This design comes from an exercise in tuning for a short achievable clock period and few clock cycles on the open sky130 flow, not from production work. Function was checked by simulation only, so behaviour that the tests miss may differ from the original. Not every run is shown, and edits may drop behaviour that the tests do not exercise. The clock port is modelled as an ideal driver; clocking choices that lean on that would not hold on a real chip.

$ cat flow/constraint.sdc
create_clock -name core_clock -period 25.0 [get_ports {clk}]
set_input_delay 5.0000 -clock core_clock [delete_from_list [all_inputs] [get_ports {clk}]]
set_output_delay 5.0000 -clock core_clock [all_outputs]
set_load 0.01 [all_outputs]
$ cat flow/config.mk
export PLATFORM = sky130hd
export DESIGN_NAME = cpu
export DESIGN_NICKNAME = cpu
export VERILOG_FILES = /design/flow/design.v
export SDC_FILE = /design/flow/constraint.sdc
export NUM_CORES = 8
export LEC_CHECK = 0
export CAP_MARGIN = 35
export CORE_MARGIN = 2
export CORE_UTILIZATION = 55
export SLEW_MARGIN = 35
export SYNTH_HIERARCHICAL = 1
$ cat flow/design.v
module fadd_c1(
  input wire [31:0] s,
  input wire [31:0] t,
  output wire [26:0] g27,
  output wire [26:0] l27,
  output wire [7:0] exp_g,
  output wire sign_g,
  output wire is_add,
  output wire for_sticky,
  output wire [31:0] spec_d,    
  output wire [1:0] spec        
);
  wire ss = s[31], st = t[31];
  wire [7:0] es = s[30:23], et = t[30:23];
  wire [22:0] ms = s[22:0], mt = t[22:0];
  wire gt = s[30:0] > t[30:0];
  wire lt = s[30:0] < t[30:0];
  assign is_add = ss == st;
  assign sign_g = gt ? ss : st;
  assign exp_g = gt ? es : et;
  wire [22:0] man_g = gt ? ms : mt;
  wire [22:0] man_l = lt ? ms : mt;
  wire [7:0] d_st = es - et;
  wire [7:0] d_ts = et - es;
  wire [7:0] rel = es >= et ? d_st : d_ts;
  wire [4:0] pre_shift = (rel > 8'd25) ? 5'd31 : rel[4:0];
  wire [55:0] l56 = {2'b01, man_l, 31'b0} >> pre_shift;
  assign g27 = {2'b01, man_g, 2'b00};
  assign l27 = l56[55:29];
  wire [4:0] tz_s, tz_t;
  tzc23 uzs(ms, tz_s);
  tzc23 uzt(mt, tz_t);
  wire [4:0] tz_l = lt ? tz_s : tz_t;
  assign for_sticky = pre_shift > 5'd2 && tz_l < pre_shift - 5'd2;
  wire s_nan = es == 8'd255 && ms != 23'd0;
  wire t_nan = et == 8'd255 && mt != 23'd0;
  wire s_inf = es == 8'd255 && ms == 23'd0;
  wire t_inf = et == 8'd255 && mt == 23'd0;
  wire s_zero = es == 8'd0 && ms == 23'd0;
  wire t_zero = et == 8'd0 && mt == 23'd0;
  wire d_is_s = t_zero || (gt && rel > 8'd24);
  wire d_is_t = s_zero || (lt && rel > 8'd24);
  wire d_is_zero = (ss != st) && (es == et) && (ms == mt);
  assign spec = {t_nan || s_nan || s_inf || t_inf, d_is_s || d_is_t || d_is_zero};
  assign spec_d =
    t_nan ? {st, 8'd255, mt} :
    s_nan ? {ss, 8'd255, ms} :
    s_inf && t_inf ? (ss == st ? {ss, 8'd255, 23'd0} : {1'b0, 8'd255, 1'b1, 22'd0}) :
    s_inf ? {ss, 8'd255, 23'd0} :
    t_inf ? {st, 8'd255, 23'd0} :
    d_is_s ? s :
    d_is_t ? t : 32'd0;
endmodule
module tzc23(input wire [22:0] x, output reg [4:0] n);
  integer i;
  always @* begin
    n = 5'd23;
    for (i = 22; i >= 0; i = i - 1)
      if (x[i]) n = i;
  end
endmodule
module fadd_c2(
  input wire [26:0] g27,
  input wire [26:0] l27,
  input wire is_add,
  input wire [7:0] exp_g,
  output wire [26:0] d27,
  output wire [4:0] shift,
  output wire [4:0] shift_left
);
  assign d27 = is_add ? g27 + l27 : g27 - l27;
  assign shift =
    d27[25] ? 5'd0 : d27[24] ? 5'd1 : d27[23] ? 5'd2 : d27[22] ? 5'd3 :
    d27[21] ? 5'd4 : d27[20] ? 5'd5 : d27[19] ? 5'd6 : d27[18] ? 5'd7 :
    d27[17] ? 5'd8 : d27[16] ? 5'd9 : d27[15] ? 5'd10 : d27[14] ? 5'd11 :
    d27[13] ? 5'd12 : d27[12] ? 5'd13 : d27[11] ? 5'd14 : d27[10] ? 5'd15 :
    d27[9] ? 5'd16 : d27[8] ? 5'd17 : d27[7] ? 5'd18 : d27[6] ? 5'd19 :
    d27[5] ? 5'd20 : d27[4] ? 5'd21 : d27[3] ? 5'd22 : d27[2] ? 5'd23 :
    d27[1] ? 5'd24 : d27[0] ? 5'd25 : 5'd26;
  wire [7:0] eg_m1 = exp_g - 8'd1;
  assign shift_left = {3'b0, shift} >= exp_g ? eg_m1[4:0] : shift;
endmodule
module fadd_c3(
  input wire [26:0] d27,
  input wire [7:0] exp_g,
  input wire sign_g,
  input wire is_add,
  input wire for_sticky,
  input wire [4:0] shift,
  input wire [4:0] shift_left,
  input wire [31:0] spec_d,
  input wire [1:0] spec,
  output wire [31:0] d
);
  wire carry = d27[26];
  wire [7:0] exp_b = is_add ? exp_g + {7'b0, carry} : exp_g - {3'b0, shift_left};
  wire [55:0] dc = {d27, 29'd0};
  wire [55:0] d56 = is_add ? dc >> carry : dc << shift_left;
  wire [22:0] scaled = d56[53:31];
  wire ulp = d56[31], guard = d56[30], round = d56[29];
  wire sticky = for_sticky || (carry && d27[0]);
  wire flag = (ulp && guard && !round && !sticky) || (guard && !round && sticky && is_add) || (guard && round);
  wire [23:0] rounded = {1'b0, scaled} + {23'b0, flag};
  wire carry_round = rounded[23];
  wire [7:0] exp_d = exp_b + {7'b0, carry_round};
  wire d_is_inf = exp_d == 8'd255 && carry;
  wire d_is_den = !is_add && (shift_left < shift);
  assign d =
    spec[1] ? spec_d :
    d_is_inf ? {sign_g, 8'd255, 23'b0} :
    spec[0] ? spec_d :
    d_is_den ? {sign_g, 8'd0, rounded[22:0]} :
    {sign_g, exp_d, rounded[22:0]};
endmodule
module fadd_p(
  input wire clk,
  input wire [31:0] s,
  input wire [31:0] t,
  output wire [31:0] d,         
  output reg [31:0] q
);
  wire [26:0] g27, l27; wire [7:0] exp_g; wire sign_g, is_add, for_sticky; wire [1:0] spec;
  wire [31:0] spec_d;
  fadd_c1 u1(s, t, g27, l27, exp_g, sign_g, is_add, for_sticky, spec_d, spec);
  reg [26:0] g27_2, l27_2; reg [7:0] exp_g_2; reg sign_g_2, is_add_2, for_sticky_2; reg [1:0] spec_2;
  reg [31:0] spec_d_2;
  always @(posedge clk) begin
    g27_2 <= g27; l27_2 <= l27; exp_g_2 <= exp_g; sign_g_2 <= sign_g; is_add_2 <= is_add;
    for_sticky_2 <= for_sticky; spec_2 <= spec; spec_d_2 <= spec_d;
  end
  wire [26:0] d27; wire [4:0] shift, shift_left;
  fadd_c2 u2(g27_2, l27_2, is_add_2, exp_g_2, d27, shift, shift_left);
  reg [26:0] d27_3; reg [7:0] exp_g_3; reg sign_g_3, is_add_3, for_sticky_3; reg [1:0] spec_3;
  reg [31:0] spec_d_3; reg [4:0] shift_3, shift_left_3;
  always @(posedge clk) begin
    d27_3 <= d27; exp_g_3 <= exp_g_2; sign_g_3 <= sign_g_2; is_add_3 <= is_add_2;
    for_sticky_3 <= for_sticky_2; spec_3 <= spec_2; spec_d_3 <= spec_d_2;
    shift_3 <= shift; shift_left_3 <= shift_left;
  end
  fadd_c3 u3(d27_3, exp_g_3, sign_g_3, is_add_3, for_sticky_3, shift_3, shift_left_3, spec_d_3, spec_3, d);
  always @(posedge clk) q <= d;
endmodule
module fmul_s1(
  input wire [31:0] s,
  input wire [31:0] t,
  output wire [47:0] ps,
  output wire [47:0] pc,
  output wire [4:0] info,       
  output wire [7:0] exp0,       
  output wire [31:0] spec_d     
);
  wire [7:0] es = s[30:23], et = t[30:23];
  wire [22:0] ms = s[22:0], mt = t[22:0];
  csmul #(24, 24) um({1'b1, ms}, {1'b1, mt}, ps, pc);
  wire [8:0] sum9 = {1'b0, es} + {1'b0, et};
  wire sign_d = s[31] ^ t[31];
  wire underflow = sum9 < 9'd127;
  wire ovf0 = sum9 >= 9'd382;
  wire ovf1 = sum9 >= 9'd381;
  wire s_nan = es == 8'd255 && ms != 23'd0;
  wire t_nan = et == 8'd255 && mt != 23'd0;
  wire s_inf = es == 8'd255 && ms == 23'd0;
  wire t_inf = et == 8'd255 && mt == 23'd0;
  wire s_zero = es == 8'd0 && ms == 23'd0;
  wire t_zero = et == 8'd0 && mt == 23'd0;
  wire spec = s_nan || t_nan || s_inf || t_inf || s_zero || t_zero;
  assign info = {sign_d, underflow, ovf0, ovf1, spec};
  assign exp0 = es + et - 8'd127;
  assign spec_d =
    s_nan ? {s[31], es, 1'b1, ms[21:0]} :
    t_nan ? {t[31], et, 1'b1, mt[21:0]} :
    (s_inf || t_inf) ? {sign_d, 8'd255, 23'b0} :
    {sign_d, 31'b0};
endmodule
module fmul_s2(
  input wire [47:0] m,          
  input wire [4:0] info,
  input wire [7:0] exp0,
  input wire [31:0] spec_d,
  output wire [31:0] d
);
  wire sign_d = info[4], underflow = info[3], ovf0 = info[2], ovf1 = info[1], spec = info[0];
  wire carry = m[47];
  wire [23:0] m24 = carry ? m[47:24] : m[46:23];
  wire ulp = carry ? m[24] : m[23];
  wire guard = carry ? m[23] : m[22];
  wire round = carry ? m[22] : m[21];
  wire sticky = carry ? |m[21:0] : |m[20:0];
  wire flag = guard && (ulp || round || sticky);
  wire [23:0] one_m = m24 + {23'b0, flag};
  wire overflow = carry ? ovf1 : ovf0;
  wire [7:0] exp_d = exp0 + {7'b0, carry};
  assign d =
    spec ? spec_d :
    overflow ? {sign_d, 8'd255, 23'b0} :
    underflow ? {sign_d, 31'b0} :
    {sign_d, exp_d, one_m[22:0]};
endmodule
module fmul_p(
  input wire clk,
  input wire [31:0] s,
  input wire [31:0] t,
  output wire [31:0] d,         
  output reg [31:0] q
);
  wire [47:0] ps, pc;
  wire [4:0] info;
  wire [7:0] exp0;
  wire [31:0] spec_d;
  fmul_s1 u1(s, t, ps, pc, info, exp0, spec_d);
  reg [47:0] ps_r, pc_r;
  reg [4:0] info_r;
  reg [7:0] exp0_r;
  reg [31:0] spec_r;
  fmul_s2 u2(ps_r + pc_r, info_r, exp0_r, spec_r, d);
  always @(posedge clk) begin
    ps_r <= ps;
    pc_r <= pc;
    info_r <= info;
    exp0_r <= exp0;
    spec_r <= spec_d;
    q <= d;
  end
endmodule
module csmul #(parameter NA = 24, parameter NB = 24) (
  input wire [NA-1:0] a,
  input wire [NB-1:0] b,
  output wire [NA+NB-1:0] s,
  output wire [NA+NB-1:0] c
);
  localparam W = NA + NB;
  function integer nrows(input integer lvl);
    integer r, i;
    begin
      r = NB;
      for (i = 0; i < lvl; i = i + 1) r = (r / 3) * 2 + (r % 3);
      nrows = r;
    end
  endfunction
  function integer nlev(input integer dummy);
    integer r, l;
    begin
      r = NB;
      l = 0;
      for (l = 0; r > 2; l = l + 1) r = (r / 3) * 2 + (r % 3);
      nlev = l;
    end
  endfunction
  localparam L = nlev(0);
  wire [W*NB*(L+1)-1:0] R;
  genvar i, l, g;
  generate
    for (i = 0; i < NB; i = i + 1) begin : pp
      assign R[i*W +: W] = b[i] ? ({{NB{1'b0}}, a} << i) : {W{1'b0}};
    end
    for (l = 0; l < L; l = l + 1) begin : lev
      localparam RI = nrows(l);
      for (g = 0; g < RI / 3; g = g + 1) begin : grp
        wire [W-1:0] x = R[(l*NB + 3*g)*W +: W];
        wire [W-1:0] y = R[(l*NB + 3*g + 1)*W +: W];
        wire [W-1:0] z = R[(l*NB + 3*g + 2)*W +: W];
        assign R[((l+1)*NB + 2*g)*W +: W] = x ^ y ^ z;
        assign R[((l+1)*NB + 2*g + 1)*W +: W] = ((x & y) | (x & z) | (y & z)) << 1;
      end
      for (g = 0; g < RI % 3; g = g + 1) begin : pass
        assign R[((l+1)*NB + 2*(RI/3) + g)*W +: W] = R[(l*NB + 3*(RI/3) + g)*W +: W];
      end
      for (g = nrows(l+1); g < NB; g = g + 1) begin : unused
        assign R[((l+1)*NB + g)*W +: W] = {W{1'b0}};
      end
    end
    if (nrows(L) > 1) begin : two
      assign c = R[(L*NB + 1)*W +: W];
    end else begin : one
      assign c = {W{1'b0}};
    end
  endgenerate
  assign s = R[(L*NB)*W +: W];
endmodule
module csmula #(parameter NA = 24, parameter NB = 24) (
  input wire [NA-1:0] a,
  input wire [NB-1:0] b,
  input wire [NA+NB-1:0] e,
  output wire [NA+NB-1:0] s,
  output wire [NA+NB-1:0] c
);
  localparam W = NA + NB;
  localparam N0 = NB + 1;
  function integer nrows(input integer lvl);
    integer r, i;
    begin
      r = N0;
      for (i = 0; i < lvl; i = i + 1) r = (r / 3) * 2 + (r % 3);
      nrows = r;
    end
  endfunction
  function integer nlev(input integer dummy);
    integer r, l;
    begin
      r = N0;
      l = 0;
      for (l = 0; r > 2; l = l + 1) r = (r / 3) * 2 + (r % 3);
      nlev = l;
    end
  endfunction
  localparam L = nlev(0);
  wire [W*N0*(L+1)-1:0] R;
  genvar i, l, g;
  generate
    for (i = 0; i < NB; i = i + 1) begin : pp
      assign R[i*W +: W] = b[i] ? ({{NB{1'b0}}, a} << i) : {W{1'b0}};
    end
    assign R[NB*W +: W] = e;
    for (l = 0; l < L; l = l + 1) begin : lev
      localparam RI = nrows(l);
      for (g = 0; g < RI / 3; g = g + 1) begin : grp
        wire [W-1:0] x = R[(l*N0 + 3*g)*W +: W];
        wire [W-1:0] y = R[(l*N0 + 3*g + 1)*W +: W];
        wire [W-1:0] z = R[(l*N0 + 3*g + 2)*W +: W];
        assign R[((l+1)*N0 + 2*g)*W +: W] = x ^ y ^ z;
        assign R[((l+1)*N0 + 2*g + 1)*W +: W] = ((x & y) | (x & z) | (y & z)) << 1;
      end
      for (g = 0; g < RI % 3; g = g + 1) begin : pass
        assign R[((l+1)*N0 + 2*(RI/3) + g)*W +: W] = R[(l*N0 + 3*(RI/3) + g)*W +: W];
      end
      for (g = nrows(l+1); g < N0; g = g + 1) begin : unused
        assign R[((l+1)*N0 + g)*W +: W] = {W{1'b0}};
      end
    end
    if (nrows(L) > 1) begin : two
      assign c = R[(L*N0 + 1)*W +: W];
    end else begin : one
      assign c = {W{1'b0}};
    end
  endgenerate
  assign s = R[(L*N0)*W +: W];
endmodule
module fdiv_p(
  input wire clk,
  input wire [31:0] a,
  input wire [31:0] b,
  output wire [31:0] d,         
  output reg [31:0] q,
  output wire [31:0] inv7       
);
  wire [8:0] u0;
  wire [17:0] usq0;
  finv_tab ut(b[22:15], u0, usq0);
  reg [8:0] u1;
  reg [17:0] usq1;
  reg [31:0] a1, b1;
  always @(posedge clk) begin
    u1 <= u0; usq1 <= usq0; a1 <= a; b1 <= b;
  end
  wire [23:0] m1 = {1'b1, b1[22:0]};
  wire [41:0] p1s, p1c;
  csmul #(24, 18) um1(m1, usq1, p1s, p1c);
  reg [41:0] p1s_2, p1c_2;
  reg [8:0] u_2;
  reg [23:0] m_2;
  reg [8:0] e_2;    
  reg mz_2;         
  reg [31:0] a_2;
  always @(posedge clk) begin
    p1s_2 <= p1s; p1c_2 <= p1c; u_2 <= u1; m_2 <= m1;
    e_2 <= b1[31:23]; mz_2 <= b1[22:0] == 23'd0; a_2 <= a1;
  end
  wire [41:0] p1 = p1s_2 + p1c_2;
  wire [33:0] x1w = {1'b0, u_2, 24'b0} - {1'b0, p1[41:9]};
  reg [31:0] x1_3;
  reg [23:0] m_3;
  reg [8:0] e_3;
  reg mz_3;
  reg [31:0] a_3;
  always @(posedge clk) begin
    x1_3 <= x1w[31:0]; m_3 <= m_2; e_3 <= e_2; mz_3 <= mz_2; a_3 <= a_2;
  end
  wire [55:0] p2s, p2c;
  csmul #(24, 32) um2(m_3, x1_3, p2s, p2c);
  reg [55:0] p2s_4, p2c_4;
  reg [31:0] x1_4;
  reg [8:0] e_4;
  reg mz_4;
  reg [31:0] a_4;
  always @(posedge clk) begin
    p2s_4 <= p2s; p2c_4 <= p2c; x1_4 <= x1_3; e_4 <= e_3; mz_4 <= mz_3; a_4 <= a_3;
  end
  wire [55:0] p2 = p2s_4 + p2c_4;
  reg [32:0] b2_5;
  reg [31:0] x1_5;
  reg [8:0] e_5;
  reg mz_5;
  reg [31:0] a_5;
  always @(posedge clk) begin
    b2_5 <= p2[55:23]; x1_5 <= x1_4; e_5 <= e_4; mz_5 <= mz_4; a_5 <= a_4;
  end
  wire [64:0] p3s, p3c;
  csmul #(33, 32) um3(b2_5, x1_5, p3s, p3c);
  reg [64:0] p3s_6, p3c_6;
  reg [31:0] x1_6;
  reg [8:0] e_6;
  reg mz_6;
  reg [31:0] a_6;
  always @(posedge clk) begin
    p3s_6 <= p3s; p3c_6 <= p3c; x1_6 <= x1_5; e_6 <= e_5; mz_6 <= mz_5; a_6 <= a_5;
  end
  wire [64:0] p3 = p3s_6 + p3c_6;
  wire [33:0] x2w = {1'b0, x1_6, 1'b0} - {2'b0, p3[63:32]};
  reg [32:0] x2_7;
  reg [8:0] e_7;
  reg mz_7;
  reg [31:0] a_7;
  always @(posedge clk) begin
    x2_7 <= x2w[32:0]; e_7 <= e_6; mz_7 <= mz_6; a_7 <= a_6;
  end
  wire [22:0] tm;
  wire fl;
  wire [4:0] info;
  wire [7:0] exp0;
  wire [31:0] spec_d;
  fdiv_s7 u7(a_7, e_7, mz_7, x2_7, tm, fl, info, exp0, spec_d, inv7);
  wire [47:0] ps, pc;
  csmula #(24, 24) um4({1'b1, a_7[22:0]}, {1'b1, tm}, fl ? {24'b0, 1'b1, a_7[22:0]} : 48'b0, ps, pc);
  reg [47:0] ps_8, pc_8;
  reg [4:0] info_8;
  reg [7:0] exp0_8;
  reg [31:0] spec_8;
  always @(posedge clk) begin
    ps_8 <= ps; pc_8 <= pc;
    info_8 <= info;
    exp0_8 <= exp0;
    spec_8 <= spec_d;
  end
  fmul_s2 u2(ps_8 + pc_8, info_8, exp0_8, spec_8, d);
  always @(posedge clk) q <= d;
endmodule
module fdiv_s7(
  input wire [31:0] a,
  input wire [8:0] e_b,         
  input wire mz,                
  input wire [32:0] x2,
  output wire [22:0] tm,
  output wire fl,
  output wire [4:0] info,
  output wire [7:0] exp0,
  output wire [31:0] spec_d,
  output wire [31:0] inv         
);
  wire [7:0] eb = e_b[7:0];
  wire ulp = x2[8], guard = x2[7], round = x2[6];
  wire sticky = |x2[5:0];
  wire e253 = eb == 8'd253, e254 = eb == 8'd254;
  assign fl = !e253 && !e254 && !mz && guard && (ulp || round || sticky);
  assign tm = e253 ? x2[31:9] : e254 ? x2[32:10] : mz ? 23'd0 : x2[30:8];
  wire [22:0] mt = tm + {22'b0, fl};                  
  wire [7:0] et = e254 ? 8'd0 : mz ? 8'd254 - eb : 8'd253 - eb;    
  wire st = e_b[8];
  wire [7:0] es = a[30:23];
  wire [22:0] ms = a[22:0];
  wire [8:0] sum9 = {1'b0, es} + {1'b0, et};
  wire sign_d = a[31] ^ st;
  wire underflow = sum9 < 9'd127;
  wire ovf0 = sum9 >= 9'd382;
  wire ovf1 = sum9 >= 9'd381;
  wire mt_zero = tm == 23'd0 && !fl;
  wire s_nan = es == 8'd255 && ms != 23'd0;
  wire t_nan = et == 8'd255 && !mt_zero;
  wire s_inf = es == 8'd255 && ms == 23'd0;
  wire t_inf = et == 8'd255 && mt_zero;
  wire s_zero = es == 8'd0 && ms == 23'd0;
  wire t_zero = et == 8'd0 && mt_zero;
  wire spec = s_nan || t_nan || s_inf || t_inf || s_zero || t_zero;
  assign info = {sign_d, underflow, ovf0, ovf1, spec};
  assign exp0 = es + et - 8'd127;
  assign inv = {st, et, mt};
  assign spec_d =
    s_nan ? {a[31], es, 1'b1, ms[21:0]} :
    t_nan ? {st, et, 1'b1, mt[21:0]} :
    (s_inf || t_inf) ? {sign_d, 8'd255, 23'b0} :
    {sign_d, 31'b0};
endmodule
module finv_tab(input wire [7:0] i, output wire [8:0] u, output wire [17:0] usq);
  assign u =
    i == 8'd0 ? 9'd511 :
    i == 8'd1 ? 9'd510 :
    i == 8'd2 ? 9'd508 :
    i == 8'd3 ? 9'd506 :
    i == 8'd4 ? 9'd504 :
    i == 8'd5 ? 9'd502 :
    i == 8'd6 ? 9'd500 :
    i == 8'd7 ? 9'd498 :
    i == 8'd8 ? 9'd496 :
    i == 8'd9 ? 9'd494 :
    i == 8'd10 ? 9'd492 :
    i == 8'd11 ? 9'd490 :
    i == 8'd12 ? 9'd489 :
    i == 8'd13 ? 9'd487 :
    i == 8'd14 ? 9'd485 :
    i == 8'd15 ? 9'd483 :
    i == 8'd16 ? 9'd481 :
    i == 8'd17 ? 9'd480 :
    i == 8'd18 ? 9'd478 :
    i == 8'd19 ? 9'd476 :
    i == 8'd20 ? 9'd474 :
    i == 8'd21 ? 9'd473 :
    i == 8'd22 ? 9'd471 :
    i == 8'd23 ? 9'd469 :
    i == 8'd24 ? 9'd468 :
    i == 8'd25 ? 9'd466 :
    i == 8'd26 ? 9'd464 :
    i == 8'd27 ? 9'd463 :
    i == 8'd28 ? 9'd461 :
    i == 8'd29 ? 9'd459 :
    i == 8'd30 ? 9'd458 :
    i == 8'd31 ? 9'd456 :
    i == 8'd32 ? 9'd455 :
    i == 8'd33 ? 9'd453 :
    i == 8'd34 ? 9'd451 :
    i == 8'd35 ? 9'd450 :
    i == 8'd36 ? 9'd448 :
    i == 8'd37 ? 9'd447 :
    i == 8'd38 ? 9'd445 :
    i == 8'd39 ? 9'd444 :
    i == 8'd40 ? 9'd442 :
    i == 8'd41 ? 9'd441 :
    i == 8'd42 ? 9'd439 :
    i == 8'd43 ? 9'd438 :
    i == 8'd44 ? 9'd436 :
    i == 8'd45 ? 9'd435 :
    i == 8'd46 ? 9'd434 :
    i == 8'd47 ? 9'd432 :
    i == 8'd48 ? 9'd431 :
    i == 8'd49 ? 9'd429 :
    i == 8'd50 ? 9'd428 :
    i == 8'd51 ? 9'd426 :
    i == 8'd52 ? 9'd425 :
    i == 8'd53 ? 9'd424 :
    i == 8'd54 ? 9'd422 :
    i == 8'd55 ? 9'd421 :
    i == 8'd56 ? 9'd420 :
    i == 8'd57 ? 9'd418 :
    i == 8'd58 ? 9'd417 :
    i == 8'd59 ? 9'd416 :
    i == 8'd60 ? 9'd414 :
    i == 8'd61 ? 9'd413 :
    i == 8'd62 ? 9'd412 :
    i == 8'd63 ? 9'd410 :
    i == 8'd64 ? 9'd409 :
    i == 8'd65 ? 9'd408 :
    i == 8'd66 ? 9'd407 :
    i == 8'd67 ? 9'd405 :
    i == 8'd68 ? 9'd404 :
    i == 8'd69 ? 9'd403 :
    i == 8'd70 ? 9'd402 :
    i == 8'd71 ? 9'd400 :
    i == 8'd72 ? 9'd399 :
    i == 8'd73 ? 9'd398 :
    i == 8'd74 ? 9'd397 :
    i == 8'd75 ? 9'd395 :
    i == 8'd76 ? 9'd394 :
    i == 8'd77 ? 9'd393 :
    i == 8'd78 ? 9'd392 :
    i == 8'd79 ? 9'd391 :
    i == 8'd80 ? 9'd390 :
    i == 8'd81 ? 9'd388 :
    i == 8'd82 ? 9'd387 :
    i == 8'd83 ? 9'd386 :
    i == 8'd84 ? 9'd385 :
    i == 8'd85 ? 9'd384 :
    i == 8'd86 ? 9'd383 :
    i == 8'd87 ? 9'd382 :
    i == 8'd88 ? 9'd381 :
    i == 8'd89 ? 9'd379 :
    i == 8'd90 ? 9'd378 :
    i == 8'd91 ? 9'd377 :
    i == 8'd92 ? 9'd376 :
    i == 8'd93 ? 9'd375 :
    i == 8'd94 ? 9'd374 :
    i == 8'd95 ? 9'd373 :
    i == 8'd96 ? 9'd372 :
    i == 8'd97 ? 9'd371 :
    i == 8'd98 ? 9'd370 :
    i == 8'd99 ? 9'd369 :
    i == 8'd100 ? 9'd368 :
    i == 8'd101 ? 9'd367 :
    i == 8'd102 ? 9'd366 :
    i == 8'd103 ? 9'd365 :
    i == 8'd104 ? 9'd364 :
    i == 8'd105 ? 9'd363 :
    i == 8'd106 ? 9'd362 :
    i == 8'd107 ? 9'd361 :
    i == 8'd108 ? 9'd360 :
    i == 8'd109 ? 9'd359 :
    i == 8'd110 ? 9'd358 :
    i == 8'd111 ? 9'd357 :
    i == 8'd112 ? 9'd356 :
    i == 8'd113 ? 9'd355 :
    i == 8'd114 ? 9'd354 :
    i == 8'd115 ? 9'd353 :
    i == 8'd116 ? 9'd352 :
    i == 8'd117 ? 9'd351 :
    i == 8'd118 ? 9'd350 :
    i == 8'd119 ? 9'd349 :
    i == 8'd120 ? 9'd348 :
    i == 8'd121 ? 9'd347 :
    i == 8'd122 ? 9'd346 :
    i == 8'd123 ? 9'd345 :
    i == 8'd124 ? 9'd344 :
    i == 8'd125 ? 9'd344 :
    i == 8'd126 ? 9'd343 :
    i == 8'd127 ? 9'd342 :
    i == 8'd128 ? 9'd341 :
    i == 8'd129 ? 9'd340 :
    i == 8'd130 ? 9'd339 :
    i == 8'd131 ? 9'd338 :
    i == 8'd132 ? 9'd337 :
    i == 8'd133 ? 9'd336 :
    i == 8'd134 ? 9'd336 :
    i == 8'd135 ? 9'd335 :
    i == 8'd136 ? 9'd334 :
    i == 8'd137 ? 9'd333 :
    i == 8'd138 ? 9'd332 :
    i == 8'd139 ? 9'd331 :
    i == 8'd140 ? 9'd330 :
    i == 8'd141 ? 9'd330 :
    i == 8'd142 ? 9'd329 :
    i == 8'd143 ? 9'd328 :
    i == 8'd144 ? 9'd327 :
    i == 8'd145 ? 9'd326 :
    i == 8'd146 ? 9'd326 :
    i == 8'd147 ? 9'd325 :
    i == 8'd148 ? 9'd324 :
    i == 8'd149 ? 9'd323 :
    i == 8'd150 ? 9'd322 :
    i == 8'd151 ? 9'd322 :
    i == 8'd152 ? 9'd321 :
    i == 8'd153 ? 9'd320 :
    i == 8'd154 ? 9'd319 :
    i == 8'd155 ? 9'd318 :
    i == 8'd156 ? 9'd318 :
    i == 8'd157 ? 9'd317 :
    i == 8'd158 ? 9'd316 :
    i == 8'd159 ? 9'd315 :
    i == 8'd160 ? 9'd315 :
    i == 8'd161 ? 9'd314 :
    i == 8'd162 ? 9'd313 :
    i == 8'd163 ? 9'd312 :
    i == 8'd164 ? 9'd312 :
    i == 8'd165 ? 9'd311 :
    i == 8'd166 ? 9'd310 :
    i == 8'd167 ? 9'd309 :
    i == 8'd168 ? 9'd309 :
    i == 8'd169 ? 9'd308 :
    i == 8'd170 ? 9'd307 :
    i == 8'd171 ? 9'd306 :
    i == 8'd172 ? 9'd306 :
    i == 8'd173 ? 9'd305 :
    i == 8'd174 ? 9'd304 :
    i == 8'd175 ? 9'd304 :
    i == 8'd176 ? 9'd303 :
    i == 8'd177 ? 9'd302 :
    i == 8'd178 ? 9'd302 :
    i == 8'd179 ? 9'd301 :
    i == 8'd180 ? 9'd300 :
    i == 8'd181 ? 9'd299 :
    i == 8'd182 ? 9'd299 :
    i == 8'd183 ? 9'd298 :
    i == 8'd184 ? 9'd297 :
    i == 8'd185 ? 9'd297 :
    i == 8'd186 ? 9'd296 :
    i == 8'd187 ? 9'd295 :
    i == 8'd188 ? 9'd295 :
    i == 8'd189 ? 9'd294 :
    i == 8'd190 ? 9'd293 :
    i == 8'd191 ? 9'd293 :
    i == 8'd192 ? 9'd292 :
    i == 8'd193 ? 9'd291 :
    i == 8'd194 ? 9'd291 :
    i == 8'd195 ? 9'd290 :
    i == 8'd196 ? 9'd289 :
    i == 8'd197 ? 9'd289 :
    i == 8'd198 ? 9'd288 :
    i == 8'd199 ? 9'd288 :
    i == 8'd200 ? 9'd287 :
    i == 8'd201 ? 9'd286 :
    i == 8'd202 ? 9'd286 :
    i == 8'd203 ? 9'd285 :
    i == 8'd204 ? 9'd284 :
    i == 8'd205 ? 9'd284 :
    i == 8'd206 ? 9'd283 :
    i == 8'd207 ? 9'd283 :
    i == 8'd208 ? 9'd282 :
    i == 8'd209 ? 9'd281 :
    i == 8'd210 ? 9'd281 :
    i == 8'd211 ? 9'd280 :
    i == 8'd212 ? 9'd280 :
    i == 8'd213 ? 9'd279 :
    i == 8'd214 ? 9'd278 :
    i == 8'd215 ? 9'd278 :
    i == 8'd216 ? 9'd277 :
    i == 8'd217 ? 9'd277 :
    i == 8'd218 ? 9'd276 :
    i == 8'd219 ? 9'd275 :
    i == 8'd220 ? 9'd275 :
    i == 8'd221 ? 9'd274 :
    i == 8'd222 ? 9'd274 :
    i == 8'd223 ? 9'd273 :
    i == 8'd224 ? 9'd273 :
    i == 8'd225 ? 9'd272 :
    i == 8'd226 ? 9'd271 :
    i == 8'd227 ? 9'd271 :
    i == 8'd228 ? 9'd270 :
    i == 8'd229 ? 9'd270 :
    i == 8'd230 ? 9'd269 :
    i == 8'd231 ? 9'd269 :
    i == 8'd232 ? 9'd268 :
    i == 8'd233 ? 9'd268 :
    i == 8'd234 ? 9'd267 :
    i == 8'd235 ? 9'd266 :
    i == 8'd236 ? 9'd266 :
    i == 8'd237 ? 9'd265 :
    i == 8'd238 ? 9'd265 :
    i == 8'd239 ? 9'd264 :
    i == 8'd240 ? 9'd264 :
    i == 8'd241 ? 9'd263 :
    i == 8'd242 ? 9'd263 :
    i == 8'd243 ? 9'd262 :
    i == 8'd244 ? 9'd262 :
    i == 8'd245 ? 9'd261 :
    i == 8'd246 ? 9'd261 :
    i == 8'd247 ? 9'd260 :
    i == 8'd248 ? 9'd260 :
    i == 8'd249 ? 9'd259 :
    i == 8'd250 ? 9'd259 :
    i == 8'd251 ? 9'd258 :
    i == 8'd252 ? 9'd258 :
    i == 8'd253 ? 9'd257 :
    i == 8'd254 ? 9'd257 : 9'd256;
  assign usq =
    i == 8'd0 ? 18'd261121 :
    i == 8'd1 ? 18'd260100 :
    i == 8'd2 ? 18'd258064 :
    i == 8'd3 ? 18'd256036 :
    i == 8'd4 ? 18'd254016 :
    i == 8'd5 ? 18'd252004 :
    i == 8'd6 ? 18'd250000 :
    i == 8'd7 ? 18'd248004 :
    i == 8'd8 ? 18'd246016 :
    i == 8'd9 ? 18'd244036 :
    i == 8'd10 ? 18'd242064 :
    i == 8'd11 ? 18'd240100 :
    i == 8'd12 ? 18'd239121 :
    i == 8'd13 ? 18'd237169 :
    i == 8'd14 ? 18'd235225 :
    i == 8'd15 ? 18'd233289 :
    i == 8'd16 ? 18'd231361 :
    i == 8'd17 ? 18'd230400 :
    i == 8'd18 ? 18'd228484 :
    i == 8'd19 ? 18'd226576 :
    i == 8'd20 ? 18'd224676 :
    i == 8'd21 ? 18'd223729 :
    i == 8'd22 ? 18'd221841 :
    i == 8'd23 ? 18'd219961 :
    i == 8'd24 ? 18'd219024 :
    i == 8'd25 ? 18'd217156 :
    i == 8'd26 ? 18'd215296 :
    i == 8'd27 ? 18'd214369 :
    i == 8'd28 ? 18'd212521 :
    i == 8'd29 ? 18'd210681 :
    i == 8'd30 ? 18'd209764 :
    i == 8'd31 ? 18'd207936 :
    i == 8'd32 ? 18'd207025 :
    i == 8'd33 ? 18'd205209 :
    i == 8'd34 ? 18'd203401 :
    i == 8'd35 ? 18'd202500 :
    i == 8'd36 ? 18'd200704 :
    i == 8'd37 ? 18'd199809 :
    i == 8'd38 ? 18'd198025 :
    i == 8'd39 ? 18'd197136 :
    i == 8'd40 ? 18'd195364 :
    i == 8'd41 ? 18'd194481 :
    i == 8'd42 ? 18'd192721 :
    i == 8'd43 ? 18'd191844 :
    i == 8'd44 ? 18'd190096 :
    i == 8'd45 ? 18'd189225 :
    i == 8'd46 ? 18'd188356 :
    i == 8'd47 ? 18'd186624 :
    i == 8'd48 ? 18'd185761 :
    i == 8'd49 ? 18'd184041 :
    i == 8'd50 ? 18'd183184 :
    i == 8'd51 ? 18'd181476 :
    i == 8'd52 ? 18'd180625 :
    i == 8'd53 ? 18'd179776 :
    i == 8'd54 ? 18'd178084 :
    i == 8'd55 ? 18'd177241 :
    i == 8'd56 ? 18'd176400 :
    i == 8'd57 ? 18'd174724 :
    i == 8'd58 ? 18'd173889 :
    i == 8'd59 ? 18'd173056 :
    i == 8'd60 ? 18'd171396 :
    i == 8'd61 ? 18'd170569 :
    i == 8'd62 ? 18'd169744 :
    i == 8'd63 ? 18'd168100 :
    i == 8'd64 ? 18'd167281 :
    i == 8'd65 ? 18'd166464 :
    i == 8'd66 ? 18'd165649 :
    i == 8'd67 ? 18'd164025 :
    i == 8'd68 ? 18'd163216 :
    i == 8'd69 ? 18'd162409 :
    i == 8'd70 ? 18'd161604 :
    i == 8'd71 ? 18'd160000 :
    i == 8'd72 ? 18'd159201 :
    i == 8'd73 ? 18'd158404 :
    i == 8'd74 ? 18'd157609 :
    i == 8'd75 ? 18'd156025 :
    i == 8'd76 ? 18'd155236 :
    i == 8'd77 ? 18'd154449 :
    i == 8'd78 ? 18'd153664 :
    i == 8'd79 ? 18'd152881 :
    i == 8'd80 ? 18'd152100 :
    i == 8'd81 ? 18'd150544 :
    i == 8'd82 ? 18'd149769 :
    i == 8'd83 ? 18'd148996 :
    i == 8'd84 ? 18'd148225 :
    i == 8'd85 ? 18'd147456 :
    i == 8'd86 ? 18'd146689 :
    i == 8'd87 ? 18'd145924 :
    i == 8'd88 ? 18'd145161 :
    i == 8'd89 ? 18'd143641 :
    i == 8'd90 ? 18'd142884 :
    i == 8'd91 ? 18'd142129 :
    i == 8'd92 ? 18'd141376 :
    i == 8'd93 ? 18'd140625 :
    i == 8'd94 ? 18'd139876 :
    i == 8'd95 ? 18'd139129 :
    i == 8'd96 ? 18'd138384 :
    i == 8'd97 ? 18'd137641 :
    i == 8'd98 ? 18'd136900 :
    i == 8'd99 ? 18'd136161 :
    i == 8'd100 ? 18'd135424 :
    i == 8'd101 ? 18'd134689 :
    i == 8'd102 ? 18'd133956 :
    i == 8'd103 ? 18'd133225 :
    i == 8'd104 ? 18'd132496 :
    i == 8'd105 ? 18'd131769 :
    i == 8'd106 ? 18'd131044 :
    i == 8'd107 ? 18'd130321 :
    i == 8'd108 ? 18'd129600 :
    i == 8'd109 ? 18'd128881 :
    i == 8'd110 ? 18'd128164 :
    i == 8'd111 ? 18'd127449 :
    i == 8'd112 ? 18'd126736 :
    i == 8'd113 ? 18'd126025 :
    i == 8'd114 ? 18'd125316 :
    i == 8'd115 ? 18'd124609 :
    i == 8'd116 ? 18'd123904 :
    i == 8'd117 ? 18'd123201 :
    i == 8'd118 ? 18'd122500 :
    i == 8'd119 ? 18'd121801 :
    i == 8'd120 ? 18'd121104 :
    i == 8'd121 ? 18'd120409 :
    i == 8'd122 ? 18'd119716 :
    i == 8'd123 ? 18'd119025 :
    i == 8'd124 ? 18'd118336 :
    i == 8'd125 ? 18'd118336 :
    i == 8'd126 ? 18'd117649 :
    i == 8'd127 ? 18'd116964 :
    i == 8'd128 ? 18'd116281 :
    i == 8'd129 ? 18'd115600 :
    i == 8'd130 ? 18'd114921 :
    i == 8'd131 ? 18'd114244 :
    i == 8'd132 ? 18'd113569 :
    i == 8'd133 ? 18'd112896 :
    i == 8'd134 ? 18'd112896 :
    i == 8'd135 ? 18'd112225 :
    i == 8'd136 ? 18'd111556 :
    i == 8'd137 ? 18'd110889 :
    i == 8'd138 ? 18'd110224 :
    i == 8'd139 ? 18'd109561 :
    i == 8'd140 ? 18'd108900 :
    i == 8'd141 ? 18'd108900 :
    i == 8'd142 ? 18'd108241 :
    i == 8'd143 ? 18'd107584 :
    i == 8'd144 ? 18'd106929 :
    i == 8'd145 ? 18'd106276 :
    i == 8'd146 ? 18'd106276 :
    i == 8'd147 ? 18'd105625 :
    i == 8'd148 ? 18'd104976 :
    i == 8'd149 ? 18'd104329 :
    i == 8'd150 ? 18'd103684 :
    i == 8'd151 ? 18'd103684 :
    i == 8'd152 ? 18'd103041 :
    i == 8'd153 ? 18'd102400 :
    i == 8'd154 ? 18'd101761 :
    i == 8'd155 ? 18'd101124 :
    i == 8'd156 ? 18'd101124 :
    i == 8'd157 ? 18'd100489 :
    i == 8'd158 ? 18'd99856 :
    i == 8'd159 ? 18'd99225 :
    i == 8'd160 ? 18'd99225 :
    i == 8'd161 ? 18'd98596 :
    i == 8'd162 ? 18'd97969 :
    i == 8'd163 ? 18'd97344 :
    i == 8'd164 ? 18'd97344 :
    i == 8'd165 ? 18'd96721 :
    i == 8'd166 ? 18'd96100 :
    i == 8'd167 ? 18'd95481 :
    i == 8'd168 ? 18'd95481 :
    i == 8'd169 ? 18'd94864 :
    i == 8'd170 ? 18'd94249 :
    i == 8'd171 ? 18'd93636 :
    i == 8'd172 ? 18'd93636 :
    i == 8'd173 ? 18'd93025 :
    i == 8'd174 ? 18'd92416 :
    i == 8'd175 ? 18'd92416 :
    i == 8'd176 ? 18'd91809 :
    i == 8'd177 ? 18'd91204 :
    i == 8'd178 ? 18'd91204 :
    i == 8'd179 ? 18'd90601 :
    i == 8'd180 ? 18'd90000 :
    i == 8'd181 ? 18'd89401 :
    i == 8'd182 ? 18'd89401 :
    i == 8'd183 ? 18'd88804 :
    i == 8'd184 ? 18'd88209 :
    i == 8'd185 ? 18'd88209 :
    i == 8'd186 ? 18'd87616 :
    i == 8'd187 ? 18'd87025 :
    i == 8'd188 ? 18'd87025 :
    i == 8'd189 ? 18'd86436 :
    i == 8'd190 ? 18'd85849 :
    i == 8'd191 ? 18'd85849 :
    i == 8'd192 ? 18'd85264 :
    i == 8'd193 ? 18'd84681 :
    i == 8'd194 ? 18'd84681 :
    i == 8'd195 ? 18'd84100 :
    i == 8'd196 ? 18'd83521 :
    i == 8'd197 ? 18'd83521 :
    i == 8'd198 ? 18'd82944 :
    i == 8'd199 ? 18'd82944 :
    i == 8'd200 ? 18'd82369 :
    i == 8'd201 ? 18'd81796 :
    i == 8'd202 ? 18'd81796 :
    i == 8'd203 ? 18'd81225 :
    i == 8'd204 ? 18'd80656 :
    i == 8'd205 ? 18'd80656 :
    i == 8'd206 ? 18'd80089 :
    i == 8'd207 ? 18'd80089 :
    i == 8'd208 ? 18'd79524 :
    i == 8'd209 ? 18'd78961 :
    i == 8'd210 ? 18'd78961 :
    i == 8'd211 ? 18'd78400 :
    i == 8'd212 ? 18'd78400 :
    i == 8'd213 ? 18'd77841 :
    i == 8'd214 ? 18'd77284 :
    i == 8'd215 ? 18'd77284 :
    i == 8'd216 ? 18'd76729 :
    i == 8'd217 ? 18'd76729 :
    i == 8'd218 ? 18'd76176 :
    i == 8'd219 ? 18'd75625 :
    i == 8'd220 ? 18'd75625 :
    i == 8'd221 ? 18'd75076 :
    i == 8'd222 ? 18'd75076 :
    i == 8'd223 ? 18'd74529 :
    i == 8'd224 ? 18'd74529 :
    i == 8'd225 ? 18'd73984 :
    i == 8'd226 ? 18'd73441 :
    i == 8'd227 ? 18'd73441 :
    i == 8'd228 ? 18'd72900 :
    i == 8'd229 ? 18'd72900 :
    i == 8'd230 ? 18'd72361 :
    i == 8'd231 ? 18'd72361 :
    i == 8'd232 ? 18'd71824 :
    i == 8'd233 ? 18'd71824 :
    i == 8'd234 ? 18'd71289 :
    i == 8'd235 ? 18'd70756 :
    i == 8'd236 ? 18'd70756 :
    i == 8'd237 ? 18'd70225 :
    i == 8'd238 ? 18'd70225 :
    i == 8'd239 ? 18'd69696 :
    i == 8'd240 ? 18'd69696 :
    i == 8'd241 ? 18'd69169 :
    i == 8'd242 ? 18'd69169 :
    i == 8'd243 ? 18'd68644 :
    i == 8'd244 ? 18'd68644 :
    i == 8'd245 ? 18'd68121 :
    i == 8'd246 ? 18'd68121 :
    i == 8'd247 ? 18'd67600 :
    i == 8'd248 ? 18'd67600 :
    i == 8'd249 ? 18'd67081 :
    i == 8'd250 ? 18'd67081 :
    i == 8'd251 ? 18'd66564 :
    i == 8'd252 ? 18'd66564 :
    i == 8'd253 ? 18'd66049 :
    i == 8'd254 ? 18'd66049 : 18'd65536;
endmodule
module fsqrt_p(
  input wire clk,
  input wire [31:0] s,
  output wire [31:0] d,         
  output reg [31:0] q
);
  wire [6:0] u0;
  wire [20:0] cube0;
  fsqrt_tab ut(s[23], s[22:16], u0, cube0);
  wire [8:0] tmp1 = {1'b0, s[30:23]} - 9'd127;
  wire [8:0] tmp2 = tmp1 >> 1;
  wire [8:0] tmp3 = tmp2 + 9'd127;
  reg [6:0] u1;
  reg [20:0] cube1;
  reg [31:0] s1;
  reg [7:0] ex_1;
  always @(posedge clk) begin
    u1 <= u0; cube1 <= cube0; s1 <= s; ex_1 <= tmp3[7:0];
  end
  wire [23:0] m1 = {1'b1, s1[22:0]};
  wire [44:0] p1s, p1c;
  csmul #(24, 21) um1(m1, cube1, p1s, p1c);
  reg [44:0] p1s_2, p1c_2;
  reg [6:0] u_2;
  reg [23:0] m_2;
  reg par_2, sgn_2;
  reg [7:0] ex_2;
  always @(posedge clk) begin
    p1s_2 <= p1s; p1c_2 <= p1c; u_2 <= u1; m_2 <= m1;
    par_2 <= s1[23]; sgn_2 <= s1[31]; ex_2 <= ex_1;
  end
  wire [44:0] p1 = p1s_2 + p1c_2;
  wire [29:0] e1 = par_2 ? p1[43:14] : p1[42:13];
  wire [31:0] b1 = {u_2 * 9'd3, 23'b0};
  wire [32:0] x1w = {1'b0, b1} - {3'b0, e1};
  reg [30:0] x1_3;
  reg [23:0] m_3;
  reg par_3, sgn_3;
  reg [7:0] ex_3;
  always @(posedge clk) begin
    x1_3 <= x1w[30:0]; m_3 <= m_2; par_3 <= par_2; sgn_3 <= sgn_2; ex_3 <= ex_2;
  end
  wire [54:0] pas, pac;
  csmul #(24, 31) um2(m_3, x1_3, pas, pac);
  wire [61:0] pbs, pbc;
  csmul #(31, 31) um3(x1_3, x1_3, pbs, pbc);
  reg [54:0] pas_4, pac_4;
  reg [61:0] pbs_4, pbc_4;
  reg [31:0] b2_4;
  reg [23:0] m_4;
  reg par_4, sgn_4;
  reg [7:0] ex_4;
  always @(posedge clk) begin
    pas_4 <= pas; pac_4 <= pac; pbs_4 <= pbs; pbc_4 <= pbc;
    b2_4 <= {1'b0, x1_3} + {2'b0, x1_3[30:1]};
    m_4 <= m_3; par_4 <= par_3; sgn_4 <= sgn_3; ex_4 <= ex_3;
  end
  wire [54:0] mx1 = pas_4 + pac_4;
  wire [61:0] sq = pbs_4 + pbc_4;
  reg [31:0] c2_5;
  reg [30:0] d2_5;
  reg [31:0] b2_5;
  reg [23:0] m_5;
  reg par_5, sgn_5;
  reg [7:0] ex_5;
  always @(posedge clk) begin
    c2_5 <= par_4 ? mx1[54:23] : mx1[53:22];
    d2_5 <= sq[61:31];
    b2_5 <= b2_4; m_5 <= m_4; par_5 <= par_4; sgn_5 <= sgn_4; ex_5 <= ex_4;
  end
  wire [62:0] pcs, pcc;
  csmul #(32, 31) um4(c2_5, d2_5, pcs, pcc);
  reg [62:0] pcs_6, pcc_6;
  reg [31:0] b2_6;
  reg [23:0] m_6;
  reg par_6, sgn_6;
  reg [7:0] ex_6;
  always @(posedge clk) begin
    pcs_6 <= pcs; pcc_6 <= pcc;
    b2_6 <= b2_5; m_6 <= m_5; par_6 <= par_5; sgn_6 <= sgn_5; ex_6 <= ex_5;
  end
  wire [62:0] cd = pcs_6 + pcc_6;
  wire [31:0] x2w = b2_6 - {2'b0, cd[61:32]};
  reg [30:0] x2_7;
  reg [23:0] m_7;
  reg par_7, sgn_7;
  reg [7:0] ex_7;
  always @(posedge clk) begin
    x2_7 <= x2w[30:0]; m_7 <= m_6; par_7 <= par_6; sgn_7 <= sgn_6; ex_7 <= ex_6;
  end
  wire [54:0] pds, pdc;
  csmul #(31, 24) um5(x2_7, m_7, pds, pdc);
  reg [54:0] pds_8, pdc_8;
  reg par_8, sgn_8;
  reg [7:0] ex_8;
  always @(posedge clk) begin
    pds_8 <= pds; pdc_8 <= pdc; par_8 <= par_7; sgn_8 <= sgn_7; ex_8 <= ex_7;
  end
  wire [54:0] xm = pds_8 + pdc_8;
  wire [31:0] y2 = par_8 ? xm[54:23] : xm[53:22];
  wire ulp = y2[8], guard = y2[7], round = y2[6];
  wire sticky = |y2[5:0];
  wire flag = guard && (ulp || round || sticky);
  wire [22:0] mant = y2[30:8] + {22'b0, flag};
  assign d = sgn_8 ? 32'd0 : {1'b0, ex_8, mant};
  always @(posedge clk) q <= d;
endmodule
module fsqrt_tab(input wire par, input wire [6:0] i, output wire [6:0] u, output wire [20:0] ucube);
  wire [7:0] k = {par, i};
  assign u =
    k == 8'd0 ? 7'd90 :
    k == 8'd1 ? 7'd90 :
    k == 8'd2 ? 7'd89 :
    k == 8'd3 ? 7'd89 :
    k == 8'd4 ? 7'd89 :
    k == 8'd5 ? 7'd88 :
    k == 8'd6 ? 7'd88 :
    k == 8'd7 ? 7'd88 :
    k == 8'd8 ? 7'd87 :
    k == 8'd9 ? 7'd87 :
    k == 8'd10 ? 7'd87 :
    k == 8'd11 ? 7'd86 :
    k == 8'd12 ? 7'd86 :
    k == 8'd13 ? 7'd86 :
    k == 8'd14 ? 7'd85 :
    k == 8'd15 ? 7'd85 :
    k == 8'd16 ? 7'd85 :
    k == 8'd17 ? 7'd85 :
    k == 8'd18 ? 7'd84 :
    k == 8'd19 ? 7'd84 :
    k == 8'd20 ? 7'd84 :
    k == 8'd21 ? 7'd83 :
    k == 8'd22 ? 7'd83 :
    k == 8'd23 ? 7'd83 :
    k == 8'd24 ? 7'd83 :
    k == 8'd25 ? 7'd82 :
    k == 8'd26 ? 7'd82 :
    k == 8'd27 ? 7'd82 :
    k == 8'd28 ? 7'd81 :
    k == 8'd29 ? 7'd81 :
    k == 8'd30 ? 7'd81 :
    k == 8'd31 ? 7'd81 :
    k == 8'd32 ? 7'd80 :
    k == 8'd33 ? 7'd80 :
    k == 8'd34 ? 7'd80 :
    k == 8'd35 ? 7'd80 :
    k == 8'd36 ? 7'd79 :
    k == 8'd37 ? 7'd79 :
    k == 8'd38 ? 7'd79 :
    k == 8'd39 ? 7'd79 :
    k == 8'd40 ? 7'd79 :
    k == 8'd41 ? 7'd78 :
    k == 8'd42 ? 7'd78 :
    k == 8'd43 ? 7'd78 :
    k == 8'd44 ? 7'd78 :
    k == 8'd45 ? 7'd77 :
    k == 8'd46 ? 7'd77 :
    k == 8'd47 ? 7'd77 :
    k == 8'd48 ? 7'd77 :
    k == 8'd49 ? 7'd76 :
    k == 8'd50 ? 7'd76 :
    k == 8'd51 ? 7'd76 :
    k == 8'd52 ? 7'd76 :
    k == 8'd53 ? 7'd76 :
    k == 8'd54 ? 7'd75 :
    k == 8'd55 ? 7'd75 :
    k == 8'd56 ? 7'd75 :
    k == 8'd57 ? 7'd75 :
    k == 8'd58 ? 7'd75 :
    k == 8'd59 ? 7'd74 :
    k == 8'd60 ? 7'd74 :
    k == 8'd61 ? 7'd74 :
    k == 8'd62 ? 7'd74 :
    k == 8'd63 ? 7'd74 :
    k == 8'd64 ? 7'd73 :
    k == 8'd65 ? 7'd73 :
    k == 8'd66 ? 7'd73 :
    k == 8'd67 ? 7'd73 :
    k == 8'd68 ? 7'd73 :
    k == 8'd69 ? 7'd72 :
    k == 8'd70 ? 7'd72 :
    k == 8'd71 ? 7'd72 :
    k == 8'd72 ? 7'd72 :
    k == 8'd73 ? 7'd72 :
    k == 8'd74 ? 7'd72 :
    k == 8'd75 ? 7'd71 :
    k == 8'd76 ? 7'd71 :
    k == 8'd77 ? 7'd71 :
    k == 8'd78 ? 7'd71 :
    k == 8'd79 ? 7'd71 :
    k == 8'd80 ? 7'd71 :
    k == 8'd81 ? 7'd70 :
    k == 8'd82 ? 7'd70 :
    k == 8'd83 ? 7'd70 :
    k == 8'd84 ? 7'd70 :
    k == 8'd85 ? 7'd70 :
    k == 8'd86 ? 7'd69 :
    k == 8'd87 ? 7'd69 :
    k == 8'd88 ? 7'd69 :
    k == 8'd89 ? 7'd69 :
    k == 8'd90 ? 7'd69 :
    k == 8'd91 ? 7'd69 :
    k == 8'd92 ? 7'd69 :
    k == 8'd93 ? 7'd68 :
    k == 8'd94 ? 7'd68 :
    k == 8'd95 ? 7'd68 :
    k == 8'd96 ? 7'd68 :
    k == 8'd97 ? 7'd68 :
    k == 8'd98 ? 7'd68 :
    k == 8'd99 ? 7'd67 :
    k == 8'd100 ? 7'd67 :
    k == 8'd101 ? 7'd67 :
    k == 8'd102 ? 7'd67 :
    k == 8'd103 ? 7'd67 :
    k == 8'd104 ? 7'd67 :
    k == 8'd105 ? 7'd67 :
    k == 8'd106 ? 7'd66 :
    k == 8'd107 ? 7'd66 :
    k == 8'd108 ? 7'd66 :
    k == 8'd109 ? 7'd66 :
    k == 8'd110 ? 7'd66 :
    k == 8'd111 ? 7'd66 :
    k == 8'd112 ? 7'd66 :
    k == 8'd113 ? 7'd65 :
    k == 8'd114 ? 7'd65 :
    k == 8'd115 ? 7'd65 :
    k == 8'd116 ? 7'd65 :
    k == 8'd117 ? 7'd65 :
    k == 8'd118 ? 7'd65 :
    k == 8'd119 ? 7'd65 :
    k == 8'd120 ? 7'd65 :
    k == 8'd121 ? 7'd64 :
    k == 8'd122 ? 7'd64 :
    k == 8'd123 ? 7'd64 :
    k == 8'd124 ? 7'd64 :
    k == 8'd125 ? 7'd64 :
    k == 8'd126 ? 7'd64 :
    k == 8'd127 ? 7'd64 :
    k == 8'd128 ? 7'd127 :
    k == 8'd129 ? 7'd127 :
    k == 8'd130 ? 7'd127 :
    k == 8'd131 ? 7'd126 :
    k == 8'd132 ? 7'd126 :
    k == 8'd133 ? 7'd125 :
    k == 8'd134 ? 7'd125 :
    k == 8'd135 ? 7'd124 :
    k == 8'd136 ? 7'd124 :
    k == 8'd137 ? 7'd123 :
    k == 8'd138 ? 7'd123 :
    k == 8'd139 ? 7'd122 :
    k == 8'd140 ? 7'd122 :
    k == 8'd141 ? 7'd121 :
    k == 8'd142 ? 7'd121 :
    k == 8'd143 ? 7'd121 :
    k == 8'd144 ? 7'd120 :
    k == 8'd145 ? 7'd120 :
    k == 8'd146 ? 7'd119 :
    k == 8'd147 ? 7'd119 :
    k == 8'd148 ? 7'd119 :
    k == 8'd149 ? 7'd118 :
    k == 8'd150 ? 7'd118 :
    k == 8'd151 ? 7'd117 :
    k == 8'd152 ? 7'd117 :
    k == 8'd153 ? 7'd117 :
    k == 8'd154 ? 7'd116 :
    k == 8'd155 ? 7'd116 :
    k == 8'd156 ? 7'd115 :
    k == 8'd157 ? 7'd115 :
    k == 8'd158 ? 7'd115 :
    k == 8'd159 ? 7'd114 :
    k == 8'd160 ? 7'd114 :
    k == 8'd161 ? 7'd114 :
    k == 8'd162 ? 7'd113 :
    k == 8'd163 ? 7'd113 :
    k == 8'd164 ? 7'd113 :
    k == 8'd165 ? 7'd112 :
    k == 8'd166 ? 7'd112 :
    k == 8'd167 ? 7'd112 :
    k == 8'd168 ? 7'd111 :
    k == 8'd169 ? 7'd111 :
    k == 8'd170 ? 7'd111 :
    k == 8'd171 ? 7'd110 :
    k == 8'd172 ? 7'd110 :
    k == 8'd173 ? 7'd110 :
    k == 8'd174 ? 7'd109 :
    k == 8'd175 ? 7'd109 :
    k == 8'd176 ? 7'd109 :
    k == 8'd177 ? 7'd108 :
    k == 8'd178 ? 7'd108 :
    k == 8'd179 ? 7'd108 :
    k == 8'd180 ? 7'd107 :
    k == 8'd181 ? 7'd107 :
    k == 8'd182 ? 7'd107 :
    k == 8'd183 ? 7'd107 :
    k == 8'd184 ? 7'd106 :
    k == 8'd185 ? 7'd106 :
    k == 8'd186 ? 7'd106 :
    k == 8'd187 ? 7'd105 :
    k == 8'd188 ? 7'd105 :
    k == 8'd189 ? 7'd105 :
    k == 8'd190 ? 7'd105 :
    k == 8'd191 ? 7'd104 :
    k == 8'd192 ? 7'd104 :
    k == 8'd193 ? 7'd104 :
    k == 8'd194 ? 7'd103 :
    k == 8'd195 ? 7'd103 :
    k == 8'd196 ? 7'd103 :
    k == 8'd197 ? 7'd103 :
    k == 8'd198 ? 7'd102 :
    k == 8'd199 ? 7'd102 :
    k == 8'd200 ? 7'd102 :
    k == 8'd201 ? 7'd102 :
    k == 8'd202 ? 7'd101 :
    k == 8'd203 ? 7'd101 :
    k == 8'd204 ? 7'd101 :
    k == 8'd205 ? 7'd101 :
    k == 8'd206 ? 7'd100 :
    k == 8'd207 ? 7'd100 :
    k == 8'd208 ? 7'd100 :
    k == 8'd209 ? 7'd100 :
    k == 8'd210 ? 7'd99 :
    k == 8'd211 ? 7'd99 :
    k == 8'd212 ? 7'd99 :
    k == 8'd213 ? 7'd99 :
    k == 8'd214 ? 7'd98 :
    k == 8'd215 ? 7'd98 :
    k == 8'd216 ? 7'd98 :
    k == 8'd217 ? 7'd98 :
    k == 8'd218 ? 7'd98 :
    k == 8'd219 ? 7'd97 :
    k == 8'd220 ? 7'd97 :
    k == 8'd221 ? 7'd97 :
    k == 8'd222 ? 7'd97 :
    k == 8'd223 ? 7'd96 :
    k == 8'd224 ? 7'd96 :
    k == 8'd225 ? 7'd96 :
    k == 8'd226 ? 7'd96 :
    k == 8'd227 ? 7'd96 :
    k == 8'd228 ? 7'd95 :
    k == 8'd229 ? 7'd95 :
    k == 8'd230 ? 7'd95 :
    k == 8'd231 ? 7'd95 :
    k == 8'd232 ? 7'd95 :
    k == 8'd233 ? 7'd94 :
    k == 8'd234 ? 7'd94 :
    k == 8'd235 ? 7'd94 :
    k == 8'd236 ? 7'd94 :
    k == 8'd237 ? 7'd94 :
    k == 8'd238 ? 7'd93 :
    k == 8'd239 ? 7'd93 :
    k == 8'd240 ? 7'd93 :
    k == 8'd241 ? 7'd93 :
    k == 8'd242 ? 7'd93 :
    k == 8'd243 ? 7'd92 :
    k == 8'd244 ? 7'd92 :
    k == 8'd245 ? 7'd92 :
    k == 8'd246 ? 7'd92 :
    k == 8'd247 ? 7'd92 :
    k == 8'd248 ? 7'd91 :
    k == 8'd249 ? 7'd91 :
    k == 8'd250 ? 7'd91 :
    k == 8'd251 ? 7'd91 :
    k == 8'd252 ? 7'd91 :
    k == 8'd253 ? 7'd91 :
    k == 8'd254 ? 7'd90 : 7'd90;
  assign ucube =
    k == 8'd0 ? 21'd729000 :
    k == 8'd1 ? 21'd729000 :
    k == 8'd2 ? 21'd704969 :
    k == 8'd3 ? 21'd704969 :
    k == 8'd4 ? 21'd704969 :
    k == 8'd5 ? 21'd681472 :
    k == 8'd6 ? 21'd681472 :
    k == 8'd7 ? 21'd681472 :
    k == 8'd8 ? 21'd658503 :
    k == 8'd9 ? 21'd658503 :
    k == 8'd10 ? 21'd658503 :
    k == 8'd11 ? 21'd636056 :
    k == 8'd12 ? 21'd636056 :
    k == 8'd13 ? 21'd636056 :
    k == 8'd14 ? 21'd614125 :
    k == 8'd15 ? 21'd614125 :
    k == 8'd16 ? 21'd614125 :
    k == 8'd17 ? 21'd614125 :
    k == 8'd18 ? 21'd592704 :
    k == 8'd19 ? 21'd592704 :
    k == 8'd20 ? 21'd592704 :
    k == 8'd21 ? 21'd571787 :
    k == 8'd22 ? 21'd571787 :
    k == 8'd23 ? 21'd571787 :
    k == 8'd24 ? 21'd571787 :
    k == 8'd25 ? 21'd551368 :
    k == 8'd26 ? 21'd551368 :
    k == 8'd27 ? 21'd551368 :
    k == 8'd28 ? 21'd531441 :
    k == 8'd29 ? 21'd531441 :
    k == 8'd30 ? 21'd531441 :
    k == 8'd31 ? 21'd531441 :
    k == 8'd32 ? 21'd512000 :
    k == 8'd33 ? 21'd512000 :
    k == 8'd34 ? 21'd512000 :
    k == 8'd35 ? 21'd512000 :
    k == 8'd36 ? 21'd493039 :
    k == 8'd37 ? 21'd493039 :
    k == 8'd38 ? 21'd493039 :
    k == 8'd39 ? 21'd493039 :
    k == 8'd40 ? 21'd493039 :
    k == 8'd41 ? 21'd474552 :
    k == 8'd42 ? 21'd474552 :
    k == 8'd43 ? 21'd474552 :
    k == 8'd44 ? 21'd474552 :
    k == 8'd45 ? 21'd456533 :
    k == 8'd46 ? 21'd456533 :
    k == 8'd47 ? 21'd456533 :
    k == 8'd48 ? 21'd456533 :
    k == 8'd49 ? 21'd438976 :
    k == 8'd50 ? 21'd438976 :
    k == 8'd51 ? 21'd438976 :
    k == 8'd52 ? 21'd438976 :
    k == 8'd53 ? 21'd438976 :
    k == 8'd54 ? 21'd421875 :
    k == 8'd55 ? 21'd421875 :
    k == 8'd56 ? 21'd421875 :
    k == 8'd57 ? 21'd421875 :
    k == 8'd58 ? 21'd421875 :
    k == 8'd59 ? 21'd405224 :
    k == 8'd60 ? 21'd405224 :
    k == 8'd61 ? 21'd405224 :
    k == 8'd62 ? 21'd405224 :
    k == 8'd63 ? 21'd405224 :
    k == 8'd64 ? 21'd389017 :
    k == 8'd65 ? 21'd389017 :
    k == 8'd66 ? 21'd389017 :
    k == 8'd67 ? 21'd389017 :
    k == 8'd68 ? 21'd389017 :
    k == 8'd69 ? 21'd373248 :
    k == 8'd70 ? 21'd373248 :
    k == 8'd71 ? 21'd373248 :
    k == 8'd72 ? 21'd373248 :
    k == 8'd73 ? 21'd373248 :
    k == 8'd74 ? 21'd373248 :
    k == 8'd75 ? 21'd357911 :
    k == 8'd76 ? 21'd357911 :
    k == 8'd77 ? 21'd357911 :
    k == 8'd78 ? 21'd357911 :
    k == 8'd79 ? 21'd357911 :
    k == 8'd80 ? 21'd357911 :
    k == 8'd81 ? 21'd343000 :
    k == 8'd82 ? 21'd343000 :
    k == 8'd83 ? 21'd343000 :
    k == 8'd84 ? 21'd343000 :
    k == 8'd85 ? 21'd343000 :
    k == 8'd86 ? 21'd328509 :
    k == 8'd87 ? 21'd328509 :
    k == 8'd88 ? 21'd328509 :
    k == 8'd89 ? 21'd328509 :
    k == 8'd90 ? 21'd328509 :
    k == 8'd91 ? 21'd328509 :
    k == 8'd92 ? 21'd328509 :
    k == 8'd93 ? 21'd314432 :
    k == 8'd94 ? 21'd314432 :
    k == 8'd95 ? 21'd314432 :
    k == 8'd96 ? 21'd314432 :
    k == 8'd97 ? 21'd314432 :
    k == 8'd98 ? 21'd314432 :
    k == 8'd99 ? 21'd300763 :
    k == 8'd100 ? 21'd300763 :
    k == 8'd101 ? 21'd300763 :
    k == 8'd102 ? 21'd300763 :
    k == 8'd103 ? 21'd300763 :
    k == 8'd104 ? 21'd300763 :
    k == 8'd105 ? 21'd300763 :
    k == 8'd106 ? 21'd287496 :
    k == 8'd107 ? 21'd287496 :
    k == 8'd108 ? 21'd287496 :
    k == 8'd109 ? 21'd287496 :
    k == 8'd110 ? 21'd287496 :
    k == 8'd111 ? 21'd287496 :
    k == 8'd112 ? 21'd287496 :
    k == 8'd113 ? 21'd274625 :
    k == 8'd114 ? 21'd274625 :
    k == 8'd115 ? 21'd274625 :
    k == 8'd116 ? 21'd274625 :
    k == 8'd117 ? 21'd274625 :
    k == 8'd118 ? 21'd274625 :
    k == 8'd119 ? 21'd274625 :
    k == 8'd120 ? 21'd274625 :
    k == 8'd121 ? 21'd262144 :
    k == 8'd122 ? 21'd262144 :
    k == 8'd123 ? 21'd262144 :
    k == 8'd124 ? 21'd262144 :
    k == 8'd125 ? 21'd262144 :
    k == 8'd126 ? 21'd262144 :
    k == 8'd127 ? 21'd262144 :
    k == 8'd128 ? 21'd2048383 :
    k == 8'd129 ? 21'd2048383 :
    k == 8'd130 ? 21'd2048383 :
    k == 8'd131 ? 21'd2000376 :
    k == 8'd132 ? 21'd2000376 :
    k == 8'd133 ? 21'd1953125 :
    k == 8'd134 ? 21'd1953125 :
    k == 8'd135 ? 21'd1906624 :
    k == 8'd136 ? 21'd1906624 :
    k == 8'd137 ? 21'd1860867 :
    k == 8'd138 ? 21'd1860867 :
    k == 8'd139 ? 21'd1815848 :
    k == 8'd140 ? 21'd1815848 :
    k == 8'd141 ? 21'd1771561 :
    k == 8'd142 ? 21'd1771561 :
    k == 8'd143 ? 21'd1771561 :
    k == 8'd144 ? 21'd1728000 :
    k == 8'd145 ? 21'd1728000 :
    k == 8'd146 ? 21'd1685159 :
    k == 8'd147 ? 21'd1685159 :
    k == 8'd148 ? 21'd1685159 :
    k == 8'd149 ? 21'd1643032 :
    k == 8'd150 ? 21'd1643032 :
    k == 8'd151 ? 21'd1601613 :
    k == 8'd152 ? 21'd1601613 :
    k == 8'd153 ? 21'd1601613 :
    k == 8'd154 ? 21'd1560896 :
    k == 8'd155 ? 21'd1560896 :
    k == 8'd156 ? 21'd1520875 :
    k == 8'd157 ? 21'd1520875 :
    k == 8'd158 ? 21'd1520875 :
    k == 8'd159 ? 21'd1481544 :
    k == 8'd160 ? 21'd1481544 :
    k == 8'd161 ? 21'd1481544 :
    k == 8'd162 ? 21'd1442897 :
    k == 8'd163 ? 21'd1442897 :
    k == 8'd164 ? 21'd1442897 :
    k == 8'd165 ? 21'd1404928 :
    k == 8'd166 ? 21'd1404928 :
    k == 8'd167 ? 21'd1404928 :
    k == 8'd168 ? 21'd1367631 :
    k == 8'd169 ? 21'd1367631 :
    k == 8'd170 ? 21'd1367631 :
    k == 8'd171 ? 21'd1331000 :
    k == 8'd172 ? 21'd1331000 :
    k == 8'd173 ? 21'd1331000 :
    k == 8'd174 ? 21'd1295029 :
    k == 8'd175 ? 21'd1295029 :
    k == 8'd176 ? 21'd1295029 :
    k == 8'd177 ? 21'd1259712 :
    k == 8'd178 ? 21'd1259712 :
    k == 8'd179 ? 21'd1259712 :
    k == 8'd180 ? 21'd1225043 :
    k == 8'd181 ? 21'd1225043 :
    k == 8'd182 ? 21'd1225043 :
    k == 8'd183 ? 21'd1225043 :
    k == 8'd184 ? 21'd1191016 :
    k == 8'd185 ? 21'd1191016 :
    k == 8'd186 ? 21'd1191016 :
    k == 8'd187 ? 21'd1157625 :
    k == 8'd188 ? 21'd1157625 :
    k == 8'd189 ? 21'd1157625 :
    k == 8'd190 ? 21'd1157625 :
    k == 8'd191 ? 21'd1124864 :
    k == 8'd192 ? 21'd1124864 :
    k == 8'd193 ? 21'd1124864 :
    k == 8'd194 ? 21'd1092727 :
    k == 8'd195 ? 21'd1092727 :
    k == 8'd196 ? 21'd1092727 :
    k == 8'd197 ? 21'd1092727 :
    k == 8'd198 ? 21'd1061208 :
    k == 8'd199 ? 21'd1061208 :
    k == 8'd200 ? 21'd1061208 :
    k == 8'd201 ? 21'd1061208 :
    k == 8'd202 ? 21'd1030301 :
    k == 8'd203 ? 21'd1030301 :
    k == 8'd204 ? 21'd1030301 :
    k == 8'd205 ? 21'd1030301 :
    k == 8'd206 ? 21'd1000000 :
    k == 8'd207 ? 21'd1000000 :
    k == 8'd208 ? 21'd1000000 :
    k == 8'd209 ? 21'd1000000 :
    k == 8'd210 ? 21'd970299 :
    k == 8'd211 ? 21'd970299 :
    k == 8'd212 ? 21'd970299 :
    k == 8'd213 ? 21'd970299 :
    k == 8'd214 ? 21'd941192 :
    k == 8'd215 ? 21'd941192 :
    k == 8'd216 ? 21'd941192 :
    k == 8'd217 ? 21'd941192 :
    k == 8'd218 ? 21'd941192 :
    k == 8'd219 ? 21'd912673 :
    k == 8'd220 ? 21'd912673 :
    k == 8'd221 ? 21'd912673 :
    k == 8'd222 ? 21'd912673 :
    k == 8'd223 ? 21'd884736 :
    k == 8'd224 ? 21'd884736 :
    k == 8'd225 ? 21'd884736 :
    k == 8'd226 ? 21'd884736 :
    k == 8'd227 ? 21'd884736 :
    k == 8'd228 ? 21'd857375 :
    k == 8'd229 ? 21'd857375 :
    k == 8'd230 ? 21'd857375 :
    k == 8'd231 ? 21'd857375 :
    k == 8'd232 ? 21'd857375 :
    k == 8'd233 ? 21'd830584 :
    k == 8'd234 ? 21'd830584 :
    k == 8'd235 ? 21'd830584 :
    k == 8'd236 ? 21'd830584 :
    k == 8'd237 ? 21'd830584 :
    k == 8'd238 ? 21'd804357 :
    k == 8'd239 ? 21'd804357 :
    k == 8'd240 ? 21'd804357 :
    k == 8'd241 ? 21'd804357 :
    k == 8'd242 ? 21'd804357 :
    k == 8'd243 ? 21'd778688 :
    k == 8'd244 ? 21'd778688 :
    k == 8'd245 ? 21'd778688 :
    k == 8'd246 ? 21'd778688 :
    k == 8'd247 ? 21'd778688 :
    k == 8'd248 ? 21'd753571 :
    k == 8'd249 ? 21'd753571 :
    k == 8'd250 ? 21'd753571 :
    k == 8'd251 ? 21'd753571 :
    k == 8'd252 ? 21'd753571 :
    k == 8'd253 ? 21'd753571 :
    k == 8'd254 ? 21'd729000 : 21'd729000;
endmodule
module ftoi(
  input wire [31:0] s,
  output wire [31:0] d
);
  wire sign_s = s[31];
  wire [7:0] exponent_s = s[30:23];
  wire [54:0] mantissa_shift = {32'b1, s[22:0]} << (exponent_s - 8'd126);
  wire [31:0] m = {1'b0, mantissa_shift[54:24]};
  wire guard = mantissa_shift[23];
  wire [31:0] x = sign_s ? ~m : m;
  wire [31:0] r = x + {31'b0, sign_s ^ guard};
  wire d_is_inf = exponent_s >= 8'd158;
  wire d_is_zero = exponent_s < 8'd126;
  assign d =
    d_is_inf ? {1'b1, 31'b0} :
    d_is_zero ? 32'd0 : r;
endmodule
module itof_p(
  input wire clk,
  input wire [31:0] s,
  output wire [31:0] d,
  output reg [31:0] q
);
  wire [31:0] abs_s = s[31] ? ~s + 32'd1 : s;
  wire [7:0] e =
    abs_s[31] ? 8'd31 : abs_s[30] ? 8'd30 : abs_s[29] ? 8'd29 : abs_s[28] ? 8'd28 :
    abs_s[27] ? 8'd27 : abs_s[26] ? 8'd26 : abs_s[25] ? 8'd25 : abs_s[24] ? 8'd24 :
    abs_s[23] ? 8'd23 : abs_s[22] ? 8'd22 : abs_s[21] ? 8'd21 : abs_s[20] ? 8'd20 :
    abs_s[19] ? 8'd19 : abs_s[18] ? 8'd18 : abs_s[17] ? 8'd17 : abs_s[16] ? 8'd16 :
    abs_s[15] ? 8'd15 : abs_s[14] ? 8'd14 : abs_s[13] ? 8'd13 : abs_s[12] ? 8'd12 :
    abs_s[11] ? 8'd11 : abs_s[10] ? 8'd10 : abs_s[9] ? 8'd9 : abs_s[8] ? 8'd8 :
    abs_s[7] ? 8'd7 : abs_s[6] ? 8'd6 : abs_s[5] ? 8'd5 : abs_s[4] ? 8'd4 :
    abs_s[3] ? 8'd3 : abs_s[2] ? 8'd2 : abs_s[1] ? 8'd1 : 8'd0;
  wire [7:0] shift = 8'd32 - e;
  reg [31:0] tmp, s1;
  reg [7:0] exp1;
  always @(posedge clk) begin
    tmp <= abs_s << shift;
    s1 <= s;
    exp1 <= e;
  end
  wire ulp = tmp[9], guard = tmp[8], round = tmp[7];
  wire sticky = |tmp[6:0];
  wire flag = (ulp && guard && (~round) && (~sticky)) || (guard && (~round) && sticky) || (guard && round);
  wire carry = &(tmp[31:9]) && flag;
  wire d_is_zero = s1 == 32'b0;
  wire [7:0] exponent_d = d_is_zero ? 8'd0 : exp1 + 8'd127 + {7'd0, carry};
  wire [22:0] mantissa_d = d_is_zero ? 23'd0 : tmp[31:9] + {22'b0, flag};
  assign d = {s1[31], exponent_d, mantissa_d};
  always @(posedge clk) q <= d;
endmodule
module floor_p(
  input wire clk,
  input wire [31:0] s,
  output wire [31:0] d,
  output reg [31:0] q
);
  wire sign_s = s[31];
  wire [7:0] exponent_s = s[30:23];
  wire [22:0] mantissa_s = s[22:0];
  wire [7:0] e127 = exponent_s > 8'd127 ? exponent_s - 8'd127 : 8'd0;
  wire [7:0] k = 8'd23 - e127;
  wire [22:0] low = ~(23'h7fffff << k[4:0]);           
  wire flag = |(mantissa_s & low) && sign_s;
  wire [23:0] inc = {23'b0, flag} << k[4:0];
  wire d_is_s = e127 >= 8'd24;
  wire d_is_zero = (exponent_s <= 8'd126) && ~sign_s;
  wire d_is_minuszero = (exponent_s == 8'd0) && sign_s;
  wire d_is_minusone = (exponent_s <= 8'd126) && sign_s;
  wire [1:0] sel =
    d_is_s ? 2'd0 :
    d_is_zero ? 2'd1 :
    (d_is_minuszero || d_is_minusone) ? 2'd2 : 2'd3;
  wire [31:0] spec_d =
    d_is_s ? s :
    d_is_zero ? 32'd0 :
    d_is_minuszero ? {1'b1, 31'b0} : {1'b1, 8'd127, 23'b0};
  reg [22:0] hi_2, inc_2;
  reg [31:0] spec_2;
  reg norm_2, sign_2, mnz_2;
  reg [7:0] exp_2;
  always @(posedge clk) begin
    hi_2 <= mantissa_s & ~low;
    inc_2 <= inc[22:0];
    spec_2 <= spec_d;
    norm_2 <= sel == 2'd3;
    sign_2 <= sign_s;
    mnz_2 <= mantissa_s != 23'd0;
    exp_2 <= exponent_s;
  end
  wire [22:0] mantissa_d = hi_2 + inc_2;
  wire carry = sign_2 && mnz_2 && (mantissa_d == 23'd0);
  wire [7:0] exponent_d = exp_2 + {7'd0, carry};
  assign d = norm_2 ? {sign_2, exponent_d, mantissa_d} : spec_2;
  always @(posedge clk) q <= d;
endmodule
`default_nettype none
module cpu(
	input wire clk,
	input wire rstn,
	output wire[15:0] inst_addr,
	input wire[31:0] inst_data,
	output wire[18:0] mem_addr,
	output wire[31:0] mem_wdata,
	input wire[31:0] mem_rdata,
	output wire mem_enable,
	output wire[3:0] mem_wea,
	output wire uart_wenable,
	input wire uart_wdone,
	output wire[31:0] uart_wd,
	output wire uart_renable,
	input wire uart_rdone,
	input wire[31:0] uart_rd
);
	localparam OP_LW    = 6'b00_0001;
	localparam OP_SW    = 6'b00_0000;
	localparam OP_LF    = 6'b10_0001;
	localparam OP_LWR   = 6'b01_0001;
	localparam OP_LFR   = 6'b11_0001;
	localparam OP_SF    = 6'b01_0000;
	localparam OP_ADD   = 6'b00_0010;
	localparam OP_SUB   = 6'b00_0011;
	localparam OP_MUL   = 6'b00_0100;
	localparam OP_XOR   = 6'b00_0101;
	localparam OP_ADDI  = 6'b00_1000;
	localparam OP_SI    = 6'b00_1001;
	localparam OP_ORI   = 6'b00_1010;
	localparam OP_FADD  = 6'b11_0010;
	localparam OP_FSUB  = 6'b11_0011;
	localparam OP_FMUL  = 6'b11_0100;
	localparam OP_FDIV  = 6'b11_0101;
	localparam OP_FNEG  = 6'b11_0110;
	localparam OP_FABS  = 6'b11_0111;
	localparam OP_SQRT  = 6'b11_1000;
	localparam OP_FLOOR = 6'b11_1001;
	localparam OP_FTOI  = 6'b01_1010;
	localparam OP_ITOF  = 6'b10_1010;
	localparam OP_MOVF  = 6'b11_1010;
	localparam OP_J     = 6'b00_1011;
	localparam OP_JAL   = 6'b00_1100;
	localparam OP_JALR  = 6'b00_1101;
	localparam OP_SLT   = 6'b00_0111;
	localparam OP_SLTF  = 6'b01_0010;
	localparam OP_BNE   = 6'b10_1100;
	localparam OP_BLE   = 6'b10_1110;
	localparam OP_BEQF  = 6'b01_1100;
	localparam OP_BLTF  = 6'b01_1101;
	localparam OP_OUTB  = 6'b00_1110;
	localparam OP_INF   = 6'b11_1111;
	localparam OP_IN    = 6'b00_1111;
	localparam N_ITOF  = 2;
	localparam N_FLOOR = 2;
	localparam N_MUL   = 2;
	localparam N_FADD  = 3;
	localparam N_FMUL  = 2;
	localparam N_FDIV  = 9;
	localparam N_SQRT  = 9;
	localparam KM = 10;       
	localparam S_ALU = 4'd0, S_MUL = 4'd1, S_FTOI = 4'd2, S_ITOF = 4'd3, S_MEM = 4'd4,
	           S_FADD = 4'd5, S_FMUL = 4'd6, S_FDIV = 4'd7, S_SQRT = 4'd8, S_FLOOR = 4'd9;
	localparam F_ADD = 4'd0, F_SUB = 4'd1, F_XOR = 4'd2, F_OR = 4'd3, F_SLT = 4'd4,
	           F_SHIFT = 4'd5, F_SLTF = 4'd6, F_PASS = 4'd7, F_NEG = 4'd8, F_ABS = 4'd9;
	localparam T_COND = 2'd0, T_JUMP = 2'd1, T_CALL = 2'd2, T_RET = 2'd3;
	function [11:0] opkeys(input [31:0] w);
		reg [5:0] o;
		reg br, af, bf;
		begin
			o = w[31:26];
			br = (o[5] ^ o[4]) && o[3] && o[2];
			af = o[4] && o[3:1] != 3'b000;
			bf = o[4] && o[3:0] != 4'b0001;
			opkeys = {af, w[20:16], bf, (o[3:0] == 4'b0000 || br) ? w[25:21] : w[15:11]};
		end
	endfunction
	integer j;
	reg [31:0] f1_pc;
	reg f1_valid;
	reg [31:0] f2_pc, f2_pred;
	reg f2_valid;
	reg [15:0] ia_r;
	assign inst_addr = ia_r;
	reg        btb_v   [0:31];
	reg [10:0] btb_tag [0:31];
	reg [15:0] btb_tgt [0:31];
	reg [1:0]  btb_ty  [0:31];
	reg [1:0]  btb_ctr [0:31];    
	reg [5:0]  btb_lh  [0:31];    
	reg [1:0]  btb_ch  [0:31];    
	reg        btb_pl  [0:31];    
	reg [1:0]  pht     [0:63];    
	reg [31:0] ras_s [0:7];
	reg [2:0]  ras_sp;
	reg [31:0] ras_a [0:7];
	reg [2:0]  ras_ap;
	reg [31:0] q_inst [0:3];
	reg [31:0] q_pc   [0:3];
	reg [31:0] q_pred [0:3];
	reg [11:0] q_keys [0:3];
	reg [1:0]  q_head;
	reg [2:0]  q_cnt;
	wire [4:0] f1_bi = f1_pc[6:2];
	wire f1_hit = btb_v[f1_bi] && btb_tag[f1_bi] == f1_pc[17:7];
	wire [31:0] f1_seq = f1_pc + 32'd4;
	wire [31:0] f1_btgt = {f1_pc[31:18], btb_tgt[f1_bi], 2'b00};
	reg push_r;
	reg [2:0] push_idx;
	reg [31:0] push_val;
	wire [2:0] ras_top_i = ras_sp - 3'd1;
	wire [31:0] ras_s_top = (push_r && push_idx == ras_top_i) ? push_val : ras_s[ras_top_i];
	reg [31:0] f1_next;
	reg f1_push, f1_pop;
	always @* begin
		f1_next = f1_seq;
		f1_push = 1'b0;
		f1_pop = 1'b0;
		if (f1_hit) begin
			case (btb_ty[f1_bi])
				T_COND: if (btb_ch[f1_bi][1] ? btb_pl[f1_bi] : btb_ctr[f1_bi][1]) f1_next = f1_btgt;
				T_JUMP: f1_next = f1_btgt;
				T_CALL: begin f1_next = f1_btgt; f1_push = 1'b1; end
				default: begin f1_next = ras_s_top; f1_pop = 1'b1; end
			endcase
		end
	end
	wire [2:0] f_occ = q_cnt + {2'b0, f1_valid} + {2'b0, f2_valid};
	wire f_room = f_occ <= 3'd3;
	wire [11:0] f2_keys = opkeys(inst_data);
	reg d_valid;
	reg d_el;           
	reg [31:0] d_inst, d_pc, d_pred;
	reg [11:0] d_keys;
	reg [31:0] rf [1:63];
	reg        iw_v [0:KM];
	reg [4:0]  iw_r [0:KM];
	reg [3:0]  iw_s [0:KM];
	reg        fw_v [0:KM];
	reg [4:0]  fw_r [0:KM];
	reg [3:0]  fw_s [0:KM];
	reg        iw_e [0:KM];    
	reg        fw_e [0:KM];
	reg [3:0]  ex_fn;
	reg [31:0] ex_a, ex_b;            
	reg [31:0] mu_a, mu_b;            
	reg [31:0] cv_a;                  
	reg [31:0] fa_a, fa_b;            
	reg [31:0] fm_a, fm_b;            
	reg [31:0] fd_a, fd_b;            
	reg [31:0] sq_a;                  
	reg [31:0] alu_res, mul_res, ftoi_res;
	reg [31:0] ld_hold;       
	wire [31:0] itof_d, floor_d, fadd_d, fmul_d, fdiv_d, sqrt_d;
	wire [31:0] itof_q, floor_q, fadd_q, fmul_q, fdiv_q, sqrt_q;
	wire [31:0] alu_out;
	alu u_alu(ex_fn, ex_a, ex_b, alu_out);
	wire [63:0] mu_s, mu_c;
	csmul #(32, 32) u_mul(mu_a, mu_b, mu_s, mu_c);
	reg [31:0] mu_s_r, mu_c_r;
	wire [31:0] mul_d = mu_s_r + mu_c_r;
	wire [31:0] ftoi_d;
	ftoi u_ftoi(cv_a, ftoi_d);
	itof_p u_itof(clk, cv_a, itof_d, itof_q);
	floor_p u_floor(clk, cv_a, floor_d, floor_q);
	fadd_p u_fadd(clk, fa_a, fa_b, fadd_d, fadd_q);
	fmul_p u_fmul(clk, fm_a, fm_b, fmul_d, fmul_q);
	wire [31:0] inv7;
	fdiv_p u_fdiv(clk, fd_a, fd_b, fdiv_d, fdiv_q, inv7);
	fsqrt_p u_sqrt(clk, sq_a, sqrt_d, sqrt_q);
	reg [31:0] iwb_e, fwb_e, iwb_n, fwb_n;
	always @* begin
		case (iw_s[0])
			S_MEM:   iwb_e = ld_hold;
			S_MUL:   iwb_e = mul_res;
			S_FTOI:  iwb_e = ftoi_res;
			default: iwb_e = alu_res;
		endcase
		case (fw_s[0])
			S_MEM:   fwb_e = ld_hold;
			S_ITOF:  fwb_e = itof_q;
			S_FLOOR: fwb_e = floor_q;
			S_FADD:  fwb_e = fadd_q;
			S_FMUL:  fwb_e = fmul_q;
			S_FDIV:  fwb_e = fdiv_q;
			S_SQRT:  fwb_e = sqrt_q;
			default: fwb_e = alu_res;
		endcase
		case (iw_s[1])
			S_MUL:   iwb_n = mul_d;
			S_FTOI:  iwb_n = ftoi_d;
			default: iwb_n = alu_out;
		endcase
		case (fw_s[1])
			S_ITOF:  fwb_n = itof_d;
			S_FLOOR: fwb_n = floor_d;
			S_FADD:  fwb_n = fadd_d;
			S_FMUL:  fwb_n = fmul_d;
			S_FDIV:  fwb_n = fdiv_d;
			S_SQRT:  fwb_n = sqrt_d;
			default: fwb_n = alu_out;
		endcase
	end
	wire [31:0] iwb = (iw_s[0] == S_MEM && !iw_e[0]) ? mem_rdata : iwb_e;
	wire [31:0] fwb = (fw_s[0] == S_MEM && !fw_e[0]) ? mem_rdata : fwb_e;
	wire [31:0] di = d_inst;
	wire [5:0] op = di[31:26];
	wire [4:0] f_rd = di[25:21];
	wire [15:0] imm = di[15:0];
	wire [5:0] a_key = d_keys[11:6];
	wire [5:0] b_key = d_keys[5:0];
	wire aF = a_key[5];
	wire bF = b_key[5];
	reg rc_v;
	reg [5:0] rc_key;
	reg [31:0] rc_val;
	reg pc_v;
	reg [5:0] pc_key;
	reg [31:0] pc_val;
	reg fl_v [1:8];           
	reg [5:0] fl_k [1:8];
	reg fl_p [1:8];           
	wire hit_r = rc_v && b_key == rc_key;
	wire hit_p = pc_v && b_key == pc_key;
	wire fdiv_hit = op == OP_FDIV && (hit_r || hit_p);
	wire [31:0] rc_hit_val = hit_r ? rc_val : pc_val;
	reg uA, uB, wr, wF;
	reg [3:0] k;       
	reg [3:0] src;     
	reg [3:0] fn;      
	reg c_load, c_store, c_br, c_j, c_jal, c_jalr, c_out, c_in, c_lwr, c_fsub;
	reg b_imm;
	reg [31:0] immv;
	always @* begin
		uA = 1'b0; uB = 1'b0; wr = 1'b0; wF = op[5];
		k = 4'd2; src = S_ALU; fn = F_PASS;
		c_load = 1'b0; c_store = 1'b0; c_br = 1'b0; c_j = 1'b0; c_jal = 1'b0; c_jalr = 1'b0;
		c_out = 1'b0; c_in = 1'b0; c_lwr = 1'b0; c_fsub = 1'b0;
		b_imm = 1'b0; immv = {{16{imm[15]}}, imm};
		case (op)
			OP_LW, OP_LF: begin uA = !d_el; wr = 1'b1; c_load = 1'b1; src = S_MEM; end
			OP_LWR, OP_LFR: begin uA = 1'b1; uB = 1'b1; wr = 1'b1; c_load = 1'b1; c_lwr = 1'b1; src = S_MEM; end
			OP_SW, OP_SF: begin uA = 1'b1; uB = 1'b1; c_store = 1'b1; end
			OP_ADD: begin uA = 1'b1; uB = 1'b1; wr = 1'b1; fn = F_ADD; end
			OP_SUB: begin uA = 1'b1; uB = 1'b1; wr = 1'b1; fn = F_SUB; end
			OP_XOR: begin uA = 1'b1; uB = 1'b1; wr = 1'b1; fn = F_XOR; end
			OP_SLT: begin uA = 1'b1; uB = 1'b1; wr = 1'b1; fn = F_SLT; end
			OP_MUL: begin uA = 1'b1; uB = 1'b1; wr = 1'b1; src = S_MUL; k = N_MUL + 1; end
			OP_ADDI: begin uA = 1'b1; wr = 1'b1; fn = F_ADD; b_imm = 1'b1; end
			OP_SI: begin uA = 1'b1; wr = 1'b1; fn = F_SHIFT; b_imm = 1'b1; end
			OP_ORI: begin uA = 1'b1; wr = 1'b1; fn = F_OR; b_imm = 1'b1; immv = {16'h0, imm}; end
			OP_FADD: begin uA = 1'b1; uB = 1'b1; wr = 1'b1; src = S_FADD; k = N_FADD + 1; end
			OP_FSUB: begin uA = 1'b1; uB = 1'b1; wr = 1'b1; src = S_FADD; k = N_FADD + 1; c_fsub = 1'b1; end
			OP_FMUL: begin uA = 1'b1; uB = 1'b1; wr = 1'b1; src = S_FMUL; k = N_FMUL + 1; end
			OP_FDIV: begin
				uA = 1'b1; wr = 1'b1;
				if (fdiv_hit) begin src = S_FMUL; k = N_FMUL + 1; end
				else begin uB = 1'b1; src = S_FDIV; k = N_FDIV + 1; end
			end
			OP_FNEG: begin uA = 1'b1; wr = 1'b1; fn = F_NEG; end
			OP_FABS: begin uA = 1'b1; wr = 1'b1; fn = F_ABS; end
			OP_MOVF: begin uA = 1'b1; wr = 1'b1; fn = F_PASS; end
			OP_SQRT: begin uA = 1'b1; wr = 1'b1; src = S_SQRT; k = N_SQRT + 1; end
			OP_FLOOR: begin uA = 1'b1; wr = 1'b1; src = S_FLOOR; k = N_FLOOR + 1; end
			OP_FTOI: begin uA = 1'b1; wr = 1'b1; src = S_FTOI; end
			OP_ITOF: begin uA = 1'b1; wr = 1'b1; src = S_ITOF; k = N_ITOF + 1; end
			OP_SLTF: begin uA = 1'b1; uB = 1'b1; wr = 1'b1; fn = F_SLTF; end
			OP_J: begin c_j = 1'b1; end
			OP_JAL: begin wr = 1'b1; c_j = 1'b1; c_jal = 1'b1; end
			OP_JALR: begin uA = 1'b1; wr = 1'b1; c_jalr = 1'b1; end
			OP_BNE, OP_BLE, OP_BEQF, OP_BLTF: begin uA = 1'b1; uB = 1'b1; c_br = 1'b1; end
			OP_OUTB: begin uA = 1'b1; c_out = 1'b1; end
			OP_IN, OP_INF: begin wr = 1'b1; c_in = 1'b1; end
			default: ;
		endcase
	end
	wire [4:0] wIdx = c_jal ? 5'd31 : f_rd;
	wire wr_eff = wr && (wF || wIdx != 5'd0);
	wire [5:0] w_key = {wF, wIdx};
	reg [KM:0] a_m, b_m, w_m;
	integer jm;
	always @* begin
		for (jm = 0; jm <= KM; jm = jm + 1) begin
			a_m[jm] = aF ? (fw_v[jm] && fw_r[jm] == a_key[4:0]) : (iw_v[jm] && iw_r[jm] == a_key[4:0]);
			b_m[jm] = bF ? (fw_v[jm] && fw_r[jm] == b_key[4:0]) : (iw_v[jm] && iw_r[jm] == b_key[4:0]);
			w_m[jm] = wF ? (fw_v[jm] && fw_r[jm] == wIdx) : (iw_v[jm] && iw_r[jm] == wIdx);
		end
	end
	wire a_far = |a_m[KM:2];                  
	wire b_far = |b_m[KM:2];
	wire [3:0] a_s1 = aF ? fw_s[1] : iw_s[1];    
	wire [3:0] a_s0 = aF ? fw_s[0] : iw_s[0];    
	wire [3:0] b_s1 = bF ? fw_s[1] : iw_s[1];
	wire [3:0] b_s0 = bF ? fw_s[0] : iw_s[0];
	wire a_n = a_m[1];                         
	wire a_w = a_m[0] && !a_m[1];              
	wire b_n = b_m[1];
	wire b_w = b_m[0] && !b_m[1];
	wire a_e1 = aF ? fw_e[1] : iw_e[1];         
	wire b_e1 = bF ? fw_e[1] : iw_e[1];
	wire a_e0 = aF ? fw_e[0] : iw_e[0];
	wire b_e0 = bF ? fw_e[0] : iw_e[0];
	wire a_late = a_s0 == S_MEM && !a_e0;      
	wire b_late = b_s0 == S_MEM && !b_e0;
	wire a_ld1 = a_s1 == S_MEM && a_e1;        
	wire b_ld1 = b_s1 == S_MEM && b_e1;
	wire [31:0] a_rf = a_key == 6'd0 ? 32'h0 : rf[a_key];
	wire [31:0] b_rf = b_key == 6'd0 ? 32'h0 : rf[b_key];
	wire [31:0] a_rw = a_w ? (aF ? fwb_e : iwb_e) : a_rf;
	wire [31:0] b_rw = b_w ? (bF ? fwb_e : iwb_e) : b_rf;
	wire a_mem = (a_n && a_ld1) || (a_w && a_late);    
	wire b_mem = (b_n && b_ld1) || (b_w && b_late);
	wire [31:0] a_cap = a_mem ? mem_rdata : a_n ? (aF ? fwb_n : iwb_n) : a_rw;
	wire [31:0] b_cap = b_mem ? mem_rdata : b_n ? (bF ? fwb_n : iwb_n) : b_rw;
	wire [31:0] a_capf = a_mem ? mem_rdata : a_n ? fwb_n : a_rw;
	wire [31:0] b_capf = b_mem ? mem_rdata : b_n ? fwb_n : b_rw;
	wire [31:0] a_capi = a_mem ? mem_rdata : a_n ? iwb_n : a_rw;
	wire [31:0] b_capi = b_mem ? mem_rdata : b_n ? iwb_n : b_rw;
	wire [31:0] a_bn = a_n ? alu_out : a_rw;
	wire [31:0] b_bn = b_n ? alu_out : b_rw;
	wire [31:0] a_br = a_mem ? mem_rdata : a_bn;
	wire a_rdyB = !a_far && (!a_n || a_s1 == S_ALU || a_ld1);
	wire b_rdyB = !b_far && (!b_n || b_s1 == S_ALU || b_ld1);
	wire ex_sum = ex_fn == F_ADD;
	wire a_rdyE = !a_far && (a_n ? (a_s1 == S_ALU && ex_sum) : !(a_w && a_late));
	wire b_rdyE = !b_far && (b_n ? (b_s1 == S_ALU && ex_sum && !a_n) : !(b_w && b_late));
	wire a_rdyC = !a_far && (!a_n || a_s1 != S_MEM || a_e1);
	wire b_rdyC = !b_far && (!b_n || b_s1 != S_MEM || b_e1);
	wire needAE = c_load || c_store;
	wire needBE = c_lwr;
	wire needAB = c_br || c_jalr;
	wire needBB = c_br;
	reg uart_pend;
	reg [1:0] uin_st;      
	reg [31:0] uart_data;
	wire w_slot = wF ? fw_v[k] : iw_v[k];
	wire stall =
		(uA && !(needAE ? a_rdyE : needAB ? a_rdyB : a_rdyC)) ||
		(uB && !(needBE ? b_rdyE : needBB ? b_rdyB : b_rdyC)) ||
		(wr_eff && |(w_m >> k)) ||
		(wr_eff && w_slot) ||
		(c_out && uart_pend) ||
		(c_in && uin_st != 2'd2);
	reg sl_v, sl_br, sl_tk, sl_nb, sl_n4, sl_nr;
	reg [31:0] sl_btgt, sl_pc4, sl_rtgt;
	wire mis_r = sl_v && (sl_br ? (sl_tk ? sl_nb : sl_n4) : sl_nr);
	wire [31:0] tgt_r = sl_br ? (sl_tk ? sl_btgt : sl_pc4) : sl_rtgt;
	reg fast_r;
	reg [31:0] fast_tgt;
	wire d_ok = d_valid && !mis_r && !fast_r;
	wire issue = d_ok && !stall;
	reg [KM:1] pf_younger;
	integer jp;
	always @* begin
		for (jp = 1; jp <= KM; jp = jp + 1) pf_younger[jp] = fw_v[jp] && fw_r[jp] == fw_r[0];
	end
	wire [5:0] pf_key = {1'b1, fw_r[0]};
	wire pf_busy = fl_v[1] && fl_p[1] || fl_v[2] && fl_p[2] || fl_v[3] && fl_p[3] || fl_v[4] && fl_p[4] ||
	               fl_v[5] && fl_p[5] || fl_v[6] && fl_p[6] || fl_v[7] && fl_p[7] || fl_v[8] && fl_p[8];
	wire pf_go = fw_v[0] && fw_s[0] == S_MEM && !(|pf_younger) && !pf_busy &&
	             !(d_ok && op == OP_FDIV) && !(d_ok && wr_eff && w_key == pf_key);
	wire [31:0] pc4 = d_pc + 32'd4;
	wire [31:0] btgt = d_pc + {{14{imm[15]}}, imm, 2'b00};
	wire [31:0] jtgt = {4'b0, di[25:0], 2'b00};
	wire [31:0] rtgt = {a_br[31:2], 2'b00};
	wire t00, t10, t01, t11, e00, e10, e01, e11;
	brcmp u_brcmp00(op, a_bn, b_bn, d_pred, t00, e00);
	brcmp u_brcmp10(op, mem_rdata, b_bn, d_pred, t10, e10);
	brcmp u_brcmp01(op, a_bn, mem_rdata, d_pred, t01, e01);
	brcmp u_brcmp11(op, mem_rdata, mem_rdata, d_pred, t11, e11);
	wire taken = a_mem ? (b_mem ? t11 : t10) : (b_mem ? t01 : t00);
	wire eq_rtgt = a_mem ? e10 : e00;
	wire eq_pc4 = d_pred == pc4;
	wire eq_btgt = d_pred == btgt;
	wire eq_jtgt = d_pred == jtgt;
	wire mis_fast = !c_br && !c_jalr && (c_j ? !eq_jtgt : !eq_pc4);
	wire [31:0] fast_next = c_j ? jtgt : pc4;
	wire redirect = mis_r || fast_r;
	wire [4:0] d_bi = d_pc[6:2];
	wire [18:0] off = c_lwr ? b_rw[18:0] : imm[15] ? {3'b111, imm} : {3'b000, imm};
	wire [18:0] ag_x = (a_n || (c_lwr && b_n)) ? ex_a[18:0] : a_rw[18:0];
	wire [18:0] ag_y = (a_n || (c_lwr && b_n)) ? ex_b[18:0] : off;
	wire [18:0] ag_z = a_n ? off : (c_lwr && b_n) ? a_rw[18:0] : 19'd0;
	wire [18:0] agu;
	add3 #(19) u_agu(ag_x, ag_y, ag_z, agu);
	reg bu_v, bu_taken;
	reg [4:0] bu_idx;
	reg [10:0] bu_tag;
	reg [15:0] bu_tgt;
	reg [1:0] bu_ty;
	wire bu_hit = btb_v[bu_idx] && btb_tag[bu_idx] == bu_tag && btb_ty[bu_idx] == T_COND;
	wire [1:0] bu_ctr = btb_ctr[bu_idx];
	wire [5:0] bu_lh = btb_lh[bu_idx];
	wire [1:0] bu_ch = btb_ch[bu_idx];
	reg [5:0] bu_lhd;    
	wire [5:0] bu_pi = bu_lhd ^ {1'b0, bu_idx};
	wire [1:0] bu_pht = pht[bu_pi];
	reg pu_v, pu_taken, pu_b;
	reg [5:0] pu_pi, pu_npi;
	reg [4:0] pu_idx;
	wire [1:0] pu_pht = pht[pu_pi];
	wire [1:0] pu_npht = pu_npi == pu_pi ? cnt(pu_pht, pu_taken) : pht[pu_npi];
	function [1:0] cnt(input [1:0] c, input up);
		begin
			cnt = up ? (c == 2'b11 ? 2'b11 : c + 2'b01) : (c == 2'b00 ? 2'b00 : c - 2'b01);
		end
	endfunction
	wire [1:0] bu_new_ctr = !bu_hit ? (bu_taken ? 2'b10 : 2'b01) : cnt(bu_ctr, bu_taken);
	wire [5:0] bu_new_lh = !bu_hit ? {5'b0, bu_taken} : {bu_lh[4:0], bu_taken};
	wire [1:0] bu_new_ch = !bu_hit ? 2'b01 :
	                       bu_ctr[1] == bu_pht[1] ? bu_ch : cnt(bu_ch, bu_pht[1] == bu_taken);
	reg [18:0] mem_addr_r;
	reg [31:0] mem_wdata_r;
	reg mem_en_r;
	reg [3:0] mem_wea_r;
	reg uart_wen_r, uart_ren_r;
	reg [31:0] uart_wd_r;
	assign mem_addr = mem_addr_r;
	assign mem_wdata = mem_wdata_r;
	assign mem_enable = mem_en_r;
	assign mem_wea = mem_wea_r;
	assign uart_wenable = uart_wen_r;
	assign uart_renable = uart_ren_r;
	assign uart_wd = uart_wd_r;
	wire [31:0] f1_pc_n = !rstn ? 32'h0 :
	                      redirect ? (mis_r ? tgt_r : fast_tgt) :
	                      f1_valid ? f1_next : f1_pc;
	wire d_take = !d_valid || issue;
	wire q_nonempty = q_cnt != 3'd0;
	wire [1:0] q_tail = q_head + q_cnt[1:0];
	wire [31:0] qh_inst = q_inst[q_head];
	wire [4:0] qh_base = qh_inst[20:16];
	wire qh_ld = qh_inst[31:26] == OP_LW || qh_inst[31:26] == OP_LF;
	reg qh_pend;
	integer je;
	always @* begin
		qh_pend = iw_v[0] && iw_r[0] == qh_base && iw_s[0] == S_MEM && !iw_e[0];
		for (je = 1; je <= KM; je = je + 1)
			if (iw_v[je] && iw_r[je] == qh_base) qh_pend = 1'b1;
	end
	wire qh_w = iw_v[0] && iw_r[0] == qh_base;
	wire [31:0] qh_rb = qh_base == 5'd0 ? 32'h0 : qh_w ? iwb_e : rf[{1'b0, qh_base}];
	wire [18:0] el_addr = qh_rb[18:0] + {{3{qh_inst[15]}}, qh_inst[15:0]};
	wire el_go = q_nonempty && qh_ld && !qh_pend && !mis_r && !fast_r &&
	             !(d_ok && (c_load || c_store)) &&
	             !(d_ok && wr_eff && !wF && wIdx == qh_base);
	always @(posedge clk) begin
		alu_res <= alu_out;
		ld_hold <= mem_rdata;
		mu_s_r <= mu_s[31:0];
		mu_c_r <= mu_c[31:0];
		mul_res <= mul_d;
		ftoi_res <= ftoi_d;
		sl_br <= c_br;
		sl_tk <= taken;
		sl_nb <= !eq_btgt;
		sl_n4 <= !eq_pc4;
		sl_nr <= !eq_rtgt;
		sl_btgt <= btgt;
		sl_pc4 <= pc4;
		sl_rtgt <= rtgt;
		if (uart_rdone) uart_data <= uart_rd;
		if (iw_v[0] && iw_r[0] != 5'd0) rf[{1'b0, iw_r[0]}] <= iwb;
		if (fw_v[0]) rf[{1'b1, fw_r[0]}] <= fwb;
		ex_fn <= fn;
		ex_a <= (c_jal || c_jalr) ? pc4 : c_in ? uart_data : a_cap;
		ex_b <= b_imm ? immv : b_cap;
		mu_a <= src == S_MUL ? a_capi : 32'h0;
		mu_b <= src == S_MUL ? b_capi : 32'h0;
		cv_a <= (src == S_FTOI || src == S_ITOF || src == S_FLOOR) ? a_cap : 32'h0;
		fa_a <= src == S_FADD ? a_capf : 32'h0;
		fa_b <= src != S_FADD ? 32'h0 : c_fsub ? {~b_capf[31], b_capf[30:0]} : b_capf;
		fm_a <= src == S_FMUL ? a_capf : 32'h0;
		fm_b <= src != S_FMUL ? 32'h0 : fdiv_hit ? rc_hit_val : b_capf;
		fd_a <= src == S_FDIV ? a_capf : 32'h0;
		fd_b <= pf_go ? (fw_e[0] ? ld_hold : mem_rdata) : src == S_FDIV ? b_capf : 32'h0;
		sq_a <= src == S_SQRT ? a_capf : 32'h0;
		fast_tgt <= fast_next;
		push_idx <= ras_sp;
		push_val <= f1_seq;
		mem_addr_r <= el_go ? el_addr : agu;
		mem_wdata_r <= b_cap;
		uart_wd_r <= a_capi;
		ia_r <= !rstn ? 16'hffff : f1_pc_n[17:2];
		if (issue && c_jal) ras_a[ras_ap] <= pc4;
		pu_pi <= bu_pi;
		pu_taken <= bu_taken;
		pu_npi <= bu_new_lh ^ {1'b0, bu_idx};
		pu_idx <= bu_idx;
		if (pu_b) btb_pl[pu_idx] <= pu_npht[1];
		bu_idx <= d_bi;
		bu_lhd <= btb_lh[d_bi];
		bu_tag <= d_pc[17:7];
		bu_tgt <= c_br ? btgt[17:2] : jtgt[17:2];
		bu_ty <= c_br ? T_COND : c_jalr ? T_RET : c_jal ? T_CALL : T_JUMP;
		bu_taken <= taken;
		if (bu_v) begin
			btb_tag[bu_idx] <= bu_tag;
			btb_tgt[bu_idx] <= bu_tgt;
			btb_ty[bu_idx] <= bu_ty;
			btb_ctr[bu_idx] <= bu_new_ctr;
			btb_lh[bu_idx] <= bu_new_lh;
			btb_ch[bu_idx] <= bu_new_ch;
		end
		if (f2_valid) begin
			q_inst[q_tail] <= inst_data;
			q_pc[q_tail] <= f2_pc;
			q_pred[q_tail] <= f2_pred;
			q_keys[q_tail] <= f2_keys;
		end
		d_el <= d_take && q_nonempty && el_go;
		if (d_take) begin
			if (q_nonempty) begin
				d_inst <= q_inst[q_head];
				d_pc <= q_pc[q_head];
				d_pred <= q_pred[q_head];
				d_keys <= q_keys[q_head];
			end else begin
				d_inst <= inst_data;
				d_pc <= f2_pc;
				d_pred <= f2_pred;
				d_keys <= f2_keys;
			end
		end
		if (f1_valid) begin
			f2_pc <= f1_pc;
			f2_pred <= f1_next;
		end
		if (mis_r || fast_r) begin
			for (j = 0; j < 8; j = j + 1) ras_s[j] <= ras_a[j];
		end else if (push_r) begin
			ras_s[push_idx] <= push_val;
		end
		if (!rstn) begin
			f1_pc <= 32'h0;
			f1_valid <= 1'b0;
			f2_valid <= 1'b0;
			q_cnt <= 3'd0;
			q_head <= 2'd0;
			d_valid <= 1'b0;
			ras_sp <= 3'd0;
			ras_ap <= 3'd0;
			sl_v <= 1'b0;
			fast_r <= 1'b0;
			push_r <= 1'b0;
			rc_v <= 1'b0;
			pc_v <= 1'b0;
			for (j = 1; j <= 8; j = j + 1) fl_v[j] <= 1'b0;
			bu_v <= 1'b0;
			pu_v <= 1'b0;
			pu_b <= 1'b0;
			for (j = 0; j < 32; j = j + 1) btb_v[j] <= 1'b0;
			for (j = 0; j < 64; j = j + 1) pht[j] <= 2'b01;
			for (j = 0; j <= KM; j = j + 1) begin
				iw_v[j] <= 1'b0;
				fw_v[j] <= 1'b0;
			end
			mem_en_r <= 1'b0;
			mem_wea_r <= 4'h0;
			uart_wen_r <= 1'b0;
			uart_ren_r <= 1'b0;
			uart_pend <= 1'b0;
			uin_st <= 2'd0;
		end else begin
			sl_v <= issue && (c_br || c_jalr);
			fast_r <= issue && mis_fast;
			if (redirect) begin
				f1_pc <= f1_pc_n;
				f1_valid <= 1'b1;
				f2_valid <= 1'b0;
				q_cnt <= 3'd0;
				d_valid <= 1'b0;
			end else begin
				f2_valid <= f1_valid;
				f1_pc <= f1_pc_n;
				f1_valid <= f_room;
				if (d_take) begin
					d_valid <= q_nonempty || f2_valid;
					if (q_nonempty) begin
						q_head <= q_head + 2'd1;
						q_cnt <= q_cnt - 3'd1 + {2'b0, f2_valid};
					end else begin
						q_cnt <= q_cnt;
					end
				end else begin
					q_cnt <= q_cnt + {2'b0, f2_valid};
				end
			end
			if (mis_r || fast_r) ras_sp <= ras_ap;
			else if (!redirect && f1_valid && f1_push) ras_sp <= ras_sp + 3'd1;
			else if (!redirect && f1_valid && f1_pop) ras_sp <= ras_sp - 3'd1;
			push_r <= !redirect && f1_valid && f1_push;
			if (issue && c_jal) ras_ap <= ras_ap + 3'd1;
			else if (issue && c_jalr) ras_ap <= ras_ap - 3'd1;
			bu_v <= issue && (c_br || c_j || c_jalr);
			if (bu_v) btb_v[bu_idx] <= 1'b1;
			pu_v <= bu_v && bu_hit;
			pu_b <= bu_v;
			if (pu_v) pht[pu_pi] <= cnt(pu_pht, pu_taken);
			for (j = 1; j < 8; j = j + 1) begin
				fl_v[j + 1] <= fl_v[j] && !(issue && wr_eff && w_key == fl_k[j]);
				fl_k[j + 1] <= fl_k[j];
				fl_p[j + 1] <= fl_p[j];
			end
			fl_v[1] <= pf_go || (issue && op == OP_FDIV && !fdiv_hit && !(wr_eff && w_key == b_key));
			fl_k[1] <= pf_go ? pf_key : b_key;
			fl_p[1] <= pf_go;
			if (fl_v[8] && !fl_p[8]) begin
				rc_v <= 1'b1;
				rc_key <= fl_k[8];
				rc_val <= inv7;
			end
			if (issue && wr_eff && w_key == ((fl_v[8] && !fl_p[8]) ? fl_k[8] : rc_key)) rc_v <= 1'b0;
			if (fl_v[8] && fl_p[8]) begin
				pc_v <= 1'b1;
				pc_key <= fl_k[8];
				pc_val <= inv7;
			end
			if (issue && wr_eff && w_key == ((fl_v[8] && fl_p[8]) ? fl_k[8] : pc_key)) pc_v <= 1'b0;
			for (j = 0; j < KM; j = j + 1) begin
				iw_v[j] <= iw_v[j + 1];
				iw_r[j] <= iw_r[j + 1];
				iw_s[j] <= iw_s[j + 1];
				iw_e[j] <= iw_e[j + 1];
				fw_v[j] <= fw_v[j + 1];
				fw_r[j] <= fw_r[j + 1];
				fw_s[j] <= fw_s[j + 1];
				fw_e[j] <= fw_e[j + 1];
			end
			iw_v[KM] <= 1'b0;
			fw_v[KM] <= 1'b0;
			if (issue && wr_eff) begin
				if (wF) begin
					fw_v[k - 4'd1] <= 1'b1;
					fw_r[k - 4'd1] <= wIdx;
					fw_s[k - 4'd1] <= src;
					fw_e[k - 4'd1] <= c_load && d_el;
				end else begin
					iw_v[k - 4'd1] <= 1'b1;
					iw_r[k - 4'd1] <= wIdx;
					iw_s[k - 4'd1] <= src;
					iw_e[k - 4'd1] <= c_load && d_el;
				end
			end
			mem_en_r <= el_go || (issue && (c_store || (c_load && !d_el)));
			mem_wea_r <= (issue && c_store) ? 4'hf : 4'h0;
			uart_wen_r <= issue && c_out;
			uart_ren_r <= 1'b0;
			if (issue && c_out) uart_pend <= 1'b1;
			else if (uart_wdone || uart_rdone) uart_pend <= 1'b0;
			if (d_ok && c_in) begin
				if (uin_st == 2'd0 && !uart_pend) begin
					uart_ren_r <= 1'b1;
					uart_pend <= 1'b1;
					uin_st <= 2'd1;
				end else if (uin_st == 2'd1 && uart_rdone) begin
					uin_st <= 2'd2;
				end else if (uin_st == 2'd2 && issue) begin
					uin_st <= 2'd0;
				end
			end
		end
	end
endmodule
module alu(
	input wire [3:0] fn,
	input wire [31:0] a,
	input wire [31:0] b,
	output reg [31:0] y
);
	localparam F_ADD = 4'd0, F_SUB = 4'd1, F_XOR = 4'd2, F_OR = 4'd3, F_SLT = 4'd4,
	           F_SHIFT = 4'd5, F_SLTF = 4'd6, F_PASS = 4'd7, F_NEG = 4'd8, F_ABS = 4'd9;
	function lti(input [31:0] a, input [31:0] b);
		begin
			lti = a[31]^b[31] ? a[31] : a < b;
		end
	endfunction
	function ltf(input [31:0] a, input [31:0] b);
		begin
			ltf = (a[31] == b[31] && ((a[30:0] < b[30:0])^a[31])) || (a[31] != b[31] && a[31] && (b[30:0] != 31'h0 || a[30:0] != 31'h0));
		end
	endfunction
	wire [63:0] sra = {{32{a[31]}}, a} >> b[4:0];
	always @* begin
		case (fn)
			F_ADD:   y = a + b;
			F_SUB:   y = a - b;
			F_XOR:   y = a ^ b;
			F_OR:    y = a | b;
			F_SLT:   y = {31'h0, lti(a, b)};
			F_SHIFT: y = ~b[5] ? a << b[4:0] :
			             ~b[6] ? a >> b[4:0] : sra[31:0];
			F_SLTF:  y = {31'h0, ltf(a, b)};
			F_NEG:   y = {~a[31], a[30:0]};
			F_ABS:   y = {1'b0, a[30:0]};
			default: y = a;
		endcase
	end
endmodule
module brcmp(
	input wire [5:0] op,
	input wire [31:0] a,
	input wire [31:0] b,
	input wire [31:0] pred,
	output reg taken,
	output wire eq_rtgt
);
	localparam OP_BNE = 6'b10_1100, OP_BLE = 6'b10_1110, OP_BEQF = 6'b01_1100;
	function lti(input [31:0] a, input [31:0] b);
		begin
			lti = a[31]^b[31] ? a[31] : a < b;
		end
	endfunction
	function eqf(input [31:0] a, input [31:0] b);
		begin
			eqf = a[31]^b[31] ? a[30:0] == 31'h0 && b[30:0] == 31'h0 : a == b;
		end
	endfunction
	function ltf(input [31:0] a, input [31:0] b);
		begin
			ltf = (a[31] == b[31] && ((a[30:0] < b[30:0])^a[31])) || (a[31] != b[31] && a[31] && (b[30:0] != 31'h0 || a[30:0] != 31'h0));
		end
	endfunction
	always @* begin
		case (op)
			OP_BNE:  taken = b != a;
			OP_BLE:  taken = ~lti(a, b);
			OP_BEQF: taken = eqf(a, b);
			default: taken = ltf(b, a);
		endcase
	end
	assign eq_rtgt = pred == {a[31:2], 2'b00};
endmodule
module add3 #(parameter W = 19) (
	input wire [W-1:0] x,
	input wire [W-1:0] y,
	input wire [W-1:0] z,
	output wire [W-1:0] s
);
	assign s = x + y + z;
endmodule
`default_nettype wire
$ cat flow/standard.sh
#!/bin/bash
# synth_recipe.tcl (not shown) runs the flow's synth.tcl, then flattens the netlist and writes it again
# the make line also repeats each setting of config.mk as NAME=value (left out here)
make -C /OpenROAD-flow-scripts/flow DESIGN_CONFIG=/design/flow/config.mk WORK_HOME=/design/flow/orfs CLKGATE_MAP_FILE= SYNTH_SCRIPT=/design/flow/synth_recipe.tcl "${@:-finish}"
$ cat flow/flow/run.sh
#!/bin/bash
# Layout flow: the standard synthesis, then the standard ORFS steps with
# their timing repair asked to reach below the clock period (a setup margin;
# the SDC, clock and I/O constraints are the standard flow's, unchanged), without gate
# cloning (its clones can leave small slew/capacitance violations after
# routing), with the port buffers made of ordinary buffers (sizable by the
# repair) rather than delay cells, with each output port's buffer moved next
# to the cell driving it before detailed placement (flow/move_out_bufs.tcl),
# and with more antenna-repair passes after detailed routing.
# Each step's output goes to a log of its own in the work folder.
set -euo pipefail
KNOBS=(SETUP_SLACK_MARGIN=${MARGIN:-18.3} TNS_END_PERCENT=${TNS:-100} SKIP_GATE_CLONING=1
       MAX_REPAIR_ANTENNAS_ITER_DRT=12 "BUFFER_PORTS_ARGS=-buffer_cell sky130_fd_sc_hd__buf_4"
       "PRE_DETAIL_PLACE_TCL=$PWD/flow/move_out_bufs.tcl")
bash standard.sh synth > flow_1_synth.log 2>&1
bash standard.sh "${KNOBS[@]}" floorplan > flow_2_floorplan.log 2>&1
bash standard.sh "${KNOBS[@]}" place > flow_3_place.log 2>&1
bash standard.sh "${KNOBS[@]}" cts > flow_4_cts.log 2>&1
bash standard.sh "${KNOBS[@]}" grt > flow_5_grt.log 2>&1
bash standard.sh "${KNOBS[@]}" finish > flow_6_route_finish.log 2>&1
$ cat flow/flow/move_out_bufs.tcl
# Run before detailed placement (PRE_DETAIL_PLACE_TCL): move each output
# port's buffer next to the cell that drives it, so that the buffer, not the
# driving flip-flop, drives the long wire to the pin.  Detailed placement then
# legalizes the moved buffers.
set block [ord::get_db_block]
set n 0
foreach bt [$block getBTerms] {
  if {[$bt getIoType] != "OUTPUT"} continue
  set net [$bt getNet]
  if {$net == "NULL"} continue
  set bufi ""
  foreach it [$net getITerms] { if {[$it isOutputSignal]} { set bufi [$it getInst] } }
  if {$bufi == ""} continue
  set srci ""
  foreach it [$bufi getITerms] {
    if {[$it isInputSignal]} {
      set in [$it getNet]
      if {$in == "NULL"} continue
      foreach it2 [$in getITerms] { if {[$it2 isOutputSignal]} { set srci [$it2 getInst] } }
    }
  }
  if {$srci == ""} continue
  set loc [$srci getLocation]
  $bufi setLocation [lindex $loc 0] [lindex $loc 1]
  incr n
}
puts "move_out_bufs: moved $n output buffers"
==> summary.md, run 1 <==
| Metric | Value |
|---|---|
| DR WL met2 | `1083 mm` |
| Top cell category | `multi-input gates` |
| Hold Violations, Final | `0` |
| Gr ovfl total | `0` |
| Critical Path End | `bu_taken` |
| Ports | `206` |
| Placed inst area | `663100 um^2` |
| CP Capture Type | `register` |
| DR WL/cell | `34.96 um` |
| # Taps | `15560` |
| Post-CTS setup buffers | `85` |
| Die width | `1.085 mm` |
| Reg area | `224300 um^2` |
| Worst rel slew slack | `18.39%` |
| DRC | `0` |
| CP Class | `reg -> reg` |
| Layout clock area frac | `4.632%` |
| Detailed Place HPWL | `1820 mm` |
| Final worst slack | `18.03 ns` |
| Mapped Cells | `56940` |
| Number of non-clock buffers | `1976` |
| Sequential cell area share | `31.81%` |
| Fillcell total | `93100` |
| Outcome | `no timing/DRC/antenna violations` |
| Period utilization | `27.87%` |
| Fin area | `705000 um^2` |
| RR Endpoint | `bu_taken` |
| Worst Hold End | `u_sqrt.ex_5[7]` |
| Critical-path cell list | `buf_4 > or2_2 > nor2_1 > nand2_1 > o221ai_1 > a21oi_1 > o2111ai_1 > nand4_1 > o22ai_4 > a21o_1 > buf_6 > inv_1 > ha_1 > nand4_2 > nor3_4 > buf_12 > nand3_2 > o311ai_1 > nor2_1 > a31o_1 > a22oi_2 > nand2_1 > and3_1 > a31oi_1` |
| Critical path depth in cells | `24` |
| Met3 WL post-DR | `353.3 mm` |
| Fmax | `143.5 MHz` |
| GRT busiest layer | `met2` |
| Slew Limit Fails | `0` |
| First drt pass iteration count | `11` |
| Maximum net fanout on the critical path | `25` |
| Die footprint | `1178000 um^2` |
| Crit path arrival time | `8.14 ns` |
| Synth warn | `21` |
| Final WL | `2565 mm` |
| Initial DRC Count | `64450` |
| Crit path required time | `26.18 ns` |
| CTS resizes | `650` |
| Setup_tns | `0 ns` |
| Place WS | `15.08 ns` |
| Port Buffers | `205` |
| Layout area overhead | `9.615%` |
| Met3 usage | `15.80%` |
| Largest stage delay, worst path | `0.75 ns` |
| Finish-stage setup viols | `0` |
| CTS Hold Bufs | `0` |
| Worst hold path class | `reg -> reg` |
| Max cap viols | `0` |
| Logic inverters | `6809` |
| Worst Max-Slew Pin Slew | `1.224 ns` |
| Initial core utilization | `55.10%` |
| Routing usage on met1 | `54.79%` |
| Via count | `476800` |
| Worst hold start | `u_sqrt.ex_4[7]` |
| Buffer depth of the longest clock path | `5` |
| Die H | `1.085 mm` |
Testbench counts for the RTL of run 1, summed over its fixed seeds: cycles 118,301.
run 1: layout by cell type (no fill, tap or decap), drive strengths merged, types with 162 or more instances in the layout:
master  instances
o211ai        217
nand4         406
nor4          392
a221oi        162
diode         772
buf          1970
dfxtp        3817
xnor2         866
mux4         2115
mux2i         634
nand2b        215
clkbuf       1198
a31oi         227
xor2          671
edfxtp       4899
a22oi         435
o22ai         229
ha           2619
conb          194
and3          185
mux2          630
nor3          494
fa           6901
a21o          461
inv          6853
a21oi        1850
clkinv        346
nand2        5240
a211oi        323
nor2b         244
o21ai        1485
nor2         2137
and2         5271
nand3         687
run_1/layers.png
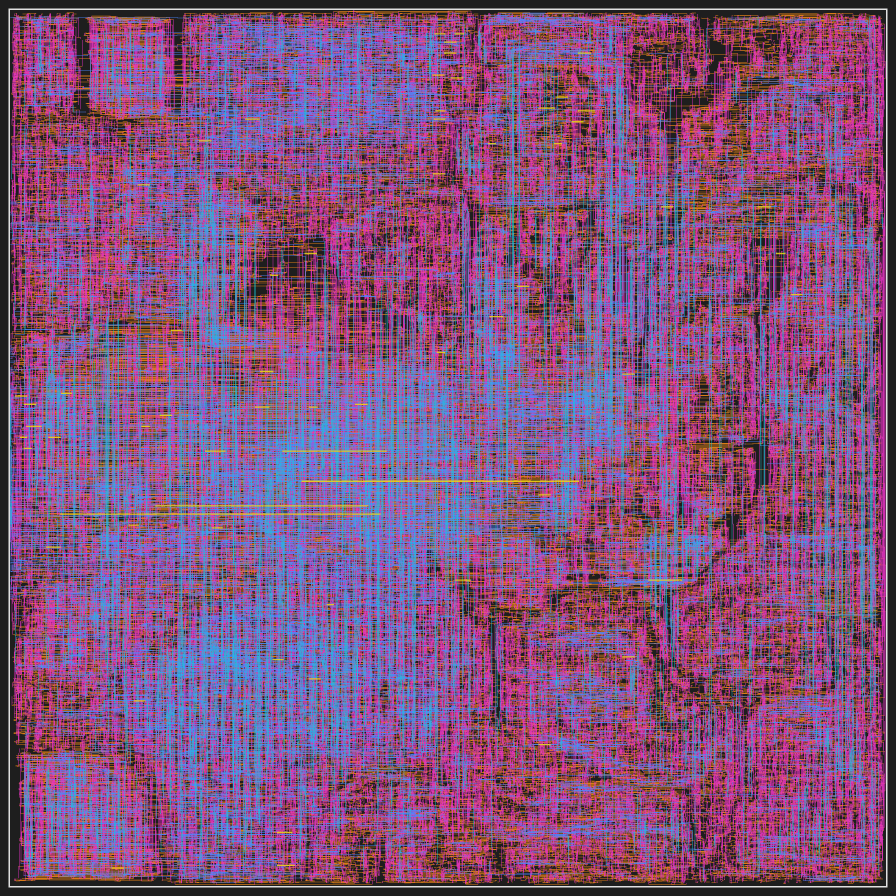
legend:
  M4:
    color: cyan
    wire_length: 201 mm
  M5:
    color: yellow
    wire_length: 1950 um
  M2:
    color: magenta
    wire_length: 1080 mm
  M3:
    color: blue
    wire_length: 353 mm
  M1:
    color: orange
    wire_length: 925 mm

run_1/pinout.png
Pins as bars across the die edge, other pins in gray.
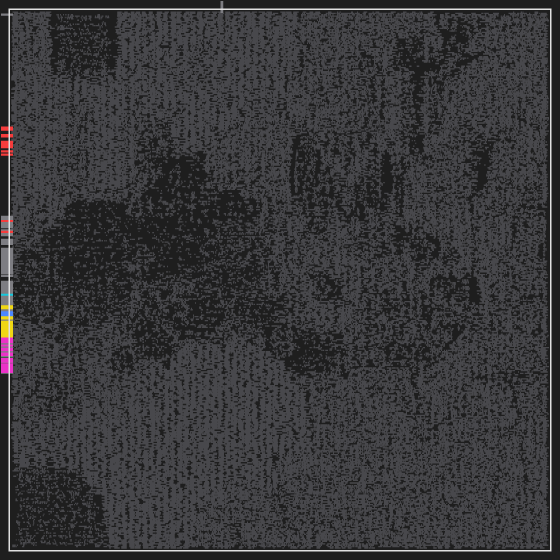
legend:
  mem_wea:
    color: blue
    pins: 4
    direction: output
    edge: left
  uart_wdone:
    color: cyan
    pins: 1
    direction: input
    edge: left
  inst_addr:
    color: red
    pins: 16
    direction: output
    edge: left
  mem_addr:
    color: magenta
    pins: 19
    direction: output
    edge: left
  mem_wdata:
    color: yellow
    pins: 32
    direction: output
    edge: left

run_1/cts.png
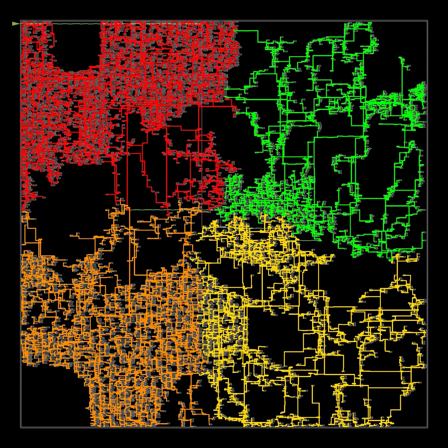
clk sink count: 8716
seq_cells: 8716
CTS buffer count: 933
htree depth: 6
CTS root buffer: clkbuf_16

==> run 2, diff against run 1 <==
--- a/flow/config.mk
+++ b/flow/config.mk
@@ -7,6 +7,6 @@
 export LEC_CHECK = 0
 export CAP_MARGIN = 35
 export CORE_MARGIN = 2
-export CORE_UTILIZATION = 55
+export CORE_UTILIZATION = 40
 export SLEW_MARGIN = 35
 export SYNTH_HIERARCHICAL = 1
run_2/cts.png
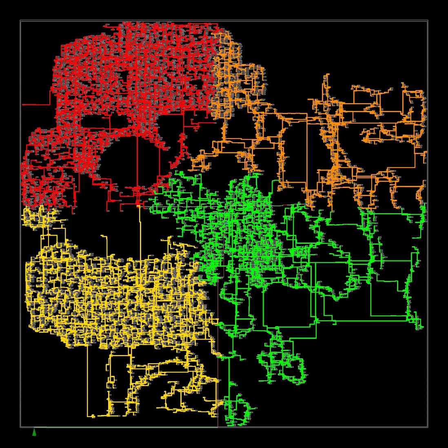
CTS buffer count: 949

run_2/blocks.png
Other sequential cells in the stronger gray, the rest of the logic in the fainter gray.
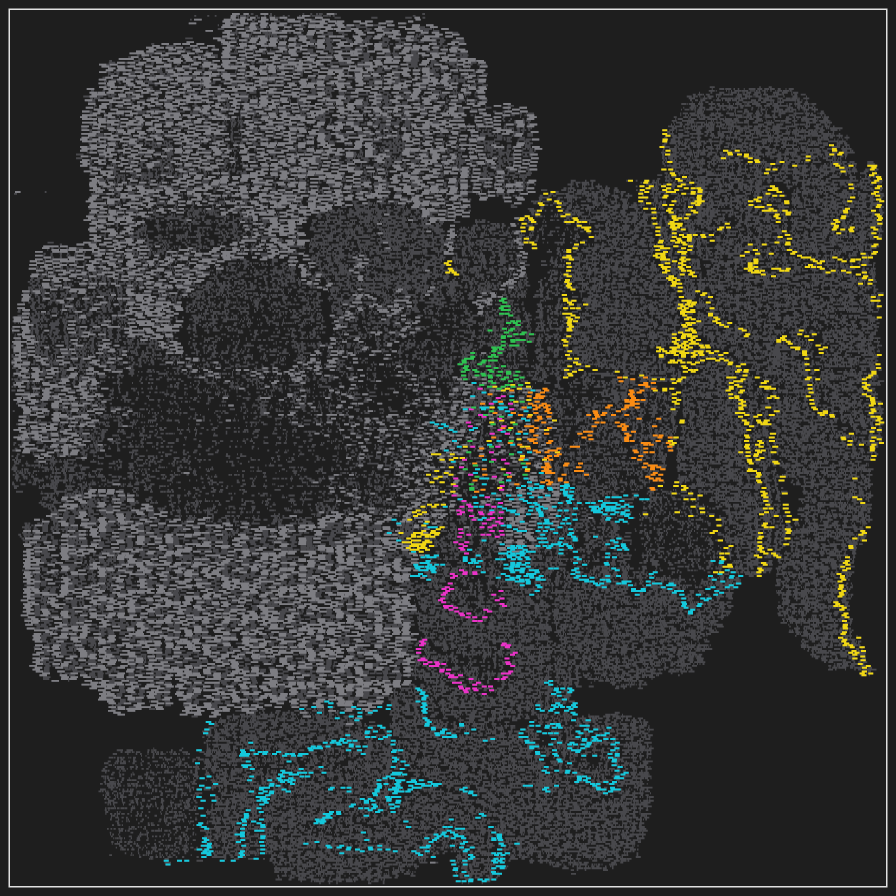
legend:
  u_floor:
    color: green
    flops: 121
    where: center
  u_fmul:
    color: magenta
    flops: 173
  u_fadd:
    color: orange
    flops: 213
  u_fdiv:
    color: cyan
    flops: 1085
  u_sqrt:
    color: yellow
    flops: 1079
not colored: 6045

==> run 2 against run 1 <==
- still clean on timing, DRC and antenna
- flip-flop and latch count unchanged
- hold slack worse by 0.058 ns
- clock skew is 0.11 ns higher
- die area increased by 37%
- worst setup slack worse by 0.0013 ns
- critical path depth down 22
- sequential share of layout area fell by 0.16 points
- highest routed layer unchanged
==> summary.md, run 2 <==
| Metric | Value |
|---|---|
| Die width | `1.272 mm (was 1.085 mm)` |
| DRC | `0 (unchanged)` |
| Critical Path End | `uart_wd[30] (was bu_taken)` |
| Wl on met1 | `925.1 mm (was 925.4 mm)` |
| Worst Hold End | `u_fdiv.a_7[24] (was u_sqrt.ex_5[7])` |
| Post-Layout Cell Count | `78480 (was 73380)` |
| RSZ-0062 raised after global routing | `true (unchanged)` |
| Worst hold start | `u_fdiv.a_6[24] (was u_sqrt.ex_4[7])` |
| Fin area | `708400 um^2 (was 705000 um^2)` |
| FF-to-FF Start | `fw_s[0][0] (was ex_fn[3])` |
| Finish-stage setup viols | `0 (unchanged)` |
| Hold Violations, Final | `0 (unchanged)` |
| Die H | `1.272 mm (was 1.085 mm)` |
| Initial DRC Count | `50210 (was 64450)` |
| Commonest non-fill, non-tap cell in the layout | `fa_1 (unchanged)` |
| Initial core utilization | `40.13% (was 55.10%)` |
| Outcome | `no timing/DRC/antenna violations (unchanged)` |
| Mapped Cells | `56940 (unchanged)` |
| Ports | `206 (unchanged)` |
| Setup slack, reg-to-reg | `18.10 ns (was 18.03 ns)` |
| Met3 WL post-DR | `227.6 mm (was 353.3 mm)` |
| CTS Hold Bufs | `0 (unchanged)` |
| Initial antenna violation count | `259 (was 390)` |
| Worst-Skew Late Latency | `1.37 ns (was 1.32 ns)` |
| Fmax | `143.5 MHz (about the same)` |
| Final core utilization | `44.19% (was 60.40%)` |
| Core area | `1603000 um^2 (was 1167000 um^2)` |
| Crit path arrival time | `1.97 ns (was 8.14 ns)` |
| Slew Limit Fails | `0 (unchanged)` |
| Final ANT Viol Nets | `0 (unchanged)` |
| Period utilization | `27.88% (was 27.87%)` |
| Clock Pin Slew Worst Setup and Hold Paths | `0.06 ns (was 0.07 ns)` |
| Maximum net fanout on the critical path | `1 (was 25)` |
| Crit path required time | `20.00 ns (was 26.18 ns)` |
| Pin count of the biggest net entering global routing | `185 (was 122)` |
| Via-to-Cell Ratio | `5.760 (was 6.497)` |
| CP Class | `reg -> out (was reg -> reg)` |
| RR Endpoint | `mu_b[23] (was bu_taken)` |
| Routability cong. | `1.024 (was 1.092)` |
| Largest stage delay, worst path | `0.32 ns (was 0.75 ns)` |
| Detailed Place HPWL | `1643 mm (was 1820 mm)` |
| CTS tree | `built (unchanged)` |
| Place WS | `15.77 ns (was 15.08 ns)` |
| Inst Count DP | `76120 (was 70620)` |
| DR WL/cell | `29.34 um (was 34.96 um)` |
| CP top delay family | `flip-flops (was simple AND/OR/NAND/NOR gates)` |
| Reg2reg path depth | `15 (was 24)` |
| First-pass GRT wire length | `3313 mm (was 3604 mm)` |
| Buffer depth of the longest clock path | `5 (unchanged)` |
| First drt pass iteration count | `10 (was 11)` |
| Htree depth | `6 (unchanged)` |
| Final WL | `2302 mm (was 2565 mm)` |
| Die footprint | `1618000 um^2 (was 1178000 um^2)` |
| Post-route minimum period | `6.970 ns (was 6.968 ns)` |
| Port Buffers | `205 (unchanged)` |
| Max cap viols | `0 (unchanged)` |
| Startpoint class of the critical path | `register (unchanged)` |
| Mapped Avg Cell Area | `11.29 um^2 (unchanged)` |
| Critical path depth in cells | `2 (was 24)` |
| Final worst slack | `18.03 ns (about the same)` |
| Fin nets | `65650 (was 65830)` |
| Worst rel slew slack | `15.78% (was 18.39%)` |
| Clock skew | `0.2807 ns (was 0.1671 ns)` |
| Gr ovfl total | `0 (unchanged)` |
| Share of post-route cells with drive strength above 1 | `13.60% (was 14.17%)` |
| Hold path cells | `0 (unchanged)` |
| DR WL met2 | `1012 mm (was 1083 mm)` |
| Worst hold path class | `reg -> reg (unchanged)` |
| Layout area overhead | `10.14% (was 9.615%)` |
| Placed inst area | `668000 um^2 (was 663100 um^2)` |
| Synth warn | `21 (unchanged)` |
| Worst Max-Slew Pin Slew | `1.260 ns (was 1.224 ns)` |
| Critical-path cell list | `buf_6 > buf_12 (was buf_4 > or2_2 > nor2_1 > nand2_1 > o221ai_1 > a21oi_1 > o2111ai_1 > nand4_1 > o22ai_4 > a21o_1 > buf_6 > inv_1 > ha_1 > nand4_2 > nor3_4 > buf_12 > nand3_2 > o311ai_1 > nor2_1 > a31o_1 > a22oi_2 > nand2_1 > and3_1 > a31oi_1)` |
| FP Rows | `465 (was 397)` |
| WP buf/inv | `2 (was 4)` |
| Clk sink count | `8716 (unchanged)` |
| CP Capture Type | `output port (was register)` |
| CTS root buffer | `clkbuf_16 (unchanged)` |
| Commonest cells after routing, fill and taps aside | `6901 x fa_1, 6765 x inv_1, 5217 x nand2_1 (was 6899 x fa_1, 6761 x inv_1, 5207 x nand2_1)` |
| DR top layer | `met5 (unchanged)` |
| CP max-delay cell | `dfxtp_2 (was nor2_1)` |
| Setup_tns | `0 ns (unchanged)` |
| Hold slack | `0.2263 ns (was 0.2839 ns)` |
| Vias in the first global route | `456000 (was 486300)` |
| Max reg flops | `2016 (unchanged)` |
| Netlist Area Pre-Place | `643200 um^2 (unchanged)` |
| Beginning of the critical path | `uart_wd_r[30] (was ex_fn[3])` |
run_2/layers.png
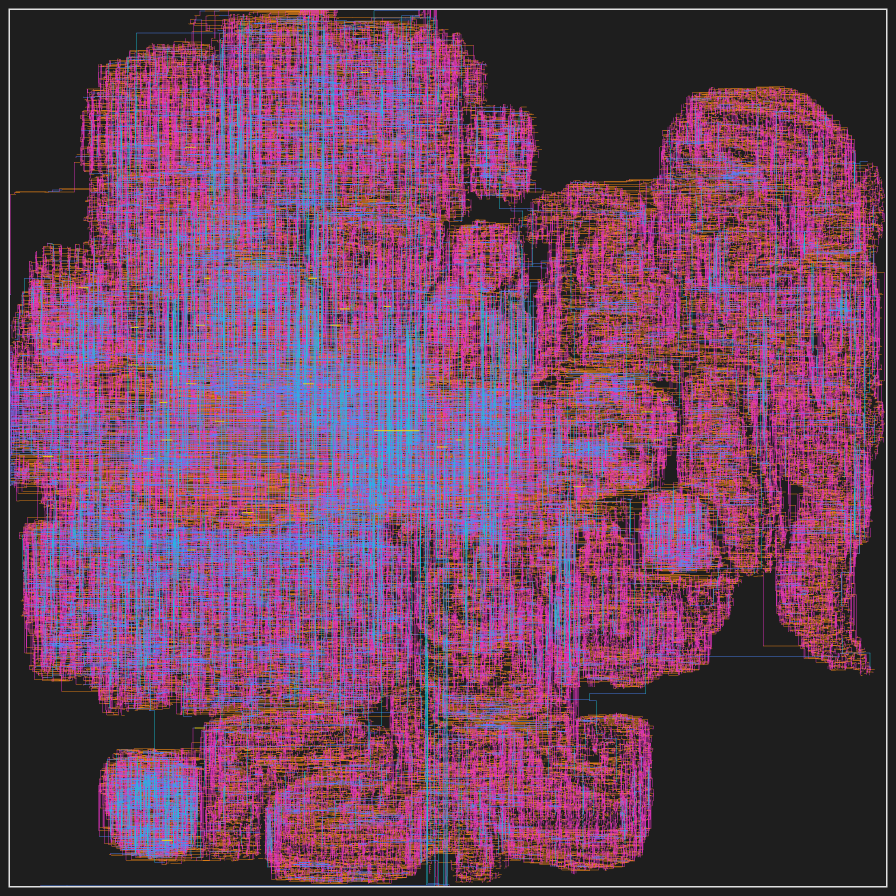
legend:
  M3:
    color: blue
    wire_length: 228 mm
  M1:
    color: orange
    wire_length: 925 mm
  M4:
    color: cyan
    wire_length: 137 mm
  M5:
    color: yellow
    wire_length: 443 um
  M2:
    color: magenta
    wire_length: 1010 mm
via count: 452000
GRT Total Usage: 27.99%

run_2/closeup.png
Region (942, 306) to (967, 331) um. Cells in gray, sequential cells in the stronger gray; small squares are vias.
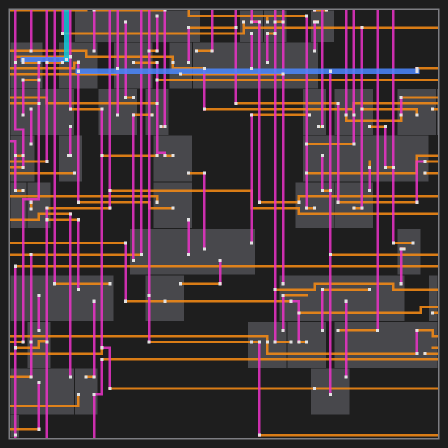
legend:
  M1:
    color: orange
  M2:
    color: magenta
  M4:
    color: cyan
  M3:
    color: blue
cells with their middle in the window: 35
most frequent: and2_1 (15), fa_1 (9), nand2_1 (6)
sequential cells in the window: 0

run 2: cell type report:
| type | count | area, um^2 |
|---|---|---|
| well taps | 21250 | 26590 |
| inverters | 6809 | 25590 |
| flip-flops and latches | 8716 | 224200 |
| diodes | 370 | 925.9 |
| multi-input cells | 37780 | 381100 |
| fillers | 148800 | 894500 |
| clock inverters | 560 | 6783 |
| clock buffers | 1219 | 26120 |
| repair buffers | 1776 | 17030 |
run 2: what timing repair did:
item                                    4_1_cts  5_1_grt
pin swaps                                    36       89
gates resized for setup                     681      294
endpoints found under the setup margin      636      511
buffers inserted                             73      115
run 2: layer usage:
metal,GRT usage (%),vias up
li1,-,190500
met1,37.56,234600
met2,42.78,22330
met3,6.567,4486
met4,13.62,64
met5,0.02338,-
==> run 3, diff against run 2 <==
--- a/flow/design.v
+++ b/flow/design.v
@@ -1882,24 +1882,8 @@
 	wire [31:0] inv7;
 	fdiv_p u_fdiv(clk, fd_a, fd_b, fdiv_d, fdiv_q, inv7);
 	fsqrt_p u_sqrt(clk, sq_a, sqrt_d, sqrt_q);
-	reg [31:0] iwb_e, fwb_e, iwb_n, fwb_n;
+	reg [31:0] iwb_n, fwb_n;
 	always @* begin
-		case (iw_s[0])
-			S_MEM:   iwb_e = ld_hold;
-			S_MUL:   iwb_e = mul_res;
-			S_FTOI:  iwb_e = ftoi_res;
-			default: iwb_e = alu_res;
-		endcase
-		case (fw_s[0])
-			S_MEM:   fwb_e = ld_hold;
-			S_ITOF:  fwb_e = itof_q;
-			S_FLOOR: fwb_e = floor_q;
-			S_FADD:  fwb_e = fadd_q;
-			S_FMUL:  fwb_e = fmul_q;
-			S_FDIV:  fwb_e = fdiv_q;
-			S_SQRT:  fwb_e = sqrt_q;
-			default: fwb_e = alu_res;
-		endcase
 		case (iw_s[1])
 			S_MUL:   iwb_n = mul_d;
 			S_FTOI:  iwb_n = ftoi_d;
@@ -1915,8 +1899,17 @@
 			default: fwb_n = alu_out;
 		endcase
 	end
-	wire [31:0] iwb = (iw_s[0] == S_MEM && !iw_e[0]) ? mem_rdata : iwb_e;
-	wire [31:0] fwb = (fw_s[0] == S_MEM && !fw_e[0]) ? mem_rdata : fwb_e;
+	reg [31:0] iwb_e, fwb_e;
+	reg il0, fl0, fm0;
+	always @(posedge clk) begin
+		iwb_e <= iw_s[1] == S_MEM ? mem_rdata : iwb_n;
+		fwb_e <= fw_s[1] == S_MEM ? mem_rdata : fwb_n;
+		il0 <= iw_s[1] == S_MEM && !iw_e[1];
+		fl0 <= fw_s[1] == S_MEM && !fw_e[1];
+		fm0 <= fw_s[1] == S_MEM;
+	end
+	wire [31:0] iwb = il0 ? mem_rdata : iwb_e;
+	wire [31:0] fwb = fl0 ? mem_rdata : fwb_e;
 	wire [31:0] di = d_inst;
 	wire [5:0] op = di[31:26];
 	wire [4:0] f_rd = di[25:21];
@@ -2003,19 +1996,15 @@
 	wire a_far = |a_m[KM:2];                  
 	wire b_far = |b_m[KM:2];
 	wire [3:0] a_s1 = aF ? fw_s[1] : iw_s[1];    
-	wire [3:0] a_s0 = aF ? fw_s[0] : iw_s[0];    
 	wire [3:0] b_s1 = bF ? fw_s[1] : iw_s[1];
-	wire [3:0] b_s0 = bF ? fw_s[0] : iw_s[0];
 	wire a_n = a_m[1];                         
 	wire a_w = a_m[0] && !a_m[1];              
 	wire b_n = b_m[1];
 	wire b_w = b_m[0] && !b_m[1];
 	wire a_e1 = aF ? fw_e[1] : iw_e[1];         
 	wire b_e1 = bF ? fw_e[1] : iw_e[1];
-	wire a_e0 = aF ? fw_e[0] : iw_e[0];
-	wire b_e0 = bF ? fw_e[0] : iw_e[0];
-	wire a_late = a_s0 == S_MEM && !a_e0;      
-	wire b_late = b_s0 == S_MEM && !b_e0;
+	wire a_late = aF ? fl0 : il0;              
+	wire b_late = bF ? fl0 : il0;
 	wire a_ld1 = a_s1 == S_MEM && a_e1;        
 	wire b_ld1 = b_s1 == S_MEM && b_e1;
 	wire [31:0] a_rf = a_key == 6'd0 ? 32'h0 : rf[a_key];
@@ -2071,7 +2060,7 @@
 	wire [5:0] pf_key = {1'b1, fw_r[0]};
 	wire pf_busy = fl_v[1] && fl_p[1] || fl_v[2] && fl_p[2] || fl_v[3] && fl_p[3] || fl_v[4] && fl_p[4] ||
 	               fl_v[5] && fl_p[5] || fl_v[6] && fl_p[6] || fl_v[7] && fl_p[7] || fl_v[8] && fl_p[8];
-	wire pf_go = fw_v[0] && fw_s[0] == S_MEM && !(|pf_younger) && !pf_busy &&
+	wire pf_go = fw_v[0] && fm0 && !(|pf_younger) && !pf_busy &&
 	             !(d_ok && op == OP_FDIV) && !(d_ok && wr_eff && w_key == pf_key);
 	wire [31:0] pc4 = d_pc + 32'd4;
 	wire [31:0] btgt = d_pc + {{14{imm[15]}}, imm, 2'b00};
@@ -2148,7 +2137,7 @@
 	reg qh_pend;
 	integer je;
 	always @* begin
-		qh_pend = iw_v[0] && iw_r[0] == qh_base && iw_s[0] == S_MEM && !iw_e[0];
+		qh_pend = iw_v[0] && iw_r[0] == qh_base && il0;
 		for (je = 1; je <= KM; je = je + 1)
 			if (iw_v[je] && iw_r[je] == qh_base) qh_pend = 1'b1;
 	end
@@ -2187,7 +2176,7 @@
 		fm_a <= src == S_FMUL ? a_capf : 32'h0;
 		fm_b <= src != S_FMUL ? 32'h0 : fdiv_hit ? rc_hit_val : b_capf;
 		fd_a <= src == S_FDIV ? a_capf : 32'h0;
-		fd_b <= pf_go ? (fw_e[0] ? ld_hold : mem_rdata) : src == S_FDIV ? b_capf : 32'h0;
+		fd_b <= pf_go ? (fl0 ? mem_rdata : ld_hold) : src == S_FDIV ? b_capf : 32'h0;
 		sq_a <= src == S_SQRT ? a_capf : 32'h0;
 		fast_tgt <= fast_next;
 		push_idx <= ras_sp;
run_3/cts.png
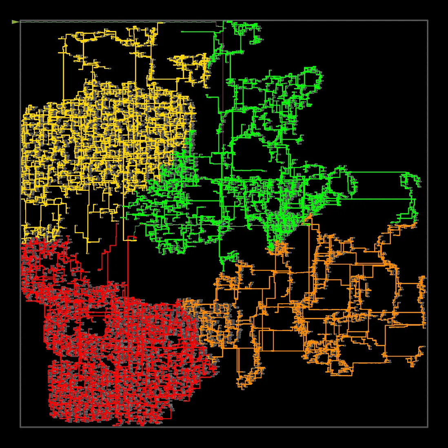
seq_cells: 8487
CTS buffer count: 925
clk sink count: 8487

run_3/closeup.png
Region (936, 304) to (961, 329) um. Cells in gray, sequential cells in the stronger gray; small squares are vias.
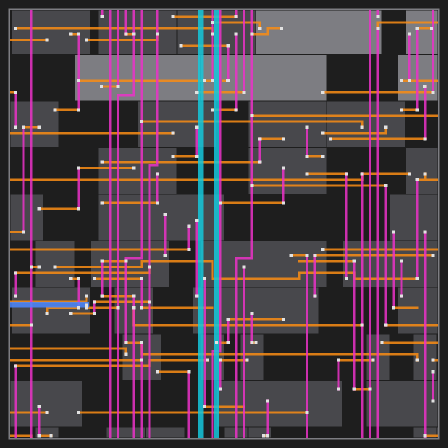

==> run 3 against run 2 <==
- still clean
- area after synthesis fell by 1.2%
- highest routed layer unchanged
- hold slack improved by 0.011 ns
- clock-buffer cell count fell by 5
- synthesized cell count fell by 1.1%
- critical endpoint is now mem_wdata[31]
==> summary.md, run 3 <==
| Metric | Value |
|---|---|
| Met3 usage | `7.613% (was 6.567%)` |
| Vias in the first global route | `454700 (was 456000)` |
| Met2 Usage GRT | `42.65% (was 42.78%)` |
| Fraction of area in multi-input gates | `54.12% (was 53.80%)` |
| Gr ovfl total | `0 (unchanged)` |
| Core area | `1587000 um^2 (was 1603000 um^2)` |
| Critical-path cell list | `buf_12 (was buf_6 > buf_12)` |
| Netlist Area Pre-Place | `635500 um^2 (was 643200 um^2)` |
| CP Capture Type | `output port (unchanged)` |
| DRC | `0 (unchanged)` |
| Commonest cells after routing, fill and taps aside | `6900 x fa_1, 6754 x inv_1, 5380 x nand2_1 (was 6901 x fa_1, 6765 x inv_1, 5217 x nand2_1)` |
| CTS root buffer | `clkbuf_16 (unchanged)` |
| Fin nets | `64960 (was 65650)` |
| CTS resizes | `653 (was 681)` |
| Period utilization | `27.66% (was 27.88%)` |
| Setup_tns | `0 ns (unchanged)` |
| Inst Count DP | `75410 (was 76120)` |
| Mapped Cells | `56310 (was 56940)` |
| Buffering overhead | `2.303% (was 2.403%)` |
| Largest stage delay, worst path | `0.36 ns (was 0.32 ns)` |
| Crit path required time | `20.00 ns (about the same)` |
| Finish-stage setup viols | `0 (unchanged)` |
| Final worst slack | `18.09 ns (was 18.03 ns)` |
| Post-Layout Cell Count | `77640 (was 78480)` |
| Place WS | `14.93 ns (was 15.77 ns)` |
| Fin area | `698300 um^2 (was 708400 um^2)` |
| Post-route minimum period | `6.915 ns (was 6.970 ns)` |
| Slew Limit Fails | `0 (unchanged)` |
| WP buf/inv | `1 (was 2)` |
| Layout area overhead | `9.888% (was 10.14%)` |
| FP Rows | `463 (was 465)` |
| Fillcell total | `147200 (was 148800)` |
| # Taps | `21160 (was 21250)` |
| First-pass GRT wire length | `3259 mm (was 3313 mm)` |
| Buffer depth of the longest clock path | `5 (unchanged)` |
| Layout clock area frac | `4.555% (was 4.645%)` |
| Worst Max-Slew Pin Slew | `1.093 ns (was 1.260 ns)` |
| Synth warn | `21 (unchanged)` |
| Port Buffers | `205 (unchanged)` |
| Worst-Skew Late Latency | `1.36 ns (was 1.37 ns)` |
| DR WL met2 | `998.8 mm (was 1012 mm)` |
| Sequential cell area share | `31.45% (was 31.65%)` |
| Hold slack | `0.2368 ns (was 0.2263 ns)` |
| Maximum net fanout on the critical path | `1 (unchanged)` |
| Worst hold path class | `reg -> reg (unchanged)` |
| Routing usage on met1 | `36.61% (was 37.56%)` |
| Comb_multi_in | `37440 (was 37780)` |
| Outcome | `no timing/DRC/antenna violations (unchanged)` |
| GRT Total Usage | `27.78% (was 27.99%)` |
| Via-to-Cell Ratio | `5.776 (was 5.760)` |
| Number of non-clock buffers | `1682 (was 1776)` |
| GRT busiest layer | `met2 (unchanged)` |
| Reg area | `219600 um^2 (was 224200 um^2)` |
| Detailed Place HPWL | `1590 mm (was 1643 mm)` |
| CP max-delay cell | `dfxtp_2 (unchanged)` |
| Mapped Avg Cell Area | `11.29 um^2 (about the same)` |
| Top cell category | `multi-input gates (unchanged)` |
| Final core utilization | `44.01% (was 44.19%)` |
| CTS tree | `built (unchanged)` |
| Post-CTS setup buffers | `74 (was 73)` |
| Worst rel slew slack | `26.60% (was 15.78%)` |
| DR top layer | `met5 (unchanged)` |
| DR WL/cell | `29.12 um (was 29.34 um)` |
| Startpoint class of the critical path | `register (unchanged)` |
| Via count | `448500 (was 452000)` |
| Met3 WL post-DR | `241.7 mm (was 227.6 mm)` |
| Clock Pin Slew Worst Setup and Hold Paths | `0.06 ns (about the same)` |
| Commonest non-fill, non-tap cell in the layout | `fa_1 (unchanged)` |
| Initial DRC Count | `49490 (was 50210)` |
| Ant diodes | `337 (was 370)` |
| Share of post-route cells with drive strength above 1 | `13.39% (was 13.60%)` |
| Max reg flops | `2016 (unchanged)` |
| Clock skew | `0.2419 ns (was 0.2807 ns)` |
| Multi-input logic area | `377900 um^2 (was 381100 um^2)` |
| Final ANT Viol Nets | `0 (unchanged)` |
| Initial antenna violation count | `253 (was 259)` |
Testbench counts for the RTL of run 3, summed over its fixed seeds: cycles 118,301.
run_3/chip.png
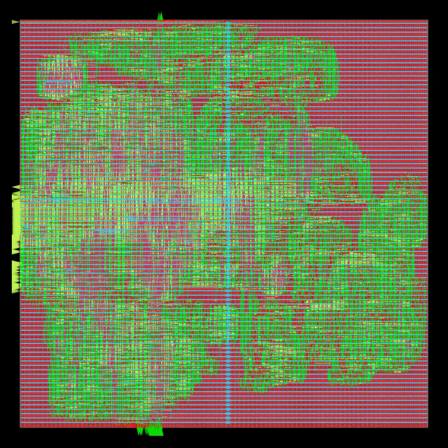
die width: 1.264 mm
final WL: 2261 mm

run_3/layers.png
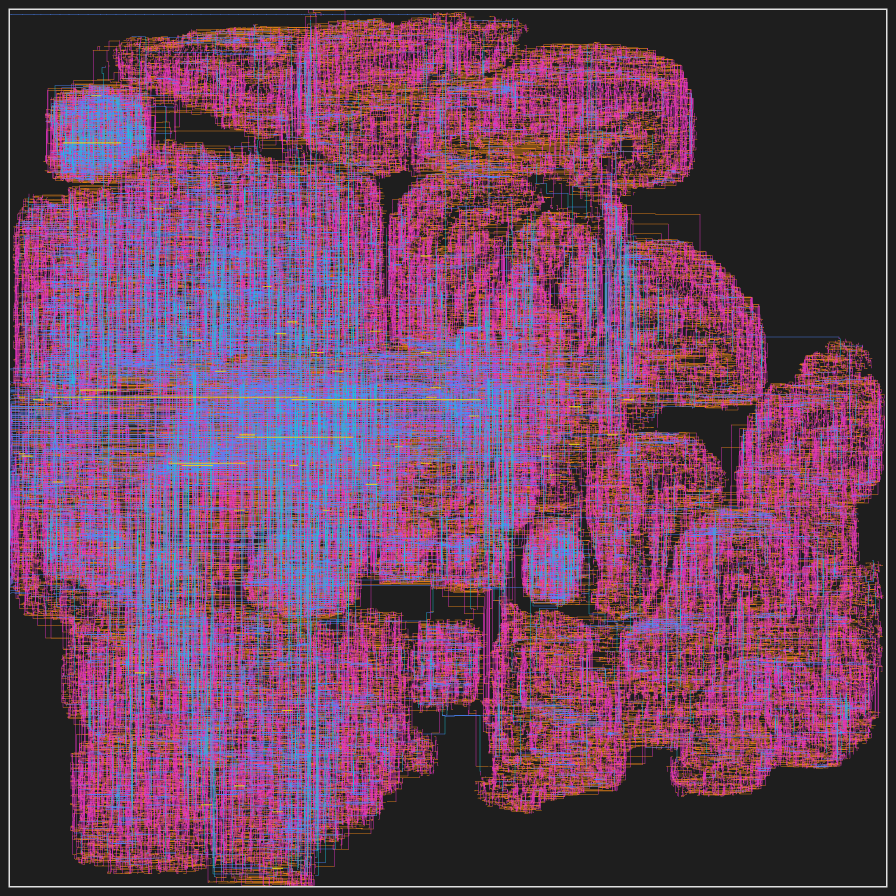
legend:
  M2:
    color: magenta
    wire_length: 999 mm
  M3:
    color: blue
    wire_length: 242 mm
  M4:
    color: cyan
    wire_length: 130 mm
  M5:
    color: yellow
    wire_length: 1650 um
  M1:
    color: orange
    wire_length: 889 mm

[run 3: changes by cell type in the layout (fill, tap and decap cells not counted), moves of 46 or more]
cell / change
a31oi_1: +62
a21oi_1: -62
xor2_1: +54
and2_1: -79
buf_4: -82
nand2_1: +163
o21ai_0: -46
dfxtp_1: -214
a22oi_1: -71
a222oi_1: -63
[run 3: final timing paths]
check | slack, ns | from | to | cells past startpoint
min reg2reg | 0.24 | u_sqrt.ex_5[5] | u_sqrt.ex_6[5] | 0
max | 18.09 | mem_wdata_r[31] | mem_wdata[31] | 1
min | 0.24 | u_sqrt.ex_5[5] | u_sqrt.ex_6[5] | 0
max reg2reg | 18.24 | register | mem_addr_r[12] | 17
[run 3: worst reg2reg max path, cell delays in order (launching register included)]
cell	delay, ns
dfxtp_4	0.69
buf_6	0.43
buf_8	0.47
buf_8	0.49
mux4_2	0.42
mux4_2	0.50
a31oi_2	0.52
o21ai_0	0.22
a21oi_1	0.19
nor2_1	0.07
fa_1	0.73
ha_1	0.51
nand3_1	0.09
o22ai_1	0.39
o21a_4	0.30
mux2i_1	0.21
nand3_1	0.14
mux2_2	0.29
==> run 4, diff against run 3 <==
--- a/flow/design.v
+++ b/flow/design.v
@@ -1678,37 +1678,33 @@
   wire [7:0] e127 = exponent_s > 8'd127 ? exponent_s - 8'd127 : 8'd0;
   wire [7:0] k = 8'd23 - e127;
   wire [22:0] low = ~(23'h7fffff << k[4:0]);           
-  wire flag = |(mantissa_s & low) && sign_s;
-  wire [23:0] inc = {23'b0, flag} << k[4:0];
+  wire [22:0] por;
+  wire [23:0] sand;
+  assign sand[23] = 1'b1;
+  genvar j;
+  generate
+    for (j = 0; j < 23; j = j + 1) begin : ps
+      assign por[j] = |mantissa_s[j:0];
+      assign sand[j] = &mantissa_s[22:j];
+    end
+  endgenerate
+  wire frac = k[4:0] == 5'd0 ? 1'b0 : por[k[4:0] - 5'd1];
+  wire flag = frac && sign_s;
+  wire [22:0] up = mantissa_s | low;
+  wire [22:0] up1 = up + 23'd1;
+  wire [22:0] mantissa_d = flag ? up1 : mantissa_s & ~low;
+  wire carry = flag && sand[k[4:0]];
+  wire [7:0] exponent_d = carry ? exponent_s + 8'd1 : exponent_s;
   wire d_is_s = e127 >= 8'd24;
   wire d_is_zero = (exponent_s <= 8'd126) && ~sign_s;
   wire d_is_minuszero = (exponent_s == 8'd0) && sign_s;
   wire d_is_minusone = (exponent_s <= 8'd126) && sign_s;
-  wire [1:0] sel =
-    d_is_s ? 2'd0 :
-    d_is_zero ? 2'd1 :
-    (d_is_minuszero || d_is_minusone) ? 2'd2 : 2'd3;
-  wire [31:0] spec_d =
+  assign d =
     d_is_s ? s :
     d_is_zero ? 32'd0 :
-    d_is_minuszero ? {1'b1, 31'b0} : {1'b1, 8'd127, 23'b0};
-  reg [22:0] hi_2, inc_2;
-  reg [31:0] spec_2;
-  reg norm_2, sign_2, mnz_2;
-  reg [7:0] exp_2;
-  always @(posedge clk) begin
-    hi_2 <= mantissa_s & ~low;
-    inc_2 <= inc[22:0];
-    spec_2 <= spec_d;
-    norm_2 <= sel == 2'd3;
-    sign_2 <= sign_s;
-    mnz_2 <= mantissa_s != 23'd0;
-    exp_2 <= exponent_s;
-  end
-  wire [22:0] mantissa_d = hi_2 + inc_2;
-  wire carry = sign_2 && mnz_2 && (mantissa_d == 23'd0);
-  wire [7:0] exponent_d = exp_2 + {7'd0, carry};
-  assign d = norm_2 ? {sign_2, exponent_d, mantissa_d} : spec_2;
+    d_is_minuszero ? {1'b1, 31'b0} :
+    d_is_minusone ? {1'b1, 8'd127, 23'b0} :
+    {sign_s, exponent_d, mantissa_d};
   always @(posedge clk) q <= d;
 endmodule
 `default_nettype none
@@ -1766,7 +1762,7 @@
 	localparam OP_INF   = 6'b11_1111;
 	localparam OP_IN    = 6'b00_1111;
 	localparam N_ITOF  = 2;
-	localparam N_FLOOR = 2;
+	localparam N_FLOOR = 1;
 	localparam N_MUL   = 2;
 	localparam N_FADD  = 3;
 	localparam N_FMUL  = 2;
run_4/pinout.png
Pins as bars across the die edge, other pins in gray.
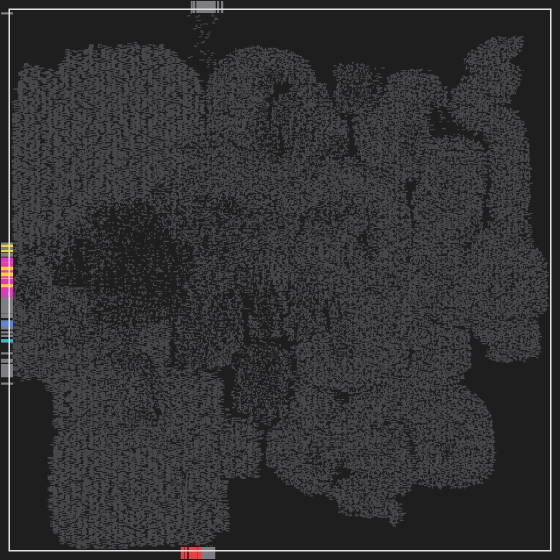
die width: 1.264 mm
Port Buffers: 205

run_4/blocks.png
Other sequential cells in the stronger gray, the rest of the logic in the fainter gray.
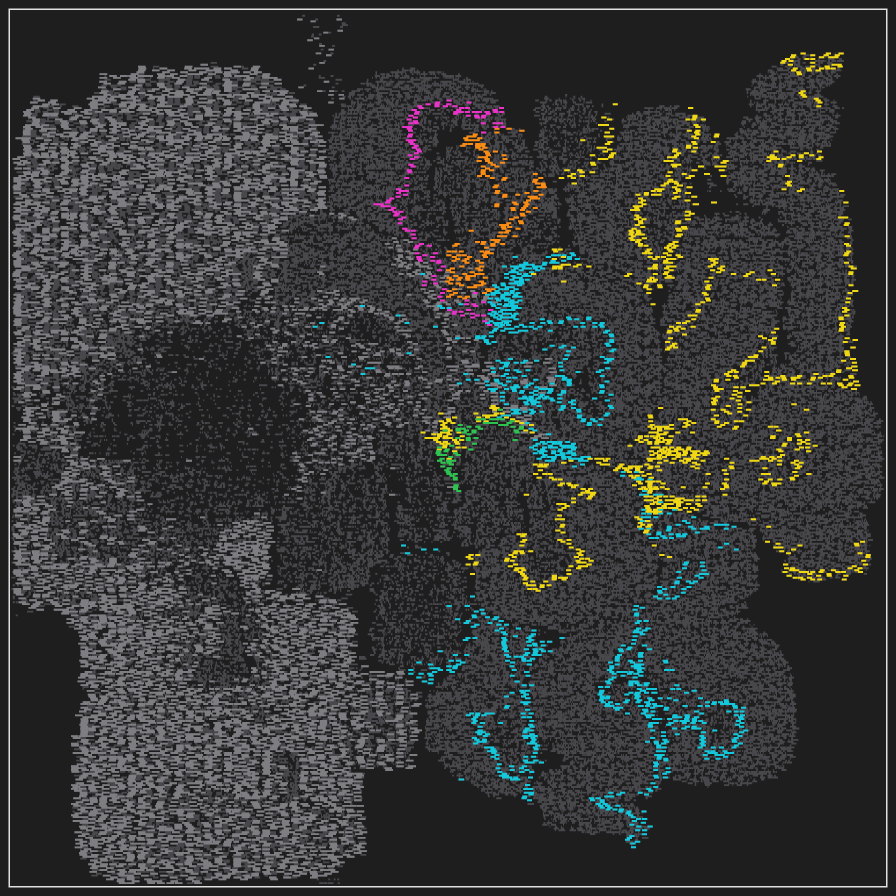
legend:
  u_fadd:
    color: orange
    flops: 181
    where: top center
  u_fmul:
    color: magenta
    flops: 141
    where: top center
  u_fdiv:
    color: cyan
    flops: 1053
  u_itof:
    color: green
    flops: 69
    where: center
  u_sqrt:
    color: yellow
    flops: 1048
not colored: 5906
die footprint: 1596000 um^2
Post-Layout Cell Count: 77640
final core utilization: 44.10%

==> run 4 against run 3 <==
- still clean on timing, DRC and antenna
- wire length increased by 2.6%
- critical path depth stayed put
- via count is 0.32% higher
- flip-flop and latch count decreased by 89
- clock skew fell by 0.073 ns
- critical endpoint is now mem_wdata[17]
==> summary.md, run 4 <==
| Metric | Value |
|---|---|
| Initial DRC Count | `49650 (was 49490)` |
| Met2 Usage GRT | `43.50% (was 42.65%)` |
| Commonest cells after routing, fill and taps aside | `6900 x fa_1, 6747 x inv_1, 5340 x nand2_1 (was 6900 x fa_1, 6754 x inv_1, 5380 x nand2_1)` |
| Startpoint class of the critical path | `register (unchanged)` |
| Final worst slack | `18.15 ns (was 18.09 ns)` |
| Worst hold path class | `reg -> reg (unchanged)` |
| CP Capture Type | `output port (unchanged)` |
| Ports | `206 (unchanged)` |
| Finish-stage setup viols | `0 (unchanged)` |
| CTS resizes | `651 (was 653)` |
| CTS Hold Bufs | `0 (unchanged)` |
| FP Rows | `462 (was 463)` |
| Initial core utilization | `40.11% (was 40.05%)` |
| GRT busiest layer | `met2 (unchanged)` |
| Largest stage delay, worst path | `0.35 ns (was 0.36 ns)` |
| Worst rel slew slack | `20.40% (was 26.60%)` |
| First drt pass iteration count | `9 (was 6)` |
| Vias in the first global route | `455400 (was 454700)` |
| CP Class | `reg -> out (unchanged)` |
| Detailed Place HPWL | `1622 mm (was 1590 mm)` |
| Clk sink count | `8398 (was 8487)` |
| Maximum net fanout on the critical path | `1 (unchanged)` |
| Max reg flops | `2016 (unchanged)` |
| Period utilization | `27.42% (was 27.66%)` |
| Hold Violations, Final | `0 (unchanged)` |
| Slew Limit Fails | `0 (unchanged)` |
| Fmax | `145.9 MHz (was 144.6 MHz)` |
| Met3 usage | `7.130% (was 7.613%)` |
| Outcome | `no timing/DRC/antenna violations (unchanged)` |
| Post-CTS setup buffers | `75 (was 74)` |
| Core area | `1582000 um^2 (was 1587000 um^2)` |
| Layout area overhead | `9.956% (was 9.888%)` |
| Clock Pin Slew Worst Setup and Hold Paths | `0.06 ns (about the same)` |
| Synth warn | `21 (unchanged)` |
| Gr ovfl total | `0 (unchanged)` |
| Worst-Skew Late Latency | `1.30 ns (was 1.36 ns)` |
| First-pass GRT wire length | `3320 mm (was 3259 mm)` |
| Netlist Area Pre-Place | `634500 um^2 (was 635500 um^2)` |
| Max cap viols | `0 (unchanged)` |
| RSZ-0062 raised after global routing | `true (unchanged)` |
| Via-to-Cell Ratio | `5.794 (was 5.776)` |
| Buffer depth of the longest clock path | `5 (unchanged)` |
| Mapped Cells | `56290 (was 56310)` |
| CP top delay family | `flip-flops (unchanged)` |
| Crit path arrival time | `1.85 ns (was 1.91 ns)` |
| Clock skew | `0.1689 ns (was 0.2419 ns)` |
| Fin area | `697700 um^2 (was 698300 um^2)` |
| DR top layer | `met5 (unchanged)` |
| CP max-delay cell | `dfxtp_2 (unchanged)` |
| DR WL met2 | `1020 mm (was 998.8 mm)` |
| Routing usage on met1 | `37.18% (was 36.61%)` |
| Crit path required time | `20.00 ns (about the same)` |
| Inst Count DP | `75310 (was 75410)` |
| Fillcell total | `146800 (was 147200)` |
| Setup_tns | `0 ns (unchanged)` |
| Initial antenna violation count | `262 (was 253)` |
| Pin count of the biggest net entering global routing | `128 (was 142)` |
| Worst Max-Slew Pin Slew | `1.194 ns (was 1.093 ns)` |
| Commonest non-fill, non-tap cell in the layout | `fa_1 (unchanged)` |
| CTS root buffer | `clkbuf_16 (unchanged)` |
| Critical-path cell list | `buf_12 (unchanged)` |
| DRC | `0 (unchanged)` |
| Met3 WL post-DR | `233.0 mm (was 241.7 mm)` |
| GRT Total Usage | `28.48% (was 27.78%)` |
| Post-route minimum period | `6.854 ns (was 6.915 ns)` |
| Mapped Avg Cell Area | `11.27 um^2 (was 11.29 um^2)` |
| Fin nets | `64910 (was 64960)` |
| CTS buffer count | `917 (was 925)` |
| Share of post-route cells with drive strength above 1 | `13.57% (was 13.39%)` |
| Place WS | `16.44 ns (was 14.93 ns)` |
| Wl on met1 | `910.3 mm (was 888.6 mm)` |
| Hold slack | `0.2816 ns (was 0.2368 ns)` |
| WP buf/inv | `1 (unchanged)` |
| Placed inst area | `658600 um^2 (was 659700 um^2)` |
| Htree depth | `6 (unchanged)` |
| Final ANT Viol Nets | `0 (unchanged)` |
| Routability cong. | `1.034 (was 1.033)` |
| CTS tree | `built (unchanged)` |
Testbench counts for the RTL of run 4, summed over its fixed seeds: cycles 117,533.
run_4/layers.png
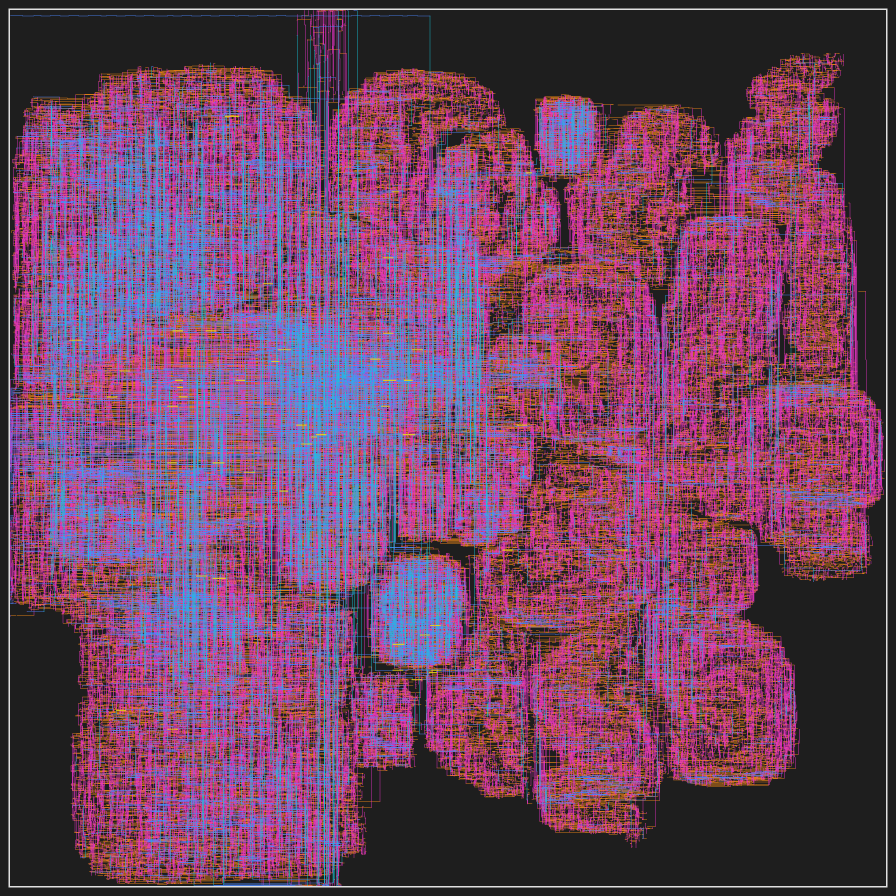
legend:
  M3:
    color: blue
    wire_length: 233 mm
  M2:
    color: magenta
    wire_length: 1020 mm
  M4:
    color: cyan
    wire_length: 155 mm
  M5:
    color: yellow
    wire_length: 639 um
  M1:
    color: orange
    wire_length: 910 mm
via count: 449900
final WL: 2319 mm
DR WL/cell: 29.86 um

run_4/closeup.png
Region (935, 303) to (960, 328) um. Cells in gray, sequential cells in the stronger gray; small squares are vias.
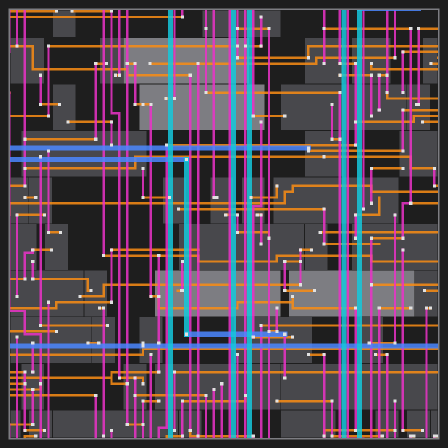
legend:
  M3:
    color: blue
  M2:
    color: magenta
  M4:
    color: cyan
  M1:
    color: orange
most frequent: inv_1 (17), fa_1 (9), nand2_1 (5)
cells with their middle in the window: 42
sequential cells in the window: 4
netlist names of flops here include: u_fdiv.p3s_6 (2)

-- run 4: final timing paths --
| path | start | endpoint | slack [ns] | cells past startpoint |
|---|---|---|---|---|
| setup / recovery | mem_wdata_r[17] | mem_wdata[17] | 18.15 | 1 |
| hold reg to reg | u_sqrt.b2_5[26] | u_sqrt.b2_6[26] | 0.28 | 0 |
| setup reg to reg | ex_b[0] | bu_taken | 18.21 | 25 |
| hold / removal | u_sqrt.b2_5[26] | u_sqrt.b2_6[26] | 0.28 | 0 |
-- run 4: cell type report --
cell class	instances	area, um^2	area share, %
timing repair buffer	1713	16610	2.380
clock inverter	536	5939	0.8513
clock buffer	1192	25160	3.607
sequential	8398	217900	31.23
antenna	410	1026	0.1470
multi-input combinational	37480	379100	54.34
tap	21110	26420	3.786
inverter	6797	25560	3.663
==> run 5, diff against run 4 <==
--- a/flow/design.v
+++ b/flow/design.v
@@ -1852,6 +1852,9 @@
 	reg        iw_e [0:KM];    
 	reg        fw_e [0:KM];
 	reg [3:0]  ex_fn;
+	reg [8:0]  ex_oh;                 
+	reg        ex_sub;
+	reg [6:0]  ex_sh;                 
 	reg [31:0] ex_a, ex_b;            
 	reg [31:0] mu_a, mu_b;            
 	reg [31:0] cv_a;                  
@@ -1864,7 +1867,7 @@
 	wire [31:0] itof_d, floor_d, fadd_d, fmul_d, fdiv_d, sqrt_d;
 	wire [31:0] itof_q, floor_q, fadd_q, fmul_q, fdiv_q, sqrt_q;
 	wire [31:0] alu_out;
-	alu u_alu(ex_fn, ex_a, ex_b, alu_out);
+	alu u_alu(ex_oh, ex_sub, ex_sh, ex_a, ex_b, alu_out);
 	wire [63:0] mu_s, mu_c;
 	csmul #(32, 32) u_mul(mu_a, mu_b, mu_s, mu_c);
 	reg [31:0] mu_s_r, mu_c_r;
@@ -2162,6 +2165,11 @@
 		if (iw_v[0] && iw_r[0] != 5'd0) rf[{1'b0, iw_r[0]}] <= iwb;
 		if (fw_v[0]) rf[{1'b1, fw_r[0]}] <= fwb;
 		ex_fn <= fn;
+		ex_oh <= {fn == F_ABS, fn == F_NEG, fn == F_SLTF, fn == F_SHIFT, fn == F_SLT,
+		          fn == F_OR, fn == F_XOR, fn == F_ADD || fn == F_SUB,
+		          !(fn <= F_SLTF || fn == F_NEG || fn == F_ABS)};
+		ex_sub <= fn == F_SUB;
+		ex_sh <= fn == F_SHIFT ? immv[6:0] : 7'd0;
 		ex_a <= (c_jal || c_jalr) ? pc4 : c_in ? uart_data : a_cap;
 		ex_b <= b_imm ? immv : b_cap;
 		mu_a <= src == S_MUL ? a_capi : 32'h0;
@@ -2362,13 +2370,13 @@
 	end
 endmodule
 module alu(
-	input wire [3:0] fn,
+	input wire [8:0] oh,      
+	input wire sub,
+	input wire [6:0] sh,      
 	input wire [31:0] a,
 	input wire [31:0] b,
-	output reg [31:0] y
+	output wire [31:0] y
 );
-	localparam F_ADD = 4'd0, F_SUB = 4'd1, F_XOR = 4'd2, F_OR = 4'd3, F_SLT = 4'd4,
-	           F_SHIFT = 4'd5, F_SLTF = 4'd6, F_PASS = 4'd7, F_NEG = 4'd8, F_ABS = 4'd9;
 	function lti(input [31:0] a, input [31:0] b);
 		begin
 			lti = a[31]^b[31] ? a[31] : a < b;
@@ -2379,22 +2387,19 @@
 			ltf = (a[31] == b[31] && ((a[30:0] < b[30:0])^a[31])) || (a[31] != b[31] && a[31] && (b[30:0] != 31'h0 || a[30:0] != 31'h0));
 		end
 	endfunction
-	wire [63:0] sra = {{32{a[31]}}, a} >> b[4:0];
-	always @* begin
-		case (fn)
-			F_ADD:   y = a + b;
-			F_SUB:   y = a - b;
-			F_XOR:   y = a ^ b;
-			F_OR:    y = a | b;
-			F_SLT:   y = {31'h0, lti(a, b)};
-			F_SHIFT: y = ~b[5] ? a << b[4:0] :
-			             ~b[6] ? a >> b[4:0] : sra[31:0];
-			F_SLTF:  y = {31'h0, ltf(a, b)};
-			F_NEG:   y = {~a[31], a[30:0]};
-			F_ABS:   y = {1'b0, a[30:0]};
-			default: y = a;
-		endcase
-	end
+	wire [31:0] as = a + (b ^ {32{sub}}) + {31'h0, sub};
+	wire [63:0] sra = {{32{a[31]}}, a} >> sh[4:0];
+	wire [31:0] shv = ~sh[5] ? a << sh[4:0] : ~sh[6] ? a >> sh[4:0] : sra[31:0];
+	assign y =
+		({32{oh[1]}} & as) |
+		({32{oh[2]}} & (a ^ b)) |
+		({32{oh[3]}} & (a | b)) |
+		({32{oh[4]}} & {31'h0, lti(a, b)}) |
+		({32{oh[5]}} & shv) |
+		({32{oh[6]}} & {31'h0, ltf(a, b)}) |
+		({32{oh[7]}} & {~a[31], a[30:0]}) |
+		({32{oh[8]}} & {1'b0, a[30:0]}) |
+		({32{oh[0]}} & a);
 endmodule
 module brcmp(
 	input wire [5:0] op,
run_5/chip.png
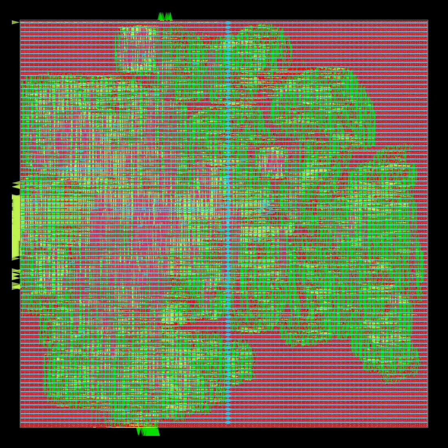
die width: 1.263 mm
final WL: 2250 mm
final core utilization: 44.00%
Ports: 206

run_5/closeup.png
Region (935, 303) to (960, 328) um. Cells in gray, sequential cells in the stronger gray; small squares are vias.
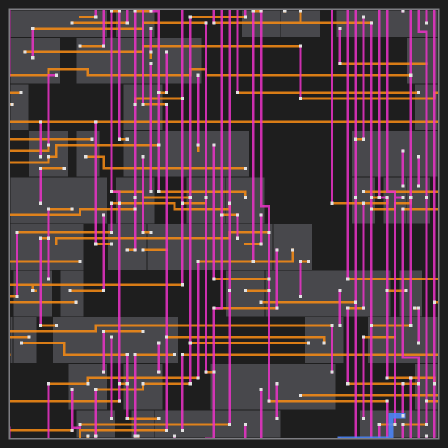
legend:
  M1:
    color: orange
  M3:
    color: blue
  M2:
    color: magenta
most frequent: and2_1 (16), fa_1 (14), inv_1 (6)
cells with their middle in the window: 40
sequential cells in the window: 0

==> run 5 against run 4 <==
- still clean on timing, DRC and antenna
- critical path depth up 21
- maximum frequency down 1.2%
- clock-buffer cell count up 10
- sequential share of layout area up 0.12 points
- flip-flop and latch count up 16
- global-route usage down 0.78 points
- hold slack worse by 0.057 ns
- area after synthesis about the same
- critical path type is now reg -> reg
- largest cell class unchanged
- highest routed layer unchanged
==> summary.md, run 5 <==
| Metric | Value |
|---|---|
| Worst Max-Slew Pin Slew | `1.169 ns (was 1.194 ns)` |
| Hold slack | `0.2247 ns (was 0.2816 ns)` |
| DR WL met2 | `984.8 mm (was 1020 mm)` |
| Worst rel slew slack | `22.06% (was 20.40%)` |
| Slew Limit Fails | `0 (unchanged)` |
| DR top layer | `met5 (unchanged)` |
| Fin nets | `64490 (was 64910)` |
| Met2 Usage GRT | `41.97% (was 43.50%)` |
| Met3 usage | `7.338% (was 7.130%)` |
| Worst-Skew Late Latency | `1.38 ns (was 1.30 ns)` |
| Synth warn | `21 (unchanged)` |
| Initial core utilization | `40.08% (was 40.11%)` |
| Via count | `445300 (was 449900)` |
| Buffer depth of the longest clock path | `5 (unchanged)` |
| Final worst slack | `18.06 ns (was 18.15 ns)` |
| CTS buffer count | `926 (was 917)` |
| Final ANT Viol Nets | `0 (unchanged)` |
| Detailed Place HPWL | `1558 mm (was 1622 mm)` |
| Via-to-Cell Ratio | `5.770 (was 5.794)` |
| WP buf/inv | `7 (was 1)` |
| Max reg flops | `2016 (unchanged)` |
| Pin count of the biggest net entering global routing | `114 (was 128)` |
| Gr ovfl total | `0 (unchanged)` |
| Vias in the first global route | `451900 (was 455400)` |
| Crit path required time | `26.10 ns (was 20.00 ns)` |
| Setup_tns | `0 ns (unchanged)` |
| Routability cong. | `1.017 (was 1.034)` |
| Commonest cells after routing, fill and taps aside | `6899 x fa_1, 6749 x inv_1, 5377 x nand2_1 (was 6900 x fa_1, 6747 x inv_1, 5340 x nand2_1)` |
| Die footprint | `1595000 um^2 (was 1596000 um^2)` |
| Worst hold path class | `reg -> reg (unchanged)` |
| CP Capture Type | `register (was output port)` |
| Port Buffers | `205 (unchanged)` |
| Place WS | `15.44 ns (was 16.44 ns)` |
| RSZ-0062 raised after global routing | `true (unchanged)` |
| DR WL/cell | `29.16 um (was 29.86 um)` |
| Clk sink count | `8414 (was 8398)` |
| Share of post-route cells with drive strength above 1 | `13.49% (was 13.57%)` |
| CTS tree | `built (unchanged)` |
| CTS Hold Bufs | `0 (unchanged)` |
| CP max-delay cell | `mux4_2 (was dfxtp_2)` |
| Wl on met1 | `875.0 mm (was 910.3 mm)` |
| CP Class | `reg -> reg (was reg -> out)` |
| Initial DRC Count | `50220 (was 49650)` |
| Netlist Area Pre-Place | `633900 um^2 (was 634500 um^2)` |
| Fmax | `144.1 MHz (was 145.9 MHz)` |
| CP top delay family | `multiplexers (was flip-flops)` |
| Most Frequent Cell on Critical Path | `buf_16` |
| Fillcell total | `147000 (was 146800)` |
| First drt pass iteration count | `8 (was 9)` |
| Core area | `1582000 um^2 (about the same)` |
| Maximum net fanout on the critical path | `52 (was 1)` |
| Largest stage delay, worst path | `0.67 ns (was 0.35 ns)` |
| Reg area | `218200 um^2 (was 217900 um^2)` |
| Max cap viols | `0 (unchanged)` |
| Mapped Cells | `56000 (was 56290)` |
| Critical-path cell list | `buf_16 > buf_16 > buf_16 > buf_16 > buf_12 > mux4_2 > mux4_2 > mux4_2 > a21oi_1 > nor2_2 > buf_4 > inv_1 > ha_1 > nand3_1 > a21oi_1 > a211oi_1 > mux2_2 > a221oi_1 > a22oi_2 > nand2_1 > and3_1 > a31oi_1 (was buf_12)` |
| FP Rows | `462 (unchanged)` |
| Mapped Avg Cell Area | `11.32 um^2 (was 11.27 um^2)` |
| Commonest non-fill, non-tap cell in the layout | `fa_1 (unchanged)` |
| Finish-stage setup viols | `0 (unchanged)` |
| Startpoint class of the critical path | `register (unchanged)` |
| Met3 WL post-DR | `235.9 mm (was 233.0 mm)` |
| Hold Violations, Final | `0 (unchanged)` |
| Initial antenna violation count | `222 (was 262)` |
| DRC | `0 (unchanged)` |
| GRT Total Usage | `27.69% (was 28.48%)` |
| Period utilization | `27.76% (was 27.42%)` |
| Post-route minimum period | `6.940 ns (was 6.854 ns)` |
| CTS root buffer | `clkbuf_16 (unchanged)` |
| Clock skew | `0.2267 ns (was 0.1689 ns)` |
| Clock Pin Slew Worst Setup and Hold Paths | `0.06 ns (about the same)` |
| Multi-input logic area | `377400 um^2 (was 379100 um^2)` |
| Htree depth | `6 (unchanged)` |
| First-pass GRT wire length | `3240 mm (was 3320 mm)` |
| Worst hold start | `u_sqrt.sgn_7 (was u_sqrt.b2_5[26])` |
| Routing usage on met1 | `36.11% (was 37.18%)` |
| Layout area overhead | `9.784% (was 9.956%)` |
| Crit path arrival time | `8.04 ns (was 1.85 ns)` |
| GRT busiest layer | `met2 (unchanged)` |
| Outcome | `no timing/DRC/antenna violations (unchanged)` |
Testbench counts for the RTL of run 5, summed over its fixed seeds: cycles 117,533.
run_5/pinout.png
Pins as bars across the die edge, other pins in gray.
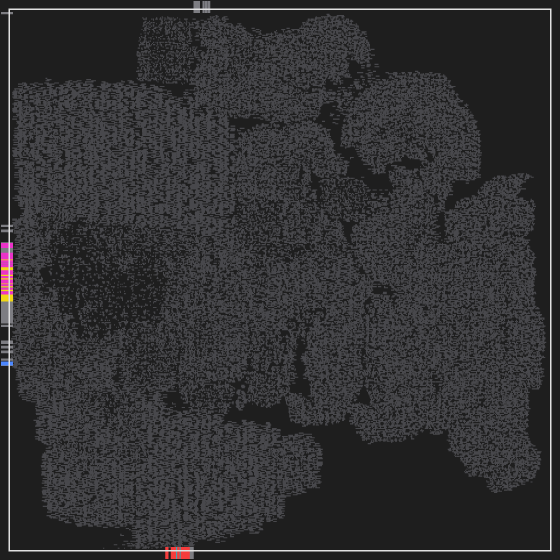
legend:
  mem_wdata:
    color: yellow
    pins: 32
    direction: output
    edge: left
  uart_wdone:
    color: cyan
    pins: 1
    direction: input
    edge: bottom
  inst_addr:
    color: red
    pins: 16
    direction: output
    edge: bottom
  mem_addr:
    color: magenta
    pins: 19
    direction: output
    edge: left
  mem_wea:
    color: blue
    pins: 4
    direction: output
    edge: left
all pins by edge: 154 left, 44 bottom, 8 top

run_5/blocks.png
Other sequential cells in the stronger gray, the rest of the logic in the fainter gray.
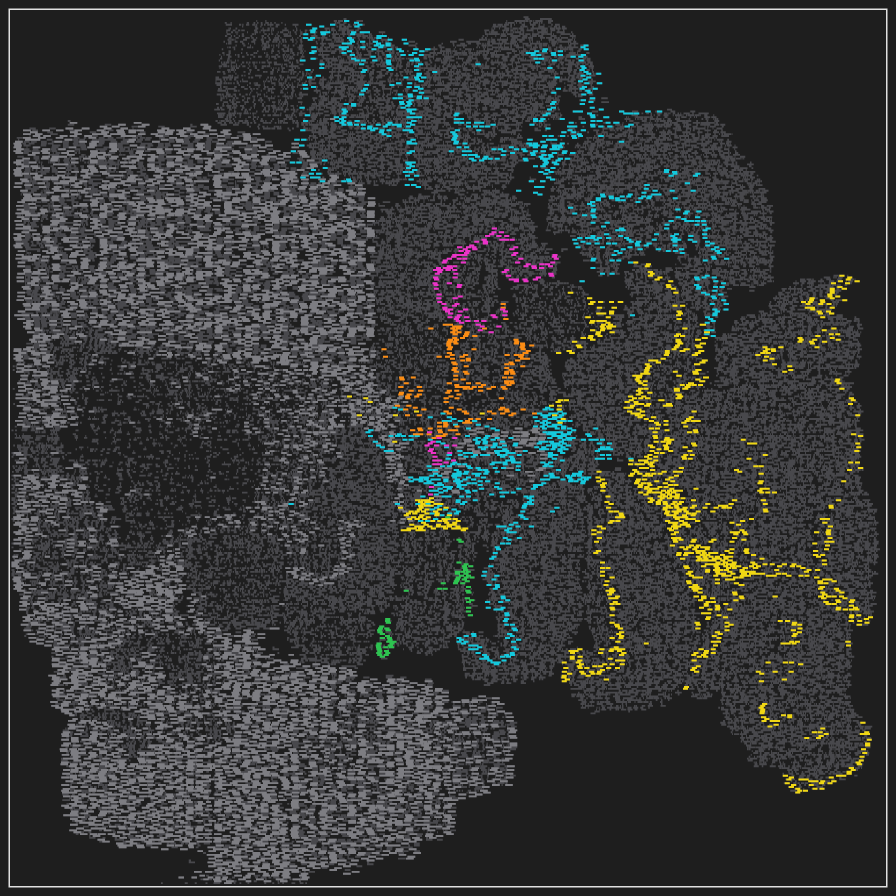
legend:
  u_sqrt:
    color: yellow
    flops: 1048
  u_itof:
    color: green
    flops: 69
  u_fmul:
    color: magenta
    flops: 141
  u_fadd:
    color: orange
    flops: 181
    where: center
  u_fdiv:
    color: cyan
    flops: 1053
not colored: 5922

run 5: path summary, 6_finish.rpt:
kind	endpoint	slack (ns)	cells past startpoint
max reg2reg	bu_taken	18.06	22
max	bu_taken	18.06	22
min	u_sqrt.sgn_8	0.22	0
min reg2reg	u_sqrt.sgn_8	0.22	0
run 5: what timing repair did:
| action | CTS | global route |
|---|---|---|
| pin swaps | 22 | 57 |
| endpoints found under the setup margin | 680 | 474 |
| buffers inserted | 62 | 91 |
| hold endpoints to repair | 0 | 0 |
| gates resized for setup | 578 | 281 |
run 5: per-stage QoR:
step	instance area, um^2	std cells
2_1_floorplan	634700	56170
3_3_place_gp	655600	74870
3_5_place_dp	657100	74900
4_1_cts	692400	76700
5_1_grt	695700	77070
6_report	696000	77170
run 5: layout make-up:
type                       instances  area share (%)
clock buffer                    1202           3.650
inverter                        6790           3.667
antenna                          363          0.1305
sequential                      8414           31.35
clock inverter                   530          0.9883
timing repair buffer            1588           2.191
multi-input combinational      37170           54.23
tap                            21110           3.796
==> run 6, diff against run 5 <==
--- a/flow/design.v
+++ b/flow/design.v
@@ -1842,7 +1842,9 @@
 	reg d_el;           
 	reg [31:0] d_inst, d_pc, d_pred;
 	reg [11:0] d_keys;
-	reg [31:0] rf [1:63];
+	reg [11:0] d_keys_h;
+	reg [15:0] rf_l [1:63];
+	reg [15:0] rf_h [1:63];
 	reg        iw_v [0:KM];
 	reg [4:0]  iw_r [0:KM];
 	reg [3:0]  iw_s [0:KM];
@@ -1915,6 +1917,8 @@
 	wire [15:0] imm = di[15:0];
 	wire [5:0] a_key = d_keys[11:6];
 	wire [5:0] b_key = d_keys[5:0];
+	wire [5:0] a_kh = d_keys_h[11:6];
+	wire [5:0] b_kh = d_keys_h[5:0];
 	wire aF = a_key[5];
 	wire bF = b_key[5];
 	reg rc_v;
@@ -2006,8 +2010,8 @@
 	wire b_late = bF ? fl0 : il0;
 	wire a_ld1 = a_s1 == S_MEM && a_e1;        
 	wire b_ld1 = b_s1 == S_MEM && b_e1;
-	wire [31:0] a_rf = a_key == 6'd0 ? 32'h0 : rf[a_key];
-	wire [31:0] b_rf = b_key == 6'd0 ? 32'h0 : rf[b_key];
+	wire [31:0] a_rf = a_key == 6'd0 ? 32'h0 : {rf_h[a_kh], rf_l[a_key]};
+	wire [31:0] b_rf = b_key == 6'd0 ? 32'h0 : {rf_h[b_kh], rf_l[b_key]};
 	wire [31:0] a_rw = a_w ? (aF ? fwb_e : iwb_e) : a_rf;
 	wire [31:0] b_rw = b_w ? (bF ? fwb_e : iwb_e) : b_rf;
 	wire a_mem = (a_n && a_ld1) || (a_w && a_late);    
@@ -2141,7 +2145,7 @@
 			if (iw_v[je] && iw_r[je] == qh_base) qh_pend = 1'b1;
 	end
 	wire qh_w = iw_v[0] && iw_r[0] == qh_base;
-	wire [31:0] qh_rb = qh_base == 5'd0 ? 32'h0 : qh_w ? iwb_e : rf[{1'b0, qh_base}];
+	wire [31:0] qh_rb = qh_base == 5'd0 ? 32'h0 : qh_w ? iwb_e : {rf_h[{1'b0, qh_base}], rf_l[{1'b0, qh_base}]};
 	wire [18:0] el_addr = qh_rb[18:0] + {{3{qh_inst[15]}}, qh_inst[15:0]};
 	wire el_go = q_nonempty && qh_ld && !qh_pend && !mis_r && !fast_r &&
 	             !(d_ok && (c_load || c_store)) &&
@@ -2162,8 +2166,14 @@
 		sl_pc4 <= pc4;
 		sl_rtgt <= rtgt;
 		if (uart_rdone) uart_data <= uart_rd;
-		if (iw_v[0] && iw_r[0] != 5'd0) rf[{1'b0, iw_r[0]}] <= iwb;
-		if (fw_v[0]) rf[{1'b1, fw_r[0]}] <= fwb;
+		if (iw_v[0] && iw_r[0] != 5'd0) begin
+			rf_l[{1'b0, iw_r[0]}] <= iwb[15:0];
+			rf_h[{1'b0, iw_r[0]}] <= iwb[31:16];
+		end
+		if (fw_v[0]) begin
+			rf_l[{1'b1, fw_r[0]}] <= fwb[15:0];
+			rf_h[{1'b1, fw_r[0]}] <= fwb[31:16];
+		end
 		ex_fn <= fn;
 		ex_oh <= {fn == F_ABS, fn == F_NEG, fn == F_SLTF, fn == F_SHIFT, fn == F_SLT,
 		          fn == F_OR, fn == F_XOR, fn == F_ADD || fn == F_SUB,
@@ -2222,11 +2232,13 @@
 				d_pc <= q_pc[q_head];
 				d_pred <= q_pred[q_head];
 				d_keys <= q_keys[q_head];
+				d_keys_h <= q_keys[q_head];
 			end else begin
 				d_inst <= inst_data;
 				d_pc <= f2_pc;
 				d_pred <= f2_pred;
 				d_keys <= f2_keys;
+				d_keys_h <= f2_keys;
 			end
 		end
 		if (f1_valid) begin
@@ -2245,6 +2257,7 @@
 			q_cnt <= 3'd0;
 			q_head <= 2'd0;
 			d_valid <= 1'b0;
+			d_keys_h <= 12'd0;
 			ras_sp <= 3'd0;
 			ras_ap <= 3'd0;
 			sl_v <= 1'b0;
run_6/cts.png
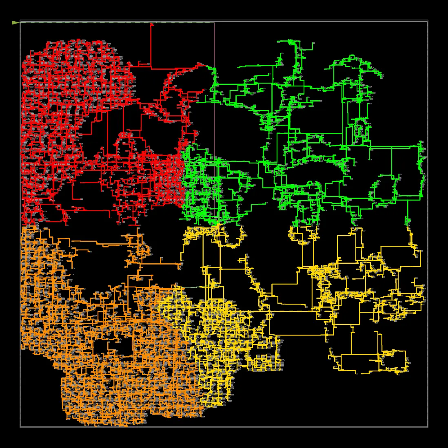
CTS buffer count: 921
clk sink count: 8439
seq_cells: 8439

run_6/chip.png
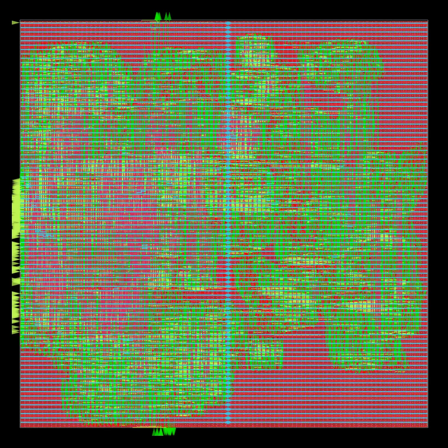
FP Rows: 462
die footprint: 1597000 um^2
die width: 1.264 mm
Post-Layout Cell Count: 77660

==> run 6 against run 5 <==
- still clean on timing, DRC and antenna
- clock skew is 0.027 ns lower
- sequential share of layout area hardly changed
- design area is 0.32% higher
- non-clock buffer count is 149 higher
- via count hardly changed
- maximum frequency is 0.58% higher
- register-to-register slack better by 0.20 ns
- final cell count is 0.64% higher
- worst setup slack better by 0.040 ns
- critical path type is now reg -> out
- highest routed layer unchanged
==> summary.md, run 6 <==
| Metric | Value |
|---|---|
| Worst Hold End | `u_sqrt.m_5[11] (was u_sqrt.sgn_8)` |
| Share of post-route cells with drive strength above 1 | `13.64% (was 13.49%)` |
| Ports | `206 (unchanged)` |
| Commonest cells after routing, fill and taps aside | `6898 x fa_1, 6755 x inv_1, 5153 x nand2_1 (was 6899 x fa_1, 6749 x inv_1, 5377 x nand2_1)` |
| Htree depth | `6 (unchanged)` |
| Initial core utilization | `40.12% (was 40.08%)` |
| Synth warn | `21 (unchanged)` |
| Hold path cells | `0 (unchanged)` |
| Crit path required time | `20.00 ns (was 26.10 ns)` |
| Maximum net fanout on the critical path | `1 (was 52)` |
| CP max-delay cell | `dfxtp_2 (was mux4_2)` |
| Gr ovfl total | `0 (unchanged)` |
| Hold slack | `0.2730 ns (was 0.2247 ns)` |
| Buffering overhead | `2.316% (was 2.191%)` |
| Clock Pin Slew Worst Setup and Hold Paths | `0.07 ns (was 0.06 ns)` |
| Vias in the first global route | `453900 (was 451900)` |
| Netlist Area Pre-Place | `634900 um^2 (was 633900 um^2)` |
| Via count | `445600 (was 445300)` |
| Outcome | `no timing/DRC/antenna violations (unchanged)` |
| DRC | `0 (unchanged)` |
| Finish-stage setup viols | `0 (unchanged)` |
| Buffer depth of the longest clock path | `5 (unchanged)` |
| Logic inverters | `6810 (was 6790)` |
| Sequential cell area share | `31.32% (was 31.35%)` |
| Final worst slack | `18.10 ns (was 18.06 ns)` |
| Worst-Skew Late Latency | `1.38 ns (about the same)` |
| Detailed Place HPWL | `1623 mm (was 1558 mm)` |
| Initial antenna violation count | `259 (was 222)` |
| CP top delay family | `flip-flops (was multiplexers)` |
| Startpoint class of the critical path | `register (unchanged)` |
| CP Capture Type | `output port (was register)` |
| Max cap viols | `0 (unchanged)` |
| Fin nets | `64690 (was 64490)` |
| Layout clock area frac | `4.538% (was 4.638%)` |
| Placed inst area | `658800 um^2 (was 657100 um^2)` |
| Number of non-clock buffers | `1737 (was 1588)` |
| Mapped Avg Cell Area | `11.33 um^2 (was 11.32 um^2)` |
| Clock skew | `0.2000 ns (was 0.2267 ns)` |
| Worst rel slew slack | `21.85% (was 22.06%)` |
| Top cell category | `multi-input gates (unchanged)` |
| Mapped Cells | `56050 (was 56000)` |
| Reg2reg path depth | `17 (was 22)` |
| Worst Max-Slew Pin Slew | `1.169 ns (about the same)` |
| Critical-path cell list | `buf_8 (was buf_16 > buf_16 > buf_16 > buf_16 > buf_12 > mux4_2 > mux4_2 > mux4_2 > a21oi_1 > nor2_2 > buf_4 > inv_1 > ha_1 > nand3_1 > a21oi_1 > a211oi_1 > mux2_2 > a221oi_1 > a22oi_2 > nand2_1 > and3_1 > a31oi_1)` |
| FF-to-FF Start | `cv_a[24]` |
| Comb_multi_in | `37180 (was 37170)` |
| CTS Hold Bufs | `0 (unchanged)` |
| Pin count of the biggest net entering global routing | `127 (was 114)` |
| DR WL/cell | `29.69 um (was 29.16 um)` |
| Via-to-Cell Ratio | `5.738 (was 5.770)` |
| Multi-input logic area | `378000 um^2 (was 377400 um^2)` |
Testbench counts for the RTL of run 6, summed over its fixed seeds: cycles 117,533.
run_6/blocks.png
Other sequential cells in the stronger gray, the rest of the logic in the fainter gray.
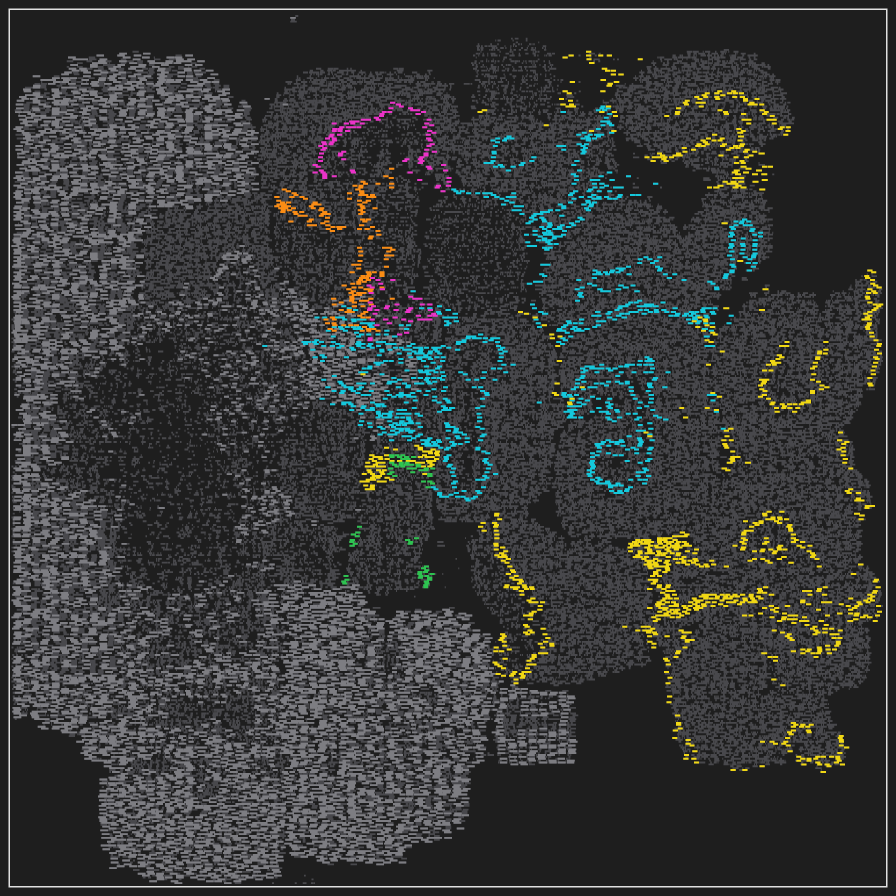
final core utilization: 44.11%

run_6/closeup.png
Region (935, 303) to (960, 328) um. Cells in gray, sequential cells in the stronger gray; small squares are vias.
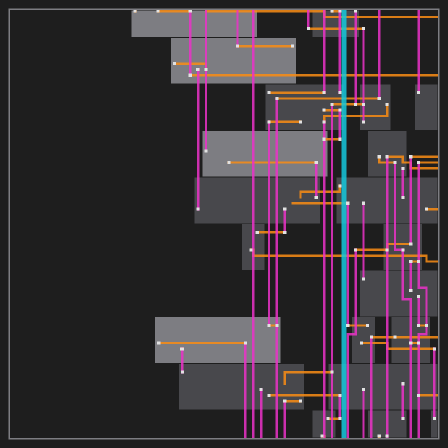
legend:
  M2:
    color: magenta
  M1:
    color: orange
  M4:
    color: cyan
cells with their middle in the window: 19
netlist names of flops here include: u_sqrt.pcc_6 (2), u_sqrt.pcs_6 (2)
sequential cells in the window: 4
most frequent: fa_1 (5), and2_1 (4), dfxtp_1 (4)

[run 6: changes by cell type in the layout (fill, tap and decap cells not counted), moves of 50 or more]
cell and change:
buf_4 +164, nor3_1 -53, nor2_1 +225, a211oi_1 +124, o21ai_0 -165, diode_2 +285
and2_1 +50, a22oi_1 +51, a21oi_1 -164, mux2i_1 +84, a21o_1 +68, nand2_1 -224
[run 6: timing repair]
item,in CTS,in global routing
setup buffers,105,92
gates resized for setup,603,301
pin swaps,53,76
endpoints found under the setup margin,1048,715
[run 6: metal layers]
metal	wire, um	vias to the layer above	track usage (%)
met5	586	-	0
met2	1026000	21980	43.66
met3	214500	5102	6.297
met1	889100	231200	36.47
met4	175600	88	18.01
li1	-	187200	-
[run 6: worst max-delay path by stage]
| stage | start | to | slack, ns | cells after the start |
|---|---|---|---|---|
| 2_1_floorplan | mem_rdata[6] | bu_taken | 18.14 | 12 |
| 3_3_place_gp | register | mem_addr_r[15] | 14.47 | 21 |
| 3_5_place_dp | register | bu_taken | 14.48 | 26 |
| 4_1_cts | uart_ren_r | uart_renable | 18.04 | 1 |
| 5_1_grt | uart_ren_r | uart_renable | 18.09 | 1 |
| 6_report | uart_ren_r | uart_renable | 18.10 | 1 |
==> run 7, diff against run 6 <==
--- a/flow/design.v
+++ b/flow/design.v
@@ -2055,6 +2055,7 @@
 	reg [31:0] fast_tgt;
 	wire d_ok = d_valid && !mis_r && !fast_r;
 	wire issue = d_ok && !stall;
+	wire [2:0] ras_ap_n = c_jal ? ras_ap + 3'd1 : ras_ap - 3'd1;    
 	reg [KM:1] pf_younger;
 	integer jp;
 	always @* begin
@@ -2199,7 +2200,7 @@
 		mem_wdata_r <= b_cap;
 		uart_wd_r <= a_capi;
 		ia_r <= !rstn ? 16'hffff : f1_pc_n[17:2];
-		if (issue && c_jal) ras_a[ras_ap] <= pc4;
+		if (d_ok && c_jal) ras_a[ras_ap] <= pc4;
 		pu_pi <= bu_pi;
 		pu_taken <= bu_taken;
 		pu_npi <= bu_new_lh ^ {1'b0, bu_idx};
@@ -2310,8 +2311,7 @@
 			else if (!redirect && f1_valid && f1_push) ras_sp <= ras_sp + 3'd1;
 			else if (!redirect && f1_valid && f1_pop) ras_sp <= ras_sp - 3'd1;
 			push_r <= !redirect && f1_valid && f1_push;
-			if (issue && c_jal) ras_ap <= ras_ap + 3'd1;
-			else if (issue && c_jalr) ras_ap <= ras_ap - 3'd1;
+			if (issue && (c_jal || c_jalr)) ras_ap <= ras_ap_n;
 			bu_v <= issue && (c_br || c_j || c_jalr);
 			if (bu_v) btb_v[bu_idx] <= 1'b1;
 			pu_v <= bu_v && bu_hit;
run_7/cts.png
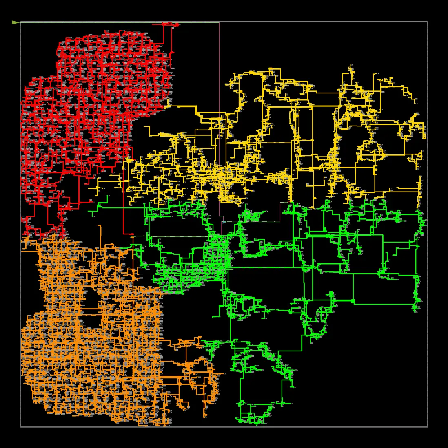
seq_cells: 8438
clk sink count: 8438
CTS buffer count: 925

run_7/closeup.png
Region (935, 303) to (960, 328) um. Cells in gray, sequential cells in the stronger gray; small squares are vias.
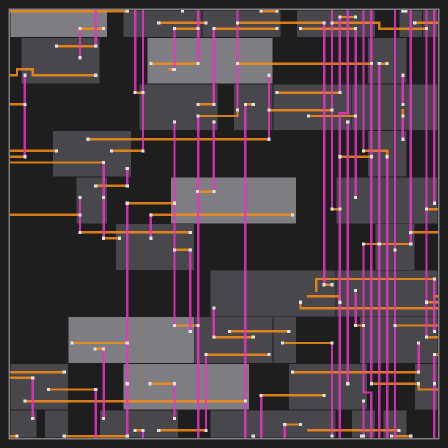
legend:
  M1:
    color: orange
  M2:
    color: magenta
cells with their middle in the window: 34
netlist names of flops here include: u_fdiv.p3c_6 (3), u_fdiv.p3s_6 (2)
most frequent: ha_1 (13)
sequential cells in the window: 5

==> run 7 against run 6 <==
- clock skew fell by 0.022 ns
- die area barely moved
- sequential share of layout area barely moved
- wire length fell by 2.2%
- area after synthesis barely moved
- utilization barely moved
- synthesized cell count fell by 0.11%
- still clean
- flip-flop and latch count fell by 1
==> summary.md, run 7 <==
| Metric | Value |
|---|---|
| Post-route minimum period | `6.929 ns (was 6.900 ns)` |
| Worst rel slew slack | `25.06% (was 21.85%)` |
| Htree depth | `6 (unchanged)` |
| Hold Violations, Final | `0 (unchanged)` |
| Fmax | `144.3 MHz (was 144.9 MHz)` |
| Ant diodes | `425 (was 648)` |
| Initial DRC Count | `48100 (was 47740)` |
| Crit path required time | `20.00 ns (about the same)` |
| Mapped Avg Cell Area | `11.33 um^2 (about the same)` |
| Die width | `1.264 mm (about the same)` |
| Fillcell total | `146800 (was 147500)` |
| Netlist Area Pre-Place | `634600 um^2 (was 634900 um^2)` |
| Wl on met1 | `877.2 mm (was 889.1 mm)` |
| CP top delay family | `flip-flops (unchanged)` |
| Largest stage delay, worst path | `0.40 ns (was 0.35 ns)` |
| Detailed Place HPWL | `1588 mm (was 1623 mm)` |
| Worst-Skew Late Latency | `1.33 ns (was 1.38 ns)` |
| Met3 WL post-DR | `228.3 mm (was 214.5 mm)` |
| Buffer depth of the longest clock path | `5 (unchanged)` |
| Comb_multi_in | `37170 (was 37180)` |
| Clock skew | `0.1780 ns (was 0.2000 ns)` |
| Placed inst area | `658700 um^2 (was 658800 um^2)` |
| Fin area | `697600 um^2 (was 698200 um^2)` |
| Die H | `1.264 mm (about the same)` |
| Pin count of the biggest net entering global routing | `123 (was 127)` |
| Clock Pin Slew Worst Setup and Hold Paths | `0.06 ns (was 0.07 ns)` |
| Fin nets | `64580 (was 64690)` |
| Sequential cell area share | `31.35% (was 31.32%)` |
| Reg area | `218700 um^2 (about the same)` |
| Hold path cells | `0 (unchanged)` |
| DR WL met2 | `996.2 mm (was 1026 mm)` |
| DR WL/cell | `29.17 um (was 29.69 um)` |
| Core area | `1582000 um^2 (was 1583000 um^2)` |
| Vias in the first global route | `453600 (was 453900)` |
| # Taps | `21110 (unchanged)` |
| Finish-stage setup viols | `0 (unchanged)` |
| Worst hold path class | `reg -> reg (unchanged)` |
| Worst Max-Slew Pin Slew | `1.107 ns (was 1.169 ns)` |
| Final worst slack | `18.07 ns (was 18.10 ns)` |
| CP Class | `reg -> out (unchanged)` |
| Reg2reg path depth | `20 (was 17)` |
| Crit path arrival time | `1.93 ns (was 1.90 ns)` |
| Via-to-Cell Ratio | `5.752 (was 5.738)` |
| Buffering overhead | `2.237% (was 2.316%)` |
| Top cell category | `multi-input gates (unchanged)` |
| Initial core utilization | `40.11% (was 40.12%)` |
| Setup slack, reg-to-reg | `18.24 ns (was 18.26 ns)` |
| Share of post-route cells with drive strength above 1 | `13.68% (was 13.64%)` |
| Final ANT Viol Nets | `0 (unchanged)` |
| First drt pass iteration count | `9 (unchanged)` |
| Setup_tns | `0 ns (unchanged)` |
| Commonest cells after routing, fill and taps aside | `6897 x fa_1, 6722 x inv_1, 5208 x nand2_1 (was 6898 x fa_1, 6755 x inv_1, 5153 x nand2_1)` |
| Initial antenna violation count | `255 (was 259)` |
| Ports | `206 (unchanged)` |
| Layout area overhead | `9.933% (was 9.963%)` |
| Port Buffers | `205 (unchanged)` |
| Gr ovfl total | `0 (unchanged)` |
| Mapped Cells | `55990 (was 56050)` |
| Routability cong. | `1.037 (was 1.013)` |
| Place WS | `16.48 ns (was 14.48 ns)` |
| FF-to-FF Start | `ex_b[6] (was cv_a[24])` |
| RR Endpoint | `bu_taken (was mu_a[28])` |
| Max cap viols | `0 (unchanged)` |
| First-pass GRT wire length | `3253 mm (was 3306 mm)` |
| Worst Hold End | `u_fdiv.a_5[24] (was u_sqrt.m_5[11])` |
| RSZ-0062 raised after global routing | `true (unchanged)` |
| CTS root buffer | `clkbuf_16 (unchanged)` |
| Period utilization | `27.72% (was 27.60%)` |
| Maximum net fanout on the critical path | `4 (was 1)` |
| DR top layer | `met5 (unchanged)` |
| Worst hold start | `u_fdiv.a_4[24] (was u_sqrt.m_4[11])` |
| Multi-input logic area | `377900 um^2 (was 378000 um^2)` |
| Outcome | `no timing/DRC/antenna violations (unchanged)` |
| Logic inverters | `6782 (was 6810)` |
| Slew Limit Fails | `0 (unchanged)` |
| Clock buffers | `1191 (was 1183)` |
| Number of non-clock buffers | `1665 (was 1737)` |
| Commonest non-fill, non-tap cell in the layout | `fa_1 (unchanged)` |
| CP max-delay cell | `dfxtp_4 (was dfxtp_2)` |
| CP Capture Type | `output port (unchanged)` |
| Critical-path cell list | `buf_8 (unchanged)` |
| DRC | `0 (unchanged)` |
| Fraction of area in multi-input gates | `54.17% (was 54.14%)` |
| Inst Count DP | `75000 (was 75070)` |
| WP buf/inv | `1 (unchanged)` |
| CTS tree | `built (unchanged)` |
| FP Rows | `462 (unchanged)` |
| Synth warn | `21 (unchanged)` |
| Hold slack | `0.2702 ns (was 0.2730 ns)` |
| Startpoint class of the critical path | `register (unchanged)` |
| Layout clock area frac | `4.653% (was 4.538%)` |
Testbench counts for the RTL of run 7, summed over its fixed seeds: cycles 117,533.
run_7/blocks.png
Other sequential cells in the stronger gray, the rest of the logic in the fainter gray.
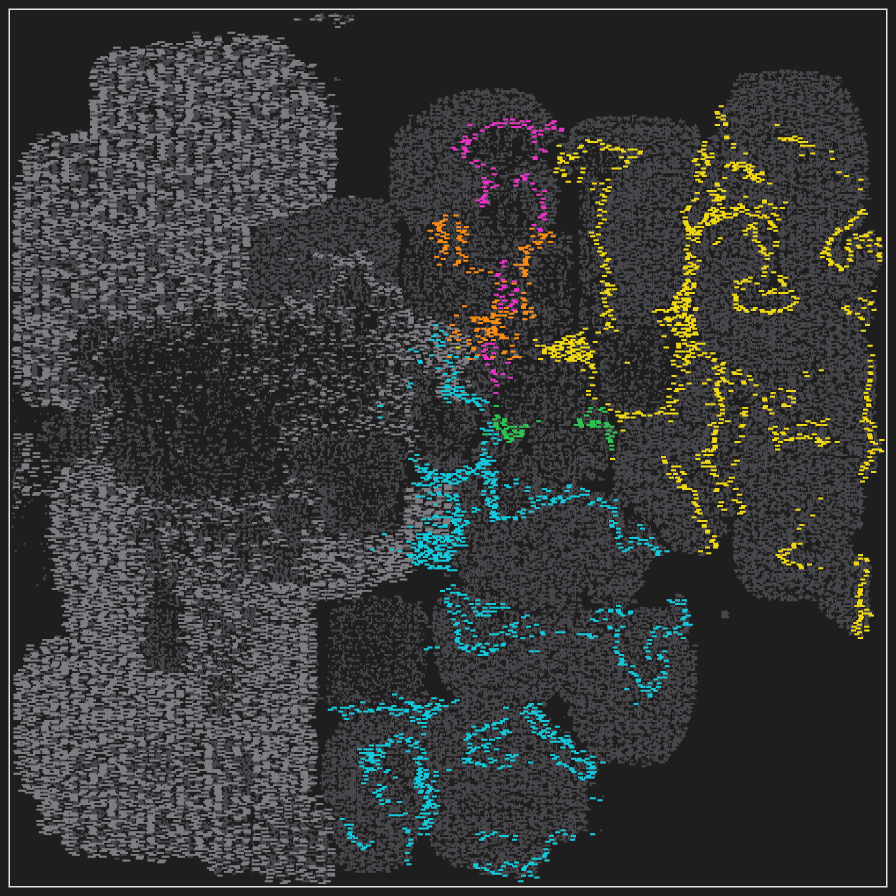
legend:
  u_sqrt:
    color: yellow
    flops: 1048
  u_itof:
    color: green
    flops: 69
    where: center
  u_fmul:
    color: magenta
    flops: 141
    where: top center
  u_fadd:
    color: orange
    flops: 181
  u_fdiv:
    color: cyan
    flops: 1053
not colored: 5946
Post-Layout Cell Count: 77330
die footprint: 1597000 um^2
final core utilization: 44.09%

run_7/layers.png
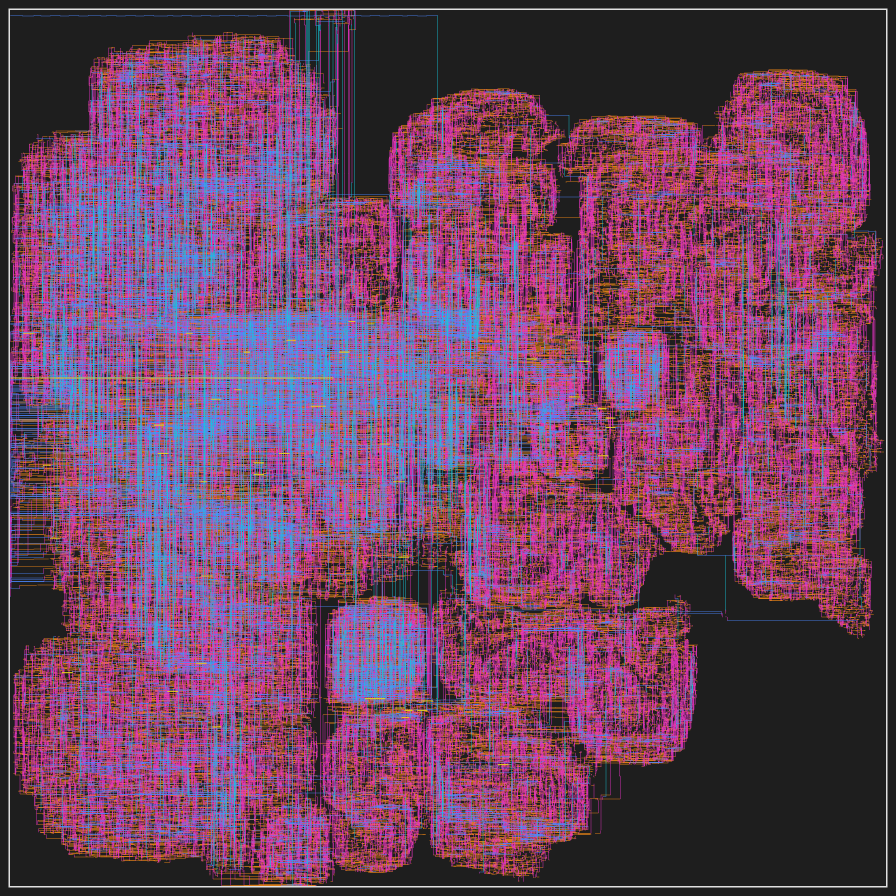
legend:
  M4:
    color: cyan
    wire_length: 153 mm
  M2:
    color: magenta
    wire_length: 996 mm
  M1:
    color: orange
    wire_length: 877 mm
  M5:
    color: yellow
    wire_length: 1010 um
  M3:
    color: blue
    wire_length: 228 mm
final WL: 2256 mm
GRT Total Usage: 27.78%
via count: 444800

-- run 7: layer usage --
layer | vias to the layer above | global-route usage (%)
li1 | 186800 | -
met1 | 230200 | 36.05
met2 | 22440 | 42.60
met3 | 5250 | 6.998
met4 | 86 | 15.50
met5 | - | 0.1979
-- run 7: worst max-delay path by stage --
stage                               from          to  slack (ns)  cells after the start
after global routing        mem_wea_r[2]  mem_wea[1]       18.04                      1
final                       mem_wea_r[2]  mem_wea[2]       18.07                      1
after CTS                   mem_wea_r[2]  mem_wea[0]       18.02                      1
after global placement    u_fdiv.ps_8[1]    ex_a[22]       16.40                     30
after floorplan            mem_rdata[24]    bu_taken       18.07                     10
after detailed placement  u_fdiv.ps_8[1]    ex_a[22]       16.48                     30
-- run 7: timing repair --
item | CTS | global route
hold buffers | 0 | 0
buffers inserted | 65 | 85
gates cloned | 0 | 0
pin swaps | 47 | 102
endpoints found under the setup margin | 730 | 563
gates resized for setup | 556 | 311
hold endpoints to repair | 0 | 0

[separate check: timing with driven ports]
The flow's constraints put no driver on any port. The routed layouts listed below were extracted and timed again, unchanged, in two steps.
Step 1, drivers: a clkbuf_16 drives clk and a buf_2 each remaining input, both assumed.
Step 2, shift: input delay + t, output delay - t, t = (earliest + latest rising clock arrival at the registers) / 2. This alone moves slack from input paths to output paths.
Three values: no drivers, after step 1, after step 2; two values: the first two.
run	shift t [ns]	slack for setup (ns)	pins driven straight from the clock port
run 1	1.437	18.032 / 17.921 / 16.752	1
run 2	1.421	18.030 / 17.857 / 16.939	1
run 3	1.440	18.085 / 17.889 / 17.050	1
run 4	1.423	18.146 / 17.949 / 17.079	1
run 5	1.458	18.060 / 17.938 / 16.887	1
run 6	1.444	18.100 / 17.908 / 16.964	1
run 7	1.439	18.071 / 17.877 / 16.737	1
After both steps every run listed still meets setup and hold. For run 7, which loses most, drivers alone change the setup slack by -0.194 ns; drivers and shift together by -1.334 ns.
